From an optimization exercise on the open Yosys and OpenROAD flow, aimed at small area; shortcuts taken in it are not production practice.
RTL that was checked went through simulation tests only; none was proved equivalent to the original.
The series may have gaps, and a smaller design here may also do less where the tests do not look.
Function not checked in run 13: the RTL went through the layout flow alone.

==> design.v <==
module requant_fa (a, b, ci, s, co);
	input wire a;
	input wire b;
	input wire ci;
	output wire s;
	output wire co;
	assign s = a ^ b ^ ci;
	assign co = (a & b) | (a & ci) | (b & ci);
endmodule
module requant_ha (a, b, s, co);
	input wire a;
	input wire b;
	output wire s;
	output wire co;
	assign s = a ^ b;
	assign co = a & b;
endmodule
module requant_maj (a, b, ci, y);
	input wire a;
	input wire b;
	input wire ci;
	output wire y;
	assign y = (a & b) | (a & ci) | (b & ci);
endmodule
module requant_and2 (a, b, y);
	input wire a;
	input wire b;
	output wire y;
	assign y = a & b;
endmodule
module requant_or2 (a, b, y);
	input wire a;
	input wire b;
	output wire y;
	assign y = a | b;
endmodule
module requant_ao21 (a, b, c, y);
	input wire a;
	input wire b;
	input wire c;
	output wire y;
	assign y = (a & b) | c;
endmodule
module requant_pp (na, nb, p);
	input wire na;
	input wire nb;
	output wire p;
	assign p = ~(na | nb);
endmodule
module requant (
	clk,
	ce,
	rst,
	data_in,
	sync_in,
	gain,
	data_out,
	sync_out,
	addr,
	ovfl
);
	input wire clk;
	input wire ce;
	input wire rst;
	input wire [35:0] data_in;
	input wire sync_in;
	input wire [10:0] gain;
	output wire [15:0] data_out;
	output wire sync_out;
	output reg [10:0] addr;
	output wire ovfl;
	wire [10:0] g = gain;
	wire [10:0] gn = ~gain;
	wire [10:0] o2, o4, o8, gor;
	assign o2 = {g[10:1] | g[9:0], g[0]};
	assign o4 = {o2[10:2] | o2[8:0], o2[1:0]};
	assign o8 = {o4[10:4] | o4[6:0], o4[3:0]};
	assign gor = {o8[10:8] | o8[2:0], o8[7:0]};
	wire gnz = gor[10];
	wire [10:0] gm1 = g ^ ~{gor[9:0], 1'b0};           
	wire re_s = data_in[35];
	wire [16:0] re_an = ~(data_in[34:18] ^ {17{re_s}});    
	wire [16:0] re_a = ~re_an;
	wire [10:0] re_c = gm1 & {11{re_s & gnz}};
	wire [16:0] re_po;    
	assign re_po[16] = re_a[16];
	assign re_po[15] = re_po[16] | re_a[15];
	assign re_po[14] = re_po[15] | re_a[14];
	assign re_po[13] = re_po[14] | re_a[13];
	assign re_po[12] = re_po[13] | re_a[12];
	assign re_po[11] = re_po[12] | re_a[11];
	assign re_po[10] = re_po[11] | re_a[10];
	assign re_po[9] = re_po[10] | re_a[9];
	assign re_po[8] = re_po[9] | re_a[8];
	assign re_po[7] = re_po[8] | re_a[7];
	assign re_po[6] = re_po[7] | re_a[6];
	assign re_po[5] = re_po[6] | re_a[5];
	assign re_po[4] = re_po[5] | re_a[4];
	assign re_po[3] = re_po[4] | re_a[3];
	assign re_po[2] = re_po[3] | re_a[2];
	assign re_po[1] = re_po[2] | re_a[1];
	assign re_po[0] = re_po[1] | re_a[0];
	wire re_ovhi = (g[1] & re_po[16]) | (g[2] & re_po[15]) | (g[3] & re_po[14]) | (g[4] & re_po[13]) | (g[5] & re_po[12]) | (g[6] & re_po[11]) | (g[7] & re_po[10]) | (g[8] & re_po[9]) | (g[9] & re_po[8]) | (g[10] & re_po[7]);    
	wire re_ovearly;
	wire re_p1;
	wire re_p2;
	wire re_p3;
	wire re_p4;
	wire re_p5;
	wire re_p6;
	wire re_p7;
	wire re_p8;
	wire re_p9;
	wire re_p10;
	wire re_p11;
	wire re_p12;
	wire re_p13;
	wire re_p14;
	wire re_p15;
	wire re_p16;
	wire re_p17;
	wire re_p18;
	wire re_p19;
	wire re_p20;
	wire re_p21;
	wire re_p22;
	wire re_p23;
	wire re_p24;
	wire re_p25;
	wire re_p26;
	wire re_p27;
	wire re_p28;
	wire re_p29;
	wire re_p30;
	wire re_p31;
	wire re_p32;
	wire re_p33;
	wire re_p34;
	wire re_p35;
	wire re_p36;
	wire re_p37;
	wire re_p38;
	wire re_p39;
	wire re_p40;
	wire re_p41;
	wire re_p42;
	wire re_p43;
	wire re_p44;
	wire re_p45;
	wire re_p46;
	wire re_p47;
	wire re_p48;
	wire re_p49;
	wire re_p50;
	wire re_p51;
	wire re_p52;
	wire re_p53;
	wire re_p54;
	wire re_p55;
	wire re_p56;
	wire re_p57;
	wire re_p58;
	wire re_p59;
	wire re_p60;
	wire re_p61;
	wire re_p62;
	wire re_p63;
	wire re_p64;
	wire re_p65;
	wire re_p66;
	wire re_p67;
	wire re_p68;
	wire re_p69;
	wire re_p70;
	wire re_p71;
	wire re_p72;
	wire re_p73;
	wire re_p74;
	wire re_p75;
	wire re_p76;
	wire re_p77;
	wire re_p78;
	wire re_p79;
	wire re_p80;
	wire re_p81;
	wire re_p82;
	wire re_p83;
	wire re_p84;
	wire re_p85;
	wire re_p86;
	wire re_p87;
	wire re_p88;
	wire re_p89;
	wire re_p90;
	wire re_p91;
	wire re_p92;
	wire re_p93;
	wire re_p94;
	wire re_p95;
	wire re_p96;
	wire re_p97;
	wire re_p98;
	wire re_p99;
	wire re_p100;
	wire re_p101;
	wire re_p102;
	wire re_p103;
	wire re_p104;
	wire re_p105;
	wire re_p106;
	wire re_p107;
	wire re_p108;
	wire re_p109;
	wire re_p110;
	wire re_p111;
	wire re_p112;
	wire re_p113;
	wire re_p114;
	wire re_p115;
	wire re_p116;
	wire re_p117;
	wire re_p118;
	wire re_p119;
	wire re_p120;
	wire re_p121;
	wire re_p122;
	wire re_p123;
	wire re_p124;
	wire re_p125;
	wire re_p126;
	wire re_p127;
	wire re_p128;
	wire re_p129;
	wire re_p130;
	wire re_p131;
	wire re_p132;
	wire re_s133;
	wire re_c134;
	wire re_s135;
	wire re_c136;
	wire re_s137;
	wire re_c138;
	wire re_s139;
	wire re_c140;
	wire re_s141;
	wire re_c142;
	wire re_s143;
	wire re_c144;
	wire re_s145;
	wire re_c146;
	wire re_s147;
	wire re_c148;
	wire re_s149;
	wire re_c150;
	wire re_s151;
	wire re_c152;
	wire re_s153;
	wire re_c154;
	wire re_s155;
	wire re_c156;
	wire re_s157;
	wire re_c158;
	wire re_s159;
	wire re_c160;
	wire re_s161;
	wire re_c162;
	wire re_s163;
	wire re_c164;
	wire re_s165;
	wire re_c166;
	wire re_s167;
	wire re_c168;
	wire re_s169;
	wire re_c170;
	wire re_s171;
	wire re_c172;
	wire re_s173;
	wire re_c174;
	wire re_s175;
	wire re_c176;
	wire re_s177;
	wire re_c178;
	wire re_s179;
	wire re_c180;
	wire re_s181;
	wire re_c182;
	wire re_s183;
	wire re_c184;
	wire re_s185;
	wire re_c186;
	wire re_s187;
	wire re_c188;
	wire re_s189;
	wire re_c190;
	wire re_s191;
	wire re_c192;
	wire re_s193;
	wire re_c194;
	wire re_s195;
	wire re_c196;
	wire re_s197;
	wire re_c198;
	wire re_s199;
	wire re_c200;
	wire re_s201;
	wire re_c202;
	wire re_s203;
	wire re_c204;
	wire re_s205;
	wire re_c206;
	wire re_s207;
	wire re_c208;
	wire re_s209;
	wire re_c210;
	wire re_s211;
	wire re_c212;
	wire re_s213;
	wire re_c214;
	wire re_s215;
	wire re_c216;
	wire re_s217;
	wire re_c218;
	wire re_s219;
	wire re_c220;
	wire re_s221;
	wire re_c222;
	wire re_s223;
	wire re_c224;
	wire re_s225;
	wire re_c226;
	wire re_s227;
	wire re_c228;
	wire re_s229;
	wire re_c230;
	wire re_s231;
	wire re_c232;
	wire re_s233;
	wire re_c234;
	wire re_s235;
	wire re_c236;
	wire re_s237;
	wire re_c238;
	wire re_s239;
	wire re_c240;
	wire re_s241;
	wire re_c242;
	wire re_s243;
	wire re_c244;
	wire re_s245;
	wire re_c246;
	wire re_s247;
	wire re_c248;
	wire re_s249;
	wire re_c250;
	wire re_s251;
	wire re_c252;
	wire re_s253;
	wire re_c254;
	wire re_s255;
	wire re_c256;
	wire re_s257;
	wire re_c258;
	wire re_s259;
	wire re_c260;
	wire re_s261;
	wire re_c262;
	wire re_s263;
	wire re_c264;
	wire re_s265;
	wire re_c266;
	wire re_s267;
	wire re_c268;
	wire re_s269;
	wire re_c270;
	wire re_s271;
	wire re_c272;
	wire re_s273;
	wire re_c274;
	wire re_s275;
	wire re_c276;
	wire re_s277;
	wire re_c278;
	wire re_s279;
	wire re_c280;
	wire re_s281;
	wire re_c282;
	wire re_s283;
	wire re_c284;
	wire re_s285;
	wire re_c286;
	wire re_s287;
	wire re_c288;
	wire re_s289;
	wire re_c290;
	wire re_s291;
	wire re_c292;
	wire re_s293;
	wire re_c294;
	wire re_s295;
	wire re_c296;
	wire re_s297;
	wire re_c298;
	wire re_s299;
	wire re_c300;
	wire re_s301;
	wire re_c302;
	wire re_s303;
	wire re_c304;
	wire re_s305;
	wire re_c306;
	wire re_s307;
	wire re_c308;
	wire re_s309;
	wire re_c310;
	wire re_s311;
	wire re_c312;
	wire re_s313;
	wire re_c314;
	wire re_s315;
	wire re_c316;
	wire re_s317;
	wire re_c318;
	wire re_s319;
	wire re_c320;
	wire re_s321;
	wire re_c322;
	wire re_s323;
	wire re_c324;
	wire re_s325;
	wire re_c326;
	wire re_s327;
	wire re_c328;
	wire re_s329;
	wire re_c330;
	wire re_s331;
	wire re_c332;
	wire re_s333;
	wire re_c334;
	wire re_s335;
	wire re_c336;
	wire re_s337;
	wire re_c338;
	wire re_s339;
	wire re_c340;
	wire re_s341;
	wire re_c342;
	wire re_s343;
	wire re_c344;
	wire re_s345;
	wire re_c346;
	wire re_s347;
	wire re_c348;
	wire re_s349;
	wire re_c350;
	wire re_s351;
	wire re_c352;
	wire re_s353;
	wire re_c354;
	wire re_s355;
	wire re_c356;
	wire re_s357;
	wire re_c358;
	wire re_s359;
	wire re_c360;
	wire re_s361;
	wire re_c362;
	wire re_w363;
	wire re_w364;
	wire re_w365;
	wire re_w366;
	wire re_w367;
	wire re_w368;
	wire re_w369;
	wire re_w370;
	wire re_w371;
	wire re_w372;
	wire re_w373;
	wire re_w374;
	wire re_w375;
	wire re_w376;
	wire re_w377;
	wire re_s378;
	wire re_c379;
	wire re_s380;
	wire re_c381;
	wire re_s382;
	wire re_c383;
	wire re_s384;
	wire re_c385;
	wire re_s386;
	wire re_c387;
	wire re_s388;
	wire re_c389;
	wire re_s390;
	wire re_c391;
	wire re_w392;
	wire re_w393;
	requant_pp u_re_p1 (.na(re_an[0]), .nb(gn[0]), .p(re_p1));
	requant_pp u_re_p2 (.na(re_an[1]), .nb(gn[0]), .p(re_p2));
	requant_pp u_re_p3 (.na(re_an[2]), .nb(gn[0]), .p(re_p3));
	requant_pp u_re_p4 (.na(re_an[3]), .nb(gn[0]), .p(re_p4));
	requant_pp u_re_p5 (.na(re_an[4]), .nb(gn[0]), .p(re_p5));
	requant_pp u_re_p6 (.na(re_an[5]), .nb(gn[0]), .p(re_p6));
	requant_pp u_re_p7 (.na(re_an[6]), .nb(gn[0]), .p(re_p7));
	requant_pp u_re_p8 (.na(re_an[7]), .nb(gn[0]), .p(re_p8));
	requant_pp u_re_p9 (.na(re_an[8]), .nb(gn[0]), .p(re_p9));
	requant_pp u_re_p10 (.na(re_an[9]), .nb(gn[0]), .p(re_p10));
	requant_pp u_re_p11 (.na(re_an[10]), .nb(gn[0]), .p(re_p11));
	requant_pp u_re_p12 (.na(re_an[11]), .nb(gn[0]), .p(re_p12));
	requant_pp u_re_p13 (.na(re_an[12]), .nb(gn[0]), .p(re_p13));
	requant_pp u_re_p14 (.na(re_an[13]), .nb(gn[0]), .p(re_p14));
	requant_pp u_re_p15 (.na(re_an[14]), .nb(gn[0]), .p(re_p15));
	requant_pp u_re_p16 (.na(re_an[15]), .nb(gn[0]), .p(re_p16));
	requant_pp u_re_p17 (.na(re_an[16]), .nb(gn[0]), .p(re_p17));
	requant_pp u_re_p18 (.na(re_an[0]), .nb(gn[1]), .p(re_p18));
	requant_pp u_re_p19 (.na(re_an[1]), .nb(gn[1]), .p(re_p19));
	requant_pp u_re_p20 (.na(re_an[2]), .nb(gn[1]), .p(re_p20));
	requant_pp u_re_p21 (.na(re_an[3]), .nb(gn[1]), .p(re_p21));
	requant_pp u_re_p22 (.na(re_an[4]), .nb(gn[1]), .p(re_p22));
	requant_pp u_re_p23 (.na(re_an[5]), .nb(gn[1]), .p(re_p23));
	requant_pp u_re_p24 (.na(re_an[6]), .nb(gn[1]), .p(re_p24));
	requant_pp u_re_p25 (.na(re_an[7]), .nb(gn[1]), .p(re_p25));
	requant_pp u_re_p26 (.na(re_an[8]), .nb(gn[1]), .p(re_p26));
	requant_pp u_re_p27 (.na(re_an[9]), .nb(gn[1]), .p(re_p27));
	requant_pp u_re_p28 (.na(re_an[10]), .nb(gn[1]), .p(re_p28));
	requant_pp u_re_p29 (.na(re_an[11]), .nb(gn[1]), .p(re_p29));
	requant_pp u_re_p30 (.na(re_an[12]), .nb(gn[1]), .p(re_p30));
	requant_pp u_re_p31 (.na(re_an[13]), .nb(gn[1]), .p(re_p31));
	requant_pp u_re_p32 (.na(re_an[14]), .nb(gn[1]), .p(re_p32));
	requant_pp u_re_p33 (.na(re_an[15]), .nb(gn[1]), .p(re_p33));
	requant_pp u_re_p34 (.na(re_an[0]), .nb(gn[2]), .p(re_p34));
	requant_pp u_re_p35 (.na(re_an[1]), .nb(gn[2]), .p(re_p35));
	requant_pp u_re_p36 (.na(re_an[2]), .nb(gn[2]), .p(re_p36));
	requant_pp u_re_p37 (.na(re_an[3]), .nb(gn[2]), .p(re_p37));
	requant_pp u_re_p38 (.na(re_an[4]), .nb(gn[2]), .p(re_p38));
	requant_pp u_re_p39 (.na(re_an[5]), .nb(gn[2]), .p(re_p39));
	requant_pp u_re_p40 (.na(re_an[6]), .nb(gn[2]), .p(re_p40));
	requant_pp u_re_p41 (.na(re_an[7]), .nb(gn[2]), .p(re_p41));
	requant_pp u_re_p42 (.na(re_an[8]), .nb(gn[2]), .p(re_p42));
	requant_pp u_re_p43 (.na(re_an[9]), .nb(gn[2]), .p(re_p43));
	requant_pp u_re_p44 (.na(re_an[10]), .nb(gn[2]), .p(re_p44));
	requant_pp u_re_p45 (.na(re_an[11]), .nb(gn[2]), .p(re_p45));
	requant_pp u_re_p46 (.na(re_an[12]), .nb(gn[2]), .p(re_p46));
	requant_pp u_re_p47 (.na(re_an[13]), .nb(gn[2]), .p(re_p47));
	requant_pp u_re_p48 (.na(re_an[14]), .nb(gn[2]), .p(re_p48));
	requant_pp u_re_p49 (.na(re_an[0]), .nb(gn[3]), .p(re_p49));
	requant_pp u_re_p50 (.na(re_an[1]), .nb(gn[3]), .p(re_p50));
	requant_pp u_re_p51 (.na(re_an[2]), .nb(gn[3]), .p(re_p51));
	requant_pp u_re_p52 (.na(re_an[3]), .nb(gn[3]), .p(re_p52));
	requant_pp u_re_p53 (.na(re_an[4]), .nb(gn[3]), .p(re_p53));
	requant_pp u_re_p54 (.na(re_an[5]), .nb(gn[3]), .p(re_p54));
	requant_pp u_re_p55 (.na(re_an[6]), .nb(gn[3]), .p(re_p55));
	requant_pp u_re_p56 (.na(re_an[7]), .nb(gn[3]), .p(re_p56));
	requant_pp u_re_p57 (.na(re_an[8]), .nb(gn[3]), .p(re_p57));
	requant_pp u_re_p58 (.na(re_an[9]), .nb(gn[3]), .p(re_p58));
	requant_pp u_re_p59 (.na(re_an[10]), .nb(gn[3]), .p(re_p59));
	requant_pp u_re_p60 (.na(re_an[11]), .nb(gn[3]), .p(re_p60));
	requant_pp u_re_p61 (.na(re_an[12]), .nb(gn[3]), .p(re_p61));
	requant_pp u_re_p62 (.na(re_an[13]), .nb(gn[3]), .p(re_p62));
	requant_pp u_re_p63 (.na(re_an[0]), .nb(gn[4]), .p(re_p63));
	requant_pp u_re_p64 (.na(re_an[1]), .nb(gn[4]), .p(re_p64));
	requant_pp u_re_p65 (.na(re_an[2]), .nb(gn[4]), .p(re_p65));
	requant_pp u_re_p66 (.na(re_an[3]), .nb(gn[4]), .p(re_p66));
	requant_pp u_re_p67 (.na(re_an[4]), .nb(gn[4]), .p(re_p67));
	requant_pp u_re_p68 (.na(re_an[5]), .nb(gn[4]), .p(re_p68));
	requant_pp u_re_p69 (.na(re_an[6]), .nb(gn[4]), .p(re_p69));
	requant_pp u_re_p70 (.na(re_an[7]), .nb(gn[4]), .p(re_p70));
	requant_pp u_re_p71 (.na(re_an[8]), .nb(gn[4]), .p(re_p71));
	requant_pp u_re_p72 (.na(re_an[9]), .nb(gn[4]), .p(re_p72));
	requant_pp u_re_p73 (.na(re_an[10]), .nb(gn[4]), .p(re_p73));
	requant_pp u_re_p74 (.na(re_an[11]), .nb(gn[4]), .p(re_p74));
	requant_pp u_re_p75 (.na(re_an[12]), .nb(gn[4]), .p(re_p75));
	requant_pp u_re_p76 (.na(re_an[0]), .nb(gn[5]), .p(re_p76));
	requant_pp u_re_p77 (.na(re_an[1]), .nb(gn[5]), .p(re_p77));
	requant_pp u_re_p78 (.na(re_an[2]), .nb(gn[5]), .p(re_p78));
	requant_pp u_re_p79 (.na(re_an[3]), .nb(gn[5]), .p(re_p79));
	requant_pp u_re_p80 (.na(re_an[4]), .nb(gn[5]), .p(re_p80));
	requant_pp u_re_p81 (.na(re_an[5]), .nb(gn[5]), .p(re_p81));
	requant_pp u_re_p82 (.na(re_an[6]), .nb(gn[5]), .p(re_p82));
	requant_pp u_re_p83 (.na(re_an[7]), .nb(gn[5]), .p(re_p83));
	requant_pp u_re_p84 (.na(re_an[8]), .nb(gn[5]), .p(re_p84));
	requant_pp u_re_p85 (.na(re_an[9]), .nb(gn[5]), .p(re_p85));
	requant_pp u_re_p86 (.na(re_an[10]), .nb(gn[5]), .p(re_p86));
	requant_pp u_re_p87 (.na(re_an[11]), .nb(gn[5]), .p(re_p87));
	requant_pp u_re_p88 (.na(re_an[0]), .nb(gn[6]), .p(re_p88));
	requant_pp u_re_p89 (.na(re_an[1]), .nb(gn[6]), .p(re_p89));
	requant_pp u_re_p90 (.na(re_an[2]), .nb(gn[6]), .p(re_p90));
	requant_pp u_re_p91 (.na(re_an[3]), .nb(gn[6]), .p(re_p91));
	requant_pp u_re_p92 (.na(re_an[4]), .nb(gn[6]), .p(re_p92));
	requant_pp u_re_p93 (.na(re_an[5]), .nb(gn[6]), .p(re_p93));
	requant_pp u_re_p94 (.na(re_an[6]), .nb(gn[6]), .p(re_p94));
	requant_pp u_re_p95 (.na(re_an[7]), .nb(gn[6]), .p(re_p95));
	requant_pp u_re_p96 (.na(re_an[8]), .nb(gn[6]), .p(re_p96));
	requant_pp u_re_p97 (.na(re_an[9]), .nb(gn[6]), .p(re_p97));
	requant_pp u_re_p98 (.na(re_an[10]), .nb(gn[6]), .p(re_p98));
	requant_pp u_re_p99 (.na(re_an[0]), .nb(gn[7]), .p(re_p99));
	requant_pp u_re_p100 (.na(re_an[1]), .nb(gn[7]), .p(re_p100));
	requant_pp u_re_p101 (.na(re_an[2]), .nb(gn[7]), .p(re_p101));
	requant_pp u_re_p102 (.na(re_an[3]), .nb(gn[7]), .p(re_p102));
	requant_pp u_re_p103 (.na(re_an[4]), .nb(gn[7]), .p(re_p103));
	requant_pp u_re_p104 (.na(re_an[5]), .nb(gn[7]), .p(re_p104));
	requant_pp u_re_p105 (.na(re_an[6]), .nb(gn[7]), .p(re_p105));
	requant_pp u_re_p106 (.na(re_an[7]), .nb(gn[7]), .p(re_p106));
	requant_pp u_re_p107 (.na(re_an[8]), .nb(gn[7]), .p(re_p107));
	requant_pp u_re_p108 (.na(re_an[9]), .nb(gn[7]), .p(re_p108));
	requant_pp u_re_p109 (.na(re_an[0]), .nb(gn[8]), .p(re_p109));
	requant_pp u_re_p110 (.na(re_an[1]), .nb(gn[8]), .p(re_p110));
	requant_pp u_re_p111 (.na(re_an[2]), .nb(gn[8]), .p(re_p111));
	requant_pp u_re_p112 (.na(re_an[3]), .nb(gn[8]), .p(re_p112));
	requant_pp u_re_p113 (.na(re_an[4]), .nb(gn[8]), .p(re_p113));
	requant_pp u_re_p114 (.na(re_an[5]), .nb(gn[8]), .p(re_p114));
	requant_pp u_re_p115 (.na(re_an[6]), .nb(gn[8]), .p(re_p115));
	requant_pp u_re_p116 (.na(re_an[7]), .nb(gn[8]), .p(re_p116));
	requant_pp u_re_p117 (.na(re_an[8]), .nb(gn[8]), .p(re_p117));
	requant_pp u_re_p118 (.na(re_an[0]), .nb(gn[9]), .p(re_p118));
	requant_pp u_re_p119 (.na(re_an[1]), .nb(gn[9]), .p(re_p119));
	requant_pp u_re_p120 (.na(re_an[2]), .nb(gn[9]), .p(re_p120));
	requant_pp u_re_p121 (.na(re_an[3]), .nb(gn[9]), .p(re_p121));
	requant_pp u_re_p122 (.na(re_an[4]), .nb(gn[9]), .p(re_p122));
	requant_pp u_re_p123 (.na(re_an[5]), .nb(gn[9]), .p(re_p123));
	requant_pp u_re_p124 (.na(re_an[6]), .nb(gn[9]), .p(re_p124));
	requant_pp u_re_p125 (.na(re_an[7]), .nb(gn[9]), .p(re_p125));
	requant_pp u_re_p126 (.na(re_an[0]), .nb(gn[10]), .p(re_p126));
	requant_pp u_re_p127 (.na(re_an[1]), .nb(gn[10]), .p(re_p127));
	requant_pp u_re_p128 (.na(re_an[2]), .nb(gn[10]), .p(re_p128));
	requant_pp u_re_p129 (.na(re_an[3]), .nb(gn[10]), .p(re_p129));
	requant_pp u_re_p130 (.na(re_an[4]), .nb(gn[10]), .p(re_p130));
	requant_pp u_re_p131 (.na(re_an[5]), .nb(gn[10]), .p(re_p131));
	requant_pp u_re_p132 (.na(re_an[6]), .nb(gn[10]), .p(re_p132));
	requant_ha u_re_s133 (.a(re_p2), .b(re_p18), .s(re_s133), .co(re_c134));
	requant_fa u_re_s135 (.a(re_p3), .b(re_p19), .ci(re_p34), .s(re_s135), .co(re_c136));
	requant_ha u_re_s137 (.a(re_c134), .b(re_c[2]), .s(re_s137), .co(re_c138));
	requant_fa u_re_s139 (.a(re_p4), .b(re_p20), .ci(re_p35), .s(re_s139), .co(re_c140));
	requant_fa u_re_s141 (.a(re_p49), .b(re_c[3]), .ci(re_c136), .s(re_s141), .co(re_c142));
	requant_ha u_re_s143 (.a(re_s139), .b(re_c138), .s(re_s143), .co(re_c144));
	requant_fa u_re_s145 (.a(re_p5), .b(re_p21), .ci(re_p36), .s(re_s145), .co(re_c146));
	requant_fa u_re_s147 (.a(re_p50), .b(re_p63), .ci(re_c[4]), .s(re_s147), .co(re_c148));
	requant_fa u_re_s149 (.a(re_c140), .b(re_s145), .ci(re_c144), .s(re_s149), .co(re_c150));
	requant_ha u_re_s151 (.a(re_c142), .b(re_s147), .s(re_s151), .co(re_c152));
	requant_fa u_re_s153 (.a(re_p6), .b(re_p22), .ci(re_p37), .s(re_s153), .co(re_c154));
	requant_fa u_re_s155 (.a(re_p51), .b(re_p64), .ci(re_p76), .s(re_s155), .co(re_c156));
	requant_fa u_re_s157 (.a(re_c[5]), .b(re_c146), .ci(re_s153), .s(re_s157), .co(re_c158));
	requant_fa u_re_s159 (.a(re_s155), .b(re_c148), .ci(re_s157), .s(re_s159), .co(re_c160));
	requant_ha u_re_s161 (.a(re_c152), .b(re_c150), .s(re_s161), .co(re_c162));
	requant_fa u_re_s163 (.a(re_p7), .b(re_p23), .ci(re_p38), .s(re_s163), .co(re_c164));
	requant_fa u_re_s165 (.a(re_p52), .b(re_p65), .ci(re_p77), .s(re_s165), .co(re_c166));
	requant_fa u_re_s167 (.a(re_p88), .b(re_c[6]), .ci(re_c154), .s(re_s167), .co(re_c168));
	requant_fa u_re_s169 (.a(re_c156), .b(re_s163), .ci(re_s165), .s(re_s169), .co(re_c170));
	requant_fa u_re_s171 (.a(re_c158), .b(re_s167), .ci(re_s169), .s(re_s171), .co(re_c172));
	requant_ha u_re_s173 (.a(re_c162), .b(re_c160), .s(re_s173), .co(re_c174));
	requant_fa u_re_s175 (.a(re_p8), .b(re_p24), .ci(re_p39), .s(re_s175), .co(re_c176));
	requant_fa u_re_s177 (.a(re_p53), .b(re_p66), .ci(re_p78), .s(re_s177), .co(re_c178));
	requant_fa u_re_s179 (.a(re_p89), .b(re_p99), .ci(re_c[7]), .s(re_s179), .co(re_c180));
	requant_fa u_re_s181 (.a(re_c164), .b(re_c166), .ci(re_s175), .s(re_s181), .co(re_c182));
	requant_fa u_re_s183 (.a(re_s177), .b(re_c168), .ci(re_s179), .s(re_s183), .co(re_c184));
	requant_fa u_re_s185 (.a(re_c170), .b(re_s181), .ci(re_s183), .s(re_s185), .co(re_c186));
	requant_ha u_re_s187 (.a(re_c172), .b(re_c174), .s(re_s187), .co(re_c188));
	requant_fa u_re_s189 (.a(re_p9), .b(re_p25), .ci(re_p40), .s(re_s189), .co(re_c190));
	requant_fa u_re_s191 (.a(re_p54), .b(re_p67), .ci(re_p79), .s(re_s191), .co(re_c192));
	requant_fa u_re_s193 (.a(re_p90), .b(re_p100), .ci(re_p109), .s(re_s193), .co(re_c194));
	requant_fa u_re_s195 (.a(re_c[8]), .b(re_c176), .ci(re_c178), .s(re_s195), .co(re_c196));
	requant_fa u_re_s197 (.a(re_s189), .b(re_s191), .ci(re_s193), .s(re_s197), .co(re_c198));
	requant_fa u_re_s199 (.a(re_c180), .b(re_c182), .ci(re_s195), .s(re_s199), .co(re_c200));
	requant_fa u_re_s201 (.a(re_s197), .b(re_c184), .ci(re_s199), .s(re_s201), .co(re_c202));
	requant_ha u_re_s203 (.a(re_c186), .b(re_c188), .s(re_s203), .co(re_c204));
	requant_fa u_re_s205 (.a(re_p10), .b(re_p26), .ci(re_p41), .s(re_s205), .co(re_c206));
	requant_fa u_re_s207 (.a(re_p55), .b(re_p68), .ci(re_p80), .s(re_s207), .co(re_c208));
	requant_fa u_re_s209 (.a(re_p91), .b(re_p101), .ci(re_p110), .s(re_s209), .co(re_c210));
	requant_fa u_re_s211 (.a(re_p118), .b(re_c[9]), .ci(re_c190), .s(re_s211), .co(re_c212));
	requant_fa u_re_s213 (.a(re_c192), .b(re_c194), .ci(re_s205), .s(re_s213), .co(re_c214));
	requant_fa u_re_s215 (.a(re_s207), .b(re_s209), .ci(re_c196), .s(re_s215), .co(re_c216));
	requant_fa u_re_s217 (.a(re_c198), .b(re_s211), .ci(re_s213), .s(re_s217), .co(re_c218));
	requant_fa u_re_s219 (.a(re_c200), .b(re_s215), .ci(re_s217), .s(re_s219), .co(re_c220));
	requant_ha u_re_s221 (.a(re_c202), .b(re_s219), .s(re_s221), .co(re_c222));
	requant_fa u_re_s223 (.a(re_p11), .b(re_p27), .ci(re_p42), .s(re_s223), .co(re_c224));
	requant_fa u_re_s225 (.a(re_p56), .b(re_p69), .ci(re_p81), .s(re_s225), .co(re_c226));
	requant_fa u_re_s227 (.a(re_p92), .b(re_p102), .ci(re_p111), .s(re_s227), .co(re_c228));
	requant_fa u_re_s229 (.a(re_p119), .b(re_p126), .ci(re_c[10]), .s(re_s229), .co(re_c230));
	requant_fa u_re_s231 (.a(re_c206), .b(re_c208), .ci(re_c210), .s(re_s231), .co(re_c232));
	requant_fa u_re_s233 (.a(re_s223), .b(re_s225), .ci(re_s227), .s(re_s233), .co(re_c234));
	requant_fa u_re_s235 (.a(re_c212), .b(re_s229), .ci(re_c214), .s(re_s235), .co(re_c236));
	requant_fa u_re_s237 (.a(re_s231), .b(re_s233), .ci(re_c216), .s(re_s237), .co(re_c238));
	requant_fa u_re_s239 (.a(re_c218), .b(re_s235), .ci(re_s237), .s(re_s239), .co(re_c240));
	requant_ha u_re_s241 (.a(re_c220), .b(re_s239), .s(re_s241), .co(re_c242));
	requant_fa u_re_s243 (.a(re_p12), .b(re_p28), .ci(re_p43), .s(re_s243), .co(re_c244));
	requant_fa u_re_s245 (.a(re_p57), .b(re_p70), .ci(re_p82), .s(re_s245), .co(re_c246));
	requant_fa u_re_s247 (.a(re_p93), .b(re_p103), .ci(re_p112), .s(re_s247), .co(re_c248));
	requant_fa u_re_s249 (.a(re_p120), .b(re_p127), .ci(re_c224), .s(re_s249), .co(re_c250));
	requant_fa u_re_s251 (.a(re_c226), .b(re_c228), .ci(re_s243), .s(re_s251), .co(re_c252));
	requant_fa u_re_s253 (.a(re_s245), .b(re_s247), .ci(re_c230), .s(re_s253), .co(re_c254));
	requant_fa u_re_s255 (.a(re_c232), .b(re_c234), .ci(re_s249), .s(re_s255), .co(re_c256));
	requant_fa u_re_s257 (.a(re_s251), .b(re_s253), .ci(re_c236), .s(re_s257), .co(re_c258));
	requant_fa u_re_s259 (.a(re_s255), .b(re_c238), .ci(re_s257), .s(re_s259), .co(re_c260));
	requant_ha u_re_s261 (.a(re_c240), .b(re_s259), .s(re_s261), .co(re_c262));
	requant_fa u_re_s263 (.a(re_p13), .b(re_p29), .ci(re_p44), .s(re_s263), .co(re_c264));
	requant_fa u_re_s265 (.a(re_p58), .b(re_p71), .ci(re_p83), .s(re_s265), .co(re_c266));
	requant_fa u_re_s267 (.a(re_p94), .b(re_p104), .ci(re_p113), .s(re_s267), .co(re_c268));
	requant_fa u_re_s269 (.a(re_p121), .b(re_p128), .ci(re_c244), .s(re_s269), .co(re_c270));
	requant_fa u_re_s271 (.a(re_c246), .b(re_c248), .ci(re_s263), .s(re_s271), .co(re_c272));
	requant_fa u_re_s273 (.a(re_s265), .b(re_s267), .ci(re_c250), .s(re_s273), .co(re_c274));
	requant_fa u_re_s275 (.a(re_c252), .b(re_s269), .ci(re_s271), .s(re_s275), .co(re_c276));
	requant_fa u_re_s277 (.a(re_c254), .b(re_c256), .ci(re_s273), .s(re_s277), .co(re_c278));
	requant_fa u_re_s279 (.a(re_s275), .b(re_c258), .ci(re_s277), .s(re_s279), .co(re_c280));
	requant_ha u_re_s281 (.a(re_c260), .b(re_s279), .s(re_s281), .co(re_c282));
	requant_fa u_re_s283 (.a(re_p14), .b(re_p30), .ci(re_p45), .s(re_s283), .co(re_c284));
	requant_fa u_re_s285 (.a(re_p59), .b(re_p72), .ci(re_p84), .s(re_s285), .co(re_c286));
	requant_fa u_re_s287 (.a(re_p95), .b(re_p105), .ci(re_p114), .s(re_s287), .co(re_c288));
	requant_fa u_re_s289 (.a(re_p122), .b(re_p129), .ci(re_c264), .s(re_s289), .co(re_c290));
	requant_fa u_re_s291 (.a(re_c266), .b(re_c268), .ci(re_s283), .s(re_s291), .co(re_c292));
	requant_fa u_re_s293 (.a(re_s285), .b(re_s287), .ci(re_c270), .s(re_s293), .co(re_c294));
	requant_fa u_re_s295 (.a(re_c272), .b(re_s289), .ci(re_s291), .s(re_s295), .co(re_c296));
	requant_fa u_re_s297 (.a(re_c274), .b(re_s293), .ci(re_c276), .s(re_s297), .co(re_c298));
	requant_fa u_re_s299 (.a(re_s295), .b(re_c278), .ci(re_s297), .s(re_s299), .co(re_c300));
	requant_ha u_re_s301 (.a(re_c280), .b(re_s299), .s(re_s301), .co(re_c302));
	requant_fa u_re_s303 (.a(re_p15), .b(re_p31), .ci(re_p46), .s(re_s303), .co(re_c304));
	requant_fa u_re_s305 (.a(re_p60), .b(re_p73), .ci(re_p85), .s(re_s305), .co(re_c306));
	requant_fa u_re_s307 (.a(re_p96), .b(re_p106), .ci(re_p115), .s(re_s307), .co(re_c308));
	requant_fa u_re_s309 (.a(re_p123), .b(re_p130), .ci(re_c284), .s(re_s309), .co(re_c310));
	requant_fa u_re_s311 (.a(re_c286), .b(re_c288), .ci(re_s303), .s(re_s311), .co(re_c312));
	requant_fa u_re_s313 (.a(re_s305), .b(re_s307), .ci(re_c290), .s(re_s313), .co(re_c314));
	requant_fa u_re_s315 (.a(re_c292), .b(re_s309), .ci(re_s311), .s(re_s315), .co(re_c316));
	requant_fa u_re_s317 (.a(re_c294), .b(re_s313), .ci(re_c296), .s(re_s317), .co(re_c318));
	requant_fa u_re_s319 (.a(re_s315), .b(re_c298), .ci(re_s317), .s(re_s319), .co(re_c320));
	requant_ha u_re_s321 (.a(re_c300), .b(re_s319), .s(re_s321), .co(re_c322));
	requant_fa u_re_s323 (.a(re_p16), .b(re_p32), .ci(re_p47), .s(re_s323), .co(re_c324));
	requant_fa u_re_s325 (.a(re_p61), .b(re_p74), .ci(re_p86), .s(re_s325), .co(re_c326));
	requant_fa u_re_s327 (.a(re_p97), .b(re_p107), .ci(re_p116), .s(re_s327), .co(re_c328));
	requant_fa u_re_s329 (.a(re_p124), .b(re_p131), .ci(re_c304), .s(re_s329), .co(re_c330));
	requant_fa u_re_s331 (.a(re_c306), .b(re_c308), .ci(re_s323), .s(re_s331), .co(re_c332));
	requant_fa u_re_s333 (.a(re_s325), .b(re_s327), .ci(re_c310), .s(re_s333), .co(re_c334));
	requant_fa u_re_s335 (.a(re_c312), .b(re_s329), .ci(re_s331), .s(re_s335), .co(re_c336));
	requant_fa u_re_s337 (.a(re_c314), .b(re_s333), .ci(re_c316), .s(re_s337), .co(re_c338));
	requant_fa u_re_s339 (.a(re_s335), .b(re_c318), .ci(re_s337), .s(re_s339), .co(re_c340));
	requant_ha u_re_s341 (.a(re_c320), .b(re_s339), .s(re_s341), .co(re_c342));
	requant_fa u_re_s343 (.a(re_p17), .b(re_p33), .ci(re_p48), .s(re_s343), .co(re_c344));
	requant_fa u_re_s345 (.a(re_p62), .b(re_p75), .ci(re_p87), .s(re_s345), .co(re_c346));
	requant_fa u_re_s347 (.a(re_p98), .b(re_p108), .ci(re_p117), .s(re_s347), .co(re_c348));
	requant_fa u_re_s349 (.a(re_p125), .b(re_p132), .ci(re_c324), .s(re_s349), .co(re_c350));
	requant_fa u_re_s351 (.a(re_c326), .b(re_c328), .ci(re_s343), .s(re_s351), .co(re_c352));
	requant_fa u_re_s353 (.a(re_s345), .b(re_s347), .ci(re_c330), .s(re_s353), .co(re_c354));
	requant_fa u_re_s355 (.a(re_c332), .b(re_s349), .ci(re_s351), .s(re_s355), .co(re_c356));
	requant_fa u_re_s357 (.a(re_c334), .b(re_s353), .ci(re_c336), .s(re_s357), .co(re_c358));
	requant_fa u_re_s359 (.a(re_s355), .b(re_c338), .ci(re_s357), .s(re_s359), .co(re_c360));
	requant_ha u_re_s361 (.a(re_c340), .b(re_s359), .s(re_s361), .co(re_c362));
	requant_and2 u_re_w363 (.a(re_p1), .b(re_c[0]), .y(re_w363));
	requant_maj u_re_w364 (.a(re_c[1]), .b(re_s133), .ci(re_w363), .y(re_w364));
	requant_maj u_re_w365 (.a(re_s135), .b(re_s137), .ci(re_w364), .y(re_w365));
	requant_maj u_re_w366 (.a(re_s143), .b(re_s141), .ci(re_w365), .y(re_w366));
	requant_maj u_re_w367 (.a(re_s151), .b(re_s149), .ci(re_w366), .y(re_w367));
	requant_maj u_re_w368 (.a(re_s161), .b(re_s159), .ci(re_w367), .y(re_w368));
	requant_maj u_re_w369 (.a(re_s171), .b(re_s173), .ci(re_w368), .y(re_w369));
	requant_maj u_re_w370 (.a(re_s185), .b(re_s187), .ci(re_w369), .y(re_w370));
	requant_and2 u_re_w371 (.a(re_s201), .b(re_s203), .y(re_w371));
	requant_or2 u_re_w372 (.a(re_s201), .b(re_s203), .y(re_w372));
	requant_and2 u_re_w373 (.a(re_c204), .b(re_s221), .y(re_w373));
	requant_or2 u_re_w374 (.a(re_c204), .b(re_s221), .y(re_w374));
	requant_ao21 u_re_w375 (.a(re_w374), .b(re_w371), .c(re_w373), .y(re_w375));
	requant_and2 u_re_w376 (.a(re_w374), .b(re_w372), .y(re_w376));
	requant_ao21 u_re_w377 (.a(re_w376), .b(re_w370), .c(re_w375), .y(re_w377));
	requant_ha u_re_s378 (.a(re_c222), .b(re_s241), .s(re_s378), .co(re_c379));
	requant_fa u_re_s380 (.a(re_c242), .b(re_s261), .ci(re_c379), .s(re_s380), .co(re_c381));
	requant_ha u_re_s382 (.a(re_c262), .b(re_s281), .s(re_s382), .co(re_c383));
	requant_fa u_re_s384 (.a(re_c282), .b(re_s301), .ci(re_c383), .s(re_s384), .co(re_c385));
	requant_fa u_re_s386 (.a(re_c302), .b(re_s321), .ci(re_c385), .s(re_s386), .co(re_c387));
	requant_ha u_re_s388 (.a(re_c322), .b(re_s341), .s(re_s388), .co(re_c389));
	requant_fa u_re_s390 (.a(re_c342), .b(re_s361), .ci(re_c389), .s(re_s390), .co(re_c391));
	assign re_ovearly = re_ovhi | re_c344 | re_c346 | re_c348 | re_c350 | re_c352 | re_c354 | re_c356 | re_c358 | re_c360;
	requant_or2 u_re_w392 (.a(re_ovearly), .b(re_c362), .y(re_w392));
	requant_or2 u_re_w393 (.a(re_w392), .b(re_c391), .y(re_w393));
	wire re_ovp = re_w393;
	wire im_s = data_in[17];
	wire [16:0] im_an = ~(data_in[16:0] ^ {17{im_s}});    
	wire [16:0] im_a = ~im_an;
	wire [10:0] im_c = gm1 & {11{im_s & gnz}};
	wire [16:0] im_po;    
	assign im_po[16] = im_a[16];
	assign im_po[15] = im_po[16] | im_a[15];
	assign im_po[14] = im_po[15] | im_a[14];
	assign im_po[13] = im_po[14] | im_a[13];
	assign im_po[12] = im_po[13] | im_a[12];
	assign im_po[11] = im_po[12] | im_a[11];
	assign im_po[10] = im_po[11] | im_a[10];
	assign im_po[9] = im_po[10] | im_a[9];
	assign im_po[8] = im_po[9] | im_a[8];
	assign im_po[7] = im_po[8] | im_a[7];
	assign im_po[6] = im_po[7] | im_a[6];
	assign im_po[5] = im_po[6] | im_a[5];
	assign im_po[4] = im_po[5] | im_a[4];
	assign im_po[3] = im_po[4] | im_a[3];
	assign im_po[2] = im_po[3] | im_a[2];
	assign im_po[1] = im_po[2] | im_a[1];
	assign im_po[0] = im_po[1] | im_a[0];
	wire im_ovhi = (g[1] & im_po[16]) | (g[2] & im_po[15]) | (g[3] & im_po[14]) | (g[4] & im_po[13]) | (g[5] & im_po[12]) | (g[6] & im_po[11]) | (g[7] & im_po[10]) | (g[8] & im_po[9]) | (g[9] & im_po[8]) | (g[10] & im_po[7]);    
	wire im_ovearly;
	wire im_p1;
	wire im_p2;
	wire im_p3;
	wire im_p4;
	wire im_p5;
	wire im_p6;
	wire im_p7;
	wire im_p8;
	wire im_p9;
	wire im_p10;
	wire im_p11;
	wire im_p12;
	wire im_p13;
	wire im_p14;
	wire im_p15;
	wire im_p16;
	wire im_p17;
	wire im_p18;
	wire im_p19;
	wire im_p20;
	wire im_p21;
	wire im_p22;
	wire im_p23;
	wire im_p24;
	wire im_p25;
	wire im_p26;
	wire im_p27;
	wire im_p28;
	wire im_p29;
	wire im_p30;
	wire im_p31;
	wire im_p32;
	wire im_p33;
	wire im_p34;
	wire im_p35;
	wire im_p36;
	wire im_p37;
	wire im_p38;
	wire im_p39;
	wire im_p40;
	wire im_p41;
	wire im_p42;
	wire im_p43;
	wire im_p44;
	wire im_p45;
	wire im_p46;
	wire im_p47;
	wire im_p48;
	wire im_p49;
	wire im_p50;
	wire im_p51;
	wire im_p52;
	wire im_p53;
	wire im_p54;
	wire im_p55;
	wire im_p56;
	wire im_p57;
	wire im_p58;
	wire im_p59;
	wire im_p60;
	wire im_p61;
	wire im_p62;
	wire im_p63;
	wire im_p64;
	wire im_p65;
	wire im_p66;
	wire im_p67;
	wire im_p68;
	wire im_p69;
	wire im_p70;
	wire im_p71;
	wire im_p72;
	wire im_p73;
	wire im_p74;
	wire im_p75;
	wire im_p76;
	wire im_p77;
	wire im_p78;
	wire im_p79;
	wire im_p80;
	wire im_p81;
	wire im_p82;
	wire im_p83;
	wire im_p84;
	wire im_p85;
	wire im_p86;
	wire im_p87;
	wire im_p88;
	wire im_p89;
	wire im_p90;
	wire im_p91;
	wire im_p92;
	wire im_p93;
	wire im_p94;
	wire im_p95;
	wire im_p96;
	wire im_p97;
	wire im_p98;
	wire im_p99;
	wire im_p100;
	wire im_p101;
	wire im_p102;
	wire im_p103;
	wire im_p104;
	wire im_p105;
	wire im_p106;
	wire im_p107;
	wire im_p108;
	wire im_p109;
	wire im_p110;
	wire im_p111;
	wire im_p112;
	wire im_p113;
	wire im_p114;
	wire im_p115;
	wire im_p116;
	wire im_p117;
	wire im_p118;
	wire im_p119;
	wire im_p120;
	wire im_p121;
	wire im_p122;
	wire im_p123;
	wire im_p124;
	wire im_p125;
	wire im_p126;
	wire im_p127;
	wire im_p128;
	wire im_p129;
	wire im_p130;
	wire im_p131;
	wire im_p132;
	wire im_s133;
	wire im_c134;
	wire im_s135;
	wire im_c136;
	wire im_s137;
	wire im_c138;
	wire im_s139;
	wire im_c140;
	wire im_s141;
	wire im_c142;
	wire im_s143;
	wire im_c144;
	wire im_s145;
	wire im_c146;
	wire im_s147;
	wire im_c148;
	wire im_s149;
	wire im_c150;
	wire im_s151;
	wire im_c152;
	wire im_s153;
	wire im_c154;
	wire im_s155;
	wire im_c156;
	wire im_s157;
	wire im_c158;
	wire im_s159;
	wire im_c160;
	wire im_s161;
	wire im_c162;
	wire im_s163;
	wire im_c164;
	wire im_s165;
	wire im_c166;
	wire im_s167;
	wire im_c168;
	wire im_s169;
	wire im_c170;
	wire im_s171;
	wire im_c172;
	wire im_s173;
	wire im_c174;
	wire im_s175;
	wire im_c176;
	wire im_s177;
	wire im_c178;
	wire im_s179;
	wire im_c180;
	wire im_s181;
	wire im_c182;
	wire im_s183;
	wire im_c184;
	wire im_s185;
	wire im_c186;
	wire im_s187;
	wire im_c188;
	wire im_s189;
	wire im_c190;
	wire im_s191;
	wire im_c192;
	wire im_s193;
	wire im_c194;
	wire im_s195;
	wire im_c196;
	wire im_s197;
	wire im_c198;
	wire im_s199;
	wire im_c200;
	wire im_s201;
	wire im_c202;
	wire im_s203;
	wire im_c204;
	wire im_s205;
	wire im_c206;
	wire im_s207;
	wire im_c208;
	wire im_s209;
	wire im_c210;
	wire im_s211;
	wire im_c212;
	wire im_s213;
	wire im_c214;
	wire im_s215;
	wire im_c216;
	wire im_s217;
	wire im_c218;
	wire im_s219;
	wire im_c220;
	wire im_s221;
	wire im_c222;
	wire im_s223;
	wire im_c224;
	wire im_s225;
	wire im_c226;
	wire im_s227;
	wire im_c228;
	wire im_s229;
	wire im_c230;
	wire im_s231;
	wire im_c232;
	wire im_s233;
	wire im_c234;
	wire im_s235;
	wire im_c236;
	wire im_s237;
	wire im_c238;
	wire im_s239;
	wire im_c240;
	wire im_s241;
	wire im_c242;
	wire im_s243;
	wire im_c244;
	wire im_s245;
	wire im_c246;
	wire im_s247;
	wire im_c248;
	wire im_s249;
	wire im_c250;
	wire im_s251;
	wire im_c252;
	wire im_s253;
	wire im_c254;
	wire im_s255;
	wire im_c256;
	wire im_s257;
	wire im_c258;
	wire im_s259;
	wire im_c260;
	wire im_s261;
	wire im_c262;
	wire im_s263;
	wire im_c264;
	wire im_s265;
	wire im_c266;
	wire im_s267;
	wire im_c268;
	wire im_s269;
	wire im_c270;
	wire im_s271;
	wire im_c272;
	wire im_s273;
	wire im_c274;
	wire im_s275;
	wire im_c276;
	wire im_s277;
	wire im_c278;
	wire im_s279;
	wire im_c280;
	wire im_s281;
	wire im_c282;
	wire im_s283;
	wire im_c284;
	wire im_s285;
	wire im_c286;
	wire im_s287;
	wire im_c288;
	wire im_s289;
	wire im_c290;
	wire im_s291;
	wire im_c292;
	wire im_s293;
	wire im_c294;
	wire im_s295;
	wire im_c296;
	wire im_s297;
	wire im_c298;
	wire im_s299;
	wire im_c300;
	wire im_s301;
	wire im_c302;
	wire im_s303;
	wire im_c304;
	wire im_s305;
	wire im_c306;
	wire im_s307;
	wire im_c308;
	wire im_s309;
	wire im_c310;
	wire im_s311;
	wire im_c312;
	wire im_s313;
	wire im_c314;
	wire im_s315;
	wire im_c316;
	wire im_s317;
	wire im_c318;
	wire im_s319;
	wire im_c320;
	wire im_s321;
	wire im_c322;
	wire im_s323;
	wire im_c324;
	wire im_s325;
	wire im_c326;
	wire im_s327;
	wire im_c328;
	wire im_s329;
	wire im_c330;
	wire im_s331;
	wire im_c332;
	wire im_s333;
	wire im_c334;
	wire im_s335;
	wire im_c336;
	wire im_s337;
	wire im_c338;
	wire im_s339;
	wire im_c340;
	wire im_s341;
	wire im_c342;
	wire im_s343;
	wire im_c344;
	wire im_s345;
	wire im_c346;
	wire im_s347;
	wire im_c348;
	wire im_s349;
	wire im_c350;
	wire im_s351;
	wire im_c352;
	wire im_s353;
	wire im_c354;
	wire im_s355;
	wire im_c356;
	wire im_s357;
	wire im_c358;
	wire im_s359;
	wire im_c360;
	wire im_s361;
	wire im_c362;
	wire im_w363;
	wire im_w364;
	wire im_w365;
	wire im_w366;
	wire im_w367;
	wire im_w368;
	wire im_w369;
	wire im_w370;
	wire im_w371;
	wire im_w372;
	wire im_w373;
	wire im_w374;
	wire im_w375;
	wire im_w376;
	wire im_w377;
	wire im_s378;
	wire im_c379;
	wire im_s380;
	wire im_c381;
	wire im_s382;
	wire im_c383;
	wire im_s384;
	wire im_c385;
	wire im_s386;
	wire im_c387;
	wire im_s388;
	wire im_c389;
	wire im_s390;
	wire im_c391;
	wire im_w392;
	wire im_w393;
	requant_pp u_im_p1 (.na(im_an[0]), .nb(gn[0]), .p(im_p1));
	requant_pp u_im_p2 (.na(im_an[1]), .nb(gn[0]), .p(im_p2));
	requant_pp u_im_p3 (.na(im_an[2]), .nb(gn[0]), .p(im_p3));
	requant_pp u_im_p4 (.na(im_an[3]), .nb(gn[0]), .p(im_p4));
	requant_pp u_im_p5 (.na(im_an[4]), .nb(gn[0]), .p(im_p5));
	requant_pp u_im_p6 (.na(im_an[5]), .nb(gn[0]), .p(im_p6));
	requant_pp u_im_p7 (.na(im_an[6]), .nb(gn[0]), .p(im_p7));
	requant_pp u_im_p8 (.na(im_an[7]), .nb(gn[0]), .p(im_p8));
	requant_pp u_im_p9 (.na(im_an[8]), .nb(gn[0]), .p(im_p9));
	requant_pp u_im_p10 (.na(im_an[9]), .nb(gn[0]), .p(im_p10));
	requant_pp u_im_p11 (.na(im_an[10]), .nb(gn[0]), .p(im_p11));
	requant_pp u_im_p12 (.na(im_an[11]), .nb(gn[0]), .p(im_p12));
	requant_pp u_im_p13 (.na(im_an[12]), .nb(gn[0]), .p(im_p13));
	requant_pp u_im_p14 (.na(im_an[13]), .nb(gn[0]), .p(im_p14));
	requant_pp u_im_p15 (.na(im_an[14]), .nb(gn[0]), .p(im_p15));
	requant_pp u_im_p16 (.na(im_an[15]), .nb(gn[0]), .p(im_p16));
	requant_pp u_im_p17 (.na(im_an[16]), .nb(gn[0]), .p(im_p17));
	requant_pp u_im_p18 (.na(im_an[0]), .nb(gn[1]), .p(im_p18));
	requant_pp u_im_p19 (.na(im_an[1]), .nb(gn[1]), .p(im_p19));
	requant_pp u_im_p20 (.na(im_an[2]), .nb(gn[1]), .p(im_p20));
	requant_pp u_im_p21 (.na(im_an[3]), .nb(gn[1]), .p(im_p21));
	requant_pp u_im_p22 (.na(im_an[4]), .nb(gn[1]), .p(im_p22));
	requant_pp u_im_p23 (.na(im_an[5]), .nb(gn[1]), .p(im_p23));
	requant_pp u_im_p24 (.na(im_an[6]), .nb(gn[1]), .p(im_p24));
	requant_pp u_im_p25 (.na(im_an[7]), .nb(gn[1]), .p(im_p25));
	requant_pp u_im_p26 (.na(im_an[8]), .nb(gn[1]), .p(im_p26));
	requant_pp u_im_p27 (.na(im_an[9]), .nb(gn[1]), .p(im_p27));
	requant_pp u_im_p28 (.na(im_an[10]), .nb(gn[1]), .p(im_p28));
	requant_pp u_im_p29 (.na(im_an[11]), .nb(gn[1]), .p(im_p29));
	requant_pp u_im_p30 (.na(im_an[12]), .nb(gn[1]), .p(im_p30));
	requant_pp u_im_p31 (.na(im_an[13]), .nb(gn[1]), .p(im_p31));
	requant_pp u_im_p32 (.na(im_an[14]), .nb(gn[1]), .p(im_p32));
	requant_pp u_im_p33 (.na(im_an[15]), .nb(gn[1]), .p(im_p33));
	requant_pp u_im_p34 (.na(im_an[0]), .nb(gn[2]), .p(im_p34));
	requant_pp u_im_p35 (.na(im_an[1]), .nb(gn[2]), .p(im_p35));
	requant_pp u_im_p36 (.na(im_an[2]), .nb(gn[2]), .p(im_p36));
	requant_pp u_im_p37 (.na(im_an[3]), .nb(gn[2]), .p(im_p37));
	requant_pp u_im_p38 (.na(im_an[4]), .nb(gn[2]), .p(im_p38));
	requant_pp u_im_p39 (.na(im_an[5]), .nb(gn[2]), .p(im_p39));
	requant_pp u_im_p40 (.na(im_an[6]), .nb(gn[2]), .p(im_p40));
	requant_pp u_im_p41 (.na(im_an[7]), .nb(gn[2]), .p(im_p41));
	requant_pp u_im_p42 (.na(im_an[8]), .nb(gn[2]), .p(im_p42));
	requant_pp u_im_p43 (.na(im_an[9]), .nb(gn[2]), .p(im_p43));
	requant_pp u_im_p44 (.na(im_an[10]), .nb(gn[2]), .p(im_p44));
	requant_pp u_im_p45 (.na(im_an[11]), .nb(gn[2]), .p(im_p45));
	requant_pp u_im_p46 (.na(im_an[12]), .nb(gn[2]), .p(im_p46));
	requant_pp u_im_p47 (.na(im_an[13]), .nb(gn[2]), .p(im_p47));
	requant_pp u_im_p48 (.na(im_an[14]), .nb(gn[2]), .p(im_p48));
	requant_pp u_im_p49 (.na(im_an[0]), .nb(gn[3]), .p(im_p49));
	requant_pp u_im_p50 (.na(im_an[1]), .nb(gn[3]), .p(im_p50));
	requant_pp u_im_p51 (.na(im_an[2]), .nb(gn[3]), .p(im_p51));
	requant_pp u_im_p52 (.na(im_an[3]), .nb(gn[3]), .p(im_p52));
	requant_pp u_im_p53 (.na(im_an[4]), .nb(gn[3]), .p(im_p53));
	requant_pp u_im_p54 (.na(im_an[5]), .nb(gn[3]), .p(im_p54));
	requant_pp u_im_p55 (.na(im_an[6]), .nb(gn[3]), .p(im_p55));
	requant_pp u_im_p56 (.na(im_an[7]), .nb(gn[3]), .p(im_p56));
	requant_pp u_im_p57 (.na(im_an[8]), .nb(gn[3]), .p(im_p57));
	requant_pp u_im_p58 (.na(im_an[9]), .nb(gn[3]), .p(im_p58));
	requant_pp u_im_p59 (.na(im_an[10]), .nb(gn[3]), .p(im_p59));
	requant_pp u_im_p60 (.na(im_an[11]), .nb(gn[3]), .p(im_p60));
	requant_pp u_im_p61 (.na(im_an[12]), .nb(gn[3]), .p(im_p61));
	requant_pp u_im_p62 (.na(im_an[13]), .nb(gn[3]), .p(im_p62));
	requant_pp u_im_p63 (.na(im_an[0]), .nb(gn[4]), .p(im_p63));
	requant_pp u_im_p64 (.na(im_an[1]), .nb(gn[4]), .p(im_p64));
	requant_pp u_im_p65 (.na(im_an[2]), .nb(gn[4]), .p(im_p65));
	requant_pp u_im_p66 (.na(im_an[3]), .nb(gn[4]), .p(im_p66));
	requant_pp u_im_p67 (.na(im_an[4]), .nb(gn[4]), .p(im_p67));
	requant_pp u_im_p68 (.na(im_an[5]), .nb(gn[4]), .p(im_p68));
	requant_pp u_im_p69 (.na(im_an[6]), .nb(gn[4]), .p(im_p69));
	requant_pp u_im_p70 (.na(im_an[7]), .nb(gn[4]), .p(im_p70));
	requant_pp u_im_p71 (.na(im_an[8]), .nb(gn[4]), .p(im_p71));
	requant_pp u_im_p72 (.na(im_an[9]), .nb(gn[4]), .p(im_p72));
	requant_pp u_im_p73 (.na(im_an[10]), .nb(gn[4]), .p(im_p73));
	requant_pp u_im_p74 (.na(im_an[11]), .nb(gn[4]), .p(im_p74));
	requant_pp u_im_p75 (.na(im_an[12]), .nb(gn[4]), .p(im_p75));
	requant_pp u_im_p76 (.na(im_an[0]), .nb(gn[5]), .p(im_p76));
	requant_pp u_im_p77 (.na(im_an[1]), .nb(gn[5]), .p(im_p77));
	requant_pp u_im_p78 (.na(im_an[2]), .nb(gn[5]), .p(im_p78));
	requant_pp u_im_p79 (.na(im_an[3]), .nb(gn[5]), .p(im_p79));
	requant_pp u_im_p80 (.na(im_an[4]), .nb(gn[5]), .p(im_p80));
	requant_pp u_im_p81 (.na(im_an[5]), .nb(gn[5]), .p(im_p81));
	requant_pp u_im_p82 (.na(im_an[6]), .nb(gn[5]), .p(im_p82));
	requant_pp u_im_p83 (.na(im_an[7]), .nb(gn[5]), .p(im_p83));
	requant_pp u_im_p84 (.na(im_an[8]), .nb(gn[5]), .p(im_p84));
	requant_pp u_im_p85 (.na(im_an[9]), .nb(gn[5]), .p(im_p85));
	requant_pp u_im_p86 (.na(im_an[10]), .nb(gn[5]), .p(im_p86));
	requant_pp u_im_p87 (.na(im_an[11]), .nb(gn[5]), .p(im_p87));
	requant_pp u_im_p88 (.na(im_an[0]), .nb(gn[6]), .p(im_p88));
	requant_pp u_im_p89 (.na(im_an[1]), .nb(gn[6]), .p(im_p89));
	requant_pp u_im_p90 (.na(im_an[2]), .nb(gn[6]), .p(im_p90));
	requant_pp u_im_p91 (.na(im_an[3]), .nb(gn[6]), .p(im_p91));
	requant_pp u_im_p92 (.na(im_an[4]), .nb(gn[6]), .p(im_p92));
	requant_pp u_im_p93 (.na(im_an[5]), .nb(gn[6]), .p(im_p93));
	requant_pp u_im_p94 (.na(im_an[6]), .nb(gn[6]), .p(im_p94));
	requant_pp u_im_p95 (.na(im_an[7]), .nb(gn[6]), .p(im_p95));
	requant_pp u_im_p96 (.na(im_an[8]), .nb(gn[6]), .p(im_p96));
	requant_pp u_im_p97 (.na(im_an[9]), .nb(gn[6]), .p(im_p97));
	requant_pp u_im_p98 (.na(im_an[10]), .nb(gn[6]), .p(im_p98));
	requant_pp u_im_p99 (.na(im_an[0]), .nb(gn[7]), .p(im_p99));
	requant_pp u_im_p100 (.na(im_an[1]), .nb(gn[7]), .p(im_p100));
	requant_pp u_im_p101 (.na(im_an[2]), .nb(gn[7]), .p(im_p101));
	requant_pp u_im_p102 (.na(im_an[3]), .nb(gn[7]), .p(im_p102));
	requant_pp u_im_p103 (.na(im_an[4]), .nb(gn[7]), .p(im_p103));
	requant_pp u_im_p104 (.na(im_an[5]), .nb(gn[7]), .p(im_p104));
	requant_pp u_im_p105 (.na(im_an[6]), .nb(gn[7]), .p(im_p105));
	requant_pp u_im_p106 (.na(im_an[7]), .nb(gn[7]), .p(im_p106));
	requant_pp u_im_p107 (.na(im_an[8]), .nb(gn[7]), .p(im_p107));
	requant_pp u_im_p108 (.na(im_an[9]), .nb(gn[7]), .p(im_p108));
	requant_pp u_im_p109 (.na(im_an[0]), .nb(gn[8]), .p(im_p109));
	requant_pp u_im_p110 (.na(im_an[1]), .nb(gn[8]), .p(im_p110));
	requant_pp u_im_p111 (.na(im_an[2]), .nb(gn[8]), .p(im_p111));
	requant_pp u_im_p112 (.na(im_an[3]), .nb(gn[8]), .p(im_p112));
	requant_pp u_im_p113 (.na(im_an[4]), .nb(gn[8]), .p(im_p113));
	requant_pp u_im_p114 (.na(im_an[5]), .nb(gn[8]), .p(im_p114));
	requant_pp u_im_p115 (.na(im_an[6]), .nb(gn[8]), .p(im_p115));
	requant_pp u_im_p116 (.na(im_an[7]), .nb(gn[8]), .p(im_p116));
	requant_pp u_im_p117 (.na(im_an[8]), .nb(gn[8]), .p(im_p117));
	requant_pp u_im_p118 (.na(im_an[0]), .nb(gn[9]), .p(im_p118));
	requant_pp u_im_p119 (.na(im_an[1]), .nb(gn[9]), .p(im_p119));
	requant_pp u_im_p120 (.na(im_an[2]), .nb(gn[9]), .p(im_p120));
	requant_pp u_im_p121 (.na(im_an[3]), .nb(gn[9]), .p(im_p121));
	requant_pp u_im_p122 (.na(im_an[4]), .nb(gn[9]), .p(im_p122));
	requant_pp u_im_p123 (.na(im_an[5]), .nb(gn[9]), .p(im_p123));
	requant_pp u_im_p124 (.na(im_an[6]), .nb(gn[9]), .p(im_p124));
	requant_pp u_im_p125 (.na(im_an[7]), .nb(gn[9]), .p(im_p125));
	requant_pp u_im_p126 (.na(im_an[0]), .nb(gn[10]), .p(im_p126));
	requant_pp u_im_p127 (.na(im_an[1]), .nb(gn[10]), .p(im_p127));
	requant_pp u_im_p128 (.na(im_an[2]), .nb(gn[10]), .p(im_p128));
	requant_pp u_im_p129 (.na(im_an[3]), .nb(gn[10]), .p(im_p129));
	requant_pp u_im_p130 (.na(im_an[4]), .nb(gn[10]), .p(im_p130));
	requant_pp u_im_p131 (.na(im_an[5]), .nb(gn[10]), .p(im_p131));
	requant_pp u_im_p132 (.na(im_an[6]), .nb(gn[10]), .p(im_p132));
	requant_ha u_im_s133 (.a(im_p2), .b(im_p18), .s(im_s133), .co(im_c134));
	requant_fa u_im_s135 (.a(im_p3), .b(im_p19), .ci(im_p34), .s(im_s135), .co(im_c136));
	requant_ha u_im_s137 (.a(im_c134), .b(im_c[2]), .s(im_s137), .co(im_c138));
	requant_fa u_im_s139 (.a(im_p4), .b(im_p20), .ci(im_p35), .s(im_s139), .co(im_c140));
	requant_fa u_im_s141 (.a(im_p49), .b(im_c[3]), .ci(im_c136), .s(im_s141), .co(im_c142));
	requant_ha u_im_s143 (.a(im_s139), .b(im_c138), .s(im_s143), .co(im_c144));
	requant_fa u_im_s145 (.a(im_p5), .b(im_p21), .ci(im_p36), .s(im_s145), .co(im_c146));
	requant_fa u_im_s147 (.a(im_p50), .b(im_p63), .ci(im_c[4]), .s(im_s147), .co(im_c148));
	requant_fa u_im_s149 (.a(im_c140), .b(im_s145), .ci(im_c144), .s(im_s149), .co(im_c150));
	requant_ha u_im_s151 (.a(im_c142), .b(im_s147), .s(im_s151), .co(im_c152));
	requant_fa u_im_s153 (.a(im_p6), .b(im_p22), .ci(im_p37), .s(im_s153), .co(im_c154));
	requant_fa u_im_s155 (.a(im_p51), .b(im_p64), .ci(im_p76), .s(im_s155), .co(im_c156));
	requant_fa u_im_s157 (.a(im_c[5]), .b(im_c146), .ci(im_s153), .s(im_s157), .co(im_c158));
	requant_fa u_im_s159 (.a(im_s155), .b(im_c148), .ci(im_s157), .s(im_s159), .co(im_c160));
	requant_ha u_im_s161 (.a(im_c152), .b(im_c150), .s(im_s161), .co(im_c162));
	requant_fa u_im_s163 (.a(im_p7), .b(im_p23), .ci(im_p38), .s(im_s163), .co(im_c164));
	requant_fa u_im_s165 (.a(im_p52), .b(im_p65), .ci(im_p77), .s(im_s165), .co(im_c166));
	requant_fa u_im_s167 (.a(im_p88), .b(im_c[6]), .ci(im_c154), .s(im_s167), .co(im_c168));
	requant_fa u_im_s169 (.a(im_c156), .b(im_s163), .ci(im_s165), .s(im_s169), .co(im_c170));
	requant_fa u_im_s171 (.a(im_c158), .b(im_s167), .ci(im_s169), .s(im_s171), .co(im_c172));
	requant_ha u_im_s173 (.a(im_c162), .b(im_c160), .s(im_s173), .co(im_c174));
	requant_fa u_im_s175 (.a(im_p8), .b(im_p24), .ci(im_p39), .s(im_s175), .co(im_c176));
	requant_fa u_im_s177 (.a(im_p53), .b(im_p66), .ci(im_p78), .s(im_s177), .co(im_c178));
	requant_fa u_im_s179 (.a(im_p89), .b(im_p99), .ci(im_c[7]), .s(im_s179), .co(im_c180));
	requant_fa u_im_s181 (.a(im_c164), .b(im_c166), .ci(im_s175), .s(im_s181), .co(im_c182));
	requant_fa u_im_s183 (.a(im_s177), .b(im_c168), .ci(im_s179), .s(im_s183), .co(im_c184));
	requant_fa u_im_s185 (.a(im_c170), .b(im_s181), .ci(im_s183), .s(im_s185), .co(im_c186));
	requant_ha u_im_s187 (.a(im_c172), .b(im_c174), .s(im_s187), .co(im_c188));
	requant_fa u_im_s189 (.a(im_p9), .b(im_p25), .ci(im_p40), .s(im_s189), .co(im_c190));
	requant_fa u_im_s191 (.a(im_p54), .b(im_p67), .ci(im_p79), .s(im_s191), .co(im_c192));
	requant_fa u_im_s193 (.a(im_p90), .b(im_p100), .ci(im_p109), .s(im_s193), .co(im_c194));
	requant_fa u_im_s195 (.a(im_c[8]), .b(im_c176), .ci(im_c178), .s(im_s195), .co(im_c196));
	requant_fa u_im_s197 (.a(im_s189), .b(im_s191), .ci(im_s193), .s(im_s197), .co(im_c198));
	requant_fa u_im_s199 (.a(im_c180), .b(im_c182), .ci(im_s195), .s(im_s199), .co(im_c200));
	requant_fa u_im_s201 (.a(im_s197), .b(im_c184), .ci(im_s199), .s(im_s201), .co(im_c202));
	requant_ha u_im_s203 (.a(im_c186), .b(im_c188), .s(im_s203), .co(im_c204));
	requant_fa u_im_s205 (.a(im_p10), .b(im_p26), .ci(im_p41), .s(im_s205), .co(im_c206));
	requant_fa u_im_s207 (.a(im_p55), .b(im_p68), .ci(im_p80), .s(im_s207), .co(im_c208));
	requant_fa u_im_s209 (.a(im_p91), .b(im_p101), .ci(im_p110), .s(im_s209), .co(im_c210));
	requant_fa u_im_s211 (.a(im_p118), .b(im_c[9]), .ci(im_c190), .s(im_s211), .co(im_c212));
	requant_fa u_im_s213 (.a(im_c192), .b(im_c194), .ci(im_s205), .s(im_s213), .co(im_c214));
	requant_fa u_im_s215 (.a(im_s207), .b(im_s209), .ci(im_c196), .s(im_s215), .co(im_c216));
	requant_fa u_im_s217 (.a(im_c198), .b(im_s211), .ci(im_s213), .s(im_s217), .co(im_c218));
	requant_fa u_im_s219 (.a(im_c200), .b(im_s215), .ci(im_s217), .s(im_s219), .co(im_c220));
	requant_ha u_im_s221 (.a(im_c202), .b(im_s219), .s(im_s221), .co(im_c222));
	requant_fa u_im_s223 (.a(im_p11), .b(im_p27), .ci(im_p42), .s(im_s223), .co(im_c224));
	requant_fa u_im_s225 (.a(im_p56), .b(im_p69), .ci(im_p81), .s(im_s225), .co(im_c226));
	requant_fa u_im_s227 (.a(im_p92), .b(im_p102), .ci(im_p111), .s(im_s227), .co(im_c228));
	requant_fa u_im_s229 (.a(im_p119), .b(im_p126), .ci(im_c[10]), .s(im_s229), .co(im_c230));
	requant_fa u_im_s231 (.a(im_c206), .b(im_c208), .ci(im_c210), .s(im_s231), .co(im_c232));
	requant_fa u_im_s233 (.a(im_s223), .b(im_s225), .ci(im_s227), .s(im_s233), .co(im_c234));
	requant_fa u_im_s235 (.a(im_c212), .b(im_s229), .ci(im_c214), .s(im_s235), .co(im_c236));
	requant_fa u_im_s237 (.a(im_s231), .b(im_s233), .ci(im_c216), .s(im_s237), .co(im_c238));
	requant_fa u_im_s239 (.a(im_c218), .b(im_s235), .ci(im_s237), .s(im_s239), .co(im_c240));
	requant_ha u_im_s241 (.a(im_c220), .b(im_s239), .s(im_s241), .co(im_c242));
	requant_fa u_im_s243 (.a(im_p12), .b(im_p28), .ci(im_p43), .s(im_s243), .co(im_c244));
	requant_fa u_im_s245 (.a(im_p57), .b(im_p70), .ci(im_p82), .s(im_s245), .co(im_c246));
	requant_fa u_im_s247 (.a(im_p93), .b(im_p103), .ci(im_p112), .s(im_s247), .co(im_c248));
	requant_fa u_im_s249 (.a(im_p120), .b(im_p127), .ci(im_c224), .s(im_s249), .co(im_c250));
	requant_fa u_im_s251 (.a(im_c226), .b(im_c228), .ci(im_s243), .s(im_s251), .co(im_c252));
	requant_fa u_im_s253 (.a(im_s245), .b(im_s247), .ci(im_c230), .s(im_s253), .co(im_c254));
	requant_fa u_im_s255 (.a(im_c232), .b(im_c234), .ci(im_s249), .s(im_s255), .co(im_c256));
	requant_fa u_im_s257 (.a(im_s251), .b(im_s253), .ci(im_c236), .s(im_s257), .co(im_c258));
	requant_fa u_im_s259 (.a(im_s255), .b(im_c238), .ci(im_s257), .s(im_s259), .co(im_c260));
	requant_ha u_im_s261 (.a(im_c240), .b(im_s259), .s(im_s261), .co(im_c262));
	requant_fa u_im_s263 (.a(im_p13), .b(im_p29), .ci(im_p44), .s(im_s263), .co(im_c264));
	requant_fa u_im_s265 (.a(im_p58), .b(im_p71), .ci(im_p83), .s(im_s265), .co(im_c266));
	requant_fa u_im_s267 (.a(im_p94), .b(im_p104), .ci(im_p113), .s(im_s267), .co(im_c268));
	requant_fa u_im_s269 (.a(im_p121), .b(im_p128), .ci(im_c244), .s(im_s269), .co(im_c270));
	requant_fa u_im_s271 (.a(im_c246), .b(im_c248), .ci(im_s263), .s(im_s271), .co(im_c272));
	requant_fa u_im_s273 (.a(im_s265), .b(im_s267), .ci(im_c250), .s(im_s273), .co(im_c274));
	requant_fa u_im_s275 (.a(im_c252), .b(im_s269), .ci(im_s271), .s(im_s275), .co(im_c276));
	requant_fa u_im_s277 (.a(im_c254), .b(im_c256), .ci(im_s273), .s(im_s277), .co(im_c278));
	requant_fa u_im_s279 (.a(im_s275), .b(im_c258), .ci(im_s277), .s(im_s279), .co(im_c280));
	requant_ha u_im_s281 (.a(im_c260), .b(im_s279), .s(im_s281), .co(im_c282));
	requant_fa u_im_s283 (.a(im_p14), .b(im_p30), .ci(im_p45), .s(im_s283), .co(im_c284));
	requant_fa u_im_s285 (.a(im_p59), .b(im_p72), .ci(im_p84), .s(im_s285), .co(im_c286));
	requant_fa u_im_s287 (.a(im_p95), .b(im_p105), .ci(im_p114), .s(im_s287), .co(im_c288));
	requant_fa u_im_s289 (.a(im_p122), .b(im_p129), .ci(im_c264), .s(im_s289), .co(im_c290));
	requant_fa u_im_s291 (.a(im_c266), .b(im_c268), .ci(im_s283), .s(im_s291), .co(im_c292));
	requant_fa u_im_s293 (.a(im_s285), .b(im_s287), .ci(im_c270), .s(im_s293), .co(im_c294));
	requant_fa u_im_s295 (.a(im_c272), .b(im_s289), .ci(im_s291), .s(im_s295), .co(im_c296));
	requant_fa u_im_s297 (.a(im_c274), .b(im_s293), .ci(im_c276), .s(im_s297), .co(im_c298));
	requant_fa u_im_s299 (.a(im_s295), .b(im_c278), .ci(im_s297), .s(im_s299), .co(im_c300));
	requant_ha u_im_s301 (.a(im_c280), .b(im_s299), .s(im_s301), .co(im_c302));
	requant_fa u_im_s303 (.a(im_p15), .b(im_p31), .ci(im_p46), .s(im_s303), .co(im_c304));
	requant_fa u_im_s305 (.a(im_p60), .b(im_p73), .ci(im_p85), .s(im_s305), .co(im_c306));
	requant_fa u_im_s307 (.a(im_p96), .b(im_p106), .ci(im_p115), .s(im_s307), .co(im_c308));
	requant_fa u_im_s309 (.a(im_p123), .b(im_p130), .ci(im_c284), .s(im_s309), .co(im_c310));
	requant_fa u_im_s311 (.a(im_c286), .b(im_c288), .ci(im_s303), .s(im_s311), .co(im_c312));
	requant_fa u_im_s313 (.a(im_s305), .b(im_s307), .ci(im_c290), .s(im_s313), .co(im_c314));
	requant_fa u_im_s315 (.a(im_c292), .b(im_s309), .ci(im_s311), .s(im_s315), .co(im_c316));
	requant_fa u_im_s317 (.a(im_c294), .b(im_s313), .ci(im_c296), .s(im_s317), .co(im_c318));
	requant_fa u_im_s319 (.a(im_s315), .b(im_c298), .ci(im_s317), .s(im_s319), .co(im_c320));
	requant_ha u_im_s321 (.a(im_c300), .b(im_s319), .s(im_s321), .co(im_c322));
	requant_fa u_im_s323 (.a(im_p16), .b(im_p32), .ci(im_p47), .s(im_s323), .co(im_c324));
	requant_fa u_im_s325 (.a(im_p61), .b(im_p74), .ci(im_p86), .s(im_s325), .co(im_c326));
	requant_fa u_im_s327 (.a(im_p97), .b(im_p107), .ci(im_p116), .s(im_s327), .co(im_c328));
	requant_fa u_im_s329 (.a(im_p124), .b(im_p131), .ci(im_c304), .s(im_s329), .co(im_c330));
	requant_fa u_im_s331 (.a(im_c306), .b(im_c308), .ci(im_s323), .s(im_s331), .co(im_c332));
	requant_fa u_im_s333 (.a(im_s325), .b(im_s327), .ci(im_c310), .s(im_s333), .co(im_c334));
	requant_fa u_im_s335 (.a(im_c312), .b(im_s329), .ci(im_s331), .s(im_s335), .co(im_c336));
	requant_fa u_im_s337 (.a(im_c314), .b(im_s333), .ci(im_c316), .s(im_s337), .co(im_c338));
	requant_fa u_im_s339 (.a(im_s335), .b(im_c318), .ci(im_s337), .s(im_s339), .co(im_c340));
	requant_ha u_im_s341 (.a(im_c320), .b(im_s339), .s(im_s341), .co(im_c342));
	requant_fa u_im_s343 (.a(im_p17), .b(im_p33), .ci(im_p48), .s(im_s343), .co(im_c344));
	requant_fa u_im_s345 (.a(im_p62), .b(im_p75), .ci(im_p87), .s(im_s345), .co(im_c346));
	requant_fa u_im_s347 (.a(im_p98), .b(im_p108), .ci(im_p117), .s(im_s347), .co(im_c348));
	requant_fa u_im_s349 (.a(im_p125), .b(im_p132), .ci(im_c324), .s(im_s349), .co(im_c350));
	requant_fa u_im_s351 (.a(im_c326), .b(im_c328), .ci(im_s343), .s(im_s351), .co(im_c352));
	requant_fa u_im_s353 (.a(im_s345), .b(im_s347), .ci(im_c330), .s(im_s353), .co(im_c354));
	requant_fa u_im_s355 (.a(im_c332), .b(im_s349), .ci(im_s351), .s(im_s355), .co(im_c356));
	requant_fa u_im_s357 (.a(im_c334), .b(im_s353), .ci(im_c336), .s(im_s357), .co(im_c358));
	requant_fa u_im_s359 (.a(im_s355), .b(im_c338), .ci(im_s357), .s(im_s359), .co(im_c360));
	requant_ha u_im_s361 (.a(im_c340), .b(im_s359), .s(im_s361), .co(im_c362));
	requant_and2 u_im_w363 (.a(im_p1), .b(im_c[0]), .y(im_w363));
	requant_maj u_im_w364 (.a(im_c[1]), .b(im_s133), .ci(im_w363), .y(im_w364));
	requant_maj u_im_w365 (.a(im_s135), .b(im_s137), .ci(im_w364), .y(im_w365));
	requant_maj u_im_w366 (.a(im_s143), .b(im_s141), .ci(im_w365), .y(im_w366));
	requant_maj u_im_w367 (.a(im_s151), .b(im_s149), .ci(im_w366), .y(im_w367));
	requant_maj u_im_w368 (.a(im_s161), .b(im_s159), .ci(im_w367), .y(im_w368));
	requant_maj u_im_w369 (.a(im_s171), .b(im_s173), .ci(im_w368), .y(im_w369));
	requant_maj u_im_w370 (.a(im_s185), .b(im_s187), .ci(im_w369), .y(im_w370));
	requant_and2 u_im_w371 (.a(im_s201), .b(im_s203), .y(im_w371));
	requant_or2 u_im_w372 (.a(im_s201), .b(im_s203), .y(im_w372));
	requant_and2 u_im_w373 (.a(im_c204), .b(im_s221), .y(im_w373));
	requant_or2 u_im_w374 (.a(im_c204), .b(im_s221), .y(im_w374));
	requant_ao21 u_im_w375 (.a(im_w374), .b(im_w371), .c(im_w373), .y(im_w375));
	requant_and2 u_im_w376 (.a(im_w374), .b(im_w372), .y(im_w376));
	requant_ao21 u_im_w377 (.a(im_w376), .b(im_w370), .c(im_w375), .y(im_w377));
	requant_ha u_im_s378 (.a(im_c222), .b(im_s241), .s(im_s378), .co(im_c379));
	requant_fa u_im_s380 (.a(im_c242), .b(im_s261), .ci(im_c379), .s(im_s380), .co(im_c381));
	requant_ha u_im_s382 (.a(im_c262), .b(im_s281), .s(im_s382), .co(im_c383));
	requant_fa u_im_s384 (.a(im_c282), .b(im_s301), .ci(im_c383), .s(im_s384), .co(im_c385));
	requant_fa u_im_s386 (.a(im_c302), .b(im_s321), .ci(im_c385), .s(im_s386), .co(im_c387));
	requant_ha u_im_s388 (.a(im_c322), .b(im_s341), .s(im_s388), .co(im_c389));
	requant_fa u_im_s390 (.a(im_c342), .b(im_s361), .ci(im_c389), .s(im_s390), .co(im_c391));
	assign im_ovearly = im_ovhi | im_c344 | im_c346 | im_c348 | im_c350 | im_c352 | im_c354 | im_c356 | im_c358 | im_c360;
	requant_or2 u_im_w392 (.a(im_ovearly), .b(im_c362), .y(im_w392));
	requant_or2 u_im_w393 (.a(im_w392), .b(im_c391), .y(im_w393));
	wire im_ovp = im_w393;
	reg re_cin_r;
	reg re_r10_0;
	reg re_r11_0;
	reg re_k12_r;
	reg re_r12_0;
	reg re_r13_0;
	reg re_r14_0;
	reg re_k15_r;
	reg re_r15_0;
	reg re_r16_0;
	reg re_s_r;
	reg re_ovp_r;
	reg im_cin_r;
	reg im_r10_0;
	reg im_r11_0;
	reg im_k12_r;
	reg im_r12_0;
	reg im_r13_0;
	reg im_r14_0;
	reg im_k15_r;
	reg im_r15_0;
	reg im_r16_0;
	reg im_s_r;
	reg im_ovp_r;
	always @(posedge clk)
		if (ce) begin
			re_cin_r <= re_w377;
			re_r10_0 <= re_s378;
			re_r11_0 <= re_s380;
			re_k12_r <= re_c381;
			re_r12_0 <= re_s382;
			re_r13_0 <= re_s384;
			re_r14_0 <= re_s386;
			re_k15_r <= re_c387;
			re_r15_0 <= re_s388;
			re_r16_0 <= re_s390;
			re_s_r <= re_s;
			re_ovp_r <= re_ovp;
			im_cin_r <= im_w377;
			im_r10_0 <= im_s378;
			im_r11_0 <= im_s380;
			im_k12_r <= im_c381;
			im_r12_0 <= im_s382;
			im_r13_0 <= im_s384;
			im_r14_0 <= im_s386;
			im_k15_r <= im_c387;
			im_r15_0 <= im_s388;
			im_r16_0 <= im_s390;
			im_s_r <= im_s;
			im_ovp_r <= im_ovp;
		end
	wire re2_s1;
	wire re2_c2;
	wire re2_s3;
	wire re2_c4;
	wire re2_s5;
	wire re2_c6;
	wire re2_s7;
	wire re2_c8;
	wire re2_s9;
	wire re2_c10;
	wire re2_s11;
	wire re2_c12;
	wire re2_s13;
	wire re2_c14;
	requant_ha u_re2_s1 (.a(re_cin_r), .b(re_r10_0), .s(re2_s1), .co(re2_c2));
	requant_ha u_re2_s3 (.a(re_r11_0), .b(re2_c2), .s(re2_s3), .co(re2_c4));
	requant_fa u_re2_s5 (.a(re_k12_r), .b(re_r12_0), .ci(re2_c4), .s(re2_s5), .co(re2_c6));
	requant_ha u_re2_s7 (.a(re_r13_0), .b(re2_c6), .s(re2_s7), .co(re2_c8));
	requant_ha u_re2_s9 (.a(re_r14_0), .b(re2_c8), .s(re2_s9), .co(re2_c10));
	requant_fa u_re2_s11 (.a(re_k15_r), .b(re_r15_0), .ci(re2_c10), .s(re2_s11), .co(re2_c12));
	requant_ha u_re2_s13 (.a(re_r16_0), .b(re2_c12), .s(re2_s13), .co(re2_c14));
	wire [8:0] re_f = finish2({re2_s13, re2_s11, re2_s9, re2_s7, re2_s5, re2_s3, re2_s1}, re_s_r, re_ovp_r | re2_c14);
	wire im2_s1;
	wire im2_c2;
	wire im2_s3;
	wire im2_c4;
	wire im2_s5;
	wire im2_c6;
	wire im2_s7;
	wire im2_c8;
	wire im2_s9;
	wire im2_c10;
	wire im2_s11;
	wire im2_c12;
	wire im2_s13;
	wire im2_c14;
	requant_ha u_im2_s1 (.a(im_cin_r), .b(im_r10_0), .s(im2_s1), .co(im2_c2));
	requant_ha u_im2_s3 (.a(im_r11_0), .b(im2_c2), .s(im2_s3), .co(im2_c4));
	requant_fa u_im2_s5 (.a(im_k12_r), .b(im_r12_0), .ci(im2_c4), .s(im2_s5), .co(im2_c6));
	requant_ha u_im2_s7 (.a(im_r13_0), .b(im2_c6), .s(im2_s7), .co(im2_c8));
	requant_ha u_im2_s9 (.a(im_r14_0), .b(im2_c8), .s(im2_s9), .co(im2_c10));
	requant_fa u_im2_s11 (.a(im_k15_r), .b(im_r15_0), .ci(im2_c10), .s(im2_s11), .co(im2_c12));
	requant_ha u_im2_s13 (.a(im_r16_0), .b(im2_c12), .s(im2_s13), .co(im2_c14));
	wire [8:0] im_f = finish2({im2_s13, im2_s11, im2_s9, im2_s7, im2_s5, im2_s3, im2_s1}, im_s_r, im_ovp_r | im2_c14);
	function automatic [8:0] finish1;
		input [6:0] q0;
		input cin, s, ovp;
		reg [7:0] v, r;
		reg [8:0] cy;
		reg ov;
		integer k;
		begin
			v = {s, q0 ^ {7{s}}};
			cy[0] = cin ^ s;
			for (k = 0; k < 8; k = k + 1) begin
				r[k] = v[k] ^ cy[k];
				cy[k + 1] = v[k] & cy[k];
			end
			ov = ovp | (cin & (&q0));
			finish1 = {ov, ov ? {s, {7{~s}}} : r};
		end
	endfunction
	function automatic [8:0] finish2;
		input [6:0] q;
		input s, ov;
		reg [7:0] v, r;
		reg [8:0] cy;
		integer k;
		begin
			v = {s, q ^ {7{s}}};
			cy[0] = s;
			for (k = 0; k < 8; k = k + 1) begin
				r[k] = v[k] ^ cy[k];
				cy[k + 1] = v[k] & cy[k];
			end
			finish2 = {ov, ov ? {s, {7{~s}}} : r};
		end
	endfunction
	reg [16:0] st2, st3, st4;
	reg [3:0] vld;
	always @(posedge clk)
		if (ce) begin
			st2 <= {re_f[8] | im_f[8], re_f[7:0], im_f[7:0]};
			st3 <= st2;
			st4 <= st3;
		end
	always @(posedge clk)
		if (rst)
			vld <= 4'b0000;
		else if (ce)
			vld <= {vld[2:0], 1'b1};
	assign data_out = st4[15:0] & {16{vld[3]}};
	assign ovfl = st4[16] & vld[3];
	wire [10:0] acy;
	assign acy[0] = 1'b1;
	genvar ai;
	generate
		for (ai = 1; ai < 11; ai = ai + 1) begin : acyb
			assign acy[ai] = acy[ai - 1] & addr[ai - 1];
		end
	endgenerate
	always @(posedge clk)
		if (rst)
			addr <= 11'd0;
		else if (ce) begin
			if (sync_in)
				addr <= 11'd1;
			else
				addr <= addr ^ acy;
		end
	reg [3:0] sync_fifo;
	always @(posedge clk) sync_fifo <= {sync_in, sync_fifo[3:1]};
	assign sync_out = sync_fifo[0];
endmodule
==> flow/run.sh <==
#!/bin/bash
# Standard ORFS layout, with plain buf_1 cells as the port buffers.
set -euo pipefail
bash standard.sh "BUFFER_PORTS_ARGS=-buffer_cell sky130_fd_sc_hd__buf_1" finish > make_finish.log 2>&1
==> standard.sh <==
#!/bin/bash
# synth_recipe.tcl (not shown) runs the flow's synth.tcl, then flattens the netlist and writes it again
# the make line also repeats each setting of config.mk as NAME=value (left out here)
make -C /OpenROAD-flow-scripts/flow DESIGN_CONFIG=/design/flow/config.mk WORK_HOME=/design/flow/orfs CLKGATE_MAP_FILE= SYNTH_SCRIPT=/design/flow/synth_recipe.tcl "${@:-finish}"
==> config.mk <==
export PLATFORM = sky130hd
export DESIGN_NAME = requant
export DESIGN_NICKNAME = requant
export VERILOG_FILES = /design/flow/design.v
export SDC_FILE = /design/flow/constraint.sdc
export NUM_CORES = 4
export LEC_CHECK = 0
export ABC_AREA = 1
export CAP_MARGIN = 20
export CORE_MARGIN = 2
export CORE_UTILIZATION = 65
export CTS_BUF_LIST = sky130_fd_sc_hd__clkbuf_8
export GPL_TIMING_DRIVEN = 0
export PLACE_DENSITY = 0.75
export SLEW_MARGIN = 20
export SYNTH_HIERARCHICAL = 1
export SYNTH_MINIMUM_KEEP_SIZE = 0
==> constraint.sdc <==
create_clock -name core_clock -period 7.0 [get_ports {clk}]
set_input_delay 1.4000 -clock core_clock [delete_from_list [all_inputs] [get_ports {clk}]]
set_output_delay 1.4000 -clock core_clock [all_outputs]
set_load 0.01 [all_outputs]
Figure 1. The clock tree on the layout (run 1).
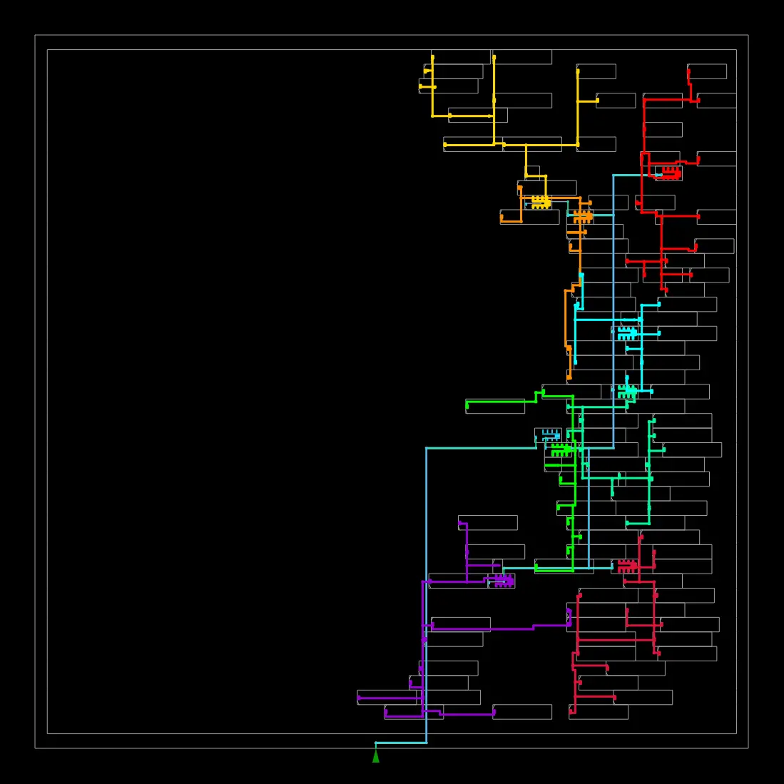
cell at the root of the clock tree: sky130_fd_sc_hd__clkbuf_8
H-Tree Level Count: 3
Clock Sinks: 94

Figure 2. Placed cells, one colour a class (run 1).
Fill, decap, tap and diode cells in grey.
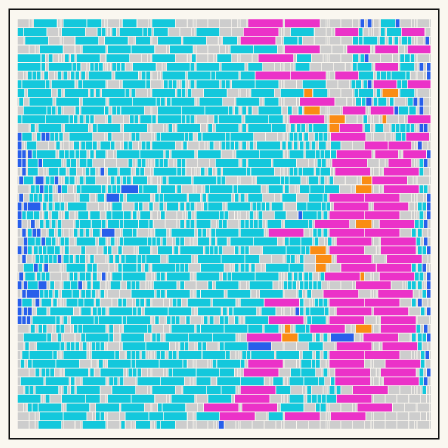
class	colour	cells	share of their area
flip-flops	magenta	94	23%
other buffers and delay cells	blue	95	3.9%
clock drivers and dummy loads	orange	16	1.5%
all other logic	cyan	970	72%
sequential share of cell area: 22.5%
summed area of non-filler cells in the final layout: 11700 µm²
row count: 47

Figure 3. I/O nets highlighted (run 1).
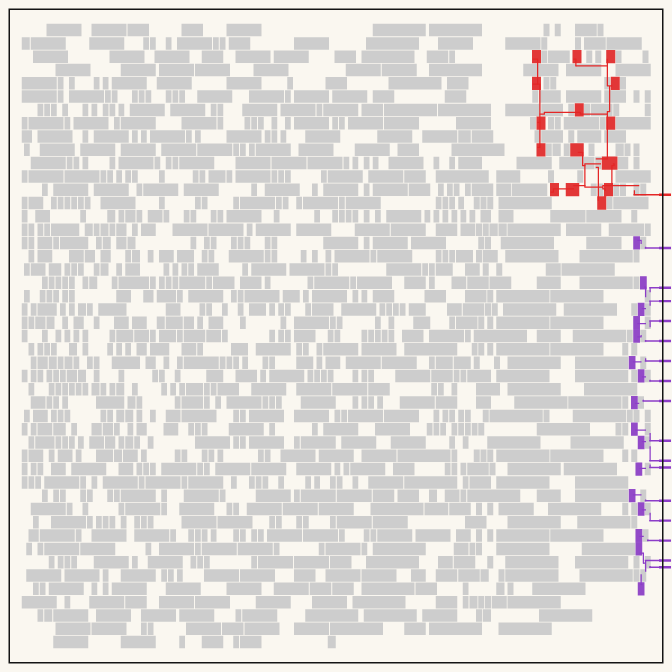
port	colour	direction	end cells	wire
rst	red	input	15	119 µm
data_out	purple	output	16	75.1 µm
Top-Level Pins: 80
IO Port Bufs: 79

==> results.yml, run 1 <==
sta:
  worst_hold_slack_ns: 0.334
  clock_skew_ns: 0.0115
  setup_viol_count_final: 0
  timing.fmax_mhz: 148
  final_max_slew_viol_count: 0
  tightestPinTransition_ns: 1.18
  finalHoldViolCount: 0
  fin_setup_tns_ns: 0
  rsz0062_at_grt: "no"
  fin_crit_sh_pct: 96.6
  layout_setup_ws_ns: 0.237
critical_path:
  critical_path_arrival_ns: 6.85
  crit_path_max_incr_delay_ns: 1.01
  timing.critical_path.max_delay_family: "adder cells"
  worst_r2r_startpoint: "im_cin_r"
  cp-end-kind: "flip-flop"
  crit_chain: "buf_1, clkinv_1, nor2_1, fa_1, fa_1, fa_1, fa_1, fa_1, ha_1, ha_1, fa_1, fa_1"
  crit_slowest_cell: "sky130_fd_sc_hd__clkinv_1"
  critical_path.most_common_cell: "sky130_fd_sc_hd__fa_1"
  critPathMaxFanout: 28
  ff2ff_setup_slack_ns: 3.62
  worstRegToRegCells: 13
  worstReg2RegEnd: "st2[6]"
  cp_num_buf_inv: 2
layout:
  layout.nonclk_buf_share_pct: 3.77
  sequential_cell_total: 94
  inverters_excl_clock: 81
  flow.area_growth_from_synthesis_pct: 7.55
  nFillCells: 1272
  layout.clock_buffers: 9
  signal_buffers: 95
  share_of_post_route_cells_with_drive_strength_above_1_pct: 5.36
  layout.nets: 1499
  final_core_utilization_pct: 71.0
  largestRegisters: "st2 x17, st3 x17, st4 x17"
  multi_input_comb_area_um2: 7870
  area_dominant_class: "multi-input combinational cells"
  diodes: 0
  clkCellAreaFrac_pct: 1.46
  multi_input_area_share_pct: 67.3
  sequential_standard_cell_area_um2: 2630
  fin_cells: 1395
  layout.comb_gates.multi_input: 889
global_route:
  grt_antenna_before_repair: 0
  wire_length_of_the_first_global_routing_pass_um: 37900
  number_of_global_route_vias_before_repair: 7969
  met2_track_demand_over_resource_in_global_routing_pct: 45.5
  groute.usage.overall_pct: 27.0
  grt_use_met3_pct: 4.11
  grt_start_max_net_pins: 37
  grt_max_usage_layer: "met2"
  gr-usage-met1_pct: 36.7
  grt-ovfl-total: 0
synthesis:
  synth_compound_gate_area_share_pct: 1.61
  postSynthRegisterBits: 94
  synth.distinct_cells: 29
  synth-seq-area-share_pct: 24.2
  yosys.area_share.xor_xnor_pct: 3.63
  dominant_combinational_cell_family_by_area_after_synthesis: "adder cells"
  synth.yosys.warnings: 7
  synth_fa_ha_area_share_pct: 46.5
  synth.area.mux_share_pct: 0
  post_synth_and_or_nand_nor_area_fraction_pct: 20.4
clock_network:
  worst_case_clock_buffer_depth: 2
  post-cts-setup-buffers: 0
  cts_made_buffers: 9
  tritoncts: "yes"
  hold_buffers: 0
  post_cts_clock_slew_at_the_launch_and_capture_registers_of_the_worst_setup_and_hold_paths_ns: 0.09
floorplanning:
  die_h_um: 133
  taps: 220
  die_area_um2: 17800
  core_um2: 16500
  die_w_um: 133
  initial_core_util_pct: 66.0
flow_run:
  maxCapViolations: 0
route:
  top_layer_used: "met4"
  post-route-drc-count: 0
  m1WireLength_um: 9350
  avgViaCountPerCell: 5.58
  first_pass_iters: 5
  first_iter_violations: 508
  via_count: 7779
  met2WireLength_um: 10800
  drtAntennaViolNets: 0
  wire_per_inst_um: 16.1
placed_design:
  dp_hpwl_um: 17200
  pre_cts_slack_ns: 0.0592
  place_congestion: 0.878
  place_area_um2: 11500
  post-place-cells: 1379
min_path:
  hold_path_class: "reg2reg"
  hp-start: "sync_fifo[2]"
  endpoint_of_the_worst_hold_path: "sync_fifo[1]"
run_status:
  status: "finished clean"
-- run 1: how the worst max path moves through the flow --
stage / startpoint / endpoint / slack [ns] / cells after the start
4_1_cts: data_in[17] / im_r14_0 / 0.44 / 14
3_3_place_gp: gain[0] / im_r14_0 / -0.29 / 18
5_1_grt: gain[3] / im_r14_0 / 0.04 / 12
2_1_floorplan: gain[0] / im_r14_0 / 0.67 / 17
3_5_place_dp: data_in[17] / im_r14_0 / 0.06 / 14
6_report: gain[3] / im_r14_0 / 0.24 / 12
-- run 1: cells in the mapped netlist --
master,instances,share of area [%]
sky130_fd_sc_hd__nor2_1,305,11
sky130_fd_sc_hd__fa_1,210,39
sky130_fd_sc_hd__nand2_1,173,6.0
sky130_fd_sc_hd__inv_1,79,2.7
sky130_fd_sc_hd__edfxtp_1,75,21
sky130_fd_sc_hd__ha_1,68,7.8
sky130_fd_sc_hd__xnor2_1,25,2.0
sky130_fd_sc_hd__a21oi_1,21,0.97
sky130_fd_sc_hd__xor2_1,20,1.6
sky130_fd_sc_hd__dfxtp_1,19,3.5
sky130_fd_sc_hd__nand3_2,17,1.6
sky130_fd_sc_hd__nand3_1,12,0.55
sky130_fd_sc_hd__nand4_1,10,0.58
sky130_fd_sc_hd__o21ai_0,8,0.37
sky130_fd_sc_hd__clkbuf_1,6,0.21
sky130_fd_sc_hd__nand2_2,5,0.29
sky130_fd_sc_hd__buf_6,4,0.41
sky130_fd_sc_hd__or2_2,3,0.17
sky130_fd_sc_hd__a211oi_1,2,0.14
sky130_fd_sc_hd__buf_4,2,0.14
sky130_fd_sc_hd__inv_2,2,0.069
sky130_fd_sc_hd__nor2_2,2,0.12
sky130_fd_sc_hd__nor3_1,2,0.092
sky130_fd_sc_hd__nor3_4,2,0.30
sky130_fd_sc_hd__a211o_1,1,0.081
sky130_fd_sc_hd__a31oi_1,1,0.058
sky130_fd_sc_hd__buf_2,1,0.046
sky130_fd_sc_hd__nand3_4,1,0.16
sky130_fd_sc_hd__nor3_2,1,0.092
-- run 1: cells in the final DEF (no fill, tap or decap), drive strengths merged, types with 5 or more instances in the layout --
cell type and n:
a21oi 21, buf 89, clkbuf 15, clkinv 5
dfxtp 19, edfxtp 75, fa 210, ha 68
inv 82, nand2 178, nand3 30, nand4 10
nor2 307, nor3 5, o21ai 8, xnor2 25
xor2 20
==> run 1 -> run 2 <==
--- a/config.mk
+++ b/config.mk
@@ -5,7 +5,6 @@
 export SDC_FILE = /design/flow/constraint.sdc
 export NUM_CORES = 4
 export LEC_CHECK = 0
-export ABC_AREA = 1
 export CAP_MARGIN = 20
 export CORE_MARGIN = 2
 export CORE_UTILIZATION = 65
Figure 4. Placed cells, one colour a class (run 2).
Fill, decap, tap and diode cells in grey.
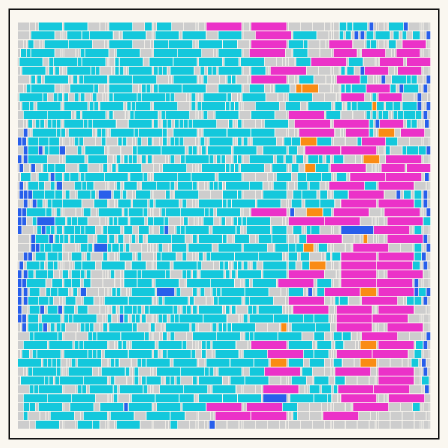
class	colour	cells	share of their area
flip-flops	magenta	94	24%
all other logic	cyan	823	71%
clock drivers and dummy loads	orange	16	1.5%
other buffers and delay cells	blue	94	3.9%
summed area of non-filler cells in the final layout: 11500 µm²
area of the core region: 15900 µm²
share of the core filled with cells: 72.2%
sequential share of cell area: 23.0%

Figure 5. The clock tree on the layout (run 2).
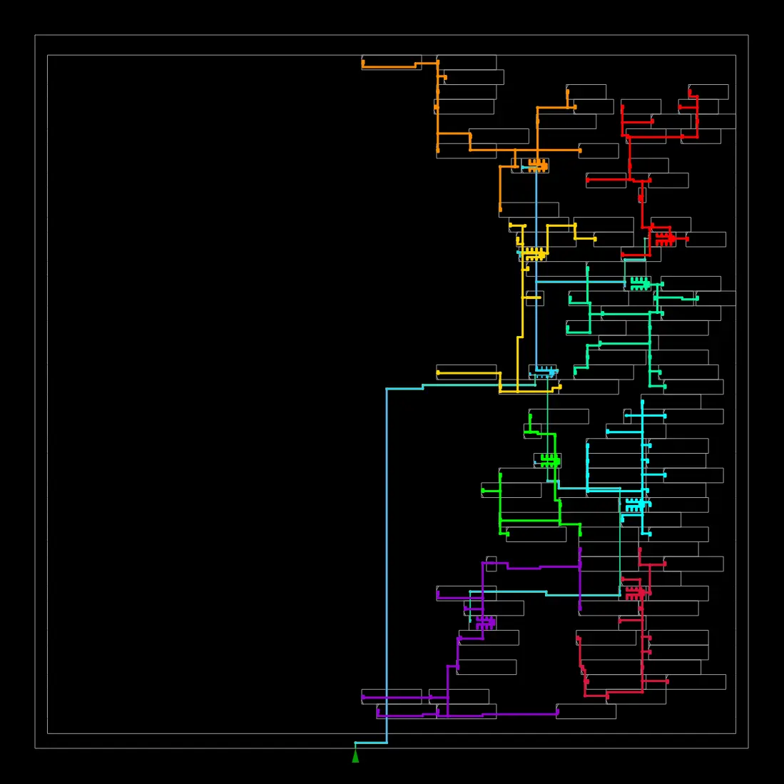
number of buffers created by CTS: 9
number of flip-flops and latches: 94

Figure 6. I/O nets highlighted (run 2).
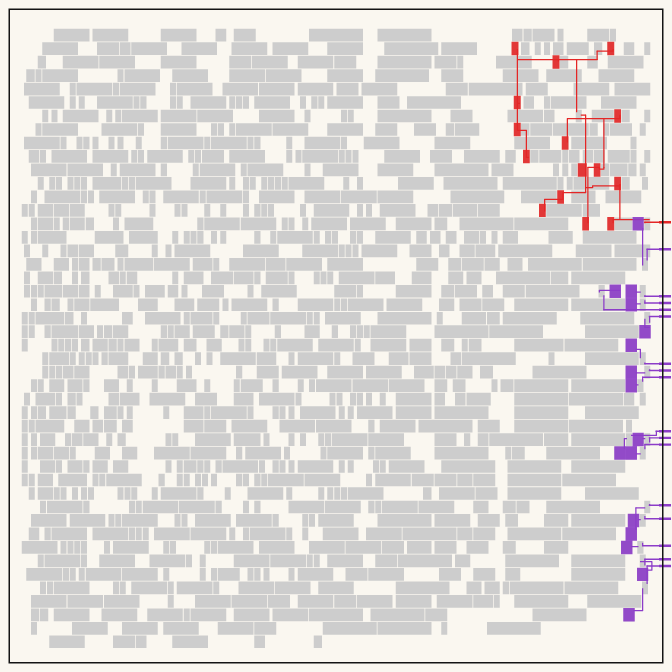
port	colour	direction	end cells	wire
data_out	purple	output	16	116 µm
rst	red	input	15	152 µm

Figure 7. The routed nets (run 2).
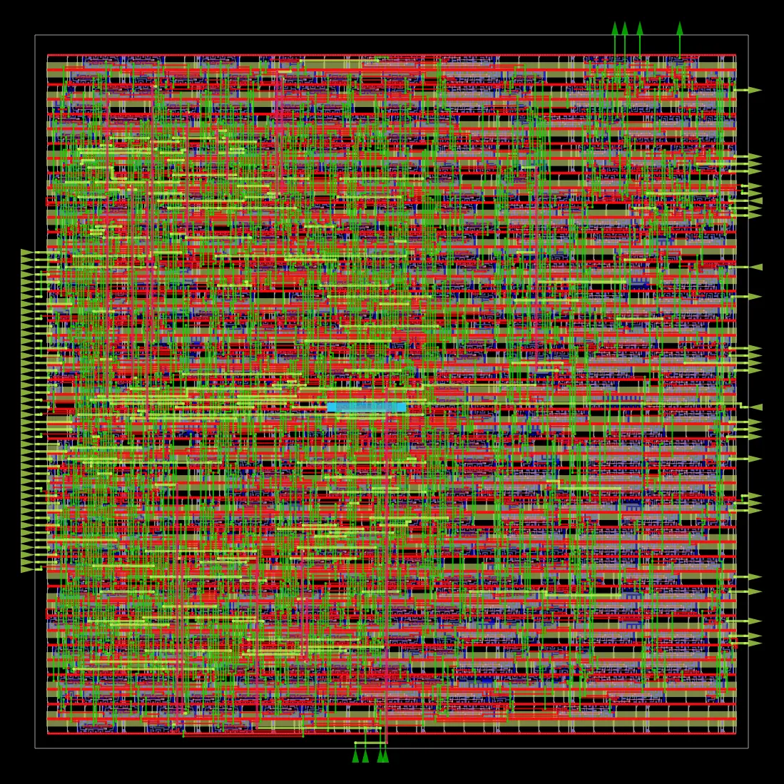
met3 WL: 1680 µm
wirelength, routed: 22100 µm

==> run 2 against run 1 <==
Against the previous run: maximum frequency increased by 1.7%; still clean on timing, DRC and antenna; highest routed layer is now met5; via count decreased by 6.4%; die area decreased by 2.6%; critical endpoint unchanged.
==> results.yml, run 2 <==
critical_path:
  timing.critical_path.max_delay_family: "adder cells"
  critPathKind: "in2reg"
  critical_path.most_common_cell: "sky130_fd_sc_hd__fa_1"
  critical_path_arrival_ns: 6.75
  crit_slowest_cell: "sky130_fd_sc_hd__fa_1"
  cp-end-kind: "flip-flop"
  cp_num_buf_inv: 3
  startpoint_type: "primary input"
  crit_path_max_incr_delay_ns: 0.53
  critPathRequiredTime_ns: 7.10
  crit_chain: "buf_1, buf_2, clkbuf_2, xnor2_2, nor2_1, fa_1, fa_1, fa_1, fa_1, fa_1, ha_1, ha_1, fa_1, fa_1"
  critPathMaxFanout: 11
route:
  first_iter_violations: 513
  avgViaCountPerCell: 5.86
  post-route-drc-count: 0
  wire_per_inst_um: 17.8
  drtAntennaViolNets: 0
  via_count: 7284
  first_pass_iters: 5
placed_design:
  place_area_um2: 11200
  pre_cts_slack_ns: -0.308
  port_buffers: 79
  dp_hpwl_um: 16900
  post-place-cells: 1227
  place_congestion: 0.846
synthesis:
  synth-seq-area-share_pct: 24.9
  synthesis.area_per_instance_um2: 11.4
  post_synthesis_cells: 929
  postSynthRegisterBits: 94
  synth.distinct_cells: 39
  dominant_cell_type_by_area_after_synthesis: "sky130_fd_sc_hd__fa_1"
  syn_area_um2: 10600
  ys.flop_type: "sky130_fd_sc_hd__edfxtp_1"
  netlist.area_leader.share_pct: 39.8
  synth.yosys.warnings: 7
  number_of_flops_mapped_to_enable_cells_by_yosys: 75
  netlist_top_cells_count: "322 x sky130_fd_sc_hd__nor2_1, 210 x sky130_fd_sc_hd__fa_1, 75 x sky130_fd_sc_hd__edfxtp_1"
  synthTopCellsByArea: "sky130_fd_sc_hd__fa_1 40%, sky130_fd_sc_hd__edfxtp_1 21%, sky130_fd_sc_hd__nor2_1 11%, sky130_fd_sc_hd__ha_1 8.0%, sky130_fd_sc_hd__xnor2_1 3.7%"
  async_flop_share_pct: 0
  yosys.cell_count.top_type: "sky130_fd_sc_hd__nor2_1"
layout:
  most-common-layout-cells: "322 x sky130_fd_sc_hd__nor2_1, 210 x sky130_fd_sc_hd__fa_1, 78 x sky130_fd_sc_hd__buf_1, 75 x sky130_fd_sc_hd__edfxtp_1, 68 x sky130_fd_sc_hd__ha_1"
  nFillCells: 1169
  share_of_post_route_cells_with_drive_strength_above_1_pct: 5.65
  flow.area_growth_from_synthesis_pct: 8.46
  layout_commonest_cell: "sky130_fd_sc_hd__nor2_1"
  layout.nets: 1351
  multi_input_comb_area_um2: 7910
  diodes: 0
  sequential_standard_cell_area_um2: 2630
  fin_cells: 1243
  largestRegisters: "st2 x17, st3 x17, st4 x17"
clock_network:
  hold_buffers: 0
  cts.root.buffer_cell: "sky130_fd_sc_hd__clkbuf_8"
  clk-insertion-delay-late_ns: 0.35
  cts-htree-levels: 3
  tritoncts: "yes"
  post_cts_clock_slew_at_the_launch_and_capture_registers_of_the_worst_setup_and_hold_paths_ns: 0.09
  clock_sinks: 94
  worst_case_clock_buffer_depth: 2
floorplanning:
  die_area_um2: 17300
  rows: 46
  die_w_um: 132
  boundaryPins: 80
  initial_core_util_pct: 66.6
  die_h_um: 132
sta:
  fin_crit_sh_pct: 95.0
  finalWorstPathRequiredPeriod_ns: 6.65
  layout_setup_ws_ns: 0.347
  finalHoldViolCount: 0
  rsz0062_at_grt: "no"
  tightestPinTransition_ns: 1.14
  clock_skew_ns: 0.0157
  setup_viol_count_final: 0
  timing.fmax_mhz: 150
  max_slew_margin_pct: 23.6
  final_max_slew_viol_count: 0
min_path:
  hold_path_class: "reg2reg"
global_route:
  groute.usage.overall_pct: 27.3
  grt-ovfl-total: 0
  grt_start_max_net_pins: 36
  grt_antenna_before_repair: 1
  wire_length_of_the_first_global_routing_pass_um: 37500
  number_of_global_route_vias_before_repair: 7582
run_status:
  status: "finished clean"
flow_run:
  maxCapViolations: 0
run 2: repair_timing:
| action | 4_1_cts | 5_1_grt |
|---|---|---|
| buffers inserted | 0 | 0 |
| resized for setup | 0 | 5 |
| setup endpoints to repair | 0 | 6 |
run 2: worst paths after layout:
| path | startpoint | to | slack, ns | cells past startpoint |
|---|---|---|---|---|
| max reg2reg | im_cin_r | st2[5] | 3.68 | 10 |
| min reg2reg | sync_fifo[2] | sync_fifo[1] | 0.33 | 0 |
| min | sync_fifo[2] | sync_fifo[1] | 0.33 | 0 |
| max | data_in[17] | im_r14_0 | 0.35 | 14 |
run 2: per-module statistics from Yosys, one instance, submodules excluded:
| module | cells | copies in the design |
|---|---|---|
| requant_fa | 1 | 210 |
| requant_and2 | 1 | 8 |
| requant_maj | 1 | 14 |
| requant | 373 | 1 |
| requant_ao21 | 1 | 4 |
| requant_or2 | 1 | 8 |
| requant_pp | 1 | 264 |
| requant_ha | 1 | 48 |
run 2: cell type report:
class	count	share of cell area, %
multi-input cells	812	69.0
clock inverters	6	0.305
well taps	216	2.36
repair buffers	83	3.27
flip-flops and latches	94	23.0
clock buffers	10	1.20
plain buffers	11	0.524
inverters	11	0.393
run 2: layer usage:
layer | wire length, µm | up-vias | GRT usage, %
met2 | 10800 | 340 | 44.5
met3 | 1680 | 38 | 4.55
met1 | 9150 | 3664 | 38.4
met5 | 12 | - | 0
li1 | - | 3240 | -
met4 | 496 | 2 | 8.03
run 2: kinds of logic (layout without fill, tap and decap cells):
family / Yosys count / count (layout) / synth area share [%]
adder cells (fa/ha/maj): 292 / 292 / 49.3
multiplexers: 5 / 5 / 0.497
buffers and inverters: 23 / 121 / 0.982
flip-flops: 94 / 94 / 24.9
XOR/XNOR: 57 / 57 / 4.72
AND/OR/NAND/NOR: 417 / 417 / 16.8
AO/OA/AOI/OAI: 41 / 41 / 2.77
run 2: through the flow:
step | hold WS [ns] | setup TNS, ns
after detailed placement | 0.314 | -1.11
final | 0.331 | 0
after global placement | 0.312 | -0.738
after global routing | 0.341 | 0
after CTS | 0.334 | 0
after floorplan | 0.310 | 0
==> run 2 -> run 3 <==
--- a/config.mk
+++ b/config.mk
@@ -8,7 +8,7 @@
 export CAP_MARGIN = 20
 export CORE_MARGIN = 2
 export CORE_UTILIZATION = 65
-export CTS_BUF_LIST = sky130_fd_sc_hd__clkbuf_8
+export CTS_BUF_LIST = sky130_fd_sc_hd__clkbuf_4 sky130_fd_sc_hd__clkbuf_8
 export GPL_TIMING_DRIVEN = 0
 export PLACE_DENSITY = 0.75
 export SLEW_MARGIN = 20
Figure 8. Signal wires by layer (run 3).
The bar under the picture is 50 µm long.
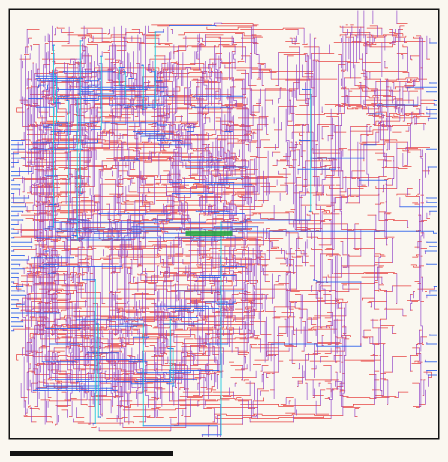
layer	colour	wire length
met5	green	12.9 µm
met3	blue	1730 µm
met4	cyan	506 µm
met1	red	9150 µm
met2	purple	10800 µm
wirelength, routed: 22100 µm
total via count in the routed design: 7293
detail-routed net length per standard cell: 17.8 µm
Tot GR Track Use: 27.3%

Figure 9. Placed cells, one colour a class (run 3).
Fill, decap, tap and diode cells in grey.
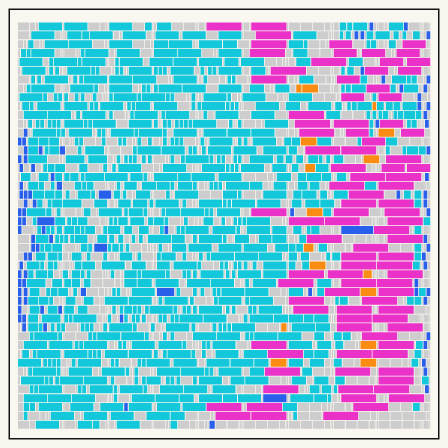
class	colour	cells	share of their area
clock drivers and dummy loads	orange	16	1.6%
flip-flops	magenta	94	23%
all other logic	cyan	823	71%
other buffers and delay cells	blue	94	3.9%
summed area of non-filler cells in the final layout: 11500 µm²
row count: 46
share of the core filled with cells: 72.2%
sequential share of cell area: 22.9%

Figure 10. The routed nets (run 3).
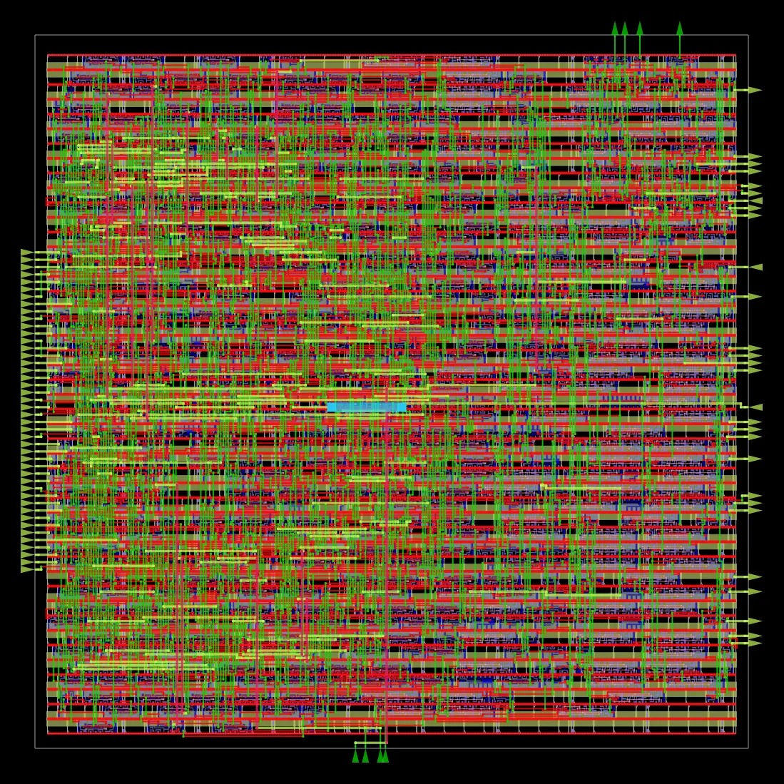
WL met1: 9150 µm
met3 WL: 1730 µm

Figure 11. Clock wires, drivers and flops (run 3).
The bar under the picture is 50 µm long.
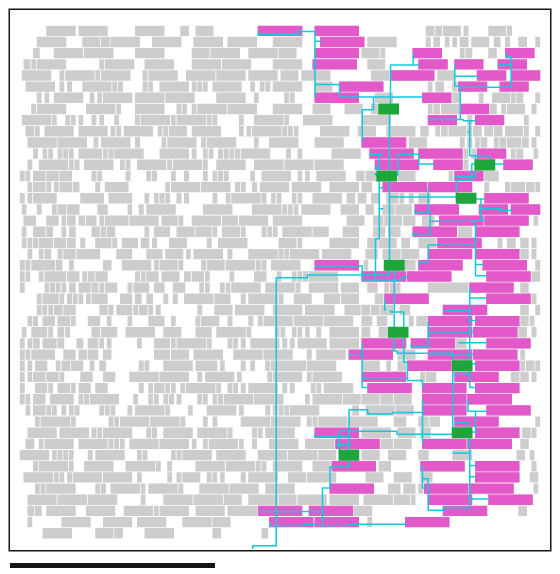
[clock wires] cyan | length: 974 µm
[cells driving clock nets] green | count: 9
[flip-flops] magenta | count: 94
routed clock nets	10
Clock Skew: 0.0160 ns
clock latency at the later pin of the worst-skew pair: 0.35 ns

==> run 3 against run 2 <==
Against the previous run: final cell count stayed put; setup slack better by 0.0065 ns; clock-buffer cell count increased by 1; global-route usage barely moved; clock skew about the same; via count is 0.12% higher; maximum frequency hardly changed; synthesized area unchanged; final area barely moved; synthesized cell count unchanged; non-clock buffer count unchanged; critical endpoint unchanged; largest cell class unchanged.
==> results.yml, run 3 <==
run_status:
  status: "finished clean"
route:
  post-route-drc-count: 0
  met2WireLength_um: 10800
  avgViaCountPerCell: 5.87
  drtAntennaViolNets: 0
  top_layer_used: "met5"
  first_pass_iters: 6
  first_iter_violations: 494
placed_design:
  place_area_um2: 11200
  pre_cts_slack_ns: -0.308
  place_congestion: 0.846
  port_buffers: 79
  dp_hpwl_um: 16900
  post-place-cells: 1227
layout:
  flow.area_growth_from_synthesis_pct: 8.49
  layout_commonest_cell: "sky130_fd_sc_hd__nor2_1"
  layout.nets: 1351
  nFillCells: 1169
  share_of_post_route_cells_with_drive_strength_above_1_pct: 5.74
  multi_input_comb_area_um2: 7910
  fin_cells: 1243
  diodes: 0
  sequential_standard_cell_area_um2: 2630
  largestRegisters: "st2 x17, st3 x17, st4 x17"
  most-common-layout-cells: "322 x sky130_fd_sc_hd__nor2_1, 210 x sky130_fd_sc_hd__fa_1, 78 x sky130_fd_sc_hd__buf_1, 75 x sky130_fd_sc_hd__edfxtp_1, 68 x sky130_fd_sc_hd__ha_1"
sta:
  fin_crit_sh_pct: 94.9
  layout_setup_ws_ns: 0.354
  final_max_slew_viol_count: 0
  finalWorstPathRequiredPeriod_ns: 6.65
  finalHoldViolCount: 0
  setup_viol_count_final: 0
  timing.fmax_mhz: 150
  max_slew_margin_pct: 23.2
  tightestPinTransition_ns: 1.14
  rsz0062_at_grt: "no"
  worst_hold_slack_ns: 0.331
  fin_setup_tns_ns: 0
critical_path:
  critPathKind: "in2reg"
  critPathRequiredTime_ns: 7.10
  cp_num_buf_inv: 3
  crit_path_max_incr_delay_ns: 0.53
  critical_path.most_common_cell: "sky130_fd_sc_hd__fa_1"
  crit_chain: "buf_1, buf_2, clkbuf_2, xnor2_2, nor2_1, fa_1, fa_1, fa_1, fa_1, fa_1, ha_1, ha_1, fa_1, fa_1"
  cp-end-kind: "flip-flop"
  critPathMaxFanout: 11
  crit_slowest_cell: "sky130_fd_sc_hd__fa_1"
  critical_path_arrival_ns: 6.74
  timing.critical_path.max_delay_family: "adder cells"
  startpoint_type: "primary input"
synthesis:
  synth.distinct_cells: 39
  post_synthesis_cells: 929
  number_of_flops_mapped_to_enable_cells_by_yosys: 75
  async_flop_share_pct: 0
  netlist_top_cells_count: "322 x sky130_fd_sc_hd__nor2_1, 210 x sky130_fd_sc_hd__fa_1, 75 x sky130_fd_sc_hd__edfxtp_1"
  dominant_cell_type_by_area_after_synthesis: "sky130_fd_sc_hd__fa_1"
  synthesis.area_per_instance_um2: 11.4
  synthTopCellsByArea: "sky130_fd_sc_hd__fa_1 40%, sky130_fd_sc_hd__edfxtp_1 21%, sky130_fd_sc_hd__nor2_1 11%, sky130_fd_sc_hd__ha_1 8.0%, sky130_fd_sc_hd__xnor2_1 3.7%"
  ys.flop_type: "sky130_fd_sc_hd__edfxtp_1"
  synth-seq-area-share_pct: 24.9
  syn_area_um2: 10600
  synth.yosys.warnings: 7
  postSynthRegisterBits: 94
  yosys.cell_count.top_type: "sky130_fd_sc_hd__nor2_1"
  netlist.area_leader.share_pct: 39.8
floorplanning:
  die_h_um: 132
  initial_core_util_pct: 66.6
  boundaryPins: 80
  core_um2: 15900
  die_w_um: 132
  die_area_um2: 17300
clock_network:
  hold_buffers: 0
  cts_repair_resize_count: 0
  cts-htree-levels: 3
  worst_case_clock_buffer_depth: 2
  post_cts_clock_slew_at_the_launch_and_capture_registers_of_the_worst_setup_and_hold_paths_ns: 0.09
  cts_made_buffers: 9
  clock_sinks: 94
  tritoncts: "yes"
  cts.root.buffer_cell: "sky130_fd_sc_hd__clkbuf_8"
  post-cts-setup-buffers: 0
global_route:
  number_of_global_route_vias_before_repair: 7579
  grt_antenna_before_repair: 1
  grt_start_max_net_pins: 36
  wire_length_of_the_first_global_routing_pass_um: 37500
  grt-ovfl-total: 0
min_path:
  hold_path_class: "reg2reg"
flow_run:
  maxCapViolations: 0
## run 3: cell counts after synthesis
Identical to the previous run, type by type.
## run 3: layer usage
| metal | up-vias | global-route usage [%] |
|---|---|---|
| met2 | 355 | 44.5 |
| met4 | 2 | 8.03 |
| met3 | 41 | 4.55 |
| met5 | - | 0 |
| met1 | 3655 | 38.5 |
| li1 | 3240 | - |
## run 3: worst paths after layout
| path | to | slack (ns) | from | depth (start not counted) |
|---|---|---|---|---|
| max reg2reg | st2[5] | 3.68 | im_cin_r | 10 |
| min reg2reg | sync_fifo[1] | 0.33 | sync_fifo[2] | 0 |
| min | sync_fifo[1] | 0.33 | sync_fifo[2] | 0 |
| max | im_r14_0 | 0.35 | data_in[17] | 14 |
## run 3: cell type report
type                            instances  share of cell area [%]
Timing Repair Buffer                   83                    3.27
Inverter                               11                   0.393
Clock buffer                           11                    1.26
Clock inverter                          5                   0.273
Sequential cell                        94                    22.9
Buffer                                 11                   0.523
Multi-Input combinational cell        812                    69.0
Tap cell                              216                    2.36
## run 3: Yosys stat by module (local to each module, per instance)
module        cells inside  copies in the design
requant_maj              1                    14
requant_ha               1                    48
requant_ao21             1                     4
requant_fa               1                   210
requant_or2              1                     8
requant                373                     1
requant_and2             1                     8
requant_pp               1                   264
## run 3: cell families after synthesis
logic type	after synthesis	synth area share [%]
buffers and inverters	23	0.982
AOI/OAI and AO/OA	41	2.77
adders and majority gates	292	49.3
DFF	94	24.9
xor gates and xnor gates	57	4.72
muxes	5	0.497
and+or+nand+nor	417	16.8
## run 3: worst register-to-register path: stages (launching register included)
cell and delay (ns):
sky130_fd_sc_hd__edfxtp_1 0.37, sky130_fd_sc_hd__ha_1 0.21, sky130_fd_sc_hd__ha_1 0.19, sky130_fd_sc_hd__fa_1 0.37
sky130_fd_sc_hd__ha_1 0.19, sky130_fd_sc_hd__ha_1 0.19, sky130_fd_sc_hd__fa_1 0.36, sky130_fd_sc_hd__ha_1 0.18
sky130_fd_sc_hd__nor2_1 0.55, sky130_fd_sc_hd__nor2_1 0.25, sky130_fd_sc_hd__a21o_1 0.23
==> run 3 -> run 4 <==
==> config.mk (replaced) <==
export PLATFORM = sky130hd
export DESIGN_NAME = requant
export DESIGN_NICKNAME = requant
export VERILOG_FILES = /design/flow/design.v
export SDC_FILE = /design/flow/constraint.sdc
export NUM_CORES = 4
export LEC_CHECK = 0
export CAP_MARGIN = 5
export CORE_MARGIN = 2
export CORE_UTILIZATION = 65
export CTS_BUF_LIST = sky130_fd_sc_hd__clkbuf_8
export GPL_TIMING_DRIVEN = 0
export PLACE_DENSITY = 0.75
export SLEW_MARGIN = 5
export SYNTH_HIERARCHICAL = 1
export SYNTH_MINIMUM_KEEP_SIZE = 0
Figure 12. Signal wires by layer (run 4).
The bar under the picture is 50 µm long.
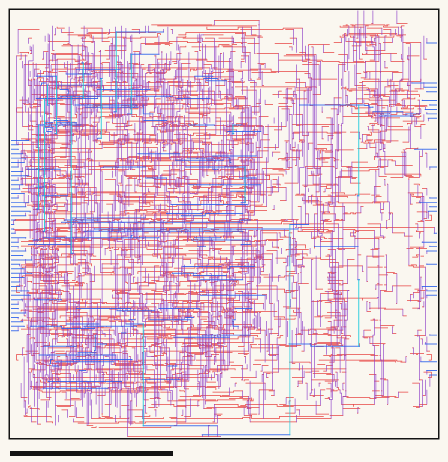
layer	colour	wire length
met1	red	9420 µm
met3	blue	1510 µm
met4	cyan	369 µm
met2	purple	10700 µm
wirelength, routed: 22000 µm
total via count in the routed design: 7262

Figure 13. Clock wires, drivers and flops (run 4).
The bar under the picture is 50 µm long.
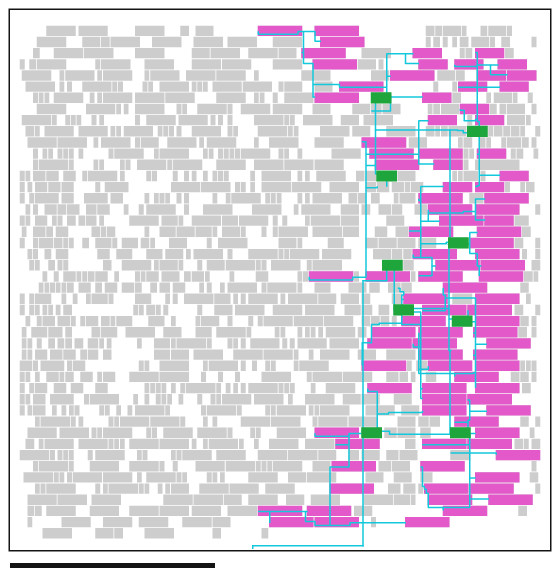
[clock wires] cyan | length: 969 µm
[flip-flops] magenta | count: 94
[cells driving clock nets] green | count: 9
routed clock nets	10
Clock Skew: 0.0124 ns

Figure 14. The routed nets (run 4).
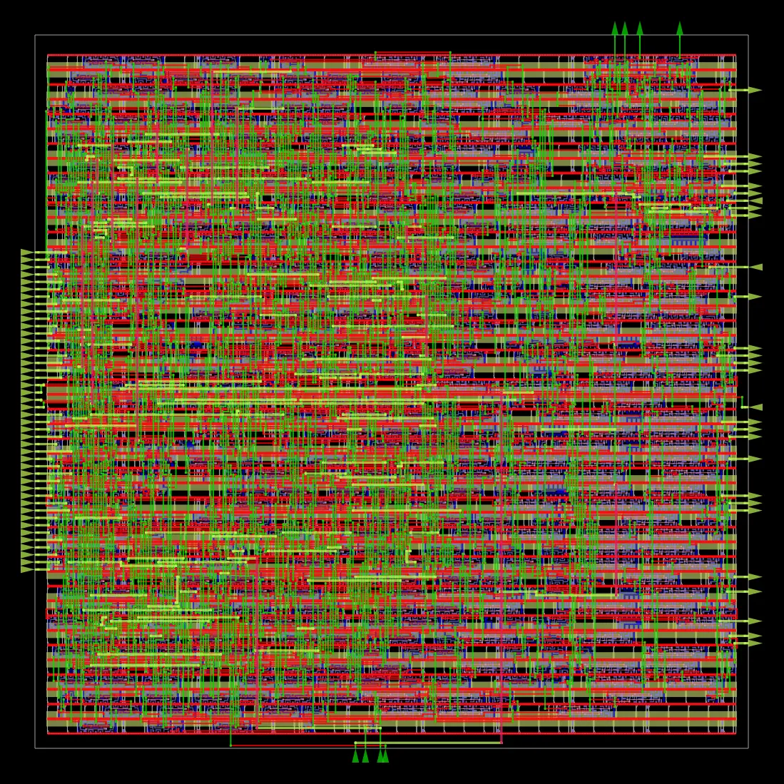
WL met1: 9420 µm
WL met2: 10700 µm
Tot GR Track Use: 27.1%

Figure 15. The clock tree on the layout (run 4).
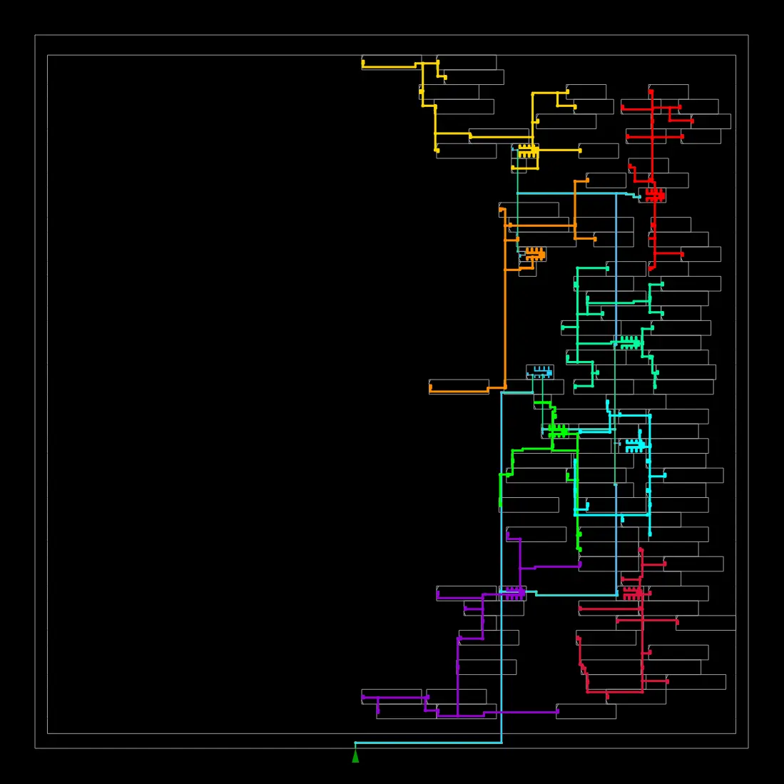

==> run 4 against run 3 <==
Against the previous run: hold slack improved by 0.00092 ns; synthesized cell count did not move; first-iteration DRC count rose by 29%; still clean; via count fell by 0.43%; critical path depth fell by 1; final cell count fell by 0.32%; final area fell by 0.58%; flip-flop and latch count did not move; clock-buffer cell count did not move; setup slack got worse by 0.049 ns; synthesized area did not move; highest routed layer is now met4.
==> results.yml, run 4 <==
layout:
  flow.area_growth_from_synthesis_pct: 7.87
  post-route-cell-area_um2: 11400
  share_of_post_route_cells_with_drive_strength_above_1_pct: 4.89
  layout_commonest_cell: "sky130_fd_sc_hd__nor2_1"
  largestRegisters: "st2 x17, st3 x17, st4 x17"
  diodes: 0
  most-common-layout-cells: "322 x sky130_fd_sc_hd__nor2_1, 210 x sky130_fd_sc_hd__fa_1, 78 x sky130_fd_sc_hd__buf_1, 75 x sky130_fd_sc_hd__edfxtp_1, 68 x sky130_fd_sc_hd__ha_1"
  nFillCells: 1214
  layout.nets: 1347
synthesis:
  async_flop_share_pct: 0
  netlist_top_cells_count: "322 x sky130_fd_sc_hd__nor2_1, 210 x sky130_fd_sc_hd__fa_1, 75 x sky130_fd_sc_hd__edfxtp_1"
  synth.distinct_cells: 39
  post_synthesis_cells: 929
  yosys.cell_count.top_type: "sky130_fd_sc_hd__nor2_1"
  dominant_cell_type_by_area_after_synthesis: "sky130_fd_sc_hd__fa_1"
  ys.flop_type: "sky130_fd_sc_hd__edfxtp_1"
  synthTopCellsByArea: "sky130_fd_sc_hd__fa_1 40%, sky130_fd_sc_hd__edfxtp_1 21%, sky130_fd_sc_hd__nor2_1 11%, sky130_fd_sc_hd__ha_1 8.0%, sky130_fd_sc_hd__xnor2_1 3.7%"
  synth.yosys.warnings: 7
  postSynthRegisterBits: 94
  syn_area_um2: 10600
  synth-seq-area-share_pct: 24.9
  number_of_flops_mapped_to_enable_cells_by_yosys: 75
  netlist.area_leader.share_pct: 39.8
  synthesis.area_per_instance_um2: 11.4
clock_network:
  post-cts-setup-buffers: 0
  cts_repair_resize_count: 0
  cts.root.buffer_cell: "sky130_fd_sc_hd__clkbuf_8"
  clock_sinks: 94
  cts-htree-levels: 3
  post_cts_clock_slew_at_the_launch_and_capture_registers_of_the_worst_setup_and_hold_paths_ns: 0.09
  clk-insertion-delay-late_ns: 0.35
  hold_buffers: 0
  tritoncts: "yes"
  cts_made_buffers: 9
  worst_case_clock_buffer_depth: 2
sta:
  setup_viol_count_final: 0
  final_max_slew_viol_count: 0
  fin_crit_sh_pct: 95.6
  max_slew_margin_pct: 17.4
  timing.fmax_mhz: 149
  finalHoldViolCount: 0
  tightestPinTransition_ns: 1.24
  finalWorstPathRequiredPeriod_ns: 6.70
  worst_hold_slack_ns: 0.332
  rsz0062_at_grt: "no"
flow_run:
  maxCapViolations: 0
route:
  avgViaCountPerCell: 5.86
  post-route-drc-count: 0
  wire_per_inst_um: 17.8
  first_pass_iters: 5
  first_iter_violations: 637
  drtAntennaViolNets: 0
placed_design:
  port_buffers: 79
  dp_hpwl_um: 16600
  place_area_um2: 11200
  place_congestion: 0.846
floorplanning:
  rows: 46
  initial_core_util_pct: 66.6
  die_area_um2: 17300
  boundaryPins: 80
  die_h_um: 132
  die_w_um: 132
  core_um2: 15900
global_route:
  grt-ovfl-total: 0
  grt_start_max_net_pins: 45
  grt_antenna_before_repair: 0
  number_of_global_route_vias_before_repair: 7715
  wire_length_of_the_first_global_routing_pass_um: 37200
critical_path:
  critPathRequiredTime_ns: 7.10
  timing.critical_path.max_delay_family: "adder cells"
  crit_path_max_incr_delay_ns: 0.95
  startpoint_type: "primary input"
  critical_path_arrival_ns: 6.79
  critPathMaxFanout: 19
  critical_path.most_common_cell: "sky130_fd_sc_hd__fa_1"
  crit_slowest_cell: "sky130_fd_sc_hd__xnor2_1"
  crit_chain: "buf_1, buf_2, xnor2_1, nor2_1, fa_1, fa_1, fa_1, fa_1, fa_1, ha_1, ha_1, fa_1, fa_1"
  cp_num_buf_inv: 2
  critPathKind: "in2reg"
  cp-end-kind: "flip-flop"
min_path:
  hold_path_class: "reg2reg"
run_status:
  status: "finished clean"
## run 4: path summary, 6_finish.rpt
path	start	to	slack (ns)	cells after the start
setup / recovery	data_in[17]	im_r14_0	0.30	13
hold / removal	sync_fifo[2]	sync_fifo[1]	0.33	0
setup reg to reg	im_cin_r	st2[2]	3.67	10
hold reg to reg	sync_fifo[2]	sync_fifo[1]	0.33	0
## run 4: metrics by stage
step	TNS, ns	util (%)	worst slack [ns]	cells
final	0	71.8	0.305	1239
after global routing	0	71.8	0.154	1239
after CTS	0	71.6	0.0914	1241
after detailed placement	-1.20	70.3	-0.310	1225
after global placement	-0.738	70.1	-0.245	1224
after floorplan	0	-	0.638	929
## run 4: final cells by class
type / instances / area, µm² / share of cell area, %
multi-input cells: 812 / 7880 / 69.0
flip-flops and latches: 94 / 2630 / 23.1
plain buffers: 10 / 55.1 / 0.483
clock inverters: 5 / 62.6 / 0.548
inverters: 11 / 41.3 / 0.362
well taps: 216 / 270 / 2.37
clock buffers: 11 / 151 / 1.33
repair buffers: 80 / 318 / 2.79
## run 4: routing by layer
layer / routed length, µm / vias to the layer above / track usage (%) / part of all wire [%]
met1: 9420 / 3698 / 37.7 / 43
met2: 10700 / 309 / 45.2 / 49
met3: 1510 / 31 / 4.05 / 6.8
met4: 368 / 0 / 7.61 / 1.7
li1: - / 3224 / - / -
met5: 0 / - / 0 / 0
## run 4: cells by family after synthesis
kind of cell / after synthesis / share of synthesized area, %
fa+ha+maj: 292 / 49.3
buf+inv: 23 / 0.982
mux: 5 / 0.497
flops: 94 / 24.9
xor+xnor: 57 / 4.72
simple gates: 417 / 16.8
compound gates: 41 / 2.77
## run 4: per-module statistics from Yosys, one instance, submodules excluded
module | copies in the design | flops+latches | cells | cell area (µm²)
requant | 1 | 94 | 373 | 4490
requant_fa | 210 | 0 | 1 | 20.0
requant_and2 | 8 | 0 | 1 | 6.26
requant_or2 | 8 | 0 | 1 | 6.26
requant_maj | 14 | 0 | 1 | 11.3
requant_ao21 | 4 | 0 | 1 | 7.51
requant_pp | 264 | 0 | 1 | 3.75
requant_ha | 48 | 0 | 1 | 12.5
==> run 4 -> run 5 <==
--- a/config.mk
+++ b/config.mk
@@ -5,12 +5,12 @@
 export SDC_FILE = /design/flow/constraint.sdc
 export NUM_CORES = 4
 export LEC_CHECK = 0
-export CAP_MARGIN = 5
+export CAP_MARGIN = 0
 export CORE_MARGIN = 2
 export CORE_UTILIZATION = 65
 export CTS_BUF_LIST = sky130_fd_sc_hd__clkbuf_8
 export GPL_TIMING_DRIVEN = 0
 export PLACE_DENSITY = 0.75
-export SLEW_MARGIN = 5
+export SLEW_MARGIN = 0
 export SYNTH_HIERARCHICAL = 1
 export SYNTH_MINIMUM_KEEP_SIZE = 0
Figure 16. The clock tree on the layout (run 5).
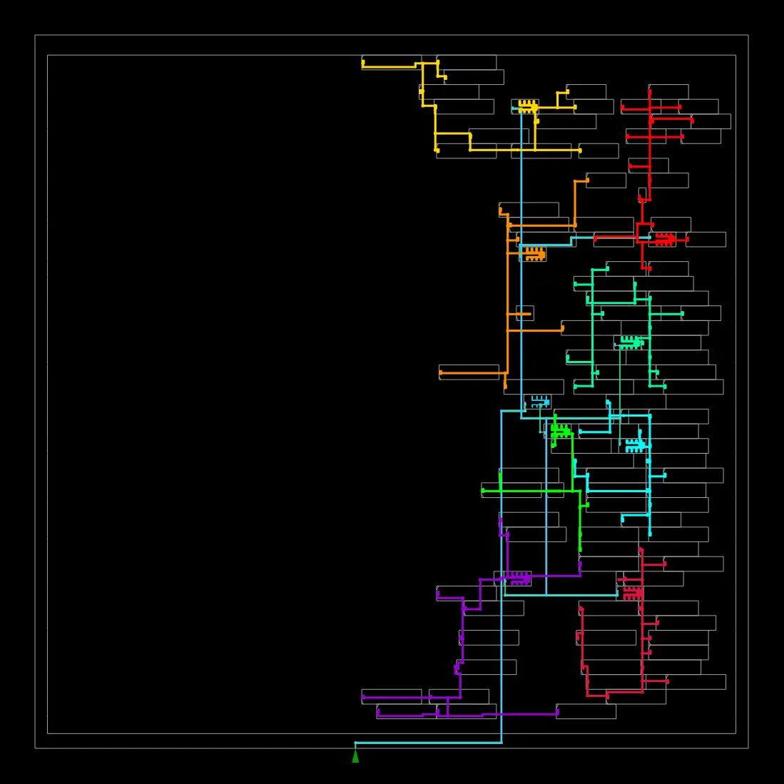

Figure 17. Clock wires, drivers and flops (run 5).
The bar under the picture is 50 µm long.
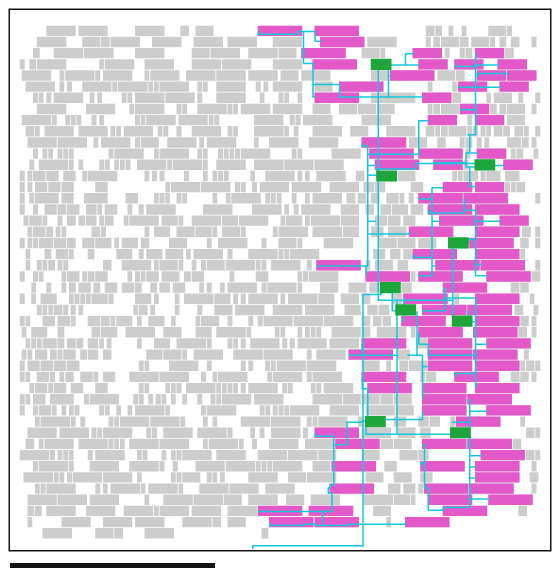
[clock wires] cyan | length: 958 µm
[flip-flops] magenta | count: 94
[cells driving clock nets] green | count: 9
routed clock nets	10
Clock Skew: 0.0151 ns
clock latency at the later pin of the worst-skew pair: 0.36 ns

Figure 18. Signal wires by layer (run 5).
The bar under the picture is 50 µm long.
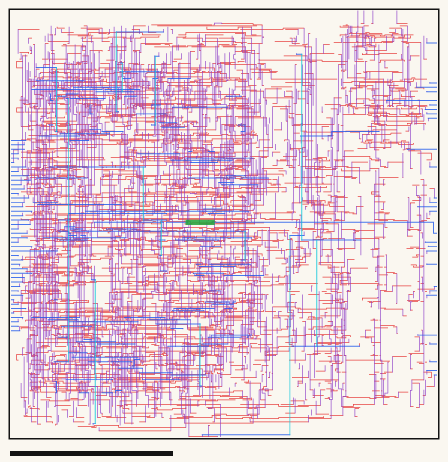
layer	colour	wire length
met1	red	9250 µm
met4	cyan	405 µm
met2	purple	10600 µm
met3	blue	1520 µm
met5	green	7.40 µm
wirelength, routed: 21800 µm
total via count in the routed design: 7246
detail-routed net length per standard cell: 17.6 µm
Tot GR Track Use: 26.8%

Figure 19. I/O nets highlighted (run 5).
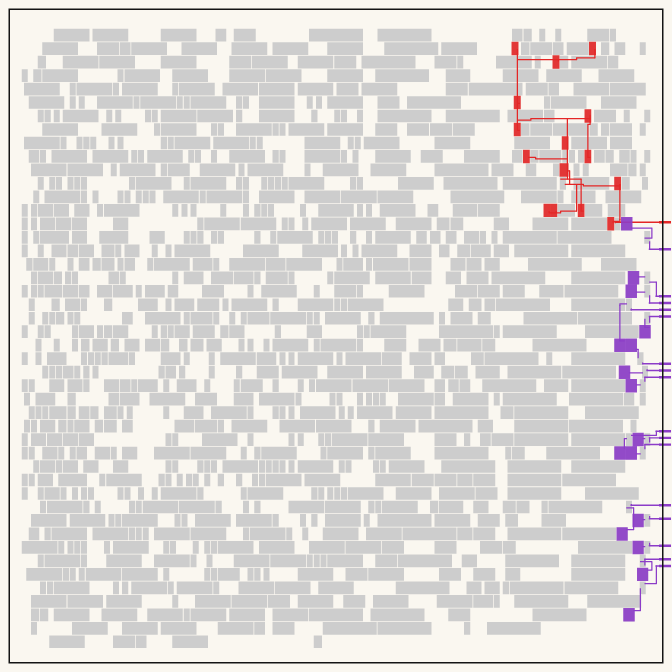
port	colour	direction	end cells	wire
data_out	purple	output	16	118 µm
rst	red	input	15	136 µm

==> run 5 against run 4 <==
Against the previous run: critical path depth did not move; non-clock buffer count did not move; via count fell by 0.22%; synthesized area did not move; utilization fell by 0.26 points; hold slack barely moved; routed wire length fell by 0.90%; critical path type unchanged; critical endpoint unchanged; largest cell class unchanged.
==> results.yml, run 5 <==
run_status:
  status: "finished clean"
global_route:
  wire_length_of_the_first_global_routing_pass_um: 36900
  grt_start_max_net_pins: 46
  number_of_global_route_vias_before_repair: 7537
  gr-usage-met1_pct: 37.6
  met2_track_demand_over_resource_in_global_routing_pct: 44.5
  grt_antenna_before_repair: 1
  grt-ovfl-total: 0
  grt_max_usage_layer: "met2"
  grt_use_met3_pct: 4.13
layout:
  post-route-cell-area_um2: 11400
  share_of_post_route_cells_with_drive_strength_above_1_pct: 4.40
  diodes: 0
  layout_commonest_cell: "sky130_fd_sc_hd__nor2_1"
  sequential_standard_cell_area_um2: 2630
  fin_cells: 1239
  nFillCells: 1224
  layout.nets: 1347
  most-common-layout-cells: "322 x sky130_fd_sc_hd__nor2_1, 210 x sky130_fd_sc_hd__fa_1, 78 x sky130_fd_sc_hd__buf_1, 75 x sky130_fd_sc_hd__edfxtp_1, 68 x sky130_fd_sc_hd__ha_1"
  multi_input_comb_area_um2: 7860
  flow.area_growth_from_synthesis_pct: 7.48
  largestRegisters: "st2 x17, st3 x17, st4 x17"
critical_path:
  crit_slowest_cell: "sky130_fd_sc_hd__xnor2_1"
  critical_path.endpoint: "im_r14_0"
  timing.critical_path.max_delay_family: "adder cells"
  ff2ff_setup_slack_ns: 3.70
  crit_chain: "buf_1, buf_2, xnor2_1, nor2_1, fa_1, fa_1, fa_1, fa_1, fa_1, ha_1, ha_1, fa_1, fa_1"
  startpoint_type: "primary input"
  cp-end-kind: "flip-flop"
  critPathRequiredTime_ns: 7.10
  critPathKind: "in2reg"
  critical_path_depth: 13
  cp_num_buf_inv: 2
  critPathMaxFanout: 19
  critical_path.most_common_cell: "sky130_fd_sc_hd__fa_1"
  critical_path_arrival_ns: 6.79
  crit_path_max_incr_delay_ns: 0.96
  worst_r2r_startpoint: "im_cin_r"
  worstReg2RegEnd: "st2[2]"
  worstRegToRegCells: 10
  setup.worst_path.start: "data_in[17]"
placed_design:
  port_buffers: 79
  post-place-cells: 1225
  pre_cts_slack_ns: -0.247
  dp_hpwl_um: 16500
  place_area_um2: 11200
  place_congestion: 0.846
clock_network:
  worst_case_clock_buffer_depth: 2
  tritoncts: "yes"
  cts_made_buffers: 9
  cts-htree-levels: 3
  post_cts_clock_slew_at_the_launch_and_capture_registers_of_the_worst_setup_and_hold_paths_ns: 0.08
  clock_sinks: 94
  cts.root.buffer_cell: "sky130_fd_sc_hd__clkbuf_8"
sta:
  rsz0062_at_grt: "no"
  timing.fmax_mhz: 150
  fin_setup_tns_ns: 0
  worst_hold_slack_ns: 0.332
  fin_crit_sh_pct: 95.5
  final_max_slew_viol_count: 0
  setup_viol_count_final: 0
  tightestPinTransition_ns: 1.26
  max_slew_margin_pct: 15.8
  finalHoldViolCount: 0
  layout_setup_ws_ns: 0.314
  finalWorstPathRequiredPeriod_ns: 6.69
synthesis:
  netlist.area_leader.share_pct: 39.8
  async_flop_share_pct: 0
  synth.yosys.warnings: 7
  synthesis.area_per_instance_um2: 11.4
  dominant_cell_type_by_area_after_synthesis: "sky130_fd_sc_hd__fa_1"
  post_synthesis_cells: 929
  netlist_top_cells_count: "322 x sky130_fd_sc_hd__nor2_1, 210 x sky130_fd_sc_hd__fa_1, 75 x sky130_fd_sc_hd__edfxtp_1"
  number_of_flops_mapped_to_enable_cells_by_yosys: 75
  synth-seq-area-share_pct: 24.9
  yosys.cell_count.top_type: "sky130_fd_sc_hd__nor2_1"
  synthTopCellsByArea: "sky130_fd_sc_hd__fa_1 40%, sky130_fd_sc_hd__edfxtp_1 21%, sky130_fd_sc_hd__nor2_1 11%, sky130_fd_sc_hd__ha_1 8.0%, sky130_fd_sc_hd__xnor2_1 3.7%"
  syn_area_um2: 10600
  ys.flop_type: "sky130_fd_sc_hd__edfxtp_1"
  synth.distinct_cells: 39
  postSynthRegisterBits: 94
floorplanning:
  die_h_um: 132
  rows: 46
  die_w_um: 132
  die_area_um2: 17300
  boundaryPins: 80
  core_um2: 15900
  initial_core_util_pct: 66.6
route:
  first_pass_iters: 5
  first_iter_violations: 469
  avgViaCountPerCell: 5.85
  drtAntennaViolNets: 0
  post-route-drc-count: 0
flow_run:
  maxCapViolations: 0
min_path:
  hold_path_class: "reg2reg"
run 5: cell counts after synthesis:
No cell type changed its count.
run 5: kinds of logic (layout without fill, tap and decap cells):
group	after synthesis	count (layout)	synth area share (%)
simple gates	417	417	16.8
fa+ha+maj	292	292	49.3
flops	94	94	24.9
xor+xnor	57	57	4.72
compound gates	41	41	2.77
buf+inv	23	117	0.982
mux	5	5	0.497
run 5: worst min path at each step:
stage	startpoint	endpoint	slack (ns)	depth (start not counted)
floorplan	sync_fifo[1]	sync_fifo[0]	0.31	0
global placement	sync_fifo[2]	sync_fifo[1]	0.31	0
detailed placement	sync_fifo[2]	sync_fifo[1]	0.31	0
CTS	sync_fifo[2]	sync_fifo[1]	0.33	0
global route	sync_fifo[3]	sync_fifo[2]	0.34	0
finish	sync_fifo[2]	sync_fifo[1]	0.33	0
run 5: repair_timing:
| item | CTS | global route |
|---|---|---|
| resized for setup | 0 | 3 |
| setup buffers | 0 | 0 |
| setup endpoints to repair | 0 | 6 |
| endpoints found under the hold margin | 0 | 0 |
| hold buffers | 0 | 0 |
run 5: final cells by class:
cell class                 instances  share of cell area, %
multi-input combinational        812                   69.2
sequential                        94                   23.2
timing repair buffer              80                   2.80
tap                              216                   2.38
clock buffer                       9                   1.09
clock inverter                     7                  0.561
buffer                            10                  0.484
inverter                          11                  0.363
run 5: Yosys stat by module, one instance, submodules excluded:
module,cells inside,copies in the design,area [µm²],flip-flops and latches
requant_maj,1,14,11.3,0
requant_ha,1,48,12.5,0
requant_pp,1,264,3.75,0
requant_and2,1,8,6.26,0
requant_ao21,1,4,7.51,0
requant_fa,1,210,20.0,0
requant,373,1,4490,94
requant_or2,1,8,6.26,0
run 5: per-stage QoR:
stage	util, %
finish	71.6
global route	71.6
CTS	71.5
detailed placement	70.3
global placement	70.1
floorplan	-
run 5: metal layers:
layer	vias up	part of all wire [%]
li1	3227	-
met1	3667	42
met2	318	49
met3	32	7.0
met4	2	1.9
met5	-	0.032
==> run 5 -> run 6 <==
==> flow/run.sh (replaced) <==
#!/bin/bash
# Standard ORFS layout, with plain buf_1 cells as the port buffers and
# power recovery (downsizing of gates off the critical paths) after global routing.
set -euo pipefail
bash standard.sh "BUFFER_PORTS_ARGS=-buffer_cell sky130_fd_sc_hd__buf_1" RECOVER_POWER=100 finish > make_finish.log 2>&1
--- a/config.mk
+++ b/config.mk
@@ -5,12 +5,12 @@
 export SDC_FILE = /design/flow/constraint.sdc
 export NUM_CORES = 4
 export LEC_CHECK = 0
-export CAP_MARGIN = 0
+export CAP_MARGIN = 20
 export CORE_MARGIN = 2
 export CORE_UTILIZATION = 65
 export CTS_BUF_LIST = sky130_fd_sc_hd__clkbuf_8
 export GPL_TIMING_DRIVEN = 0
 export PLACE_DENSITY = 0.75
-export SLEW_MARGIN = 0
+export SLEW_MARGIN = 20
 export SYNTH_HIERARCHICAL = 1
 export SYNTH_MINIMUM_KEEP_SIZE = 0
Figure 20. Signal wires by layer (run 6).
The bar under the picture is 50 µm long.
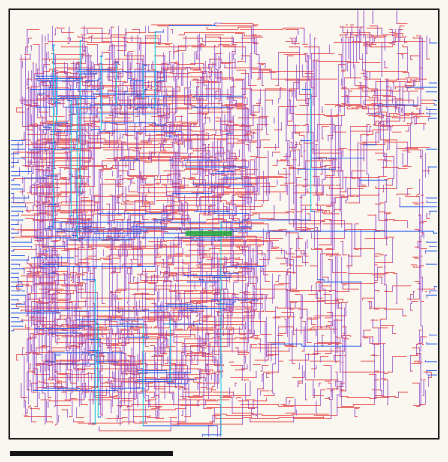
layer	colour	wire length
met2	purple	10700 µm
met3	blue	1710 µm
met5	green	12.9 µm
met1	red	9140 µm
met4	cyan	490 µm
Tot GR Track Use: 27.3%
detail-routed net length per standard cell: 17.7 µm
total via count in the routed design: 7292
wirelength, routed: 22100 µm

Figure 21. The routed nets (run 6).
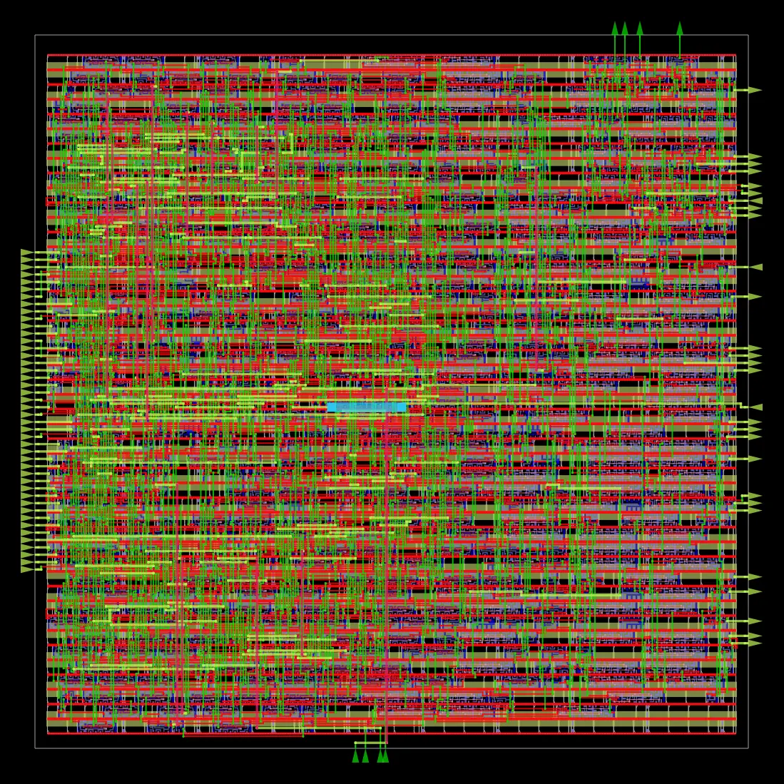
WL met2: 10700 µm
met3 WL: 1710 µm
WL met1: 9140 µm

Figure 22. I/O nets highlighted (run 6).
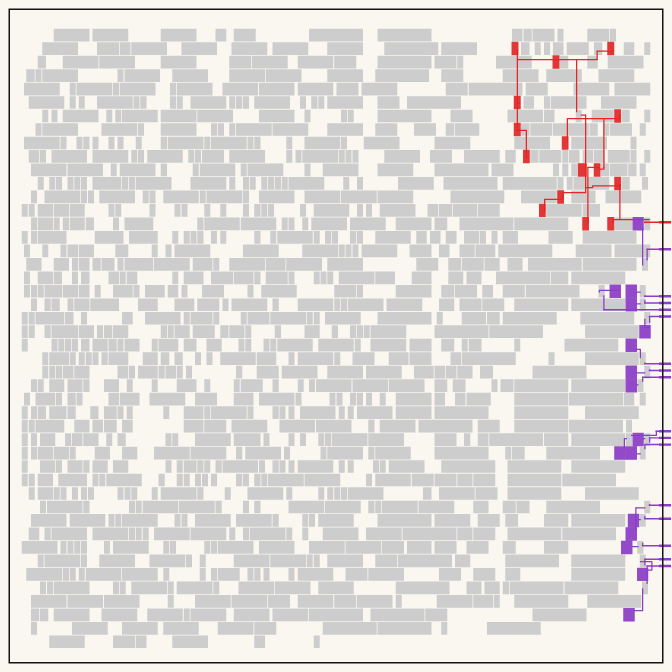
port	colour	direction	end cells	wire
data_out	purple	output	16	116 µm
rst	red	input	15	152 µm

Figure 23. Clock wires, drivers and flops (run 6).
The bar under the picture is 50 µm long.
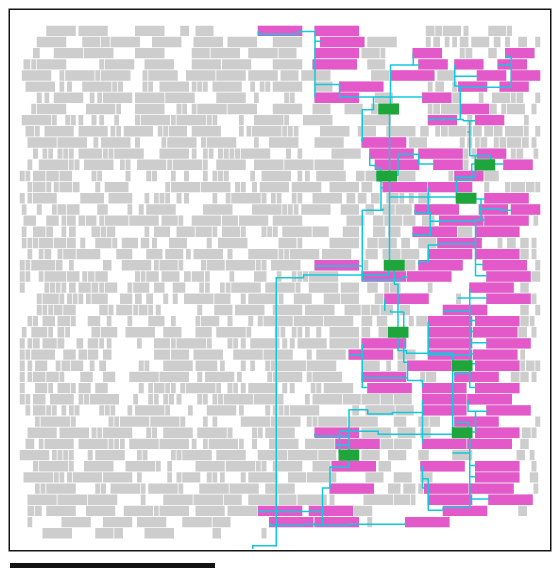
[flip-flops] magenta | count: 94
[cells driving clock nets] green | count: 9
[clock wires] cyan | length: 957 µm
routed clock nets	10
clock latency at the later pin of the worst-skew pair: 0.35 ns

==> run 6 against run 5 <==
Against the previous run: the layout now fails its checks (max-capacitance violations, max-slew violations); first-iteration DRC count up 7.5%; flip-flop and latch count unchanged.
==> results.yml, run 6 <==
run_status:
  status: "finished with violations"
  check_failures: "max-capacitance violations, max-slew violations"
synthesis:
  synth-seq-area-share_pct: 24.9
  postSynthRegisterBits: 94
  ys.flop_type: "sky130_fd_sc_hd__edfxtp_1"
  synth.yosys.warnings: 7
  synthesis.area_per_instance_um2: 11.4
  yosys.cell_count.top_type: "sky130_fd_sc_hd__nor2_1"
  synth.distinct_cells: 39
  netlist.area_leader.share_pct: 39.8
  number_of_flops_mapped_to_enable_cells_by_yosys: 75
  post_synthesis_cells: 929
  syn_area_um2: 10600
  synthTopCellsByArea: "sky130_fd_sc_hd__fa_1 40%, sky130_fd_sc_hd__edfxtp_1 21%, sky130_fd_sc_hd__nor2_1 11%, sky130_fd_sc_hd__ha_1 8.0%, sky130_fd_sc_hd__xnor2_1 3.7%"
  netlist_top_cells_count: "322 x sky130_fd_sc_hd__nor2_1, 210 x sky130_fd_sc_hd__fa_1, 75 x sky130_fd_sc_hd__edfxtp_1"
  async_flop_share_pct: 0
  dominant_cell_type_by_area_after_synthesis: "sky130_fd_sc_hd__fa_1"
floorplanning:
  die_h_um: 132
  core_um2: 15900
  rows: 46
  die_area_um2: 17300
  boundaryPins: 80
  die_w_um: 132
  initial_core_util_pct: 66.6
layout:
  diodes: 0
  nFillCells: 1177
  most-common-layout-cells: "322 x sky130_fd_sc_hd__nor2_1, 210 x sky130_fd_sc_hd__fa_1, 75 x sky130_fd_sc_hd__edfxtp_1, 75 x sky130_fd_sc_hd__buf_1, 68 x sky130_fd_sc_hd__ha_1"
  fin_cells: 1243
  final_core_utilization_pct: 71.9
  largestRegisters: "st2 x17, st3 x17, st4 x17"
  layout.nets: 1351
  flow.area_growth_from_synthesis_pct: 8.07
  share_of_post_route_cells_with_drive_strength_above_1_pct: 5.36
  layout_commonest_cell: "sky130_fd_sc_hd__nor2_1"
  post-route-cell-area_um2: 11400
placed_design:
  place_area_um2: 11200
  place_congestion: 0.846
  port_buffers: 79
  pre_cts_slack_ns: -0.308
  dp_hpwl_um: 16900
  post-place-cells: 1227
clock_network:
  tritoncts: "yes"
  cts_made_buffers: 9
  hold_buffers: 0
  clock_sinks: 94
  post-cts-setup-buffers: 0
  cts.root.buffer_cell: "sky130_fd_sc_hd__clkbuf_8"
  cts-htree-levels: 3
  post_cts_clock_slew_at_the_launch_and_capture_registers_of_the_worst_setup_and_hold_paths_ns: 0.09
  worst_case_clock_buffer_depth: 2
  cts_repair_resize_count: 0
sta:
  fin_setup_tns_ns: 0
  max_slew_margin_pct: -6.06
  finalWorstPathRequiredPeriod_ns: 6.65
  timing.fmax_mhz: 150
  final_max_slew_viol_count: 65
  finalHoldViolCount: 0
  setup_viol_count_final: 0
  fin_crit_sh_pct: 95.0
  clock_skew_ns: 0.0156
  layout_setup_ws_ns: 0.352
  worst_hold_slack_ns: 0.331
  tightestPinTransition_ns: 1.59
  rsz0062_at_grt: "no"
route:
  drtAntennaViolNets: 0
  first_pass_iters: 5
  post-route-drc-count: 0
  first_iter_violations: 504
  avgViaCountPerCell: 5.87
global_route:
  wire_length_of_the_first_global_routing_pass_um: 37500
  grt-ovfl-total: 0
  grt_antenna_before_repair: 1
  grt_start_max_net_pins: 36
  number_of_global_route_vias_before_repair: 7582
min_path:
  hold_path_class: "reg2reg"
  number_of_cells_traversed_by_the_worst_hold_path: 0
  hp-start: "sync_fifo[2]"
  endpoint_of_the_worst_hold_path: "sync_fifo[1]"
critical_path:
  critPathMaxFanout: 11
  critPathRequiredTime_ns: 7.10
  worst_r2r_startpoint: "im_cin_r"
  ff2ff_setup_slack_ns: 3.68
  critPathKind: "in2reg"
  cp-end-kind: "flip-flop"
  worstReg2RegEnd: "st2[5]"
  worstRegToRegCells: 10
  critical_path_arrival_ns: 6.74
  startpoint_type: "primary input"
flow_run:
  maxCapViolations: 2
## run 6: cell counts after synthesis
Identical to the previous run, type by type.
## run 6: critical path, cell delays in order
cell and delay, ns:
sky130_fd_sc_hd__clkbuf_1 0.34, sky130_fd_sc_hd__buf_2 0.39, sky130_fd_sc_hd__clkbuf_2 0.46, sky130_fd_sc_hd__xnor2_2 0.30
sky130_fd_sc_hd__nor2_1 0.21, sky130_fd_sc_hd__fa_1 0.49, sky130_fd_sc_hd__fa_1 0.44, sky130_fd_sc_hd__fa_1 0.43
sky130_fd_sc_hd__fa_1 0.53, sky130_fd_sc_hd__fa_1 0.43, sky130_fd_sc_hd__ha_1 0.30, sky130_fd_sc_hd__ha_1 0.19
sky130_fd_sc_hd__fa_1 0.38, sky130_fd_sc_hd__fa_1 0.44
## run 6: how the worst max path moves through the flow
stage | from | end | slack (ns) | cells after the start
floorplan | data_in[17] | im_r14_0 | 0.64 | 13
global placement | data_in[17] | im_r14_0 | -0.24 | 14
CTS | data_in[17] | im_r14_0 | 0.09 | 14
detailed placement | data_in[17] | im_r14_0 | -0.31 | 14
finish | data_in[17] | im_r14_0 | 0.35 | 14
global route | data_in[17] | im_r14_0 | 0.16 | 14
## run 6: metal layers
| metal | track usage (%) | part of all wire, % | vias up |
|---|---|---|---|
| li1 | - | - | 3238 |
| met1 | 38.4 | 41 | 3663 |
| met2 | 44.5 | 49 | 351 |
| met3 | 4.55 | 7.7 | 38 |
| met4 | 8.03 | 2.2 | 2 |
| met5 | 0 | 0.054 | - |
## run 6: logic make-up after synthesis
kind of cell	Yosys count	share of synthesized area, %
xor+xnor	57	4.72
simple gates	417	16.8
compound gates	41	2.77
fa+ha+maj	292	49.3
flops	94	24.9
buf+inv	23	0.982
mux	5	0.497
## run 6: final cells by class
cell class	instances	area, µm²	share of cell area (%)
multi-input cells	812	7910	69.2
flip-flops and latches	94	2630	23.0
repair buffers	83	334	2.92
well taps	216	270	2.36
clock buffers	10	138	1.20
plain buffers	11	60.1	0.526
inverters	11	45.0	0.394
clock inverters	6	35.0	0.307
==> run 6 -> run 7 <==
==> flow/run.sh (replaced) <==
#!/bin/bash
# Standard ORFS layout, with plain buf_1 cells as the port buffers and a clock
# tree of clkbuf_8 cells without dummy loads.
set -euo pipefail
bash standard.sh "BUFFER_PORTS_ARGS=-buffer_cell sky130_fd_sc_hd__buf_1" \
  "CTS_ARGS=-sink_clustering_enable -repair_clock_nets -buf_list sky130_fd_sc_hd__clkbuf_8 -dont_use_dummy_load -sink_clustering_size 24 -sink_clustering_max_diameter 120" \
  finish > make_finish.log 2>&1
==> config.mk (replaced) <==
export PLATFORM = sky130hd
export DESIGN_NAME = requant
export DESIGN_NICKNAME = requant
export VERILOG_FILES = /design/flow/design.v
export SDC_FILE = /design/flow/constraint.sdc
export NUM_CORES = 4
export LEC_CHECK = 0
export CAP_MARGIN = 0
export CORE_MARGIN = 2
export CORE_UTILIZATION = 65
export GPL_TIMING_DRIVEN = 0
export PLACE_DENSITY = 0.75
export SLEW_MARGIN = 0
export SYNTH_HIERARCHICAL = 1
export SYNTH_MINIMUM_KEEP_SIZE = 0
Figure 24. Placed cells, one colour a class (run 7).
Fill, decap, tap and diode cells in grey.
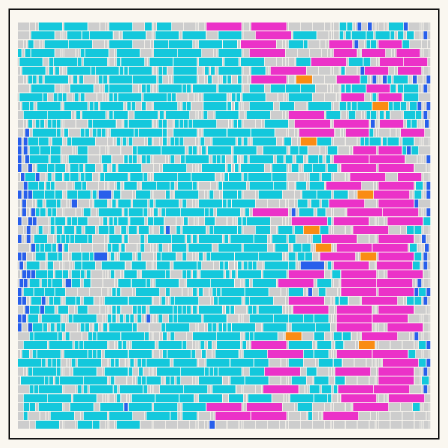
class	colour	cells	share of their area
all other logic	cyan	823	72%
other buffers and delay cells	blue	90	3.4%
cells driving clock nets	orange	9	1.1%
flip-flops	magenta	94	24%
summed area of non-filler cells in the final layout: 11300 µm²
share of the core filled with cells: 71.1%
sequential share of cell area: 23.3%

Figure 25. Signal wires by layer (run 7).
The bar under the picture is 50 µm long.
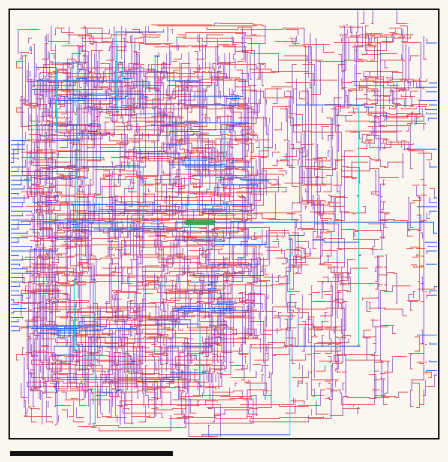
layer	colour	wire length
met1	red	9230 µm
met3	blue	1670 µm
met5	green	7.40 µm
met2	purple	10600 µm
met4	cyan	369 µm
wirelength, routed: 21900 µm
detail-routed net length per standard cell: 17.8 µm
total via count in the routed design: 7222
Tot GR Track Use: 26.8%

Figure 26. I/O nets highlighted (run 7).
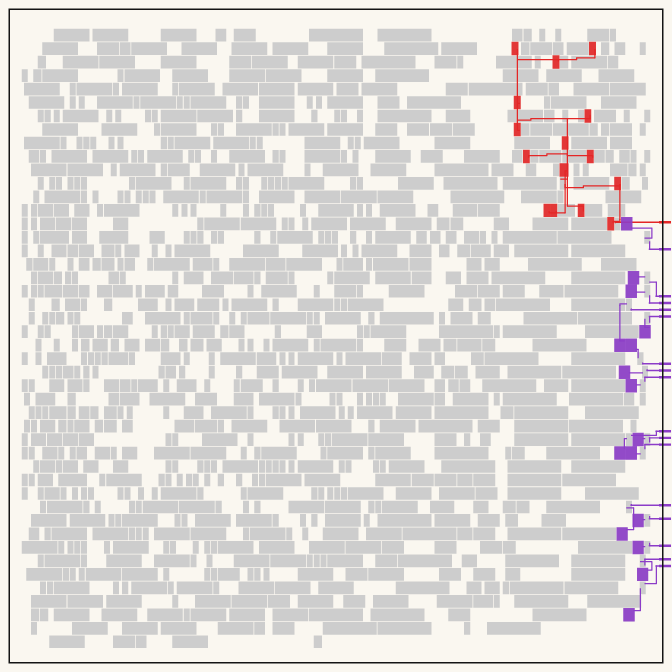
port	colour	direction	end cells	wire
data_out	purple	output	16	118 µm
rst	red	input	15	132 µm

Figure 27. The clock tree on the layout (run 7).
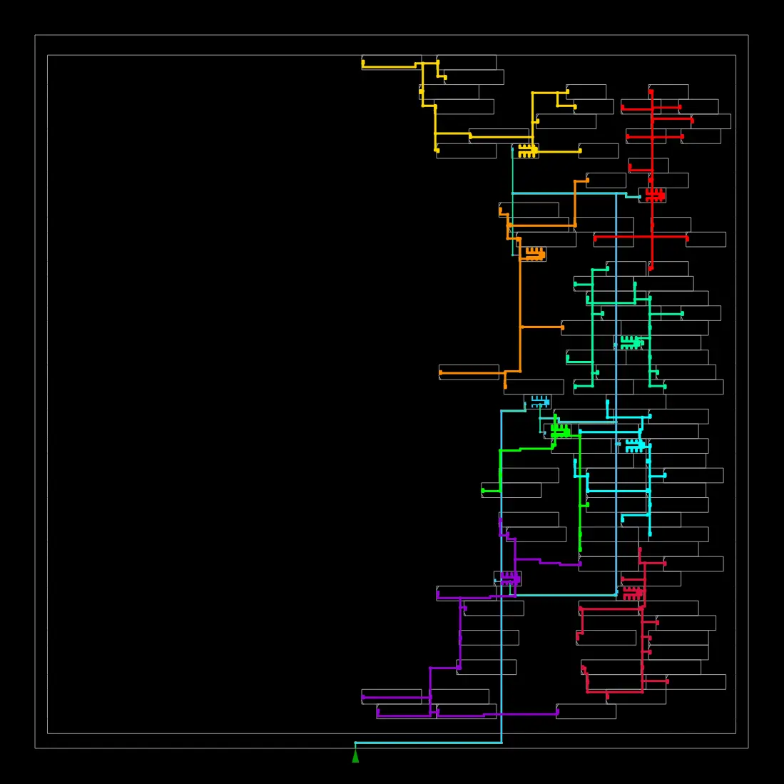

==> run 7 against run 6 <==
Against the previous run: sequential share of layout area increased by 0.26 points; largest cell class unchanged; now clean on timing, DRC and antenna; register-to-register slack improved by 0.03 ns; final cell count is 0.88% lower.
==> results.yml, run 7 <==
run_status:
  status: "finished clean"
synthesis:
  dominant_cell_type_by_area_after_synthesis: "sky130_fd_sc_hd__fa_1"
  netlist_top_cells_count: "322 x sky130_fd_sc_hd__nor2_1, 210 x sky130_fd_sc_hd__fa_1, 75 x sky130_fd_sc_hd__edfxtp_1"
  syn_area_um2: 10600
  synth.distinct_cells: 39
  number_of_flops_mapped_to_enable_cells_by_yosys: 75
  post_synthesis_cells: 929
  synth.yosys.warnings: 7
  synthTopCellsByArea: "sky130_fd_sc_hd__fa_1 40%, sky130_fd_sc_hd__edfxtp_1 21%, sky130_fd_sc_hd__nor2_1 11%, sky130_fd_sc_hd__ha_1 8.0%, sky130_fd_sc_hd__xnor2_1 3.7%"
  synth-seq-area-share_pct: 24.9
  async_flop_share_pct: 0
  ys.flop_type: "sky130_fd_sc_hd__edfxtp_1"
  yosys.cell_count.top_type: "sky130_fd_sc_hd__nor2_1"
  netlist.area_leader.share_pct: 39.8
layout:
  layout_commonest_cell: "sky130_fd_sc_hd__nor2_1"
  share_of_post_route_cells_with_drive_strength_above_1_pct: 4.04
  flow.area_growth_from_synthesis_pct: 6.87
  most-common-layout-cells: "322 x sky130_fd_sc_hd__nor2_1, 210 x sky130_fd_sc_hd__fa_1, 78 x sky130_fd_sc_hd__buf_1, 75 x sky130_fd_sc_hd__edfxtp_1, 68 x sky130_fd_sc_hd__ha_1"
  layout.nets: 1347
  largestRegisters: "st2 x17, st3 x17, st4 x17"
  nFillCells: 1228
  diodes: 0
clock_network:
  clk-insertion-delay-late_ns: 0.34
  cts-htree-levels: 3
  clock_sinks: 94
  worst_case_clock_buffer_depth: 2
  tritoncts: "yes"
  cts.root.buffer_cell: "sky130_fd_sc_hd__clkbuf_8"
  post-cts-setup-buffers: 0
  post_cts_clock_slew_at_the_launch_and_capture_registers_of_the_worst_setup_and_hold_paths_ns: 0.08
floorplanning:
  die_w_um: 132
  die_h_um: 132
  core_um2: 15900
  boundaryPins: 80
  die_area_um2: 17300
  rows: 46
global_route:
  grt-ovfl-total: 0
  grt_start_max_net_pins: 46
  number_of_global_route_vias_before_repair: 7546
sta:
  finalHoldViolCount: 0
  fin_setup_tns_ns: 0
  final_max_slew_viol_count: 0
  worst_hold_slack_ns: 0.331
  tightestPinTransition_ns: 1.24
  finalWorstPathRequiredPeriod_ns: 6.69
  fin_crit_sh_pct: 95.6
  clock_skew_ns: 0.0243
  rsz0062_at_grt: "no"
  timing.fmax_mhz: 149
  max_slew_margin_pct: 16.5
  setup_viol_count_final: 0
route:
  post-route-drc-count: 0
  first_pass_iters: 6
  drtAntennaViolNets: 0
  first_iter_violations: 459
placed_design:
  place_congestion: 0.846
  dp_hpwl_um: 16500
  post-place-cells: 1225
  pre_cts_slack_ns: -0.247
critical_path:
  critPathMaxFanout: 19
  critPathRequiredTime_ns: 7.08
  critPathKind: "in2reg"
  critical_path_arrival_ns: 6.77
  startpoint_type: "primary input"
flow_run:
  maxCapViolations: 0
min_path:
  hold_path_class: "reg2reg"
[run 7: area by class of cell]
type                       instances  area [µm²]  share of cell area (%)
multi-input combinational        812        7860                    69.6
sequential                        94        2630                    23.3
timing repair buffer              80         318                    2.81
tap                              216         270                    2.39
clock buffer                       9         124                    1.10
buffer                            10        55.1                   0.487
inverter                          11        41.3                   0.365
[run 7: logic make-up after synthesis]
kind of cell,Yosys count,synth area share (%)
muxes,5,0.497
and+or+nand+nor,417,16.8
AOI/OAI and AO/OA,41,2.77
buffers and inverters,23,0.982
DFF,94,24.9
xor gates and xnor gates,57,4.72
adders and majority gates,292,49.3
[run 7: Yosys stat by module (local to each module, per instance)]
module | area, µm² | cells inside
requant | 4490 | 373
requant_ha | 12.5 | 1
requant_and2 | 6.26 | 1
requant_maj | 11.3 | 1
requant_fa | 20.0 | 1
requant_ao21 | 7.51 | 1
requant_or2 | 6.26 | 1
requant_pp | 3.75 | 1
[run 7: path summary, 6_finish.rpt]
| check | from | endpoint | slack, ns | cells after the start |
|---|---|---|---|---|
| hold reg to reg | sync_fifo[2] | sync_fifo[1] | 0.33 | 0 |
| setup reg to reg | im_cin_r | st2[2] | 3.71 | 10 |
| setup / recovery | data_in[17] | im_r14_0 | 0.31 | 13 |
| hold / removal | sync_fifo[2] | sync_fifo[1] | 0.33 | 0 |
[run 7: worst reg2reg max path, cell delays in order, from the launching register on]
cell and delay (ns):
sky130_fd_sc_hd__edfxtp_1 0.37, sky130_fd_sc_hd__ha_1 0.21, sky130_fd_sc_hd__ha_1 0.19, sky130_fd_sc_hd__fa_1 0.36, sky130_fd_sc_hd__ha_1 0.20, sky130_fd_sc_hd__ha_1 0.19, sky130_fd_sc_hd__fa_1 0.36, sky130_fd_sc_hd__ha_1 0.18
sky130_fd_sc_hd__nor2_1 0.53, sky130_fd_sc_hd__nor2_1 0.25, sky130_fd_sc_hd__a21o_1 0.21
[run 7: layer usage]
metal | global-route usage [%] | wire (µm) | vias up
met4 | 7.13 | 368 | 2
li1 | - | - | 3217
met2 | 44.5 | 10600 | 325
met5 | 0 | 7 | -
met1 | 37.7 | 9230 | 3647
met3 | 3.82 | 1670 | 31
[run 7: timing repair]
action	in CTS	in global routing
resized for setup	0	3
setup endpoints to repair	0	6
endpoints found under the hold margin	0	0
==> run 7 -> run 8 <==
==> flow/run.sh (replaced) <==
#!/bin/bash
# Standard ORFS layout, with plain buf_1 cells as the port buffers and a clock
# tree of clkbuf_8 cells without dummy loads.
set -euo pipefail
bash standard.sh "BUFFER_PORTS_ARGS=-buffer_cell sky130_fd_sc_hd__buf_1" \
  "CTS_ARGS=-sink_clustering_enable -repair_clock_nets -buf_list sky130_fd_sc_hd__clkbuf_8 -dont_use_dummy_load" \
  finish > make_finish.log 2>&1
Figure 28. Clock wires, drivers and flops (run 8).
The bar under the picture is 50 µm long.
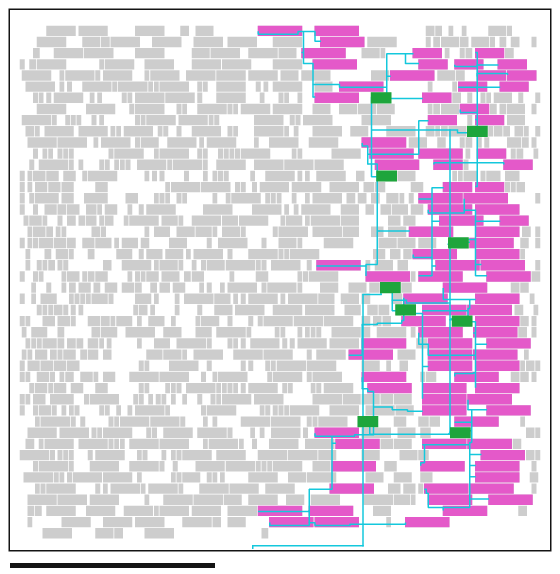
[flip-flops] magenta | count: 94
[clock wires] cyan | length: 936 µm
[cells driving clock nets] green | count: 9
routed clock nets	10
Clock Skew: 0.0243 ns

Figure 29. The routed nets (run 8).
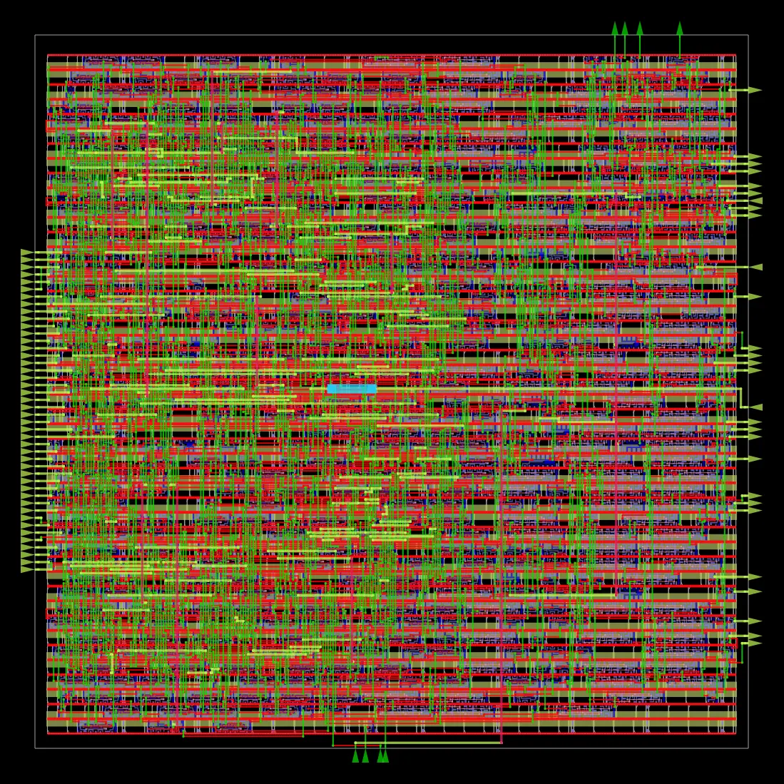
met3 WL: 1670 µm
WL met1: 9230 µm
topmost layer with routed signal wires: met5
WL met2: 10600 µm

==> run 8 against run 7 <==
Against the previous run: still clean; final area unchanged; final cell count unchanged; clock skew unchanged.
==> results.yml, run 8 <==
critical_path:
  critPathRequiredTime_ns: 7.08
  critical_path_arrival_ns: 6.77
  crit_chain: "buf_1, buf_2, xnor2_1, nor2_1, fa_1, fa_1, fa_1, fa_1, fa_1, ha_1, ha_1, fa_1, fa_1"
  startpoint_type: "primary input"
  critPathKind: "in2reg"
  critical_path.most_common_cell: "sky130_fd_sc_hd__fa_1"
  cp-end-kind: "flip-flop"
  critPathMaxFanout: 19
  crit_slowest_cell: "sky130_fd_sc_hd__xnor2_1"
  crit_path_max_incr_delay_ns: 0.96
route:
  first_pass_iters: 6
  drtAntennaViolNets: 0
  via_count: 7222
  wire_per_inst_um: 17.8
  post-route-drc-count: 0
  avgViaCountPerCell: 5.86
  first_iter_violations: 459
  wirelength_routed_um: 21900
sta:
  final_max_slew_viol_count: 0
  fin_crit_sh_pct: 95.6
  finalHoldViolCount: 0
  layout_setup_ws_ns: 0.309
  rsz0062_at_grt: "no"
  setup_viol_count_final: 0
  fin_setup_tns_ns: 0
  finalWorstPathRequiredPeriod_ns: 6.69
  timing.fmax_mhz: 149
  max_slew_margin_pct: 16.5
  tightestPinTransition_ns: 1.24
layout:
  share_of_post_route_cells_with_drive_strength_above_1_pct: 4.04
  flow.area_growth_from_synthesis_pct: 6.87
  fin_cells: 1232
  layout.nets: 1347
  most-common-layout-cells: "322 x sky130_fd_sc_hd__nor2_1, 210 x sky130_fd_sc_hd__fa_1, 78 x sky130_fd_sc_hd__buf_1, 75 x sky130_fd_sc_hd__edfxtp_1, 68 x sky130_fd_sc_hd__ha_1"
  diodes: 0
  nFillCells: 1228
  layout_commonest_cell: "sky130_fd_sc_hd__nor2_1"
  final_core_utilization_pct: 71.1
  post-route-cell-area_um2: 11300
  sequential_standard_cell_area_um2: 2630
  multi_input_comb_area_um2: 7860
  largestRegisters: "st2 x17, st3 x17, st4 x17"
synthesis:
  syn_area_um2: 10600
  synth.yosys.warnings: 7
  netlist_top_cells_count: "322 x sky130_fd_sc_hd__nor2_1, 210 x sky130_fd_sc_hd__fa_1, 75 x sky130_fd_sc_hd__edfxtp_1"
  synth.distinct_cells: 39
  postSynthRegisterBits: 94
  netlist.area_leader.share_pct: 39.8
  synthesis.area_per_instance_um2: 11.4
  ys.flop_type: "sky130_fd_sc_hd__edfxtp_1"
  number_of_flops_mapped_to_enable_cells_by_yosys: 75
  dominant_cell_type_by_area_after_synthesis: "sky130_fd_sc_hd__fa_1"
  post_synthesis_cells: 929
  synthTopCellsByArea: "sky130_fd_sc_hd__fa_1 40%, sky130_fd_sc_hd__edfxtp_1 21%, sky130_fd_sc_hd__nor2_1 11%, sky130_fd_sc_hd__ha_1 8.0%, sky130_fd_sc_hd__xnor2_1 3.7%"
  async_flop_share_pct: 0
  synth-seq-area-share_pct: 24.9
  yosys.cell_count.top_type: "sky130_fd_sc_hd__nor2_1"
floorplanning:
  initial_core_util_pct: 66.6
  die_h_um: 132
  die_area_um2: 17300
  die_w_um: 132
  rows: 46
  boundaryPins: 80
  core_um2: 15900
global_route:
  groute.usage.overall_pct: 26.8
  grt_start_max_net_pins: 46
  number_of_global_route_vias_before_repair: 7546
  grt-ovfl-total: 0
  wire_length_of_the_first_global_routing_pass_um: 36900
  grt_antenna_before_repair: 1
clock_network:
  cts.root.buffer_cell: "sky130_fd_sc_hd__clkbuf_8"
  post_cts_clock_slew_at_the_launch_and_capture_registers_of_the_worst_setup_and_hold_paths_ns: 0.08
  hold_buffers: 0
  post-cts-setup-buffers: 0
  cts_made_buffers: 9
  cts-htree-levels: 3
  clk-insertion-delay-late_ns: 0.34
  worst_case_clock_buffer_depth: 2
  tritoncts: "yes"
  clock_sinks: 94
placed_design:
  pre_cts_slack_ns: -0.247
  place_area_um2: 11200
  place_congestion: 0.846
  dp_hpwl_um: 16500
  port_buffers: 79
  post-place-cells: 1225
run_status:
  status: "finished clean"
min_path:
  hold_path_class: "reg2reg"
flow_run:
  maxCapViolations: 0
==> run 8: timing repair <==
item                                   in CTS  in global routing
endpoints found under the hold margin       0                  0
resized for setup                           0                  3
setup endpoints to repair                   0                  6
==> run 8: kinds of logic after synthesis <==
kind of cell,after synthesis,synth area share [%]
xor+xnor,57,4.72
mux,5,0.497
flops,94,24.9
buf+inv,23,0.982
simple gates,417,16.8
compound gates,41,2.77
fa+ha+maj,292,49.3
==> run 8: worst paths after layout <==
path / startpoint / end / slack, ns / depth (start not counted)
min reg2reg: sync_fifo[2] / sync_fifo[1] / 0.33 / 0
min: sync_fifo[2] / sync_fifo[1] / 0.33 / 0
max: data_in[17] / im_r14_0 / 0.31 / 13
max reg2reg: im_cin_r / st2[2] / 3.71 / 10
==> run 8: through the flow <==
stage / hold slack (ns)
2_1_floorplan: 0.310
3_3_place_gp: 0.312
3_5_place_dp: 0.314
4_1_cts: 0.332
5_1_grt: 0.341
6_report: 0.331
==> run 8: cell type report <==
type	count	area share, %
Multi-Input combinational cell	812	69.6
Inverter	11	0.365
Timing Repair Buffer	80	2.81
Tap cell	216	2.39
Clock buffer	9	1.10
Buffer	10	0.487
Sequential cell	94	23.3
==> run 8: routing by layer <==
layer / share of wire, % / track usage [%] / up-vias
li1: - / - / 3217
met1: 42 / 37.7 / 3647
met2: 48 / 44.5 / 325
met3: 7.6 / 3.82 / 31
met4: 1.7 / 7.13 / 2
met5: 0.032 / 0 / -
==> run 8: critical path, delay by kind of cell <==
kind / cells / cell delay, ns
fa+ha+maj: 9 / 3.71
xor+xnor: 1 / 0.96
simple gates: 1 / 0.15
buf+inv: 2 / 0.55
==> run 8: modules after synthesis (local to each module, per instance) <==
module        cells  times used  area, µm²  flip-flops and latches
requant_or2       1           8       6.26                       0
requant_ha        1          48       12.5                       0
requant_fa        1         210       20.0                       0
requant_maj       1          14       11.3                       0
requant_pp        1         264       3.75                       0
requant_ao21      1           4       7.51                       0
requant         373           1       4490                      94
requant_and2      1           8       6.26                       0
==> run 8 -> run 9 <==
==> flow/run.sh (replaced) <==
#!/bin/bash
# Standard ORFS layout, with plain buf_1 cells as the port buffers and a clock
# tree of clkbuf_8 cells without dummy loads; synthesis buffers are removed at floorplanning.
set -euo pipefail
bash standard.sh "BUFFER_PORTS_ARGS=-buffer_cell sky130_fd_sc_hd__buf_1" \
  "CTS_ARGS=-sink_clustering_enable -repair_clock_nets -buf_list sky130_fd_sc_hd__clkbuf_8 -dont_use_dummy_load" \
  REMOVE_ABC_BUFFERS=1 finish > make_finish.log 2>&1
Figure 30. Signal wires by layer (run 9).
The bar under the picture is 50 µm long.
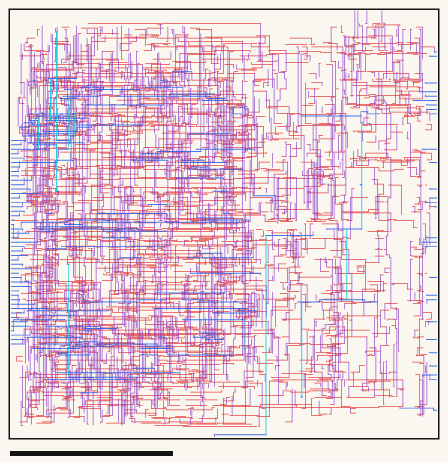
layer	colour	wire length
met4	cyan	405 µm
met3	blue	1630 µm
met1	red	9080 µm
met2	purple	10400 µm
wirelength, routed: 21600 µm
detail-routed net length per standard cell: 17.6 µm
Tot GR Track Use: 26.6%

Figure 31. Placed cells, one colour a class (run 9).
Fill, decap, tap and diode cells in grey.
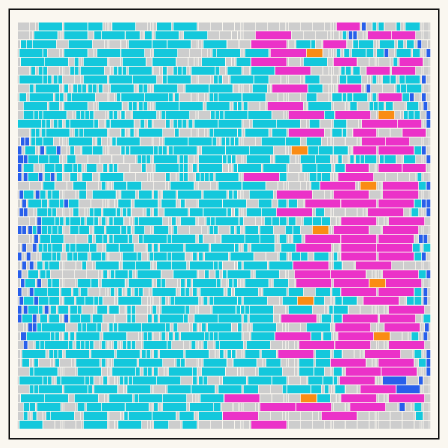
class	colour	cells	share of their area
flip-flops	magenta	94	24%
cells driving clock nets	orange	9	1.1%
other buffers and delay cells	blue	81	3.1%
all other logic	cyan	823	72%
summed area of non-filler cells in the final layout: 11200 µm²
share of the core filled with cells: 70.8%
sequential share of cell area: 23.4%

Figure 32. The routed nets (run 9).
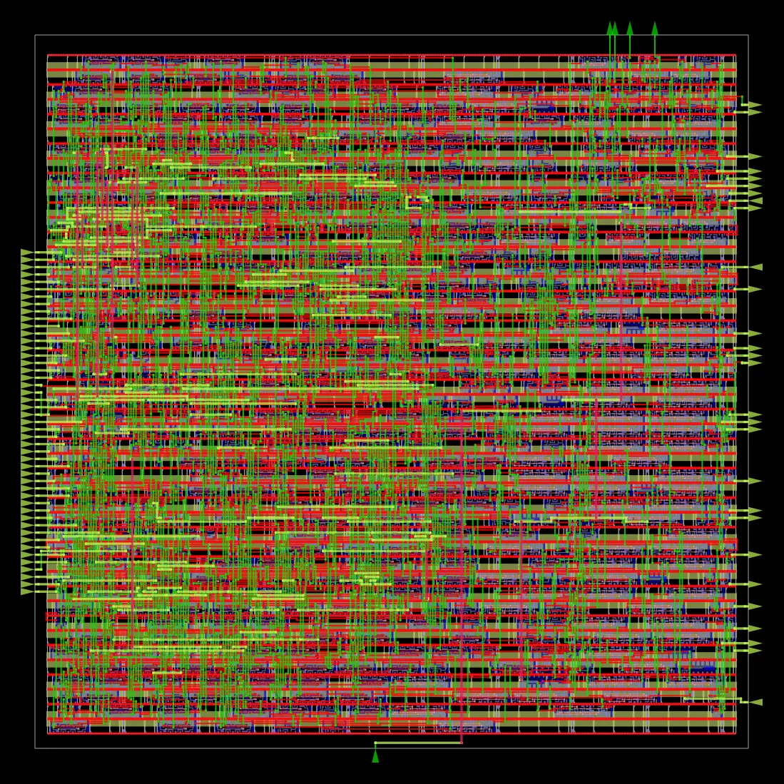
met3 WL: 1630 µm
WL met2: 10400 µm
WL met1: 9080 µm

Figure 33. I/O nets highlighted (run 9).
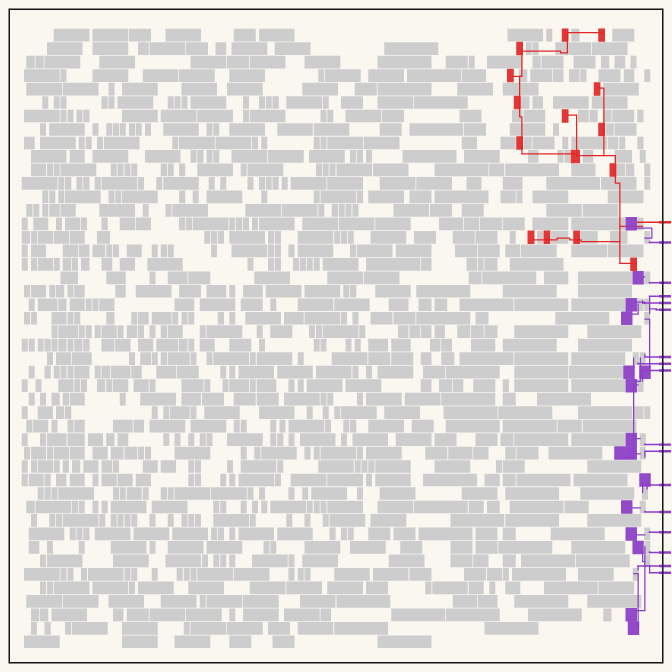
port	colour	direction	end cells	wire
data_out	purple	output	16	144 µm
rst	red	input	15	144 µm

==> run 9 against run 8 <==
Against the previous run: still clean on timing, DRC and antenna; register-to-register slack barely moved; clock skew fell by 0.0050 ns; die area did not move; first-iteration DRC count rose by 38%; setup slack improved by 0.034 ns; sequential share of layout area rose by 0.11 points; critical path type unchanged; largest cell class unchanged; highest routed layer is now met4.
==> results.yml, run 9 <==
clock_network:
  clk-insertion-delay-late_ns: 0.35
  worst_case_clock_buffer_depth: 2
  tritoncts: "yes"
  cts-htree-levels: 3
  cts_repair_resize_count: 0
  post-cts-setup-buffers: 0
  clock_sinks: 94
  post_cts_clock_slew_at_the_launch_and_capture_registers_of_the_worst_setup_and_hold_paths_ns: 0.07
  hold_buffers: 0
  cts_made_buffers: 9
  cts.root.buffer_cell: "sky130_fd_sc_hd__clkbuf_8"
synthesis:
  synth-seq-area-share_pct: 24.9
  synthesis.area_per_instance_um2: 11.4
  syn_area_um2: 10600
  number_of_flops_mapped_to_enable_cells_by_yosys: 75
  postSynthRegisterBits: 94
  synth.distinct_cells: 39
  post_synthesis_cells: 929
  netlist_top_cells_count: "322 x sky130_fd_sc_hd__nor2_1, 210 x sky130_fd_sc_hd__fa_1, 75 x sky130_fd_sc_hd__edfxtp_1"
  synthTopCellsByArea: "sky130_fd_sc_hd__fa_1 40%, sky130_fd_sc_hd__edfxtp_1 21%, sky130_fd_sc_hd__nor2_1 11%, sky130_fd_sc_hd__ha_1 8.0%, sky130_fd_sc_hd__xnor2_1 3.7%"
  ys.flop_type: "sky130_fd_sc_hd__edfxtp_1"
  yosys.cell_count.top_type: "sky130_fd_sc_hd__nor2_1"
  async_flop_share_pct: 0
  dominant_cell_type_by_area_after_synthesis: "sky130_fd_sc_hd__fa_1"
  synth.yosys.warnings: 7
  netlist.area_leader.share_pct: 39.8
floorplanning:
  initial_core_util_pct: 66.6
  rows: 46
  boundaryPins: 80
  die_h_um: 132
  die_w_um: 132
  core_um2: 15900
  die_area_um2: 17300
sta:
  final_max_slew_viol_count: 0
  rsz0062_at_grt: "no"
  fin_crit_sh_pct: 95.1
  fin_setup_tns_ns: 0
  finalWorstPathRequiredPeriod_ns: 6.66
  clock_skew_ns: 0.0193
  setup_viol_count_final: 0
  finalHoldViolCount: 0
  tightestPinTransition_ns: 1.27
  timing.fmax_mhz: 150
  max_slew_margin_pct: 15.0
layout:
  diodes: 0
  layout_commonest_cell: "sky130_fd_sc_hd__nor2_1"
  layout.nets: 1338
  most-common-layout-cells: "322 x sky130_fd_sc_hd__nor2_1, 210 x sky130_fd_sc_hd__fa_1, 76 x sky130_fd_sc_hd__buf_1, 75 x sky130_fd_sc_hd__edfxtp_1, 68 x sky130_fd_sc_hd__ha_1"
  largestRegisters: "st2 x17, st3 x17, st4 x17"
  flow.area_growth_from_synthesis_pct: 6.35
  share_of_post_route_cells_with_drive_strength_above_1_pct: 3.67
route:
  via_count: 7197
  post-route-drc-count: 0
  avgViaCountPerCell: 5.88
  first_iter_violations: 635
  drtAntennaViolNets: 0
  first_pass_iters: 5
critical_path:
  cp-end-kind: "flip-flop"
  critPathMaxFanout: 24
  ff2ff_setup_slack_ns: 3.70
  critPathKind: "in2reg"
  cp_num_buf_inv: 1
  crit_path_max_incr_delay_ns: 1.10
  critical_path_arrival_ns: 6.74
  timing.critical_path.max_delay_family: "adder cells"
  startpoint_type: "primary input"
  critPathRequiredTime_ns: 7.08
  crit_slowest_cell: "sky130_fd_sc_hd__xnor2_1"
  critical_path.most_common_cell: "sky130_fd_sc_hd__fa_1"
  crit_chain: "clkbuf_2, xnor2_1, nor2_1, fa_1, fa_1, fa_1, fa_1, fa_1, ha_1, ha_1, fa_1, fa_1"
placed_design:
  dp_hpwl_um: 16300
  place_congestion: 0.825
  port_buffers: 79
flow_run:
  maxCapViolations: 0
global_route:
  grt_antenna_before_repair: 0
  number_of_global_route_vias_before_repair: 7535
  grt-ovfl-total: 0
  grt_start_max_net_pins: 40
  wire_length_of_the_first_global_routing_pass_um: 36600
min_path:
  hold_path_class: "reg2reg"
run_status:
  status: "finished clean"
## run 9: cell counts after synthesis
No cell type changed its count.
## run 9: logic make-up (layout without fill, tap and decap cells)
| logic type | count (synthesis) | count (layout) | synth area share (%) |
|---|---|---|---|
| simple gates | 417 | 417 | 16.8 |
| fa+ha+maj | 292 | 292 | 49.3 |
| flops | 94 | 94 | 24.9 |
| xor+xnor | 57 | 57 | 4.72 |
| compound gates | 41 | 41 | 2.77 |
| buf+inv | 23 | 101 | 0.982 |
| mux | 5 | 5 | 0.497 |
## run 9: cell type report
cell class                      instances  area (µm²)
Sequential cell                        94        2630
Timing Repair Buffer                   81         340
Clock buffer                            9         124
Tap cell                              216         270
Multi-Input combinational cell        812        7840
Fill cell                            1205        4640
Inverter                               11        41.3
## run 9: through the flow
step / setup slack (ns) / area (µm²) / cells / hold WS [ns]
2_1_floorplan: 0.817 / 10500 / 917 / 0.310
3_3_place_gp: -0.213 / 11100 / 1212 / 0.311
3_5_place_dp: -0.329 / 11100 / 1214 / 0.312
4_1_cts: 0.0501 / 11200 / 1223 / 0.331
5_1_grt: 0.117 / 11200 / 1223 / 0.339
6_report: 0.343 / 11200 / 1223 / 0.330
## run 9: layer usage
| layer | wire [µm] | up-vias | track usage [%] | part of all wire [%] |
|---|---|---|---|---|
| met2 | 10400 | 336 | 43.6 | 48 |
| met3 | 1630 | 34 | 4.05 | 7.5 |
| met5 | 0 | - | 0 | 0 |
| met1 | 9080 | 3629 | 37.1 | 42 |
| met4 | 404 | 0 | 8.39 | 1.9 |
| li1 | - | 3198 | - | - |
## run 9: worst paths after layout
path              cells after the start      endpoint         start
setup / recovery                     12      im_r14_0   data_in[17]
hold / removal                        0  sync_fifo[1]  sync_fifo[2]
setup reg to reg                     10        st2[3]      im_cin_r
hold reg to reg                       0  sync_fifo[1]  sync_fifo[2]
==> run 9 -> run 10 <==
==> flow/run.sh (replaced) <==
#!/bin/bash
# Standard ORFS layout, with plain buf_1 cells as the port buffers and, after
# floorplanning, synthesis's sized-up combinational cells reset to drive 1
# (flow/downsize.tcl); later repair steps size up where needed.
set -euo pipefail
bash standard.sh "BUFFER_PORTS_ARGS=-buffer_cell sky130_fd_sc_hd__buf_1" \
  "POST_FLOORPLAN_TCL=$PWD/flow/downsize.tcl" finish > make_finish.log 2>&1
==> flow/downsize.tcl (new file) <==
# After floorplanning: put every combinational cell that synthesis sized up
# back to the smallest drive strength of the same function; the later
# repair steps size up again wherever timing, slew or load need it.
# Registers keep the cell type synthesis gave them.
set block [ord::get_db_block]
set n 0
foreach inst [$block getInsts] {
  set master [[$inst getMaster] getName]
  if { ![regexp {^(sky130_fd_sc_hd__[a-z0-9]+)_([0-9]+)$} $master -> base drive] } { continue }
  if { [regexp {__(df|edf|sdf|dl|sedf|tap|fill|decap|conb|clkbuf|clkinv|clkdly|dlygate|dlymetal)} $base] } { continue }
  foreach d {0 1 2} {
    if { $d >= $drive } { break }
    set cand [get_lib_cells -quiet ${base}_$d]
    if { [llength $cand] > 0 && [lsearch $::env(DONT_USE_CELLS) ${base}_$d] < 0 } {
      replace_cell [$inst getName] [get_name [lindex $cand 0]]
      incr n
      break
    }
  }
}
puts "downsize.tcl: resized $n instances"
--- a/config.mk
+++ b/config.mk
@@ -8,6 +8,7 @@
 export CAP_MARGIN = 0
 export CORE_MARGIN = 2
 export CORE_UTILIZATION = 65
+export CTS_BUF_LIST = sky130_fd_sc_hd__clkbuf_8
 export GPL_TIMING_DRIVEN = 0
 export PLACE_DENSITY = 0.75
 export SLEW_MARGIN = 0
Figure 34. Clock wires, drivers and flops (run 10).
The bar under the picture is 50 µm long.
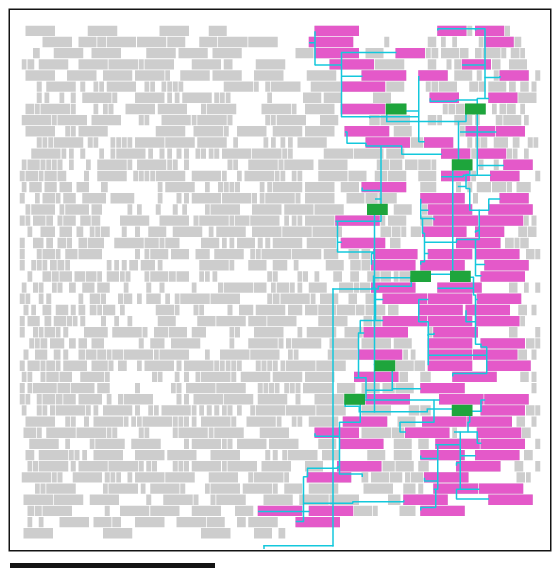
[flip-flops] magenta | count: 94
[clock wires] cyan | length: 1000 µm
[cells driving clock nets] green | count: 9
routed clock nets	10
Clock Skew: 0.0123 ns

Figure 35. The routed nets (run 10).
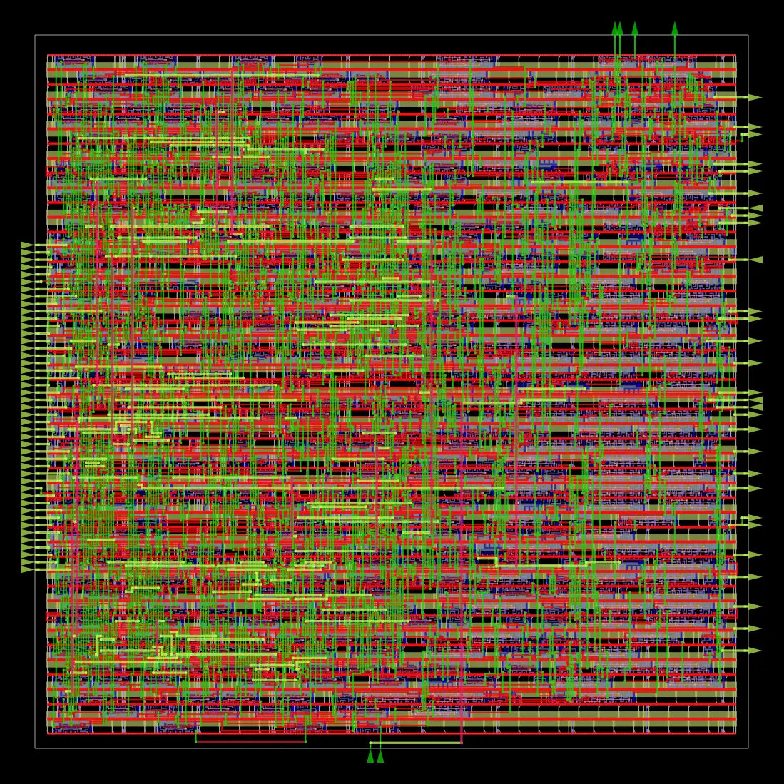
topmost layer with routed signal wires: met4
wirelength, routed: 21500 µm
Tot GR Track Use: 26.2%
total via count in the routed design: 7168

Figure 36. Signal wires by layer (run 10).
The bar under the picture is 50 µm long.
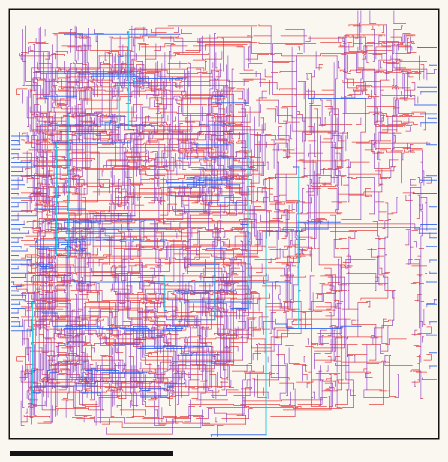
layer	colour	wire length
met2	purple	10200 µm
met4	cyan	442 µm
met1	red	9290 µm
met3	blue	1570 µm
detail-routed net length per standard cell: 17.3 µm

Figure 37. The clock tree on the layout (run 10).
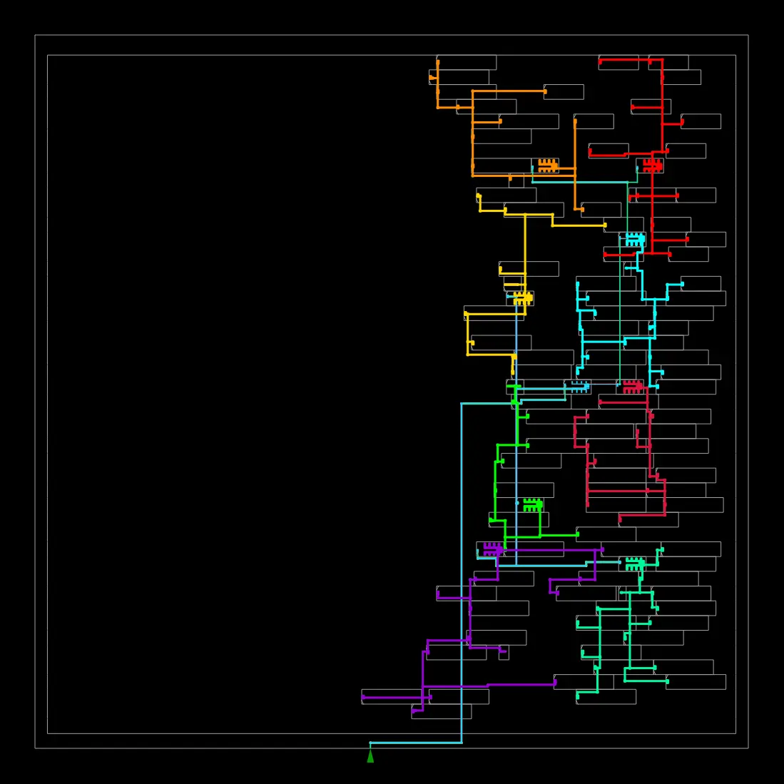

==> run 10 against run 9 <==
Against the previous run: final area increased by 0.97%; utilization rose by 0.69 points; synthesized cell count stayed put; highest routed layer unchanged; global-route usage shrank 0.33 points; clock-buffer cell count did not move; non-clock buffer count increased by 11; sequential share of layout area shrank 0.22 points; critical path depth increased by 2.
==> results.yml, run 10 <==
placed_design:
  place_congestion: 0.826
  port_buffers: 79
  post-place-cells: 1225
  pre_cts_slack_ns: -0.401
  dp_hpwl_um: 16300
critical_path:
  critPathKind: "in2reg"
  critPathRequiredTime_ns: 7.09
  crit_slowest_cell: "sky130_fd_sc_hd__xnor2_1"
  crit_path_max_incr_delay_ns: 0.79
  critical_path_arrival_ns: 6.82
  cp-end-kind: "flip-flop"
  critPathMaxFanout: 10
  worstRegToRegCells: 10
  startpoint_type: "primary input"
  critical_path.most_common_cell: "sky130_fd_sc_hd__fa_1"
  crit_chain: "buf_1, clkbuf_2, clkbuf_2, xnor2_1, nor2_1, fa_1, fa_1, fa_1, fa_1, fa_1, ha_1, ha_1, fa_1, fa_1"
layout:
  layout.nets: 1349
  share_of_post_route_cells_with_drive_strength_above_1_pct: 2.93
  most-common-layout-cells: "322 x sky130_fd_sc_hd__nor2_1, 210 x sky130_fd_sc_hd__fa_1, 80 x sky130_fd_sc_hd__buf_1, 75 x sky130_fd_sc_hd__edfxtp_1, 68 x sky130_fd_sc_hd__ha_1"
  diodes: 0
  flow.area_growth_from_synthesis_pct: 7.38
  nFillCells: 1210
  layout_commonest_cell: "sky130_fd_sc_hd__nor2_1"
  largestRegisters: "st2 x17, st3 x17, st4 x17"
  fin_cells: 1241
sta:
  fin_setup_tns_ns: 0
  timing.fmax_mhz: 149
  rsz0062_at_grt: "no"
  layout_setup_ws_ns: 0.270
  fin_crit_sh_pct: 96.1
  setup_viol_count_final: 0
  final_max_slew_viol_count: 0
  finalWorstPathRequiredPeriod_ns: 6.73
  worst_hold_slack_ns: 0.332
  finalHoldViolCount: 0
  tightestPinTransition_ns: 1.24
  max_slew_margin_pct: 17.5
floorplanning:
  boundaryPins: 80
  die_area_um2: 17300
  core_um2: 15900
  rows: 46
  initial_core_util_pct: 66.6
  die_w_um: 132
  die_h_um: 132
synthesis:
  synthTopCellsByArea: "sky130_fd_sc_hd__fa_1 40%, sky130_fd_sc_hd__edfxtp_1 21%, sky130_fd_sc_hd__nor2_1 11%, sky130_fd_sc_hd__ha_1 8.0%, sky130_fd_sc_hd__xnor2_1 3.7%"
  synth.area.mux_share_pct: 0.497
  netlist_top_cells_count: "322 x sky130_fd_sc_hd__nor2_1, 210 x sky130_fd_sc_hd__fa_1, 75 x sky130_fd_sc_hd__edfxtp_1"
  post_synthesis_cells: 929
  synth_fa_ha_area_share_pct: 49.3
  synth_compound_gate_area_share_pct: 2.77
  synth-seq-area-share_pct: 24.9
  synthesis.area_per_instance_um2: 11.4
  number_of_flops_mapped_to_enable_cells_by_yosys: 75
  syn_area_um2: 10600
  synth.yosys.warnings: 7
  ys.flop_type: "sky130_fd_sc_hd__edfxtp_1"
  dominant_cell_type_by_area_after_synthesis: "sky130_fd_sc_hd__fa_1"
  yosys.area_share.xor_xnor_pct: 4.72
  synth.distinct_cells: 39
  dominant_combinational_cell_family_by_area_after_synthesis: "adder cells"
  postSynthRegisterBits: 94
  async_flop_share_pct: 0
  netlist.area_leader.share_pct: 39.8
  post_synth_and_or_nand_nor_area_fraction_pct: 16.8
  yosys.cell_count.top_type: "sky130_fd_sc_hd__nor2_1"
global_route:
  wire_length_of_the_first_global_routing_pass_um: 35900
  grt_start_max_net_pins: 45
  grt-ovfl-total: 0
  number_of_global_route_vias_before_repair: 7351
  grt_antenna_before_repair: 1
clock_network:
  clk-insertion-delay-late_ns: 0.35
  cts_made_buffers: 9
  hold_buffers: 0
  cts-htree-levels: 3
  cts.root.buffer_cell: "sky130_fd_sc_hd__clkbuf_8"
  tritoncts: "yes"
  post-cts-setup-buffers: 0
  clock_sinks: 94
  post_cts_clock_slew_at_the_launch_and_capture_registers_of_the_worst_setup_and_hold_paths_ns: 0.08
  worst_case_clock_buffer_depth: 2
route:
  drtAntennaViolNets: 0
  first_iter_violations: 575
  post-route-drc-count: 0
  avgViaCountPerCell: 5.78
  first_pass_iters: 5
run_status:
  status: "finished clean"
flow_run:
  maxCapViolations: 0
min_path:
  hold_path_class: "reg2reg"
  number_of_cells_traversed_by_the_worst_hold_path: 0
==> run 10: cell counts after synthesis <==
Identical to the previous run, type by type.
==> run 10: per-module statistics from Yosys, one instance, submodules excluded <==
module	cells inside	copies in the design	cell area [µm²]	flip-flops and latches
requant_maj	1	14	11.3	0
requant_ao21	1	4	7.51	0
requant	373	1	4490	94
requant_and2	1	8	6.26	0
requant_ha	1	48	12.5	0
requant_pp	1	264	3.75	0
requant_fa	1	210	20.0	0
requant_or2	1	8	6.26	0
==> run 10: stage by stage <==
stage | util [%] | area (µm²)
2_1_floorplan | - | 10600
3_3_place_gp | 69.8 | 11100
3_5_place_dp | 69.9 | 11100
4_1_cts | 71.0 | 11300
5_1_grt | 71.5 | 11400
6_report | 71.5 | 11400
==> run 10: worst paths after layout <==
path | startpoint | to | slack, ns
max | data_in[17] | im_r14_0 | 0.27
min | sync_fifo[1] | sync_fifo[0] | 0.33
max reg2reg | im_cin_r | st2[7] | 3.70
min reg2reg | sync_fifo[1] | sync_fifo[0] | 0.33
==> run 10: cells by family after synthesis <==
logic type | count (synthesis)
adder cells (fa/ha/maj) | 292
AND/OR/NAND/NOR | 417
buffers and inverters | 23
XOR/XNOR | 57
AO/OA/AOI/OAI | 41
flip-flops | 94
multiplexers | 5
==> run 10: routing by layer <==
layer	wire length [µm]	track usage, %	vias to the layer above
met5	0	0	-
met3	1570	4.59	32
met2	10200	41.7	332
li1	-	-	3233
met4	442	8.51	0
met1	9290	37.4	3571
==> run 10: critical path: cells and delay by family <==
| kind | cells | cell delay, ns |
|---|---|---|
| xor+xnor | 1 | 0.79 |
| fa+ha+maj | 9 | 3.64 |
| buf+inv | 3 | 0.82 |
| simple gates | 1 | 0.14 |
==> run 10: cell type report <==
type	instances	area, µm²	share of cell area [%]
multi-input cells	812	7880	69.4
flip-flops and latches	94	2630	23.2
repair buffers	80	318	2.80
well taps	216	270	2.38
clock buffers	9	124	1.09
plain buffers	12	50.0	0.441
clock inverters	7	41.3	0.364
inverters	11	41.3	0.364
==> run 10: repair_timing <==
| item | 4_1_cts | 5_1_grt |
|---|---|---|
| endpoints found under the setup margin | 1 | 6 |
| gates resized for setup | 1 | 14 |
| pin swaps | 0 | 0 |
--- run 11: outline of the changes from run 10 ---
design.v: 1625 -> 1621 lines; modules unchanged: 7
  requant: edited, 1576 -> 1572 lines
==> flow/run.sh (replaced) <==
#!/bin/bash
# Standard ORFS layout, with plain buf_1 cells as the port buffers.
set -euo pipefail
bash standard.sh "BUFFER_PORTS_ARGS=-buffer_cell sky130_fd_sc_hd__buf_1" finish > make_finish.log 2>&1
--- a/config.mk
+++ b/config.mk
@@ -6,5 +6,5 @@
 export NUM_CORES = 4
 export LEC_CHECK = 0
-export CAP_MARGIN = 0
+export CAP_MARGIN = 20
 export CORE_MARGIN = 2
 export CORE_UTILIZATION = 65
@@ -12,5 +12,5 @@
 export GPL_TIMING_DRIVEN = 0
 export PLACE_DENSITY = 0.75
-export SLEW_MARGIN = 0
+export SLEW_MARGIN = 20
 export SYNTH_HIERARCHICAL = 1
 export SYNTH_MINIMUM_KEEP_SIZE = 0
removed: flow/downsize.tcl
Figure 38. Signal wires by layer (run 11).
The bar under the picture is 50 µm long.
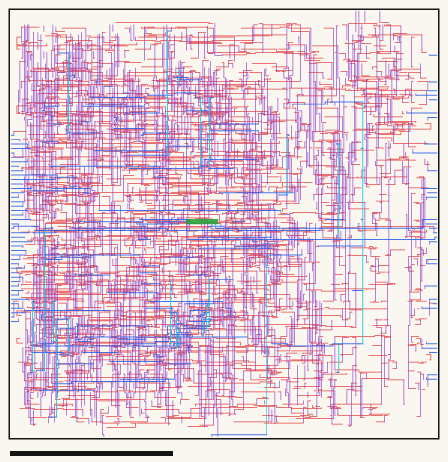
layer	colour	wire length
met3	blue	1760 µm
met2	purple	11400 µm
met1	red	9620 µm
met5	green	8.30 µm
met4	cyan	479 µm
total via count in the routed design: 7325
Tot GR Track Use: 28.1%
detail-routed net length per standard cell: 18.7 µm
wirelength, routed: 23200 µm

Figure 39. Placed cells, one colour a class (run 11).
Fill, decap, tap and diode cells in grey.
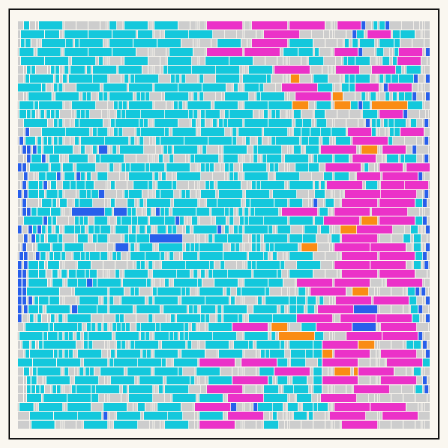
class	colour	cells	share of their area
flip-flops	magenta	92	23%
clock drivers and dummy loads	orange	16	2.0%
all other logic	cyan	823	71%
other buffers and delay cells	blue	95	4.1%
share of the core filled with cells: 72.9%
area of the core region: 15800 µm²
sequential share of cell area: 22.3%
summed area of non-filler cells in the final layout: 11500 µm²

Figure 40. The clock tree on the layout (run 11).
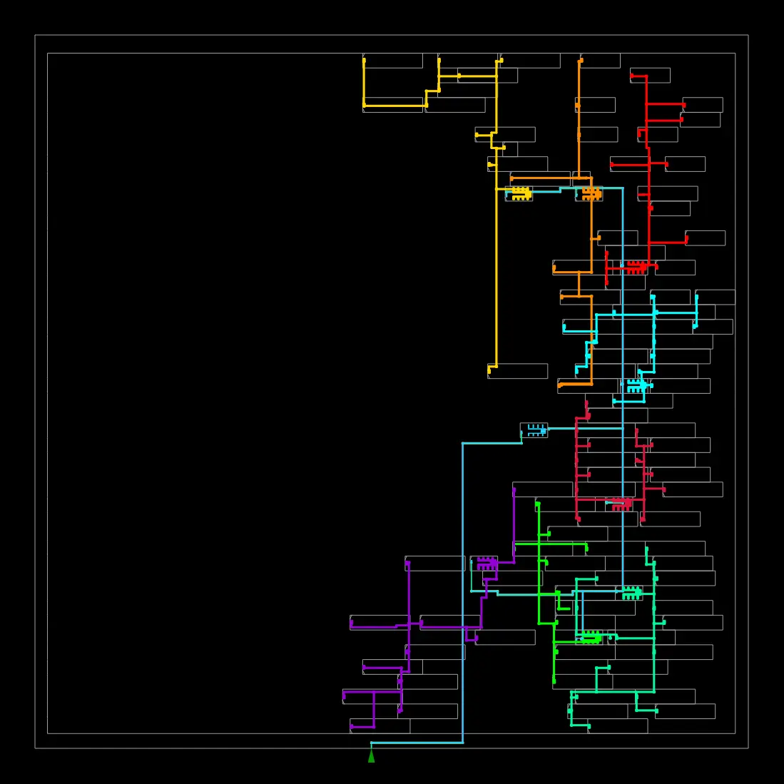
number of flip-flops and latches: 92
Clock Sinks: 92

Figure 41. The routed nets (run 11).
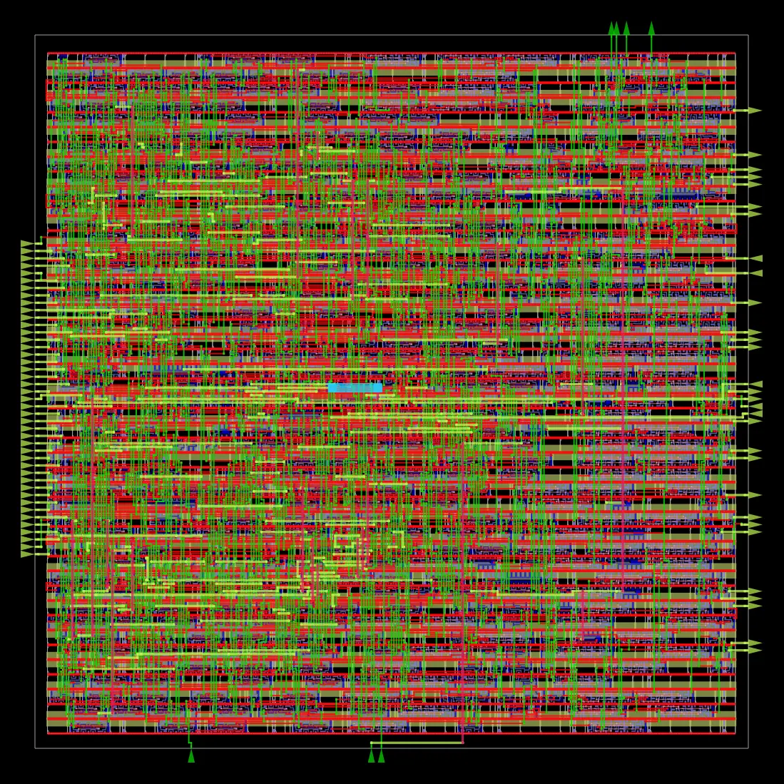
WL met1: 9620 µm
WL met2: 11400 µm
topmost layer with routed signal wires: met5

==> run 11 against run 10 <==
Against the previous run: critical endpoint is now re_r13_0; largest cell class unchanged; global-route usage rose by 1.8 points; utilization rose by 1.4 points; register-to-register slack improved by 0.20 ns.
==> results.yml, run 11 <==
clock_network:
  clk-insertion-delay-late_ns: 0.35
  worst_case_clock_buffer_depth: 2
  cts.root.buffer_cell: "sky130_fd_sc_hd__clkbuf_8"
  post-cts-setup-buffers: 0
  cts-htree-levels: 3
  post_cts_clock_slew_at_the_launch_and_capture_registers_of_the_worst_setup_and_hold_paths_ns: 0.09
  cts_made_buffers: 9
  hold_buffers: 0
  tritoncts: "yes"
  cts_repair_resize_count: 0
synthesis:
  ys.flop_type: "sky130_fd_sc_hd__edfxtp_1"
  netlist_top_cells_count: "322 x sky130_fd_sc_hd__nor2_1, 210 x sky130_fd_sc_hd__fa_1, 73 x sky130_fd_sc_hd__edfxtp_1"
  synth.yosys.warnings: 7
  async_flop_share_pct: 0
  netlist.area_leader.share_pct: 40.0
  dominant_cell_type_by_area_after_synthesis: "sky130_fd_sc_hd__fa_1"
  yosys.cell_count.top_type: "sky130_fd_sc_hd__nor2_1"
  post_synthesis_cells: 927
  synthesis.area_per_instance_um2: 11.3
  syn_area_um2: 10500
  postSynthRegisterBits: 92
  synth.distinct_cells: 39
  synthTopCellsByArea: "sky130_fd_sc_hd__fa_1 40%, sky130_fd_sc_hd__edfxtp_1 21%, sky130_fd_sc_hd__nor2_1 11%, sky130_fd_sc_hd__ha_1 8.1%, sky130_fd_sc_hd__xnor2_1 3.7%"
  synth-seq-area-share_pct: 24.5
  number_of_flops_mapped_to_enable_cells_by_yosys: 73
layout:
  flow.area_growth_from_synthesis_pct: 9.71
  share_of_post_route_cells_with_drive_strength_above_1_pct: 6.14
  largestRegisters: "st2 x17, st3 x17, st4 x17"
  fin_cells: 1243
  most-common-layout-cells: "322 x sky130_fd_sc_hd__nor2_1, 210 x sky130_fd_sc_hd__fa_1, 78 x sky130_fd_sc_hd__buf_1, 73 x sky130_fd_sc_hd__edfxtp_1, 68 x sky130_fd_sc_hd__ha_1"
  layout_commonest_cell: "sky130_fd_sc_hd__nor2_1"
  layout.nets: 1350
floorplanning:
  die_h_um: 131
  initial_core_util_pct: 66.4
  rows: 46
  die_w_um: 131
  boundaryPins: 80
  die_area_um2: 17200
placed_design:
  place_congestion: 0.839
  dp_hpwl_um: 17800
  place_area_um2: 11200
  post-place-cells: 1227
  port_buffers: 79
sta:
  final_max_slew_viol_count: 0
  finalHoldViolCount: 0
  timing.fmax_mhz: 151
  max_slew_margin_pct: 26.2
  clock_skew_ns: 0.0110
  worst_hold_slack_ns: 0.336
  setup_viol_count_final: 0
  fin_crit_sh_pct: 94.6
  tightestPinTransition_ns: 1.10
  rsz0062_at_grt: "no"
  finalWorstPathRequiredPeriod_ns: 6.62
critical_path:
  startpoint_type: "primary input"
  crit_chain: "buf_1, buf_2, clkbuf_2, xnor2_2, nor2_1, fa_1, fa_1, fa_1, fa_1, fa_1, fa_1, fa_1, fa_1"
  critical_path.most_common_cell: "sky130_fd_sc_hd__fa_1"
  crit_path_max_incr_delay_ns: 0.55
  worst_r2r_startpoint: "im_cin_r"
  critPathKind: "in2reg"
  cp-end-kind: "flip-flop"
  crit_slowest_cell: "sky130_fd_sc_hd__clkbuf_2"
  critical_path_arrival_ns: 6.73
  setup.worst_path.start: "data_in[35]"
  worstRegToRegCells: 10
  critPathRequiredTime_ns: 7.10
  critPathMaxFanout: 10
route:
  drtAntennaViolNets: 0
  first_iter_violations: 548
  first_pass_iters: 5
  avgViaCountPerCell: 5.89
  post-route-drc-count: 0
global_route:
  grt-ovfl-total: 0
  grt_start_max_net_pins: 36
  grt_antenna_before_repair: 2
  wire_length_of_the_first_global_routing_pass_um: 38200
  number_of_global_route_vias_before_repair: 7798
run_status:
  status: "finished clean"
flow_run:
  maxCapViolations: 0
min_path:
  number_of_cells_traversed_by_the_worst_hold_path: 0
  hold_path_class: "reg2reg"
  hp-start: "sync_fifo[3]"
run 11: cell count changes after synthesis, sizes merged:
| cell | change |
|---|---|
| edfxtp | -2 |
run 11: final cells by class:
cell class	count	area, µm²
timing repair buffer	84	400
inverter	11	41.3
clock buffer	10	138
clock inverter	6	88.8
sequential	92	2570
tap	216	270
antenna	1	2.50
buffer	11	60.1
multi-input combinational	812	7960
fill	1164	4290
run 11: worst paths after layout:
check,to,slack (ns)
max,re_r13_0,0.38
min,sync_fifo[2],0.34
max reg2reg,st2[2],3.90
min reg2reg,sync_fifo[2],0.34
run 11: modules after synthesis, one instance, submodules excluded, excerpt:
| module | flops+latches | copies in the design | cells |
|---|---|---|---|
| requant_pp | 0 | 264 | 1 |
| requant_and2 | 0 | 8 | 1 |
| requant | 92 | 1 | 371 |
| requant_ha | 0 | 48 | 1 |
| requant_ao21 | 0 | 4 | 1 |
| requant_maj | 0 | 14 | 1 |
| requant_or2 | 0 | 8 | 1 |
run 11: logic make-up after synthesis:
group,synth area share [%]
adder cells (fa/ha/maj),49.6
buffers and inverters,0.988
AND/OR/NAND/NOR,16.9
multiplexers,0.500
flip-flops,24.5
AO/OA/AOI/OAI,2.78
XOR/XNOR,4.75
run 11: worst max-delay path: cells and delay by family:
kind	cells	cell delay, ns
adders and majority gates	8	3.57
xor gates and xnor gates	1	0.31
buffers and inverters	3	1.23
and+or+nand+nor	1	0.21
run 11: per-stage QoR:
stage	utilization [%]	TNS, ns	setup slack (ns)
detailed placement	70.8	-1.37	-0.286
finish	72.9	0	0.376
global route	72.9	0	0.189
floorplan	-	0	0.668
CTS	72.2	0	0.116
global placement	70.0	-0.972	-0.238
run 11: per-layer routing:
metal	vias to the layer above	GRT usage (%)	routed length [µm]
li1	3238	-	-
met1	3677	38.7	9620
met2	358	47.2	11400
met3	50	3.74	1760
met4	2	8.64	479
met5	-	0	8
==> run 11 -> run 12 <==
==> flow/run.sh (replaced) <==
#!/bin/bash
# Standard ORFS layout, with plain buf_1 cells as the port buffers and a clock
# tree of clkbuf_8 cells without dummy loads; synthesis buffers are removed at floorplanning.
set -euo pipefail
bash standard.sh "BUFFER_PORTS_ARGS=-buffer_cell sky130_fd_sc_hd__buf_1" \
  "CTS_ARGS=-sink_clustering_enable -repair_clock_nets -buf_list sky130_fd_sc_hd__clkbuf_8 -dont_use_dummy_load" \
  REMOVE_ABC_BUFFERS=1 finish > make_finish.log 2>&1
==> config.mk (replaced) <==
export PLATFORM = sky130hd
export DESIGN_NAME = requant
export DESIGN_NICKNAME = requant
export VERILOG_FILES = /design/flow/design.v
export SDC_FILE = /design/flow/constraint.sdc
export NUM_CORES = 4
export LEC_CHECK = 0
export CAP_MARGIN = 0
export CORE_MARGIN = 2
export CORE_UTILIZATION = 65
export GPL_TIMING_DRIVEN = 0
export PLACE_DENSITY = 0.75
export SLEW_MARGIN = 0
export SYNTH_HIERARCHICAL = 1
export SYNTH_MINIMUM_KEEP_SIZE = 0
Figure 42. The routed nets (run 12).
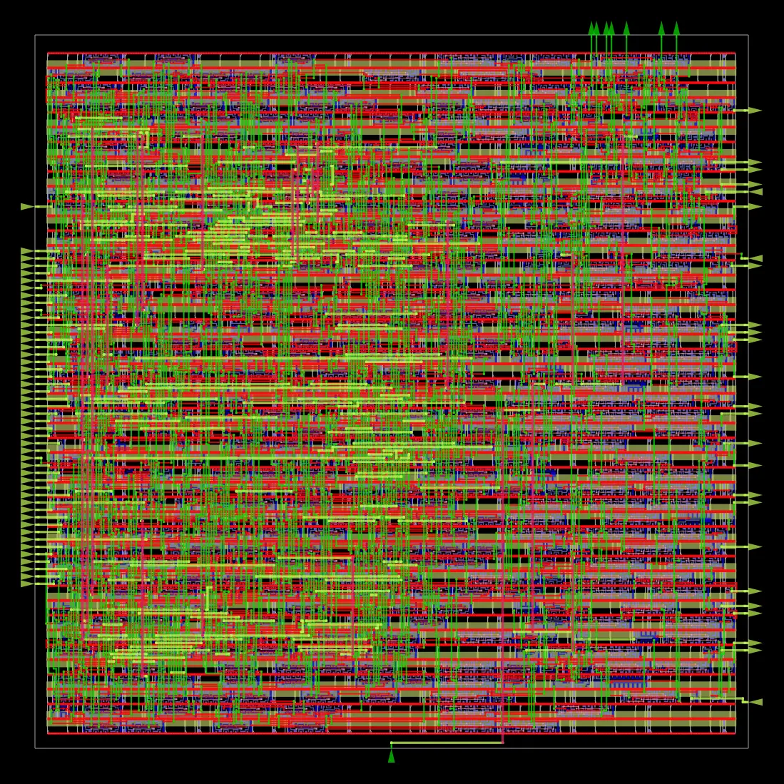
met3 WL: 2100 µm
WL met1: 8820 µm
WL met2: 10700 µm
Tot GR Track Use: 27.1%

Figure 43. Placed cells, one colour a class (run 12).
Fill, decap, tap and diode cells in grey.
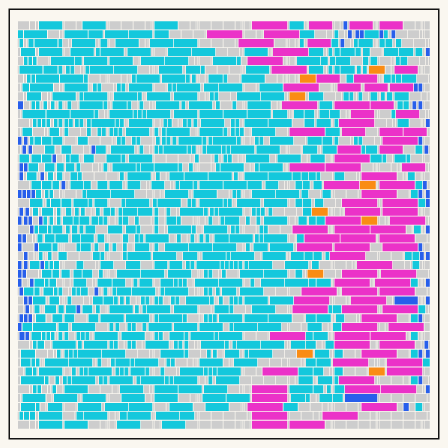
class	colour	cells	share of their area
other buffers and delay cells	blue	81	3.2%
flip-flops	magenta	92	24%
all other logic	cyan	824	72%
cells driving clock nets	orange	9	1.1%
sequential share of cell area: 23.0%
share of the core filled with cells: 70.8%
summed area of non-filler cells in the final layout: 11200 µm²

Figure 44. Signal wires by layer (run 12).
The bar under the picture is 50 µm long.
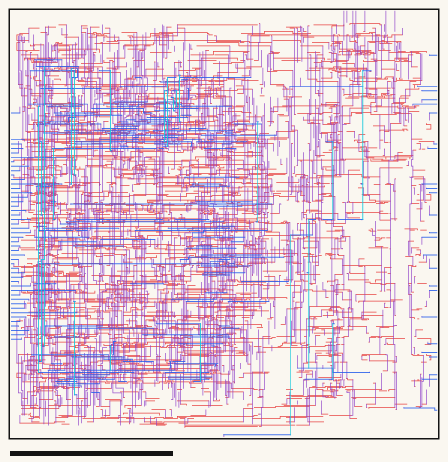
layer	colour	wire length
met1	red	8820 µm
met2	purple	10700 µm
met4	cyan	671 µm
met3	blue	2100 µm
wirelength, routed: 22300 µm
detail-routed net length per standard cell: 18.2 µm
total via count in the routed design: 7269

Figure 45. Clock wires, drivers and flops (run 12).
The bar under the picture is 50 µm long.
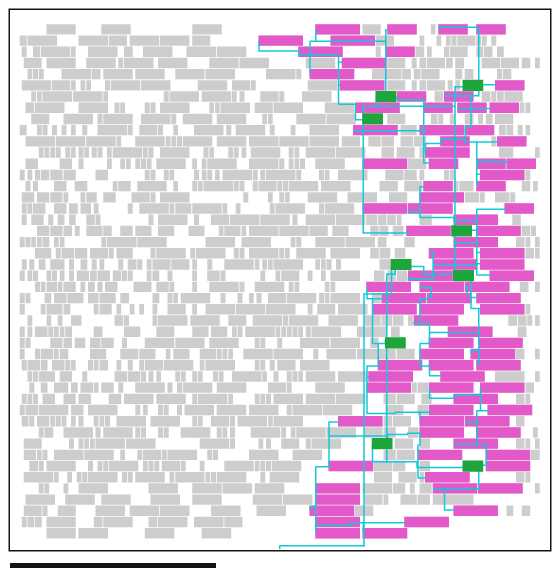
[flip-flops] magenta | count: 92
[cells driving clock nets] green | count: 9
[clock wires] cyan | length: 945 µm
routed clock nets	10
Clock Skew: 0.0186 ns
clock latency at the later pin of the worst-skew pair: 0.34 ns

==> run 12 against run 11 <==
Against the previous run: die area is the same; synthesized area is the same; global-route usage shrank 0.92 points; synthesized cell count is the same; hold slack lost 0.0043 ns; first-iteration DRC count shrank 5.8%; setup slack lost 0.15 ns; sequential share of layout area grew 0.65 points; critical path depth shrank 1; critical path type unchanged; critical endpoint is now im_r13_0; highest routed layer is now met4.
==> results.yml, run 12 <==
floorplanning:
  boundaryPins: 80
  core_um2: 15800
  die_h_um: 131
  die_area_um2: 17200
  initial_core_util_pct: 66.4
  die_w_um: 131
  rows: 46
critical_path:
  crit_chain: "clkbuf_2, xnor2_1, nor2_1, fa_1, fa_1, fa_1, fa_1, fa_1, ha_1, fa_1, fa_1, fa_1"
  cp-end-kind: "flip-flop"
  startpoint_type: "primary input"
  timing.critical_path.max_delay_family: "adder cells"
  critPathMaxFanout: 24
  critical_path.most_common_cell: "sky130_fd_sc_hd__fa_1"
  crit_path_max_incr_delay_ns: 1.18
  critical_path_arrival_ns: 6.86
  critPathKind: "in2reg"
  critPathRequiredTime_ns: 7.09
  crit_slowest_cell: "sky130_fd_sc_hd__xnor2_1"
  cp_num_buf_inv: 1
synthesis:
  async_flop_share_pct: 0
  synth-seq-area-share_pct: 24.5
  ys.flop_type: "sky130_fd_sc_hd__edfxtp_1"
  synth.yosys.warnings: 7
  synthesis.area_per_instance_um2: 11.3
  syn_area_um2: 10500
  number_of_flops_mapped_to_enable_cells_by_yosys: 73
  post_synthesis_cells: 927
  postSynthRegisterBits: 92
  dominant_cell_type_by_area_after_synthesis: "sky130_fd_sc_hd__fa_1"
  synthTopCellsByArea: "sky130_fd_sc_hd__fa_1 40%, sky130_fd_sc_hd__edfxtp_1 21%, sky130_fd_sc_hd__nor2_1 11%, sky130_fd_sc_hd__ha_1 8.1%, sky130_fd_sc_hd__xnor2_1 3.7%"
  yosys.cell_count.top_type: "sky130_fd_sc_hd__nor2_1"
  netlist_top_cells_count: "322 x sky130_fd_sc_hd__nor2_1, 210 x sky130_fd_sc_hd__fa_1, 73 x sky130_fd_sc_hd__edfxtp_1"
  synth.distinct_cells: 39
  netlist.area_leader.share_pct: 40.0
clock_network:
  post_cts_clock_slew_at_the_launch_and_capture_registers_of_the_worst_setup_and_hold_paths_ns: 0.08
  cts_made_buffers: 9
  cts.root.buffer_cell: "sky130_fd_sc_hd__clkbuf_8"
  clock_sinks: 92
  worst_case_clock_buffer_depth: 2
  tritoncts: "yes"
  cts-htree-levels: 3
  hold_buffers: 0
layout:
  layout.nets: 1337
  share_of_post_route_cells_with_drive_strength_above_1_pct: 3.98
  flow.area_growth_from_synthesis_pct: 6.58
  diodes: 0
  most-common-layout-cells: "322 x sky130_fd_sc_hd__nor2_1, 210 x sky130_fd_sc_hd__fa_1, 76 x sky130_fd_sc_hd__buf_1, 73 x sky130_fd_sc_hd__edfxtp_1, 68 x sky130_fd_sc_hd__ha_1"
  fin_cells: 1222
  layout_commonest_cell: "sky130_fd_sc_hd__nor2_1"
  largestRegisters: "st2 x17, st3 x17, st4 x17"
global_route:
  grt_antenna_before_repair: 0
  number_of_global_route_vias_before_repair: 7685
  grt-ovfl-total: 0
  wire_length_of_the_first_global_routing_pass_um: 37000
  grt_start_max_net_pins: 48
run_status:
  status: "finished clean"
placed_design:
  pre_cts_slack_ns: -0.275
  place_congestion: 0.814
  post-place-cells: 1212
  dp_hpwl_um: 16500
  port_buffers: 79
route:
  drtAntennaViolNets: 0
  first_iter_violations: 516
  avgViaCountPerCell: 5.95
  first_pass_iters: 5
  post-route-drc-count: 0
sta:
  final_max_slew_viol_count: 0
  tightestPinTransition_ns: 1.30
  finalHoldViolCount: 0
  layout_setup_ws_ns: 0.228
  finalWorstPathRequiredPeriod_ns: 6.77
  max_slew_margin_pct: 12.7
  fin_crit_sh_pct: 96.7
  rsz0062_at_grt: "no"
  setup_viol_count_final: 0
  timing.fmax_mhz: 148
min_path:
  hold_path_class: "reg2reg"
flow_run:
  maxCapViolations: 0
-- run 12: layout make-up --
class,count,area [µm²]
fillers,1163,4620
repair buffers,81,348
multi-input cells,812,7840
flip-flops and latches,92,2570
inverters,11,48.8
clock buffers,9,124
repair inverters,1,5.00
well taps,216,270
-- run 12: cells by family (layout without fill, tap and decap cells) --
logic type | count (synthesis) | after routing | share of synthesized area [%]
DFF | 92 | 92 | 24.5
adders and majority gates | 292 | 292 | 49.6
muxes | 5 | 5 | 0.500
buffers and inverters | 23 | 102 | 0.988
xor gates and xnor gates | 57 | 57 | 4.75
AOI/OAI and AO/OA | 41 | 41 | 2.78
and+or+nand+nor | 417 | 417 | 16.9
-- run 12: through the flow --
stage	hold WS [ns]	TNS, ns	cell area (µm²)	util (%)
detailed placement	0.312	-0.995	11100	69.9
floorplan	0.310	0	10500	-
global route	0.336	0	11200	70.8
finish	0.332	0	11200	70.8
CTS	0.333	0	11200	70.7
global placement	0.312	-0.738	11000	69.6
-- run 12: what timing repair did --
action,4_1_cts,5_1_grt
endpoints found under the setup margin,0,2
resized for setup,0,2
setup buffers,0,0
-- run 12: per-layer routing --
layer | vias up | part of all wire [%] | GRT usage, % | wire [µm]
li1 | 3190 | - | - | -
met1 | 3611 | 40 | 36.8 | 8820
met2 | 417 | 48 | 44.4 | 10700
met3 | 51 | 9.4 | 4.86 | 2100
met4 | 0 | 3.0 | 10.2 | 671
met5 | - | 0 | 0 | 0
-- run 12: modules after synthesis (local to each module, per instance) --
module | flip-flops and latches | cell area, µm² | cells inside
requant_fa | 0 | 20.0 | 1
requant | 92 | 4430 | 371
requant_or2 | 0 | 6.26 | 1
requant_pp | 0 | 3.75 | 1
requant_and2 | 0 | 6.26 | 1
requant_ao21 | 0 | 7.51 | 1
requant_ha | 0 | 12.5 | 1
requant_maj | 0 | 11.3 | 1
-- run 12: worst paths after layout --
check                                     to    startpoint  slack, ns  cells past startpoint
worst max-delay path                im_r13_0   data_in[17]       0.23                     12
worst min-delay path            sync_fifo[0]  sync_fifo[1]       0.33                      0
worst max register to register       st2[11]      re_r10_0       3.89                     10
worst min register to register  sync_fifo[0]  sync_fifo[1]       0.33                      0
==> run 12 -> run 13 <==
--- a/design.v
+++ b/design.v
@@ -759,10 +759,10 @@
 	requant_ao21 u_re_w377 (.a(re_w376), .b(re_w370), .c(re_w375), .y(re_w377));
 	requant_ha u_re_s378 (.a(re_c348), .b(re_s349), .s(re_s378), .co(re_c379));
 	requant_fa u_re_s380 (.a(re_c350), .b(re_s351), .ci(re_c379), .s(re_s380), .co(re_c381));
-	requant_fa u_re_s382 (.a(re_c352), .b(re_s353), .ci(re_c381), .s(re_s382), .co(re_c383));
+	requant_ha u_re_s382 (.a(re_c352), .b(re_s353), .s(re_s382), .co(re_c383));
 	requant_fa u_re_s384 (.a(re_c354), .b(re_s355), .ci(re_c383), .s(re_s384), .co(re_c385));
-	requant_ha u_re_s386 (.a(re_c356), .b(re_s357), .s(re_s386), .co(re_c387));
-	requant_fa u_re_s388 (.a(re_c358), .b(re_s359), .ci(re_c387), .s(re_s388), .co(re_c389));
+	requant_fa u_re_s386 (.a(re_c356), .b(re_s357), .ci(re_c385), .s(re_s386), .co(re_c387));
+	requant_ha u_re_s388 (.a(re_c358), .b(re_s359), .s(re_s388), .co(re_c389));
 	requant_fa u_re_s390 (.a(re_c360), .b(re_s361), .ci(re_c389), .s(re_s390), .co(re_c391));
 	assign re_ovearly = re_ovhi | re_c180 | re_c176 | re_c178 | re_c242 | re_c244 | re_c246 | re_c298 | re_c300 | re_c330;
 	requant_or2 u_re_w392 (.a(re_ovearly), .b(re_c362), .y(re_w392));
@@ -1449,10 +1449,10 @@
 	requant_ao21 u_im_w377 (.a(im_w376), .b(im_w370), .c(im_w375), .y(im_w377));
 	requant_ha u_im_s378 (.a(im_c348), .b(im_s349), .s(im_s378), .co(im_c379));
 	requant_fa u_im_s380 (.a(im_c350), .b(im_s351), .ci(im_c379), .s(im_s380), .co(im_c381));
-	requant_fa u_im_s382 (.a(im_c352), .b(im_s353), .ci(im_c381), .s(im_s382), .co(im_c383));
+	requant_ha u_im_s382 (.a(im_c352), .b(im_s353), .s(im_s382), .co(im_c383));
 	requant_fa u_im_s384 (.a(im_c354), .b(im_s355), .ci(im_c383), .s(im_s384), .co(im_c385));
-	requant_ha u_im_s386 (.a(im_c356), .b(im_s357), .s(im_s386), .co(im_c387));
-	requant_fa u_im_s388 (.a(im_c358), .b(im_s359), .ci(im_c387), .s(im_s388), .co(im_c389));
+	requant_fa u_im_s386 (.a(im_c356), .b(im_s357), .ci(im_c385), .s(im_s386), .co(im_c387));
+	requant_ha u_im_s388 (.a(im_c358), .b(im_s359), .s(im_s388), .co(im_c389));
 	requant_fa u_im_s390 (.a(im_c360), .b(im_s361), .ci(im_c389), .s(im_s390), .co(im_c391));
 	assign im_ovearly = im_ovhi | im_c180 | im_c176 | im_c178 | im_c242 | im_c244 | im_c246 | im_c298 | im_c300 | im_c330;
 	requant_or2 u_im_w392 (.a(im_ovearly), .b(im_c362), .y(im_w392));
@@ -1461,10 +1461,11 @@
 	reg re_cin_r;
 	reg re_r10_0;
 	reg re_r11_0;
+	reg re_k12_r;
 	reg re_r12_0;
 	reg re_r13_0;
-	reg re_k14_r;
 	reg re_r14_0;
+	reg re_k15_r;
 	reg re_r15_0;
 	reg re_r16_0;
 	reg re_s_r;
@@ -1472,10 +1473,11 @@
 	reg im_cin_r;
 	reg im_r10_0;
 	reg im_r11_0;
+	reg im_k12_r;
 	reg im_r12_0;
 	reg im_r13_0;
-	reg im_k14_r;
 	reg im_r14_0;
+	reg im_k15_r;
 	reg im_r15_0;
 	reg im_r16_0;
 	reg im_s_r;
@@ -1485,10 +1487,11 @@
 			re_cin_r <= re_w377;
 			re_r10_0 <= re_s378;
 			re_r11_0 <= re_s380;
+			re_k12_r <= re_c381;
 			re_r12_0 <= re_s382;
 			re_r13_0 <= re_s384;
-			re_k14_r <= re_c385;
 			re_r14_0 <= re_s386;
+			re_k15_r <= re_c387;
 			re_r15_0 <= re_s388;
 			re_r16_0 <= re_s390;
 			re_s_r <= re_s;
@@ -1496,10 +1499,11 @@
 			im_cin_r <= im_w377;
 			im_r10_0 <= im_s378;
 			im_r11_0 <= im_s380;
+			im_k12_r <= im_c381;
 			im_r12_0 <= im_s382;
 			im_r13_0 <= im_s384;
-			im_k14_r <= im_c385;
 			im_r14_0 <= im_s386;
+			im_k15_r <= im_c387;
 			im_r15_0 <= im_s388;
 			im_r16_0 <= im_s390;
 			im_s_r <= im_s;
@@ -1521,10 +1525,10 @@
 	wire re2_c14;
 	requant_ha u_re2_s1 (.a(re_cin_r), .b(re_r10_0), .s(re2_s1), .co(re2_c2));
 	requant_ha u_re2_s3 (.a(re_r11_0), .b(re2_c2), .s(re2_s3), .co(re2_c4));
-	requant_ha u_re2_s5 (.a(re_r12_0), .b(re2_c4), .s(re2_s5), .co(re2_c6));
+	requant_fa u_re2_s5 (.a(re_k12_r), .b(re_r12_0), .ci(re2_c4), .s(re2_s5), .co(re2_c6));
 	requant_ha u_re2_s7 (.a(re_r13_0), .b(re2_c6), .s(re2_s7), .co(re2_c8));
-	requant_fa u_re2_s9 (.a(re_k14_r), .b(re_r14_0), .ci(re2_c8), .s(re2_s9), .co(re2_c10));
-	requant_ha u_re2_s11 (.a(re_r15_0), .b(re2_c10), .s(re2_s11), .co(re2_c12));
+	requant_ha u_re2_s9 (.a(re_r14_0), .b(re2_c8), .s(re2_s9), .co(re2_c10));
+	requant_fa u_re2_s11 (.a(re_k15_r), .b(re_r15_0), .ci(re2_c10), .s(re2_s11), .co(re2_c12));
 	requant_ha u_re2_s13 (.a(re_r16_0), .b(re2_c12), .s(re2_s13), .co(re2_c14));
 	wire [8:0] re_f = finish2({re2_s13, re2_s11, re2_s9, re2_s7, re2_s5, re2_s3, re2_s1}, re_s_r, re_ovp_r | re2_c14);
 	wire im2_s1;
@@ -1543,10 +1547,10 @@
 	wire im2_c14;
 	requant_ha u_im2_s1 (.a(im_cin_r), .b(im_r10_0), .s(im2_s1), .co(im2_c2));
 	requant_ha u_im2_s3 (.a(im_r11_0), .b(im2_c2), .s(im2_s3), .co(im2_c4));
-	requant_ha u_im2_s5 (.a(im_r12_0), .b(im2_c4), .s(im2_s5), .co(im2_c6));
+	requant_fa u_im2_s5 (.a(im_k12_r), .b(im_r12_0), .ci(im2_c4), .s(im2_s5), .co(im2_c6));
 	requant_ha u_im2_s7 (.a(im_r13_0), .b(im2_c6), .s(im2_s7), .co(im2_c8));
-	requant_fa u_im2_s9 (.a(im_k14_r), .b(im_r14_0), .ci(im2_c8), .s(im2_s9), .co(im2_c10));
-	requant_ha u_im2_s11 (.a(im_r15_0), .b(im2_c10), .s(im2_s11), .co(im2_c12));
+	requant_ha u_im2_s9 (.a(im_r14_0), .b(im2_c8), .s(im2_s9), .co(im2_c10));
+	requant_fa u_im2_s11 (.a(im_k15_r), .b(im_r15_0), .ci(im2_c10), .s(im2_s11), .co(im2_c12));
 	requant_ha u_im2_s13 (.a(im_r16_0), .b(im2_c12), .s(im2_s13), .co(im2_c14));
 	wire [8:0] im_f = finish2({im2_s13, im2_s11, im2_s9, im2_s7, im2_s5, im2_s3, im2_s1}, im_s_r, im_ovp_r | im2_c14);
 	function automatic [8:0] finish1;
==> flow/run.sh (replaced) <==
#!/bin/bash
# Standard ORFS layout, with plain buf_1 cells as the port buffers.
set -euo pipefail
bash standard.sh "BUFFER_PORTS_ARGS=-buffer_cell sky130_fd_sc_hd__buf_1" finish > make_finish.log 2>&1
--- a/config.mk
+++ b/config.mk
@@ -5,11 +5,12 @@
 export SDC_FILE = /design/flow/constraint.sdc
 export NUM_CORES = 4
 export LEC_CHECK = 0
-export CAP_MARGIN = 0
+export CAP_MARGIN = 20
 export CORE_MARGIN = 2
 export CORE_UTILIZATION = 65
+export CTS_BUF_LIST = sky130_fd_sc_hd__clkbuf_8
 export GPL_TIMING_DRIVEN = 0
 export PLACE_DENSITY = 0.75
-export SLEW_MARGIN = 0
+export SLEW_MARGIN = 20
 export SYNTH_HIERARCHICAL = 1
 export SYNTH_MINIMUM_KEEP_SIZE = 0
Figure 46. Signal wires by layer (run 13).
The bar under the picture is 50 µm long.
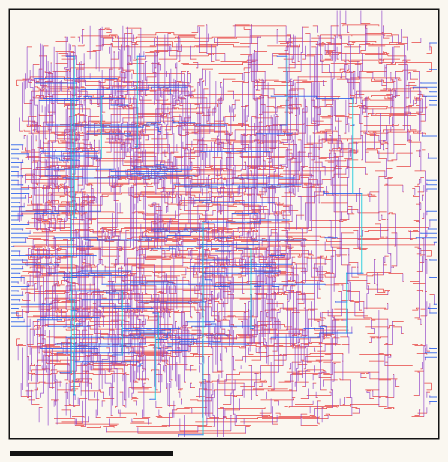
layer	colour	wire length
met1	red	9630 µm
met2	purple	11000 µm
met4	cyan	443 µm
met3	blue	1770 µm
wirelength, routed: 22900 µm
total via count in the routed design: 7229
Tot GR Track Use: 28.4%
detail-routed net length per standard cell: 18.4 µm

Figure 47. I/O nets highlighted (run 13).
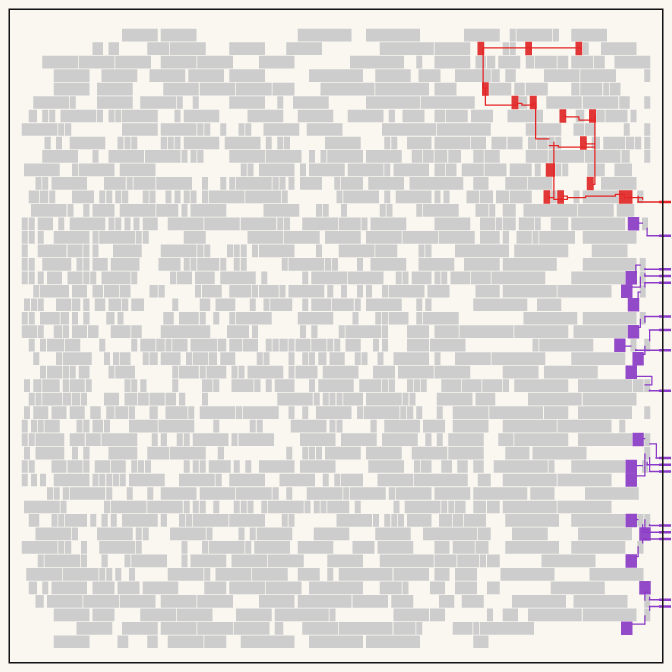
port	colour	direction	end cells	wire
rst	red	input	15	127 µm
data_out	purple	output	16	103 µm

Figure 48. The clock tree on the layout (run 13).
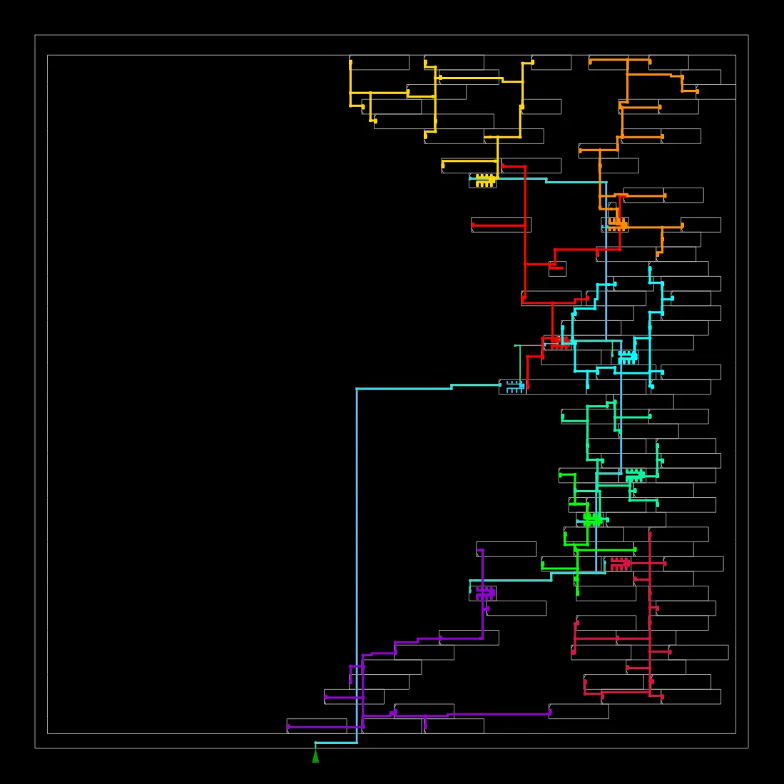
number of flip-flops and latches: 94
Clock Sinks: 94

Figure 49. Clock wires, drivers and flops (run 13).
The bar under the picture is 50 µm long.
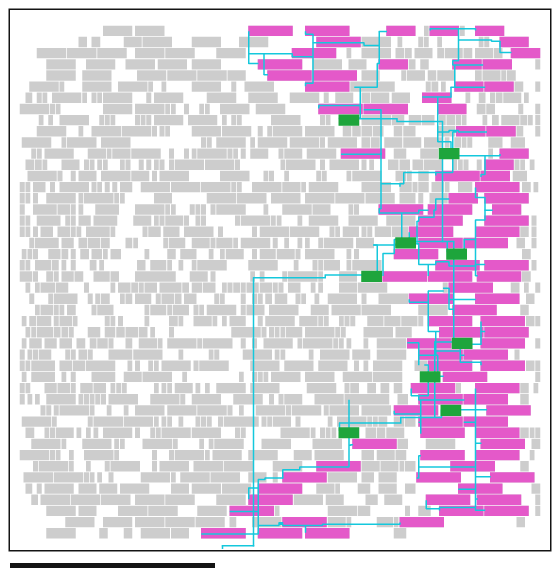
[flip-flops] magenta | count: 94
[clock wires] cyan | length: 1030 µm
[cells driving clock nets] green | count: 9
routed clock nets	10
Clock Skew: 0.0147 ns

==> run 13 against run 12 <==
Against the previous run: final cell count grew 1.9%; clock-buffer cell count unchanged; non-clock buffer count up 14; maximum frequency increased by 0.78%; largest cell class unchanged.
==> results.yml, run 13 <==
run_status:
  status: "finished clean"
synthesis:
  netlist.area_leader.share_pct: 39.8
  post_synthesis_cells: 929
  async_flop_share_pct: 0
  synthesis.area_per_instance_um2: 11.4
  synth-seq-area-share_pct: 24.9
  synth.distinct_cells: 39
  netlist_top_cells_count: "322 x sky130_fd_sc_hd__nor2_1, 210 x sky130_fd_sc_hd__fa_1, 75 x sky130_fd_sc_hd__edfxtp_1"
  ys.flop_type: "sky130_fd_sc_hd__edfxtp_1"
  postSynthRegisterBits: 94
  synthTopCellsByArea: "sky130_fd_sc_hd__fa_1 40%, sky130_fd_sc_hd__edfxtp_1 21%, sky130_fd_sc_hd__nor2_1 11%, sky130_fd_sc_hd__ha_1 8.0%, sky130_fd_sc_hd__xnor2_1 3.7%"
  synth.yosys.warnings: 7
  dominant_cell_type_by_area_after_synthesis: "sky130_fd_sc_hd__fa_1"
  yosys.cell_count.top_type: "sky130_fd_sc_hd__nor2_1"
  number_of_flops_mapped_to_enable_cells_by_yosys: 75
  syn_area_um2: 10600
clock_network:
  post_cts_clock_slew_at_the_launch_and_capture_registers_of_the_worst_setup_and_hold_paths_ns: 0.09
  worst_case_clock_buffer_depth: 2
  tritoncts: "yes"
  cts_repair_resize_count: 0
  cts.root.buffer_cell: "sky130_fd_sc_hd__clkbuf_8"
  cts-htree-levels: 3
  cts_made_buffers: 9
  hold_buffers: 0
  post-cts-setup-buffers: 0
  clk-insertion-delay-late_ns: 0.36
layout:
  flow.area_growth_from_synthesis_pct: 8.97
  layout.nets: 1352
  most-common-layout-cells: "322 x sky130_fd_sc_hd__nor2_1, 210 x sky130_fd_sc_hd__fa_1, 80 x sky130_fd_sc_hd__buf_1, 75 x sky130_fd_sc_hd__edfxtp_1, 68 x sky130_fd_sc_hd__ha_1"
  share_of_post_route_cells_with_drive_strength_above_1_pct: 5.74
  largestRegisters: "st2 x17, st3 x17, st4 x17"
  post-route-cell-area_um2: 11500
  layout_commonest_cell: "sky130_fd_sc_hd__nor2_1"
global_route:
  met2_track_demand_over_resource_in_global_routing_pct: 47.0
  grt_use_met3_pct: 3.86
  wire_length_of_the_first_global_routing_pass_um: 38400
  number_of_global_route_vias_before_repair: 7732
  gr-usage-met1_pct: 40.0
  grt_start_max_net_pins: 37
  grt-ovfl-total: 0
  grt_antenna_before_repair: 0
  grt_max_usage_layer: "met2"
critical_path:
  startpoint_type: "primary input"
  worstReg2RegEnd: "st2[1]"
  critical_path.most_common_cell: "sky130_fd_sc_hd__fa_1"
  timing.critical_path.max_delay_family: "adder cells"
  setup.worst_path.start: "data_in[35]"
  critPathMaxFanout: 11
  critPathKind: "in2reg"
  worstRegToRegCells: 10
  worst_r2r_startpoint: "im_r10_0"
  crit_path_max_incr_delay_ns: 0.63
  critical_path_arrival_ns: 6.82
  crit_chain: "buf_1, buf_2, buf_1, xnor2_1, nor2_1, fa_1, fa_1, fa_1, fa_1, fa_1, ha_1, fa_1, fa_1"
  crit_slowest_cell: "sky130_fd_sc_hd__buf_1"
  critical_path.endpoint: "re_r14_0"
  cp-end-kind: "flip-flop"
  critical_path_depth: 13
  critPathRequiredTime_ns: 7.10
  ff2ff_setup_slack_ns: 3.63
  cp_num_buf_inv: 3
route:
  drtAntennaViolNets: 0
  met3WireLength_um: 1770
  top_layer_used: "met4"
  post-route-drc-count: 0
  first_iter_violations: 563
  avgViaCountPerCell: 5.81
  met2WireLength_um: 11000
  m1WireLength_um: 9630
  first_pass_iters: 5
floorplanning:
  die_w_um: 132
  boundaryPins: 80
  core_um2: 15900
  rows: 46
  die_h_um: 132
  die_area_um2: 17300
  initial_core_util_pct: 66.6
sta:
  rsz0062_at_grt: "no"
  final_max_slew_viol_count: 0
  finalHoldViolCount: 0
  fin_crit_sh_pct: 96.0
  finalWorstPathRequiredPeriod_ns: 6.72
  timing.fmax_mhz: 149
  setup_viol_count_final: 0
  max_slew_margin_pct: 22.9
  tightestPinTransition_ns: 1.15
min_path:
  hold_path_class: "reg2reg"
placed_design:
  place_congestion: 0.864
  place_area_um2: 11200
  dp_hpwl_um: 17100
  port_buffers: 79
flow_run:
  maxCapViolations: 0
[run 13: changes by cell type in the layout (fill, tap and decap cells not counted), sizes merged]
cell / before / now
diode: 0 / 1
buf: 79 / 89
clkinv: 0 / 1
edfxtp: 73 / 75
clkbuf: 11 / 15
clkinvlp: 3 / 0
inv: 9 / 15
bufinv: 0 / 2
[run 13: final cells by class]
cell class	count	area (µm²)
Multi-Input combinational cell	812	7920
Sequential cell	94	2630
Tap cell	216	270
Timing Repair Buffer	83	380
Fill cell	1159	4360
Buffer	12	62.6
Clock buffer	9	124
Antenna cell	1	2.50
Clock inverter	7	88.8
Inverter	11	41.3
[run 13: cell families (layout without fill, tap and decap cells)]
kind of cell,after synthesis,count (layout),synth area share [%]
and+or+nand+nor,417,417,16.8
adders and majority gates,292,292,49.3
DFF,94,94,24.9
xor gates and xnor gates,57,57,4.72
AOI/OAI and AO/OA,41,41,2.77
buffers and inverters,23,122,0.982
muxes,5,5,0.497
other,0,1,0
[run 13: worst min path at each step]
| stage | startpoint | endpoint | slack, ns | depth (start not counted) |
|---|---|---|---|---|
| floorplan | sync_fifo[1] | sync_fifo[0] | 0.31 | 0 |
| global placement | sync_fifo[3] | sync_fifo[2] | 0.31 | 0 |
| detailed placement | sync_fifo[3] | sync_fifo[2] | 0.31 | 0 |
| CTS | sync_fifo[3] | sync_fifo[2] | 0.33 | 0 |
| global route | sync_fifo[2] | sync_fifo[1] | 0.34 | 0 |
| finish | sync_fifo[3] | sync_fifo[2] | 0.33 | 0 |
[run 13: Yosys stat by module, one instance, submodules excluded]
module	cells	copies in the design	flops+latches
requant_fa	1	210	0
requant_or2	1	8	0
requant_and2	1	8	0
requant_maj	1	14	0
requant_pp	1	264	0
requant	373	1	94
requant_ao21	1	4	0
requant_ha	1	48	0
[run 13: per-stage QoR]
stage / utilization [%] / cells / TNS [ns] / setup slack [ns] / hold WS (ns)
2_1_floorplan: - / 929 / 0 / 0.942 / 0.310
3_3_place_gp: 70.1 / 1224 / 0 / 0.00520 / 0.311
3_5_place_dp: 70.7 / 1227 / -0.167 / -0.0924 / 0.312
4_1_cts: 72.1 / 1243 / 0 / 0.310 / 0.334
5_1_grt: 72.5 / 1244 / 0 / 0.0954 / 0.344
6_report: 72.5 / 1245 / 0 / 0.280 / 0.334

[what the ideal ports hide]
The results above use ideal ports. As a check the final layouts listed here were re-extracted and re-timed, cells and wires unchanged.
Step 1 assumes that a clkbuf_16 drives the clock port and a buf_2 every other input.
Step 2 also shifts input and output timing later by t, the mid clock arrival at the registers, as if the neighbouring blocks saw the same clock.
a / b / c = no drivers / after step 1 / after step 2; a / b = the first two.
run | t (ns) | setup WS [ns] | slew at the worst register clock pin (ns) | worst data-port slew with drivers (ns)
run 1 | 0.374 | 0.237 / 0.245 / -0.129 | 0.10 / 0.10 | 0.05
run 2 | 0.384 | 0.347 / 0.361 / -0.022 | 0.09 / 0.09 | 0.08
run 3 | 0.382 | 0.354 / 0.367 / -0.015 | 0.09 / 0.09 | 0.08
run 4 | 0.378 | 0.305 / 0.319 / -0.059 | 0.09 / 0.09 | 0.10
run 5 | 0.383 | 0.314 / 0.326 / -0.057 | 0.09 / 0.09 | 0.08
run 6 | 0.382 | 0.352 / 0.365 / -0.017 | 0.09 / 0.09 | 0.08
run 7 | 0.362 | 0.309 / 0.295 / -0.068 | 0.08 / 0.08 | 0.08
run 8 | 0.362 | 0.309 / 0.295 / -0.068 | 0.08 / 0.08 | 0.08
run 9 | 0.375 | 0.343 / 0.353 / -0.022 | 0.09 / 0.09 | 0.04
run 10 | 0.378 | 0.270 / 0.284 / -0.094 | 0.09 / 0.09 | 0.06
run 11 | 0.376 | 0.376 / 0.382 / 0.007 | 0.09 / 0.09 | 0.11
run 12 | 0.367 | 0.228 / 0.241 / -0.126 | 0.08 / 0.08 | 0.04
run 13 | 0.387 | 0.280 / 0.296 / -0.091 | 0.09 / 0.09 | 0.09
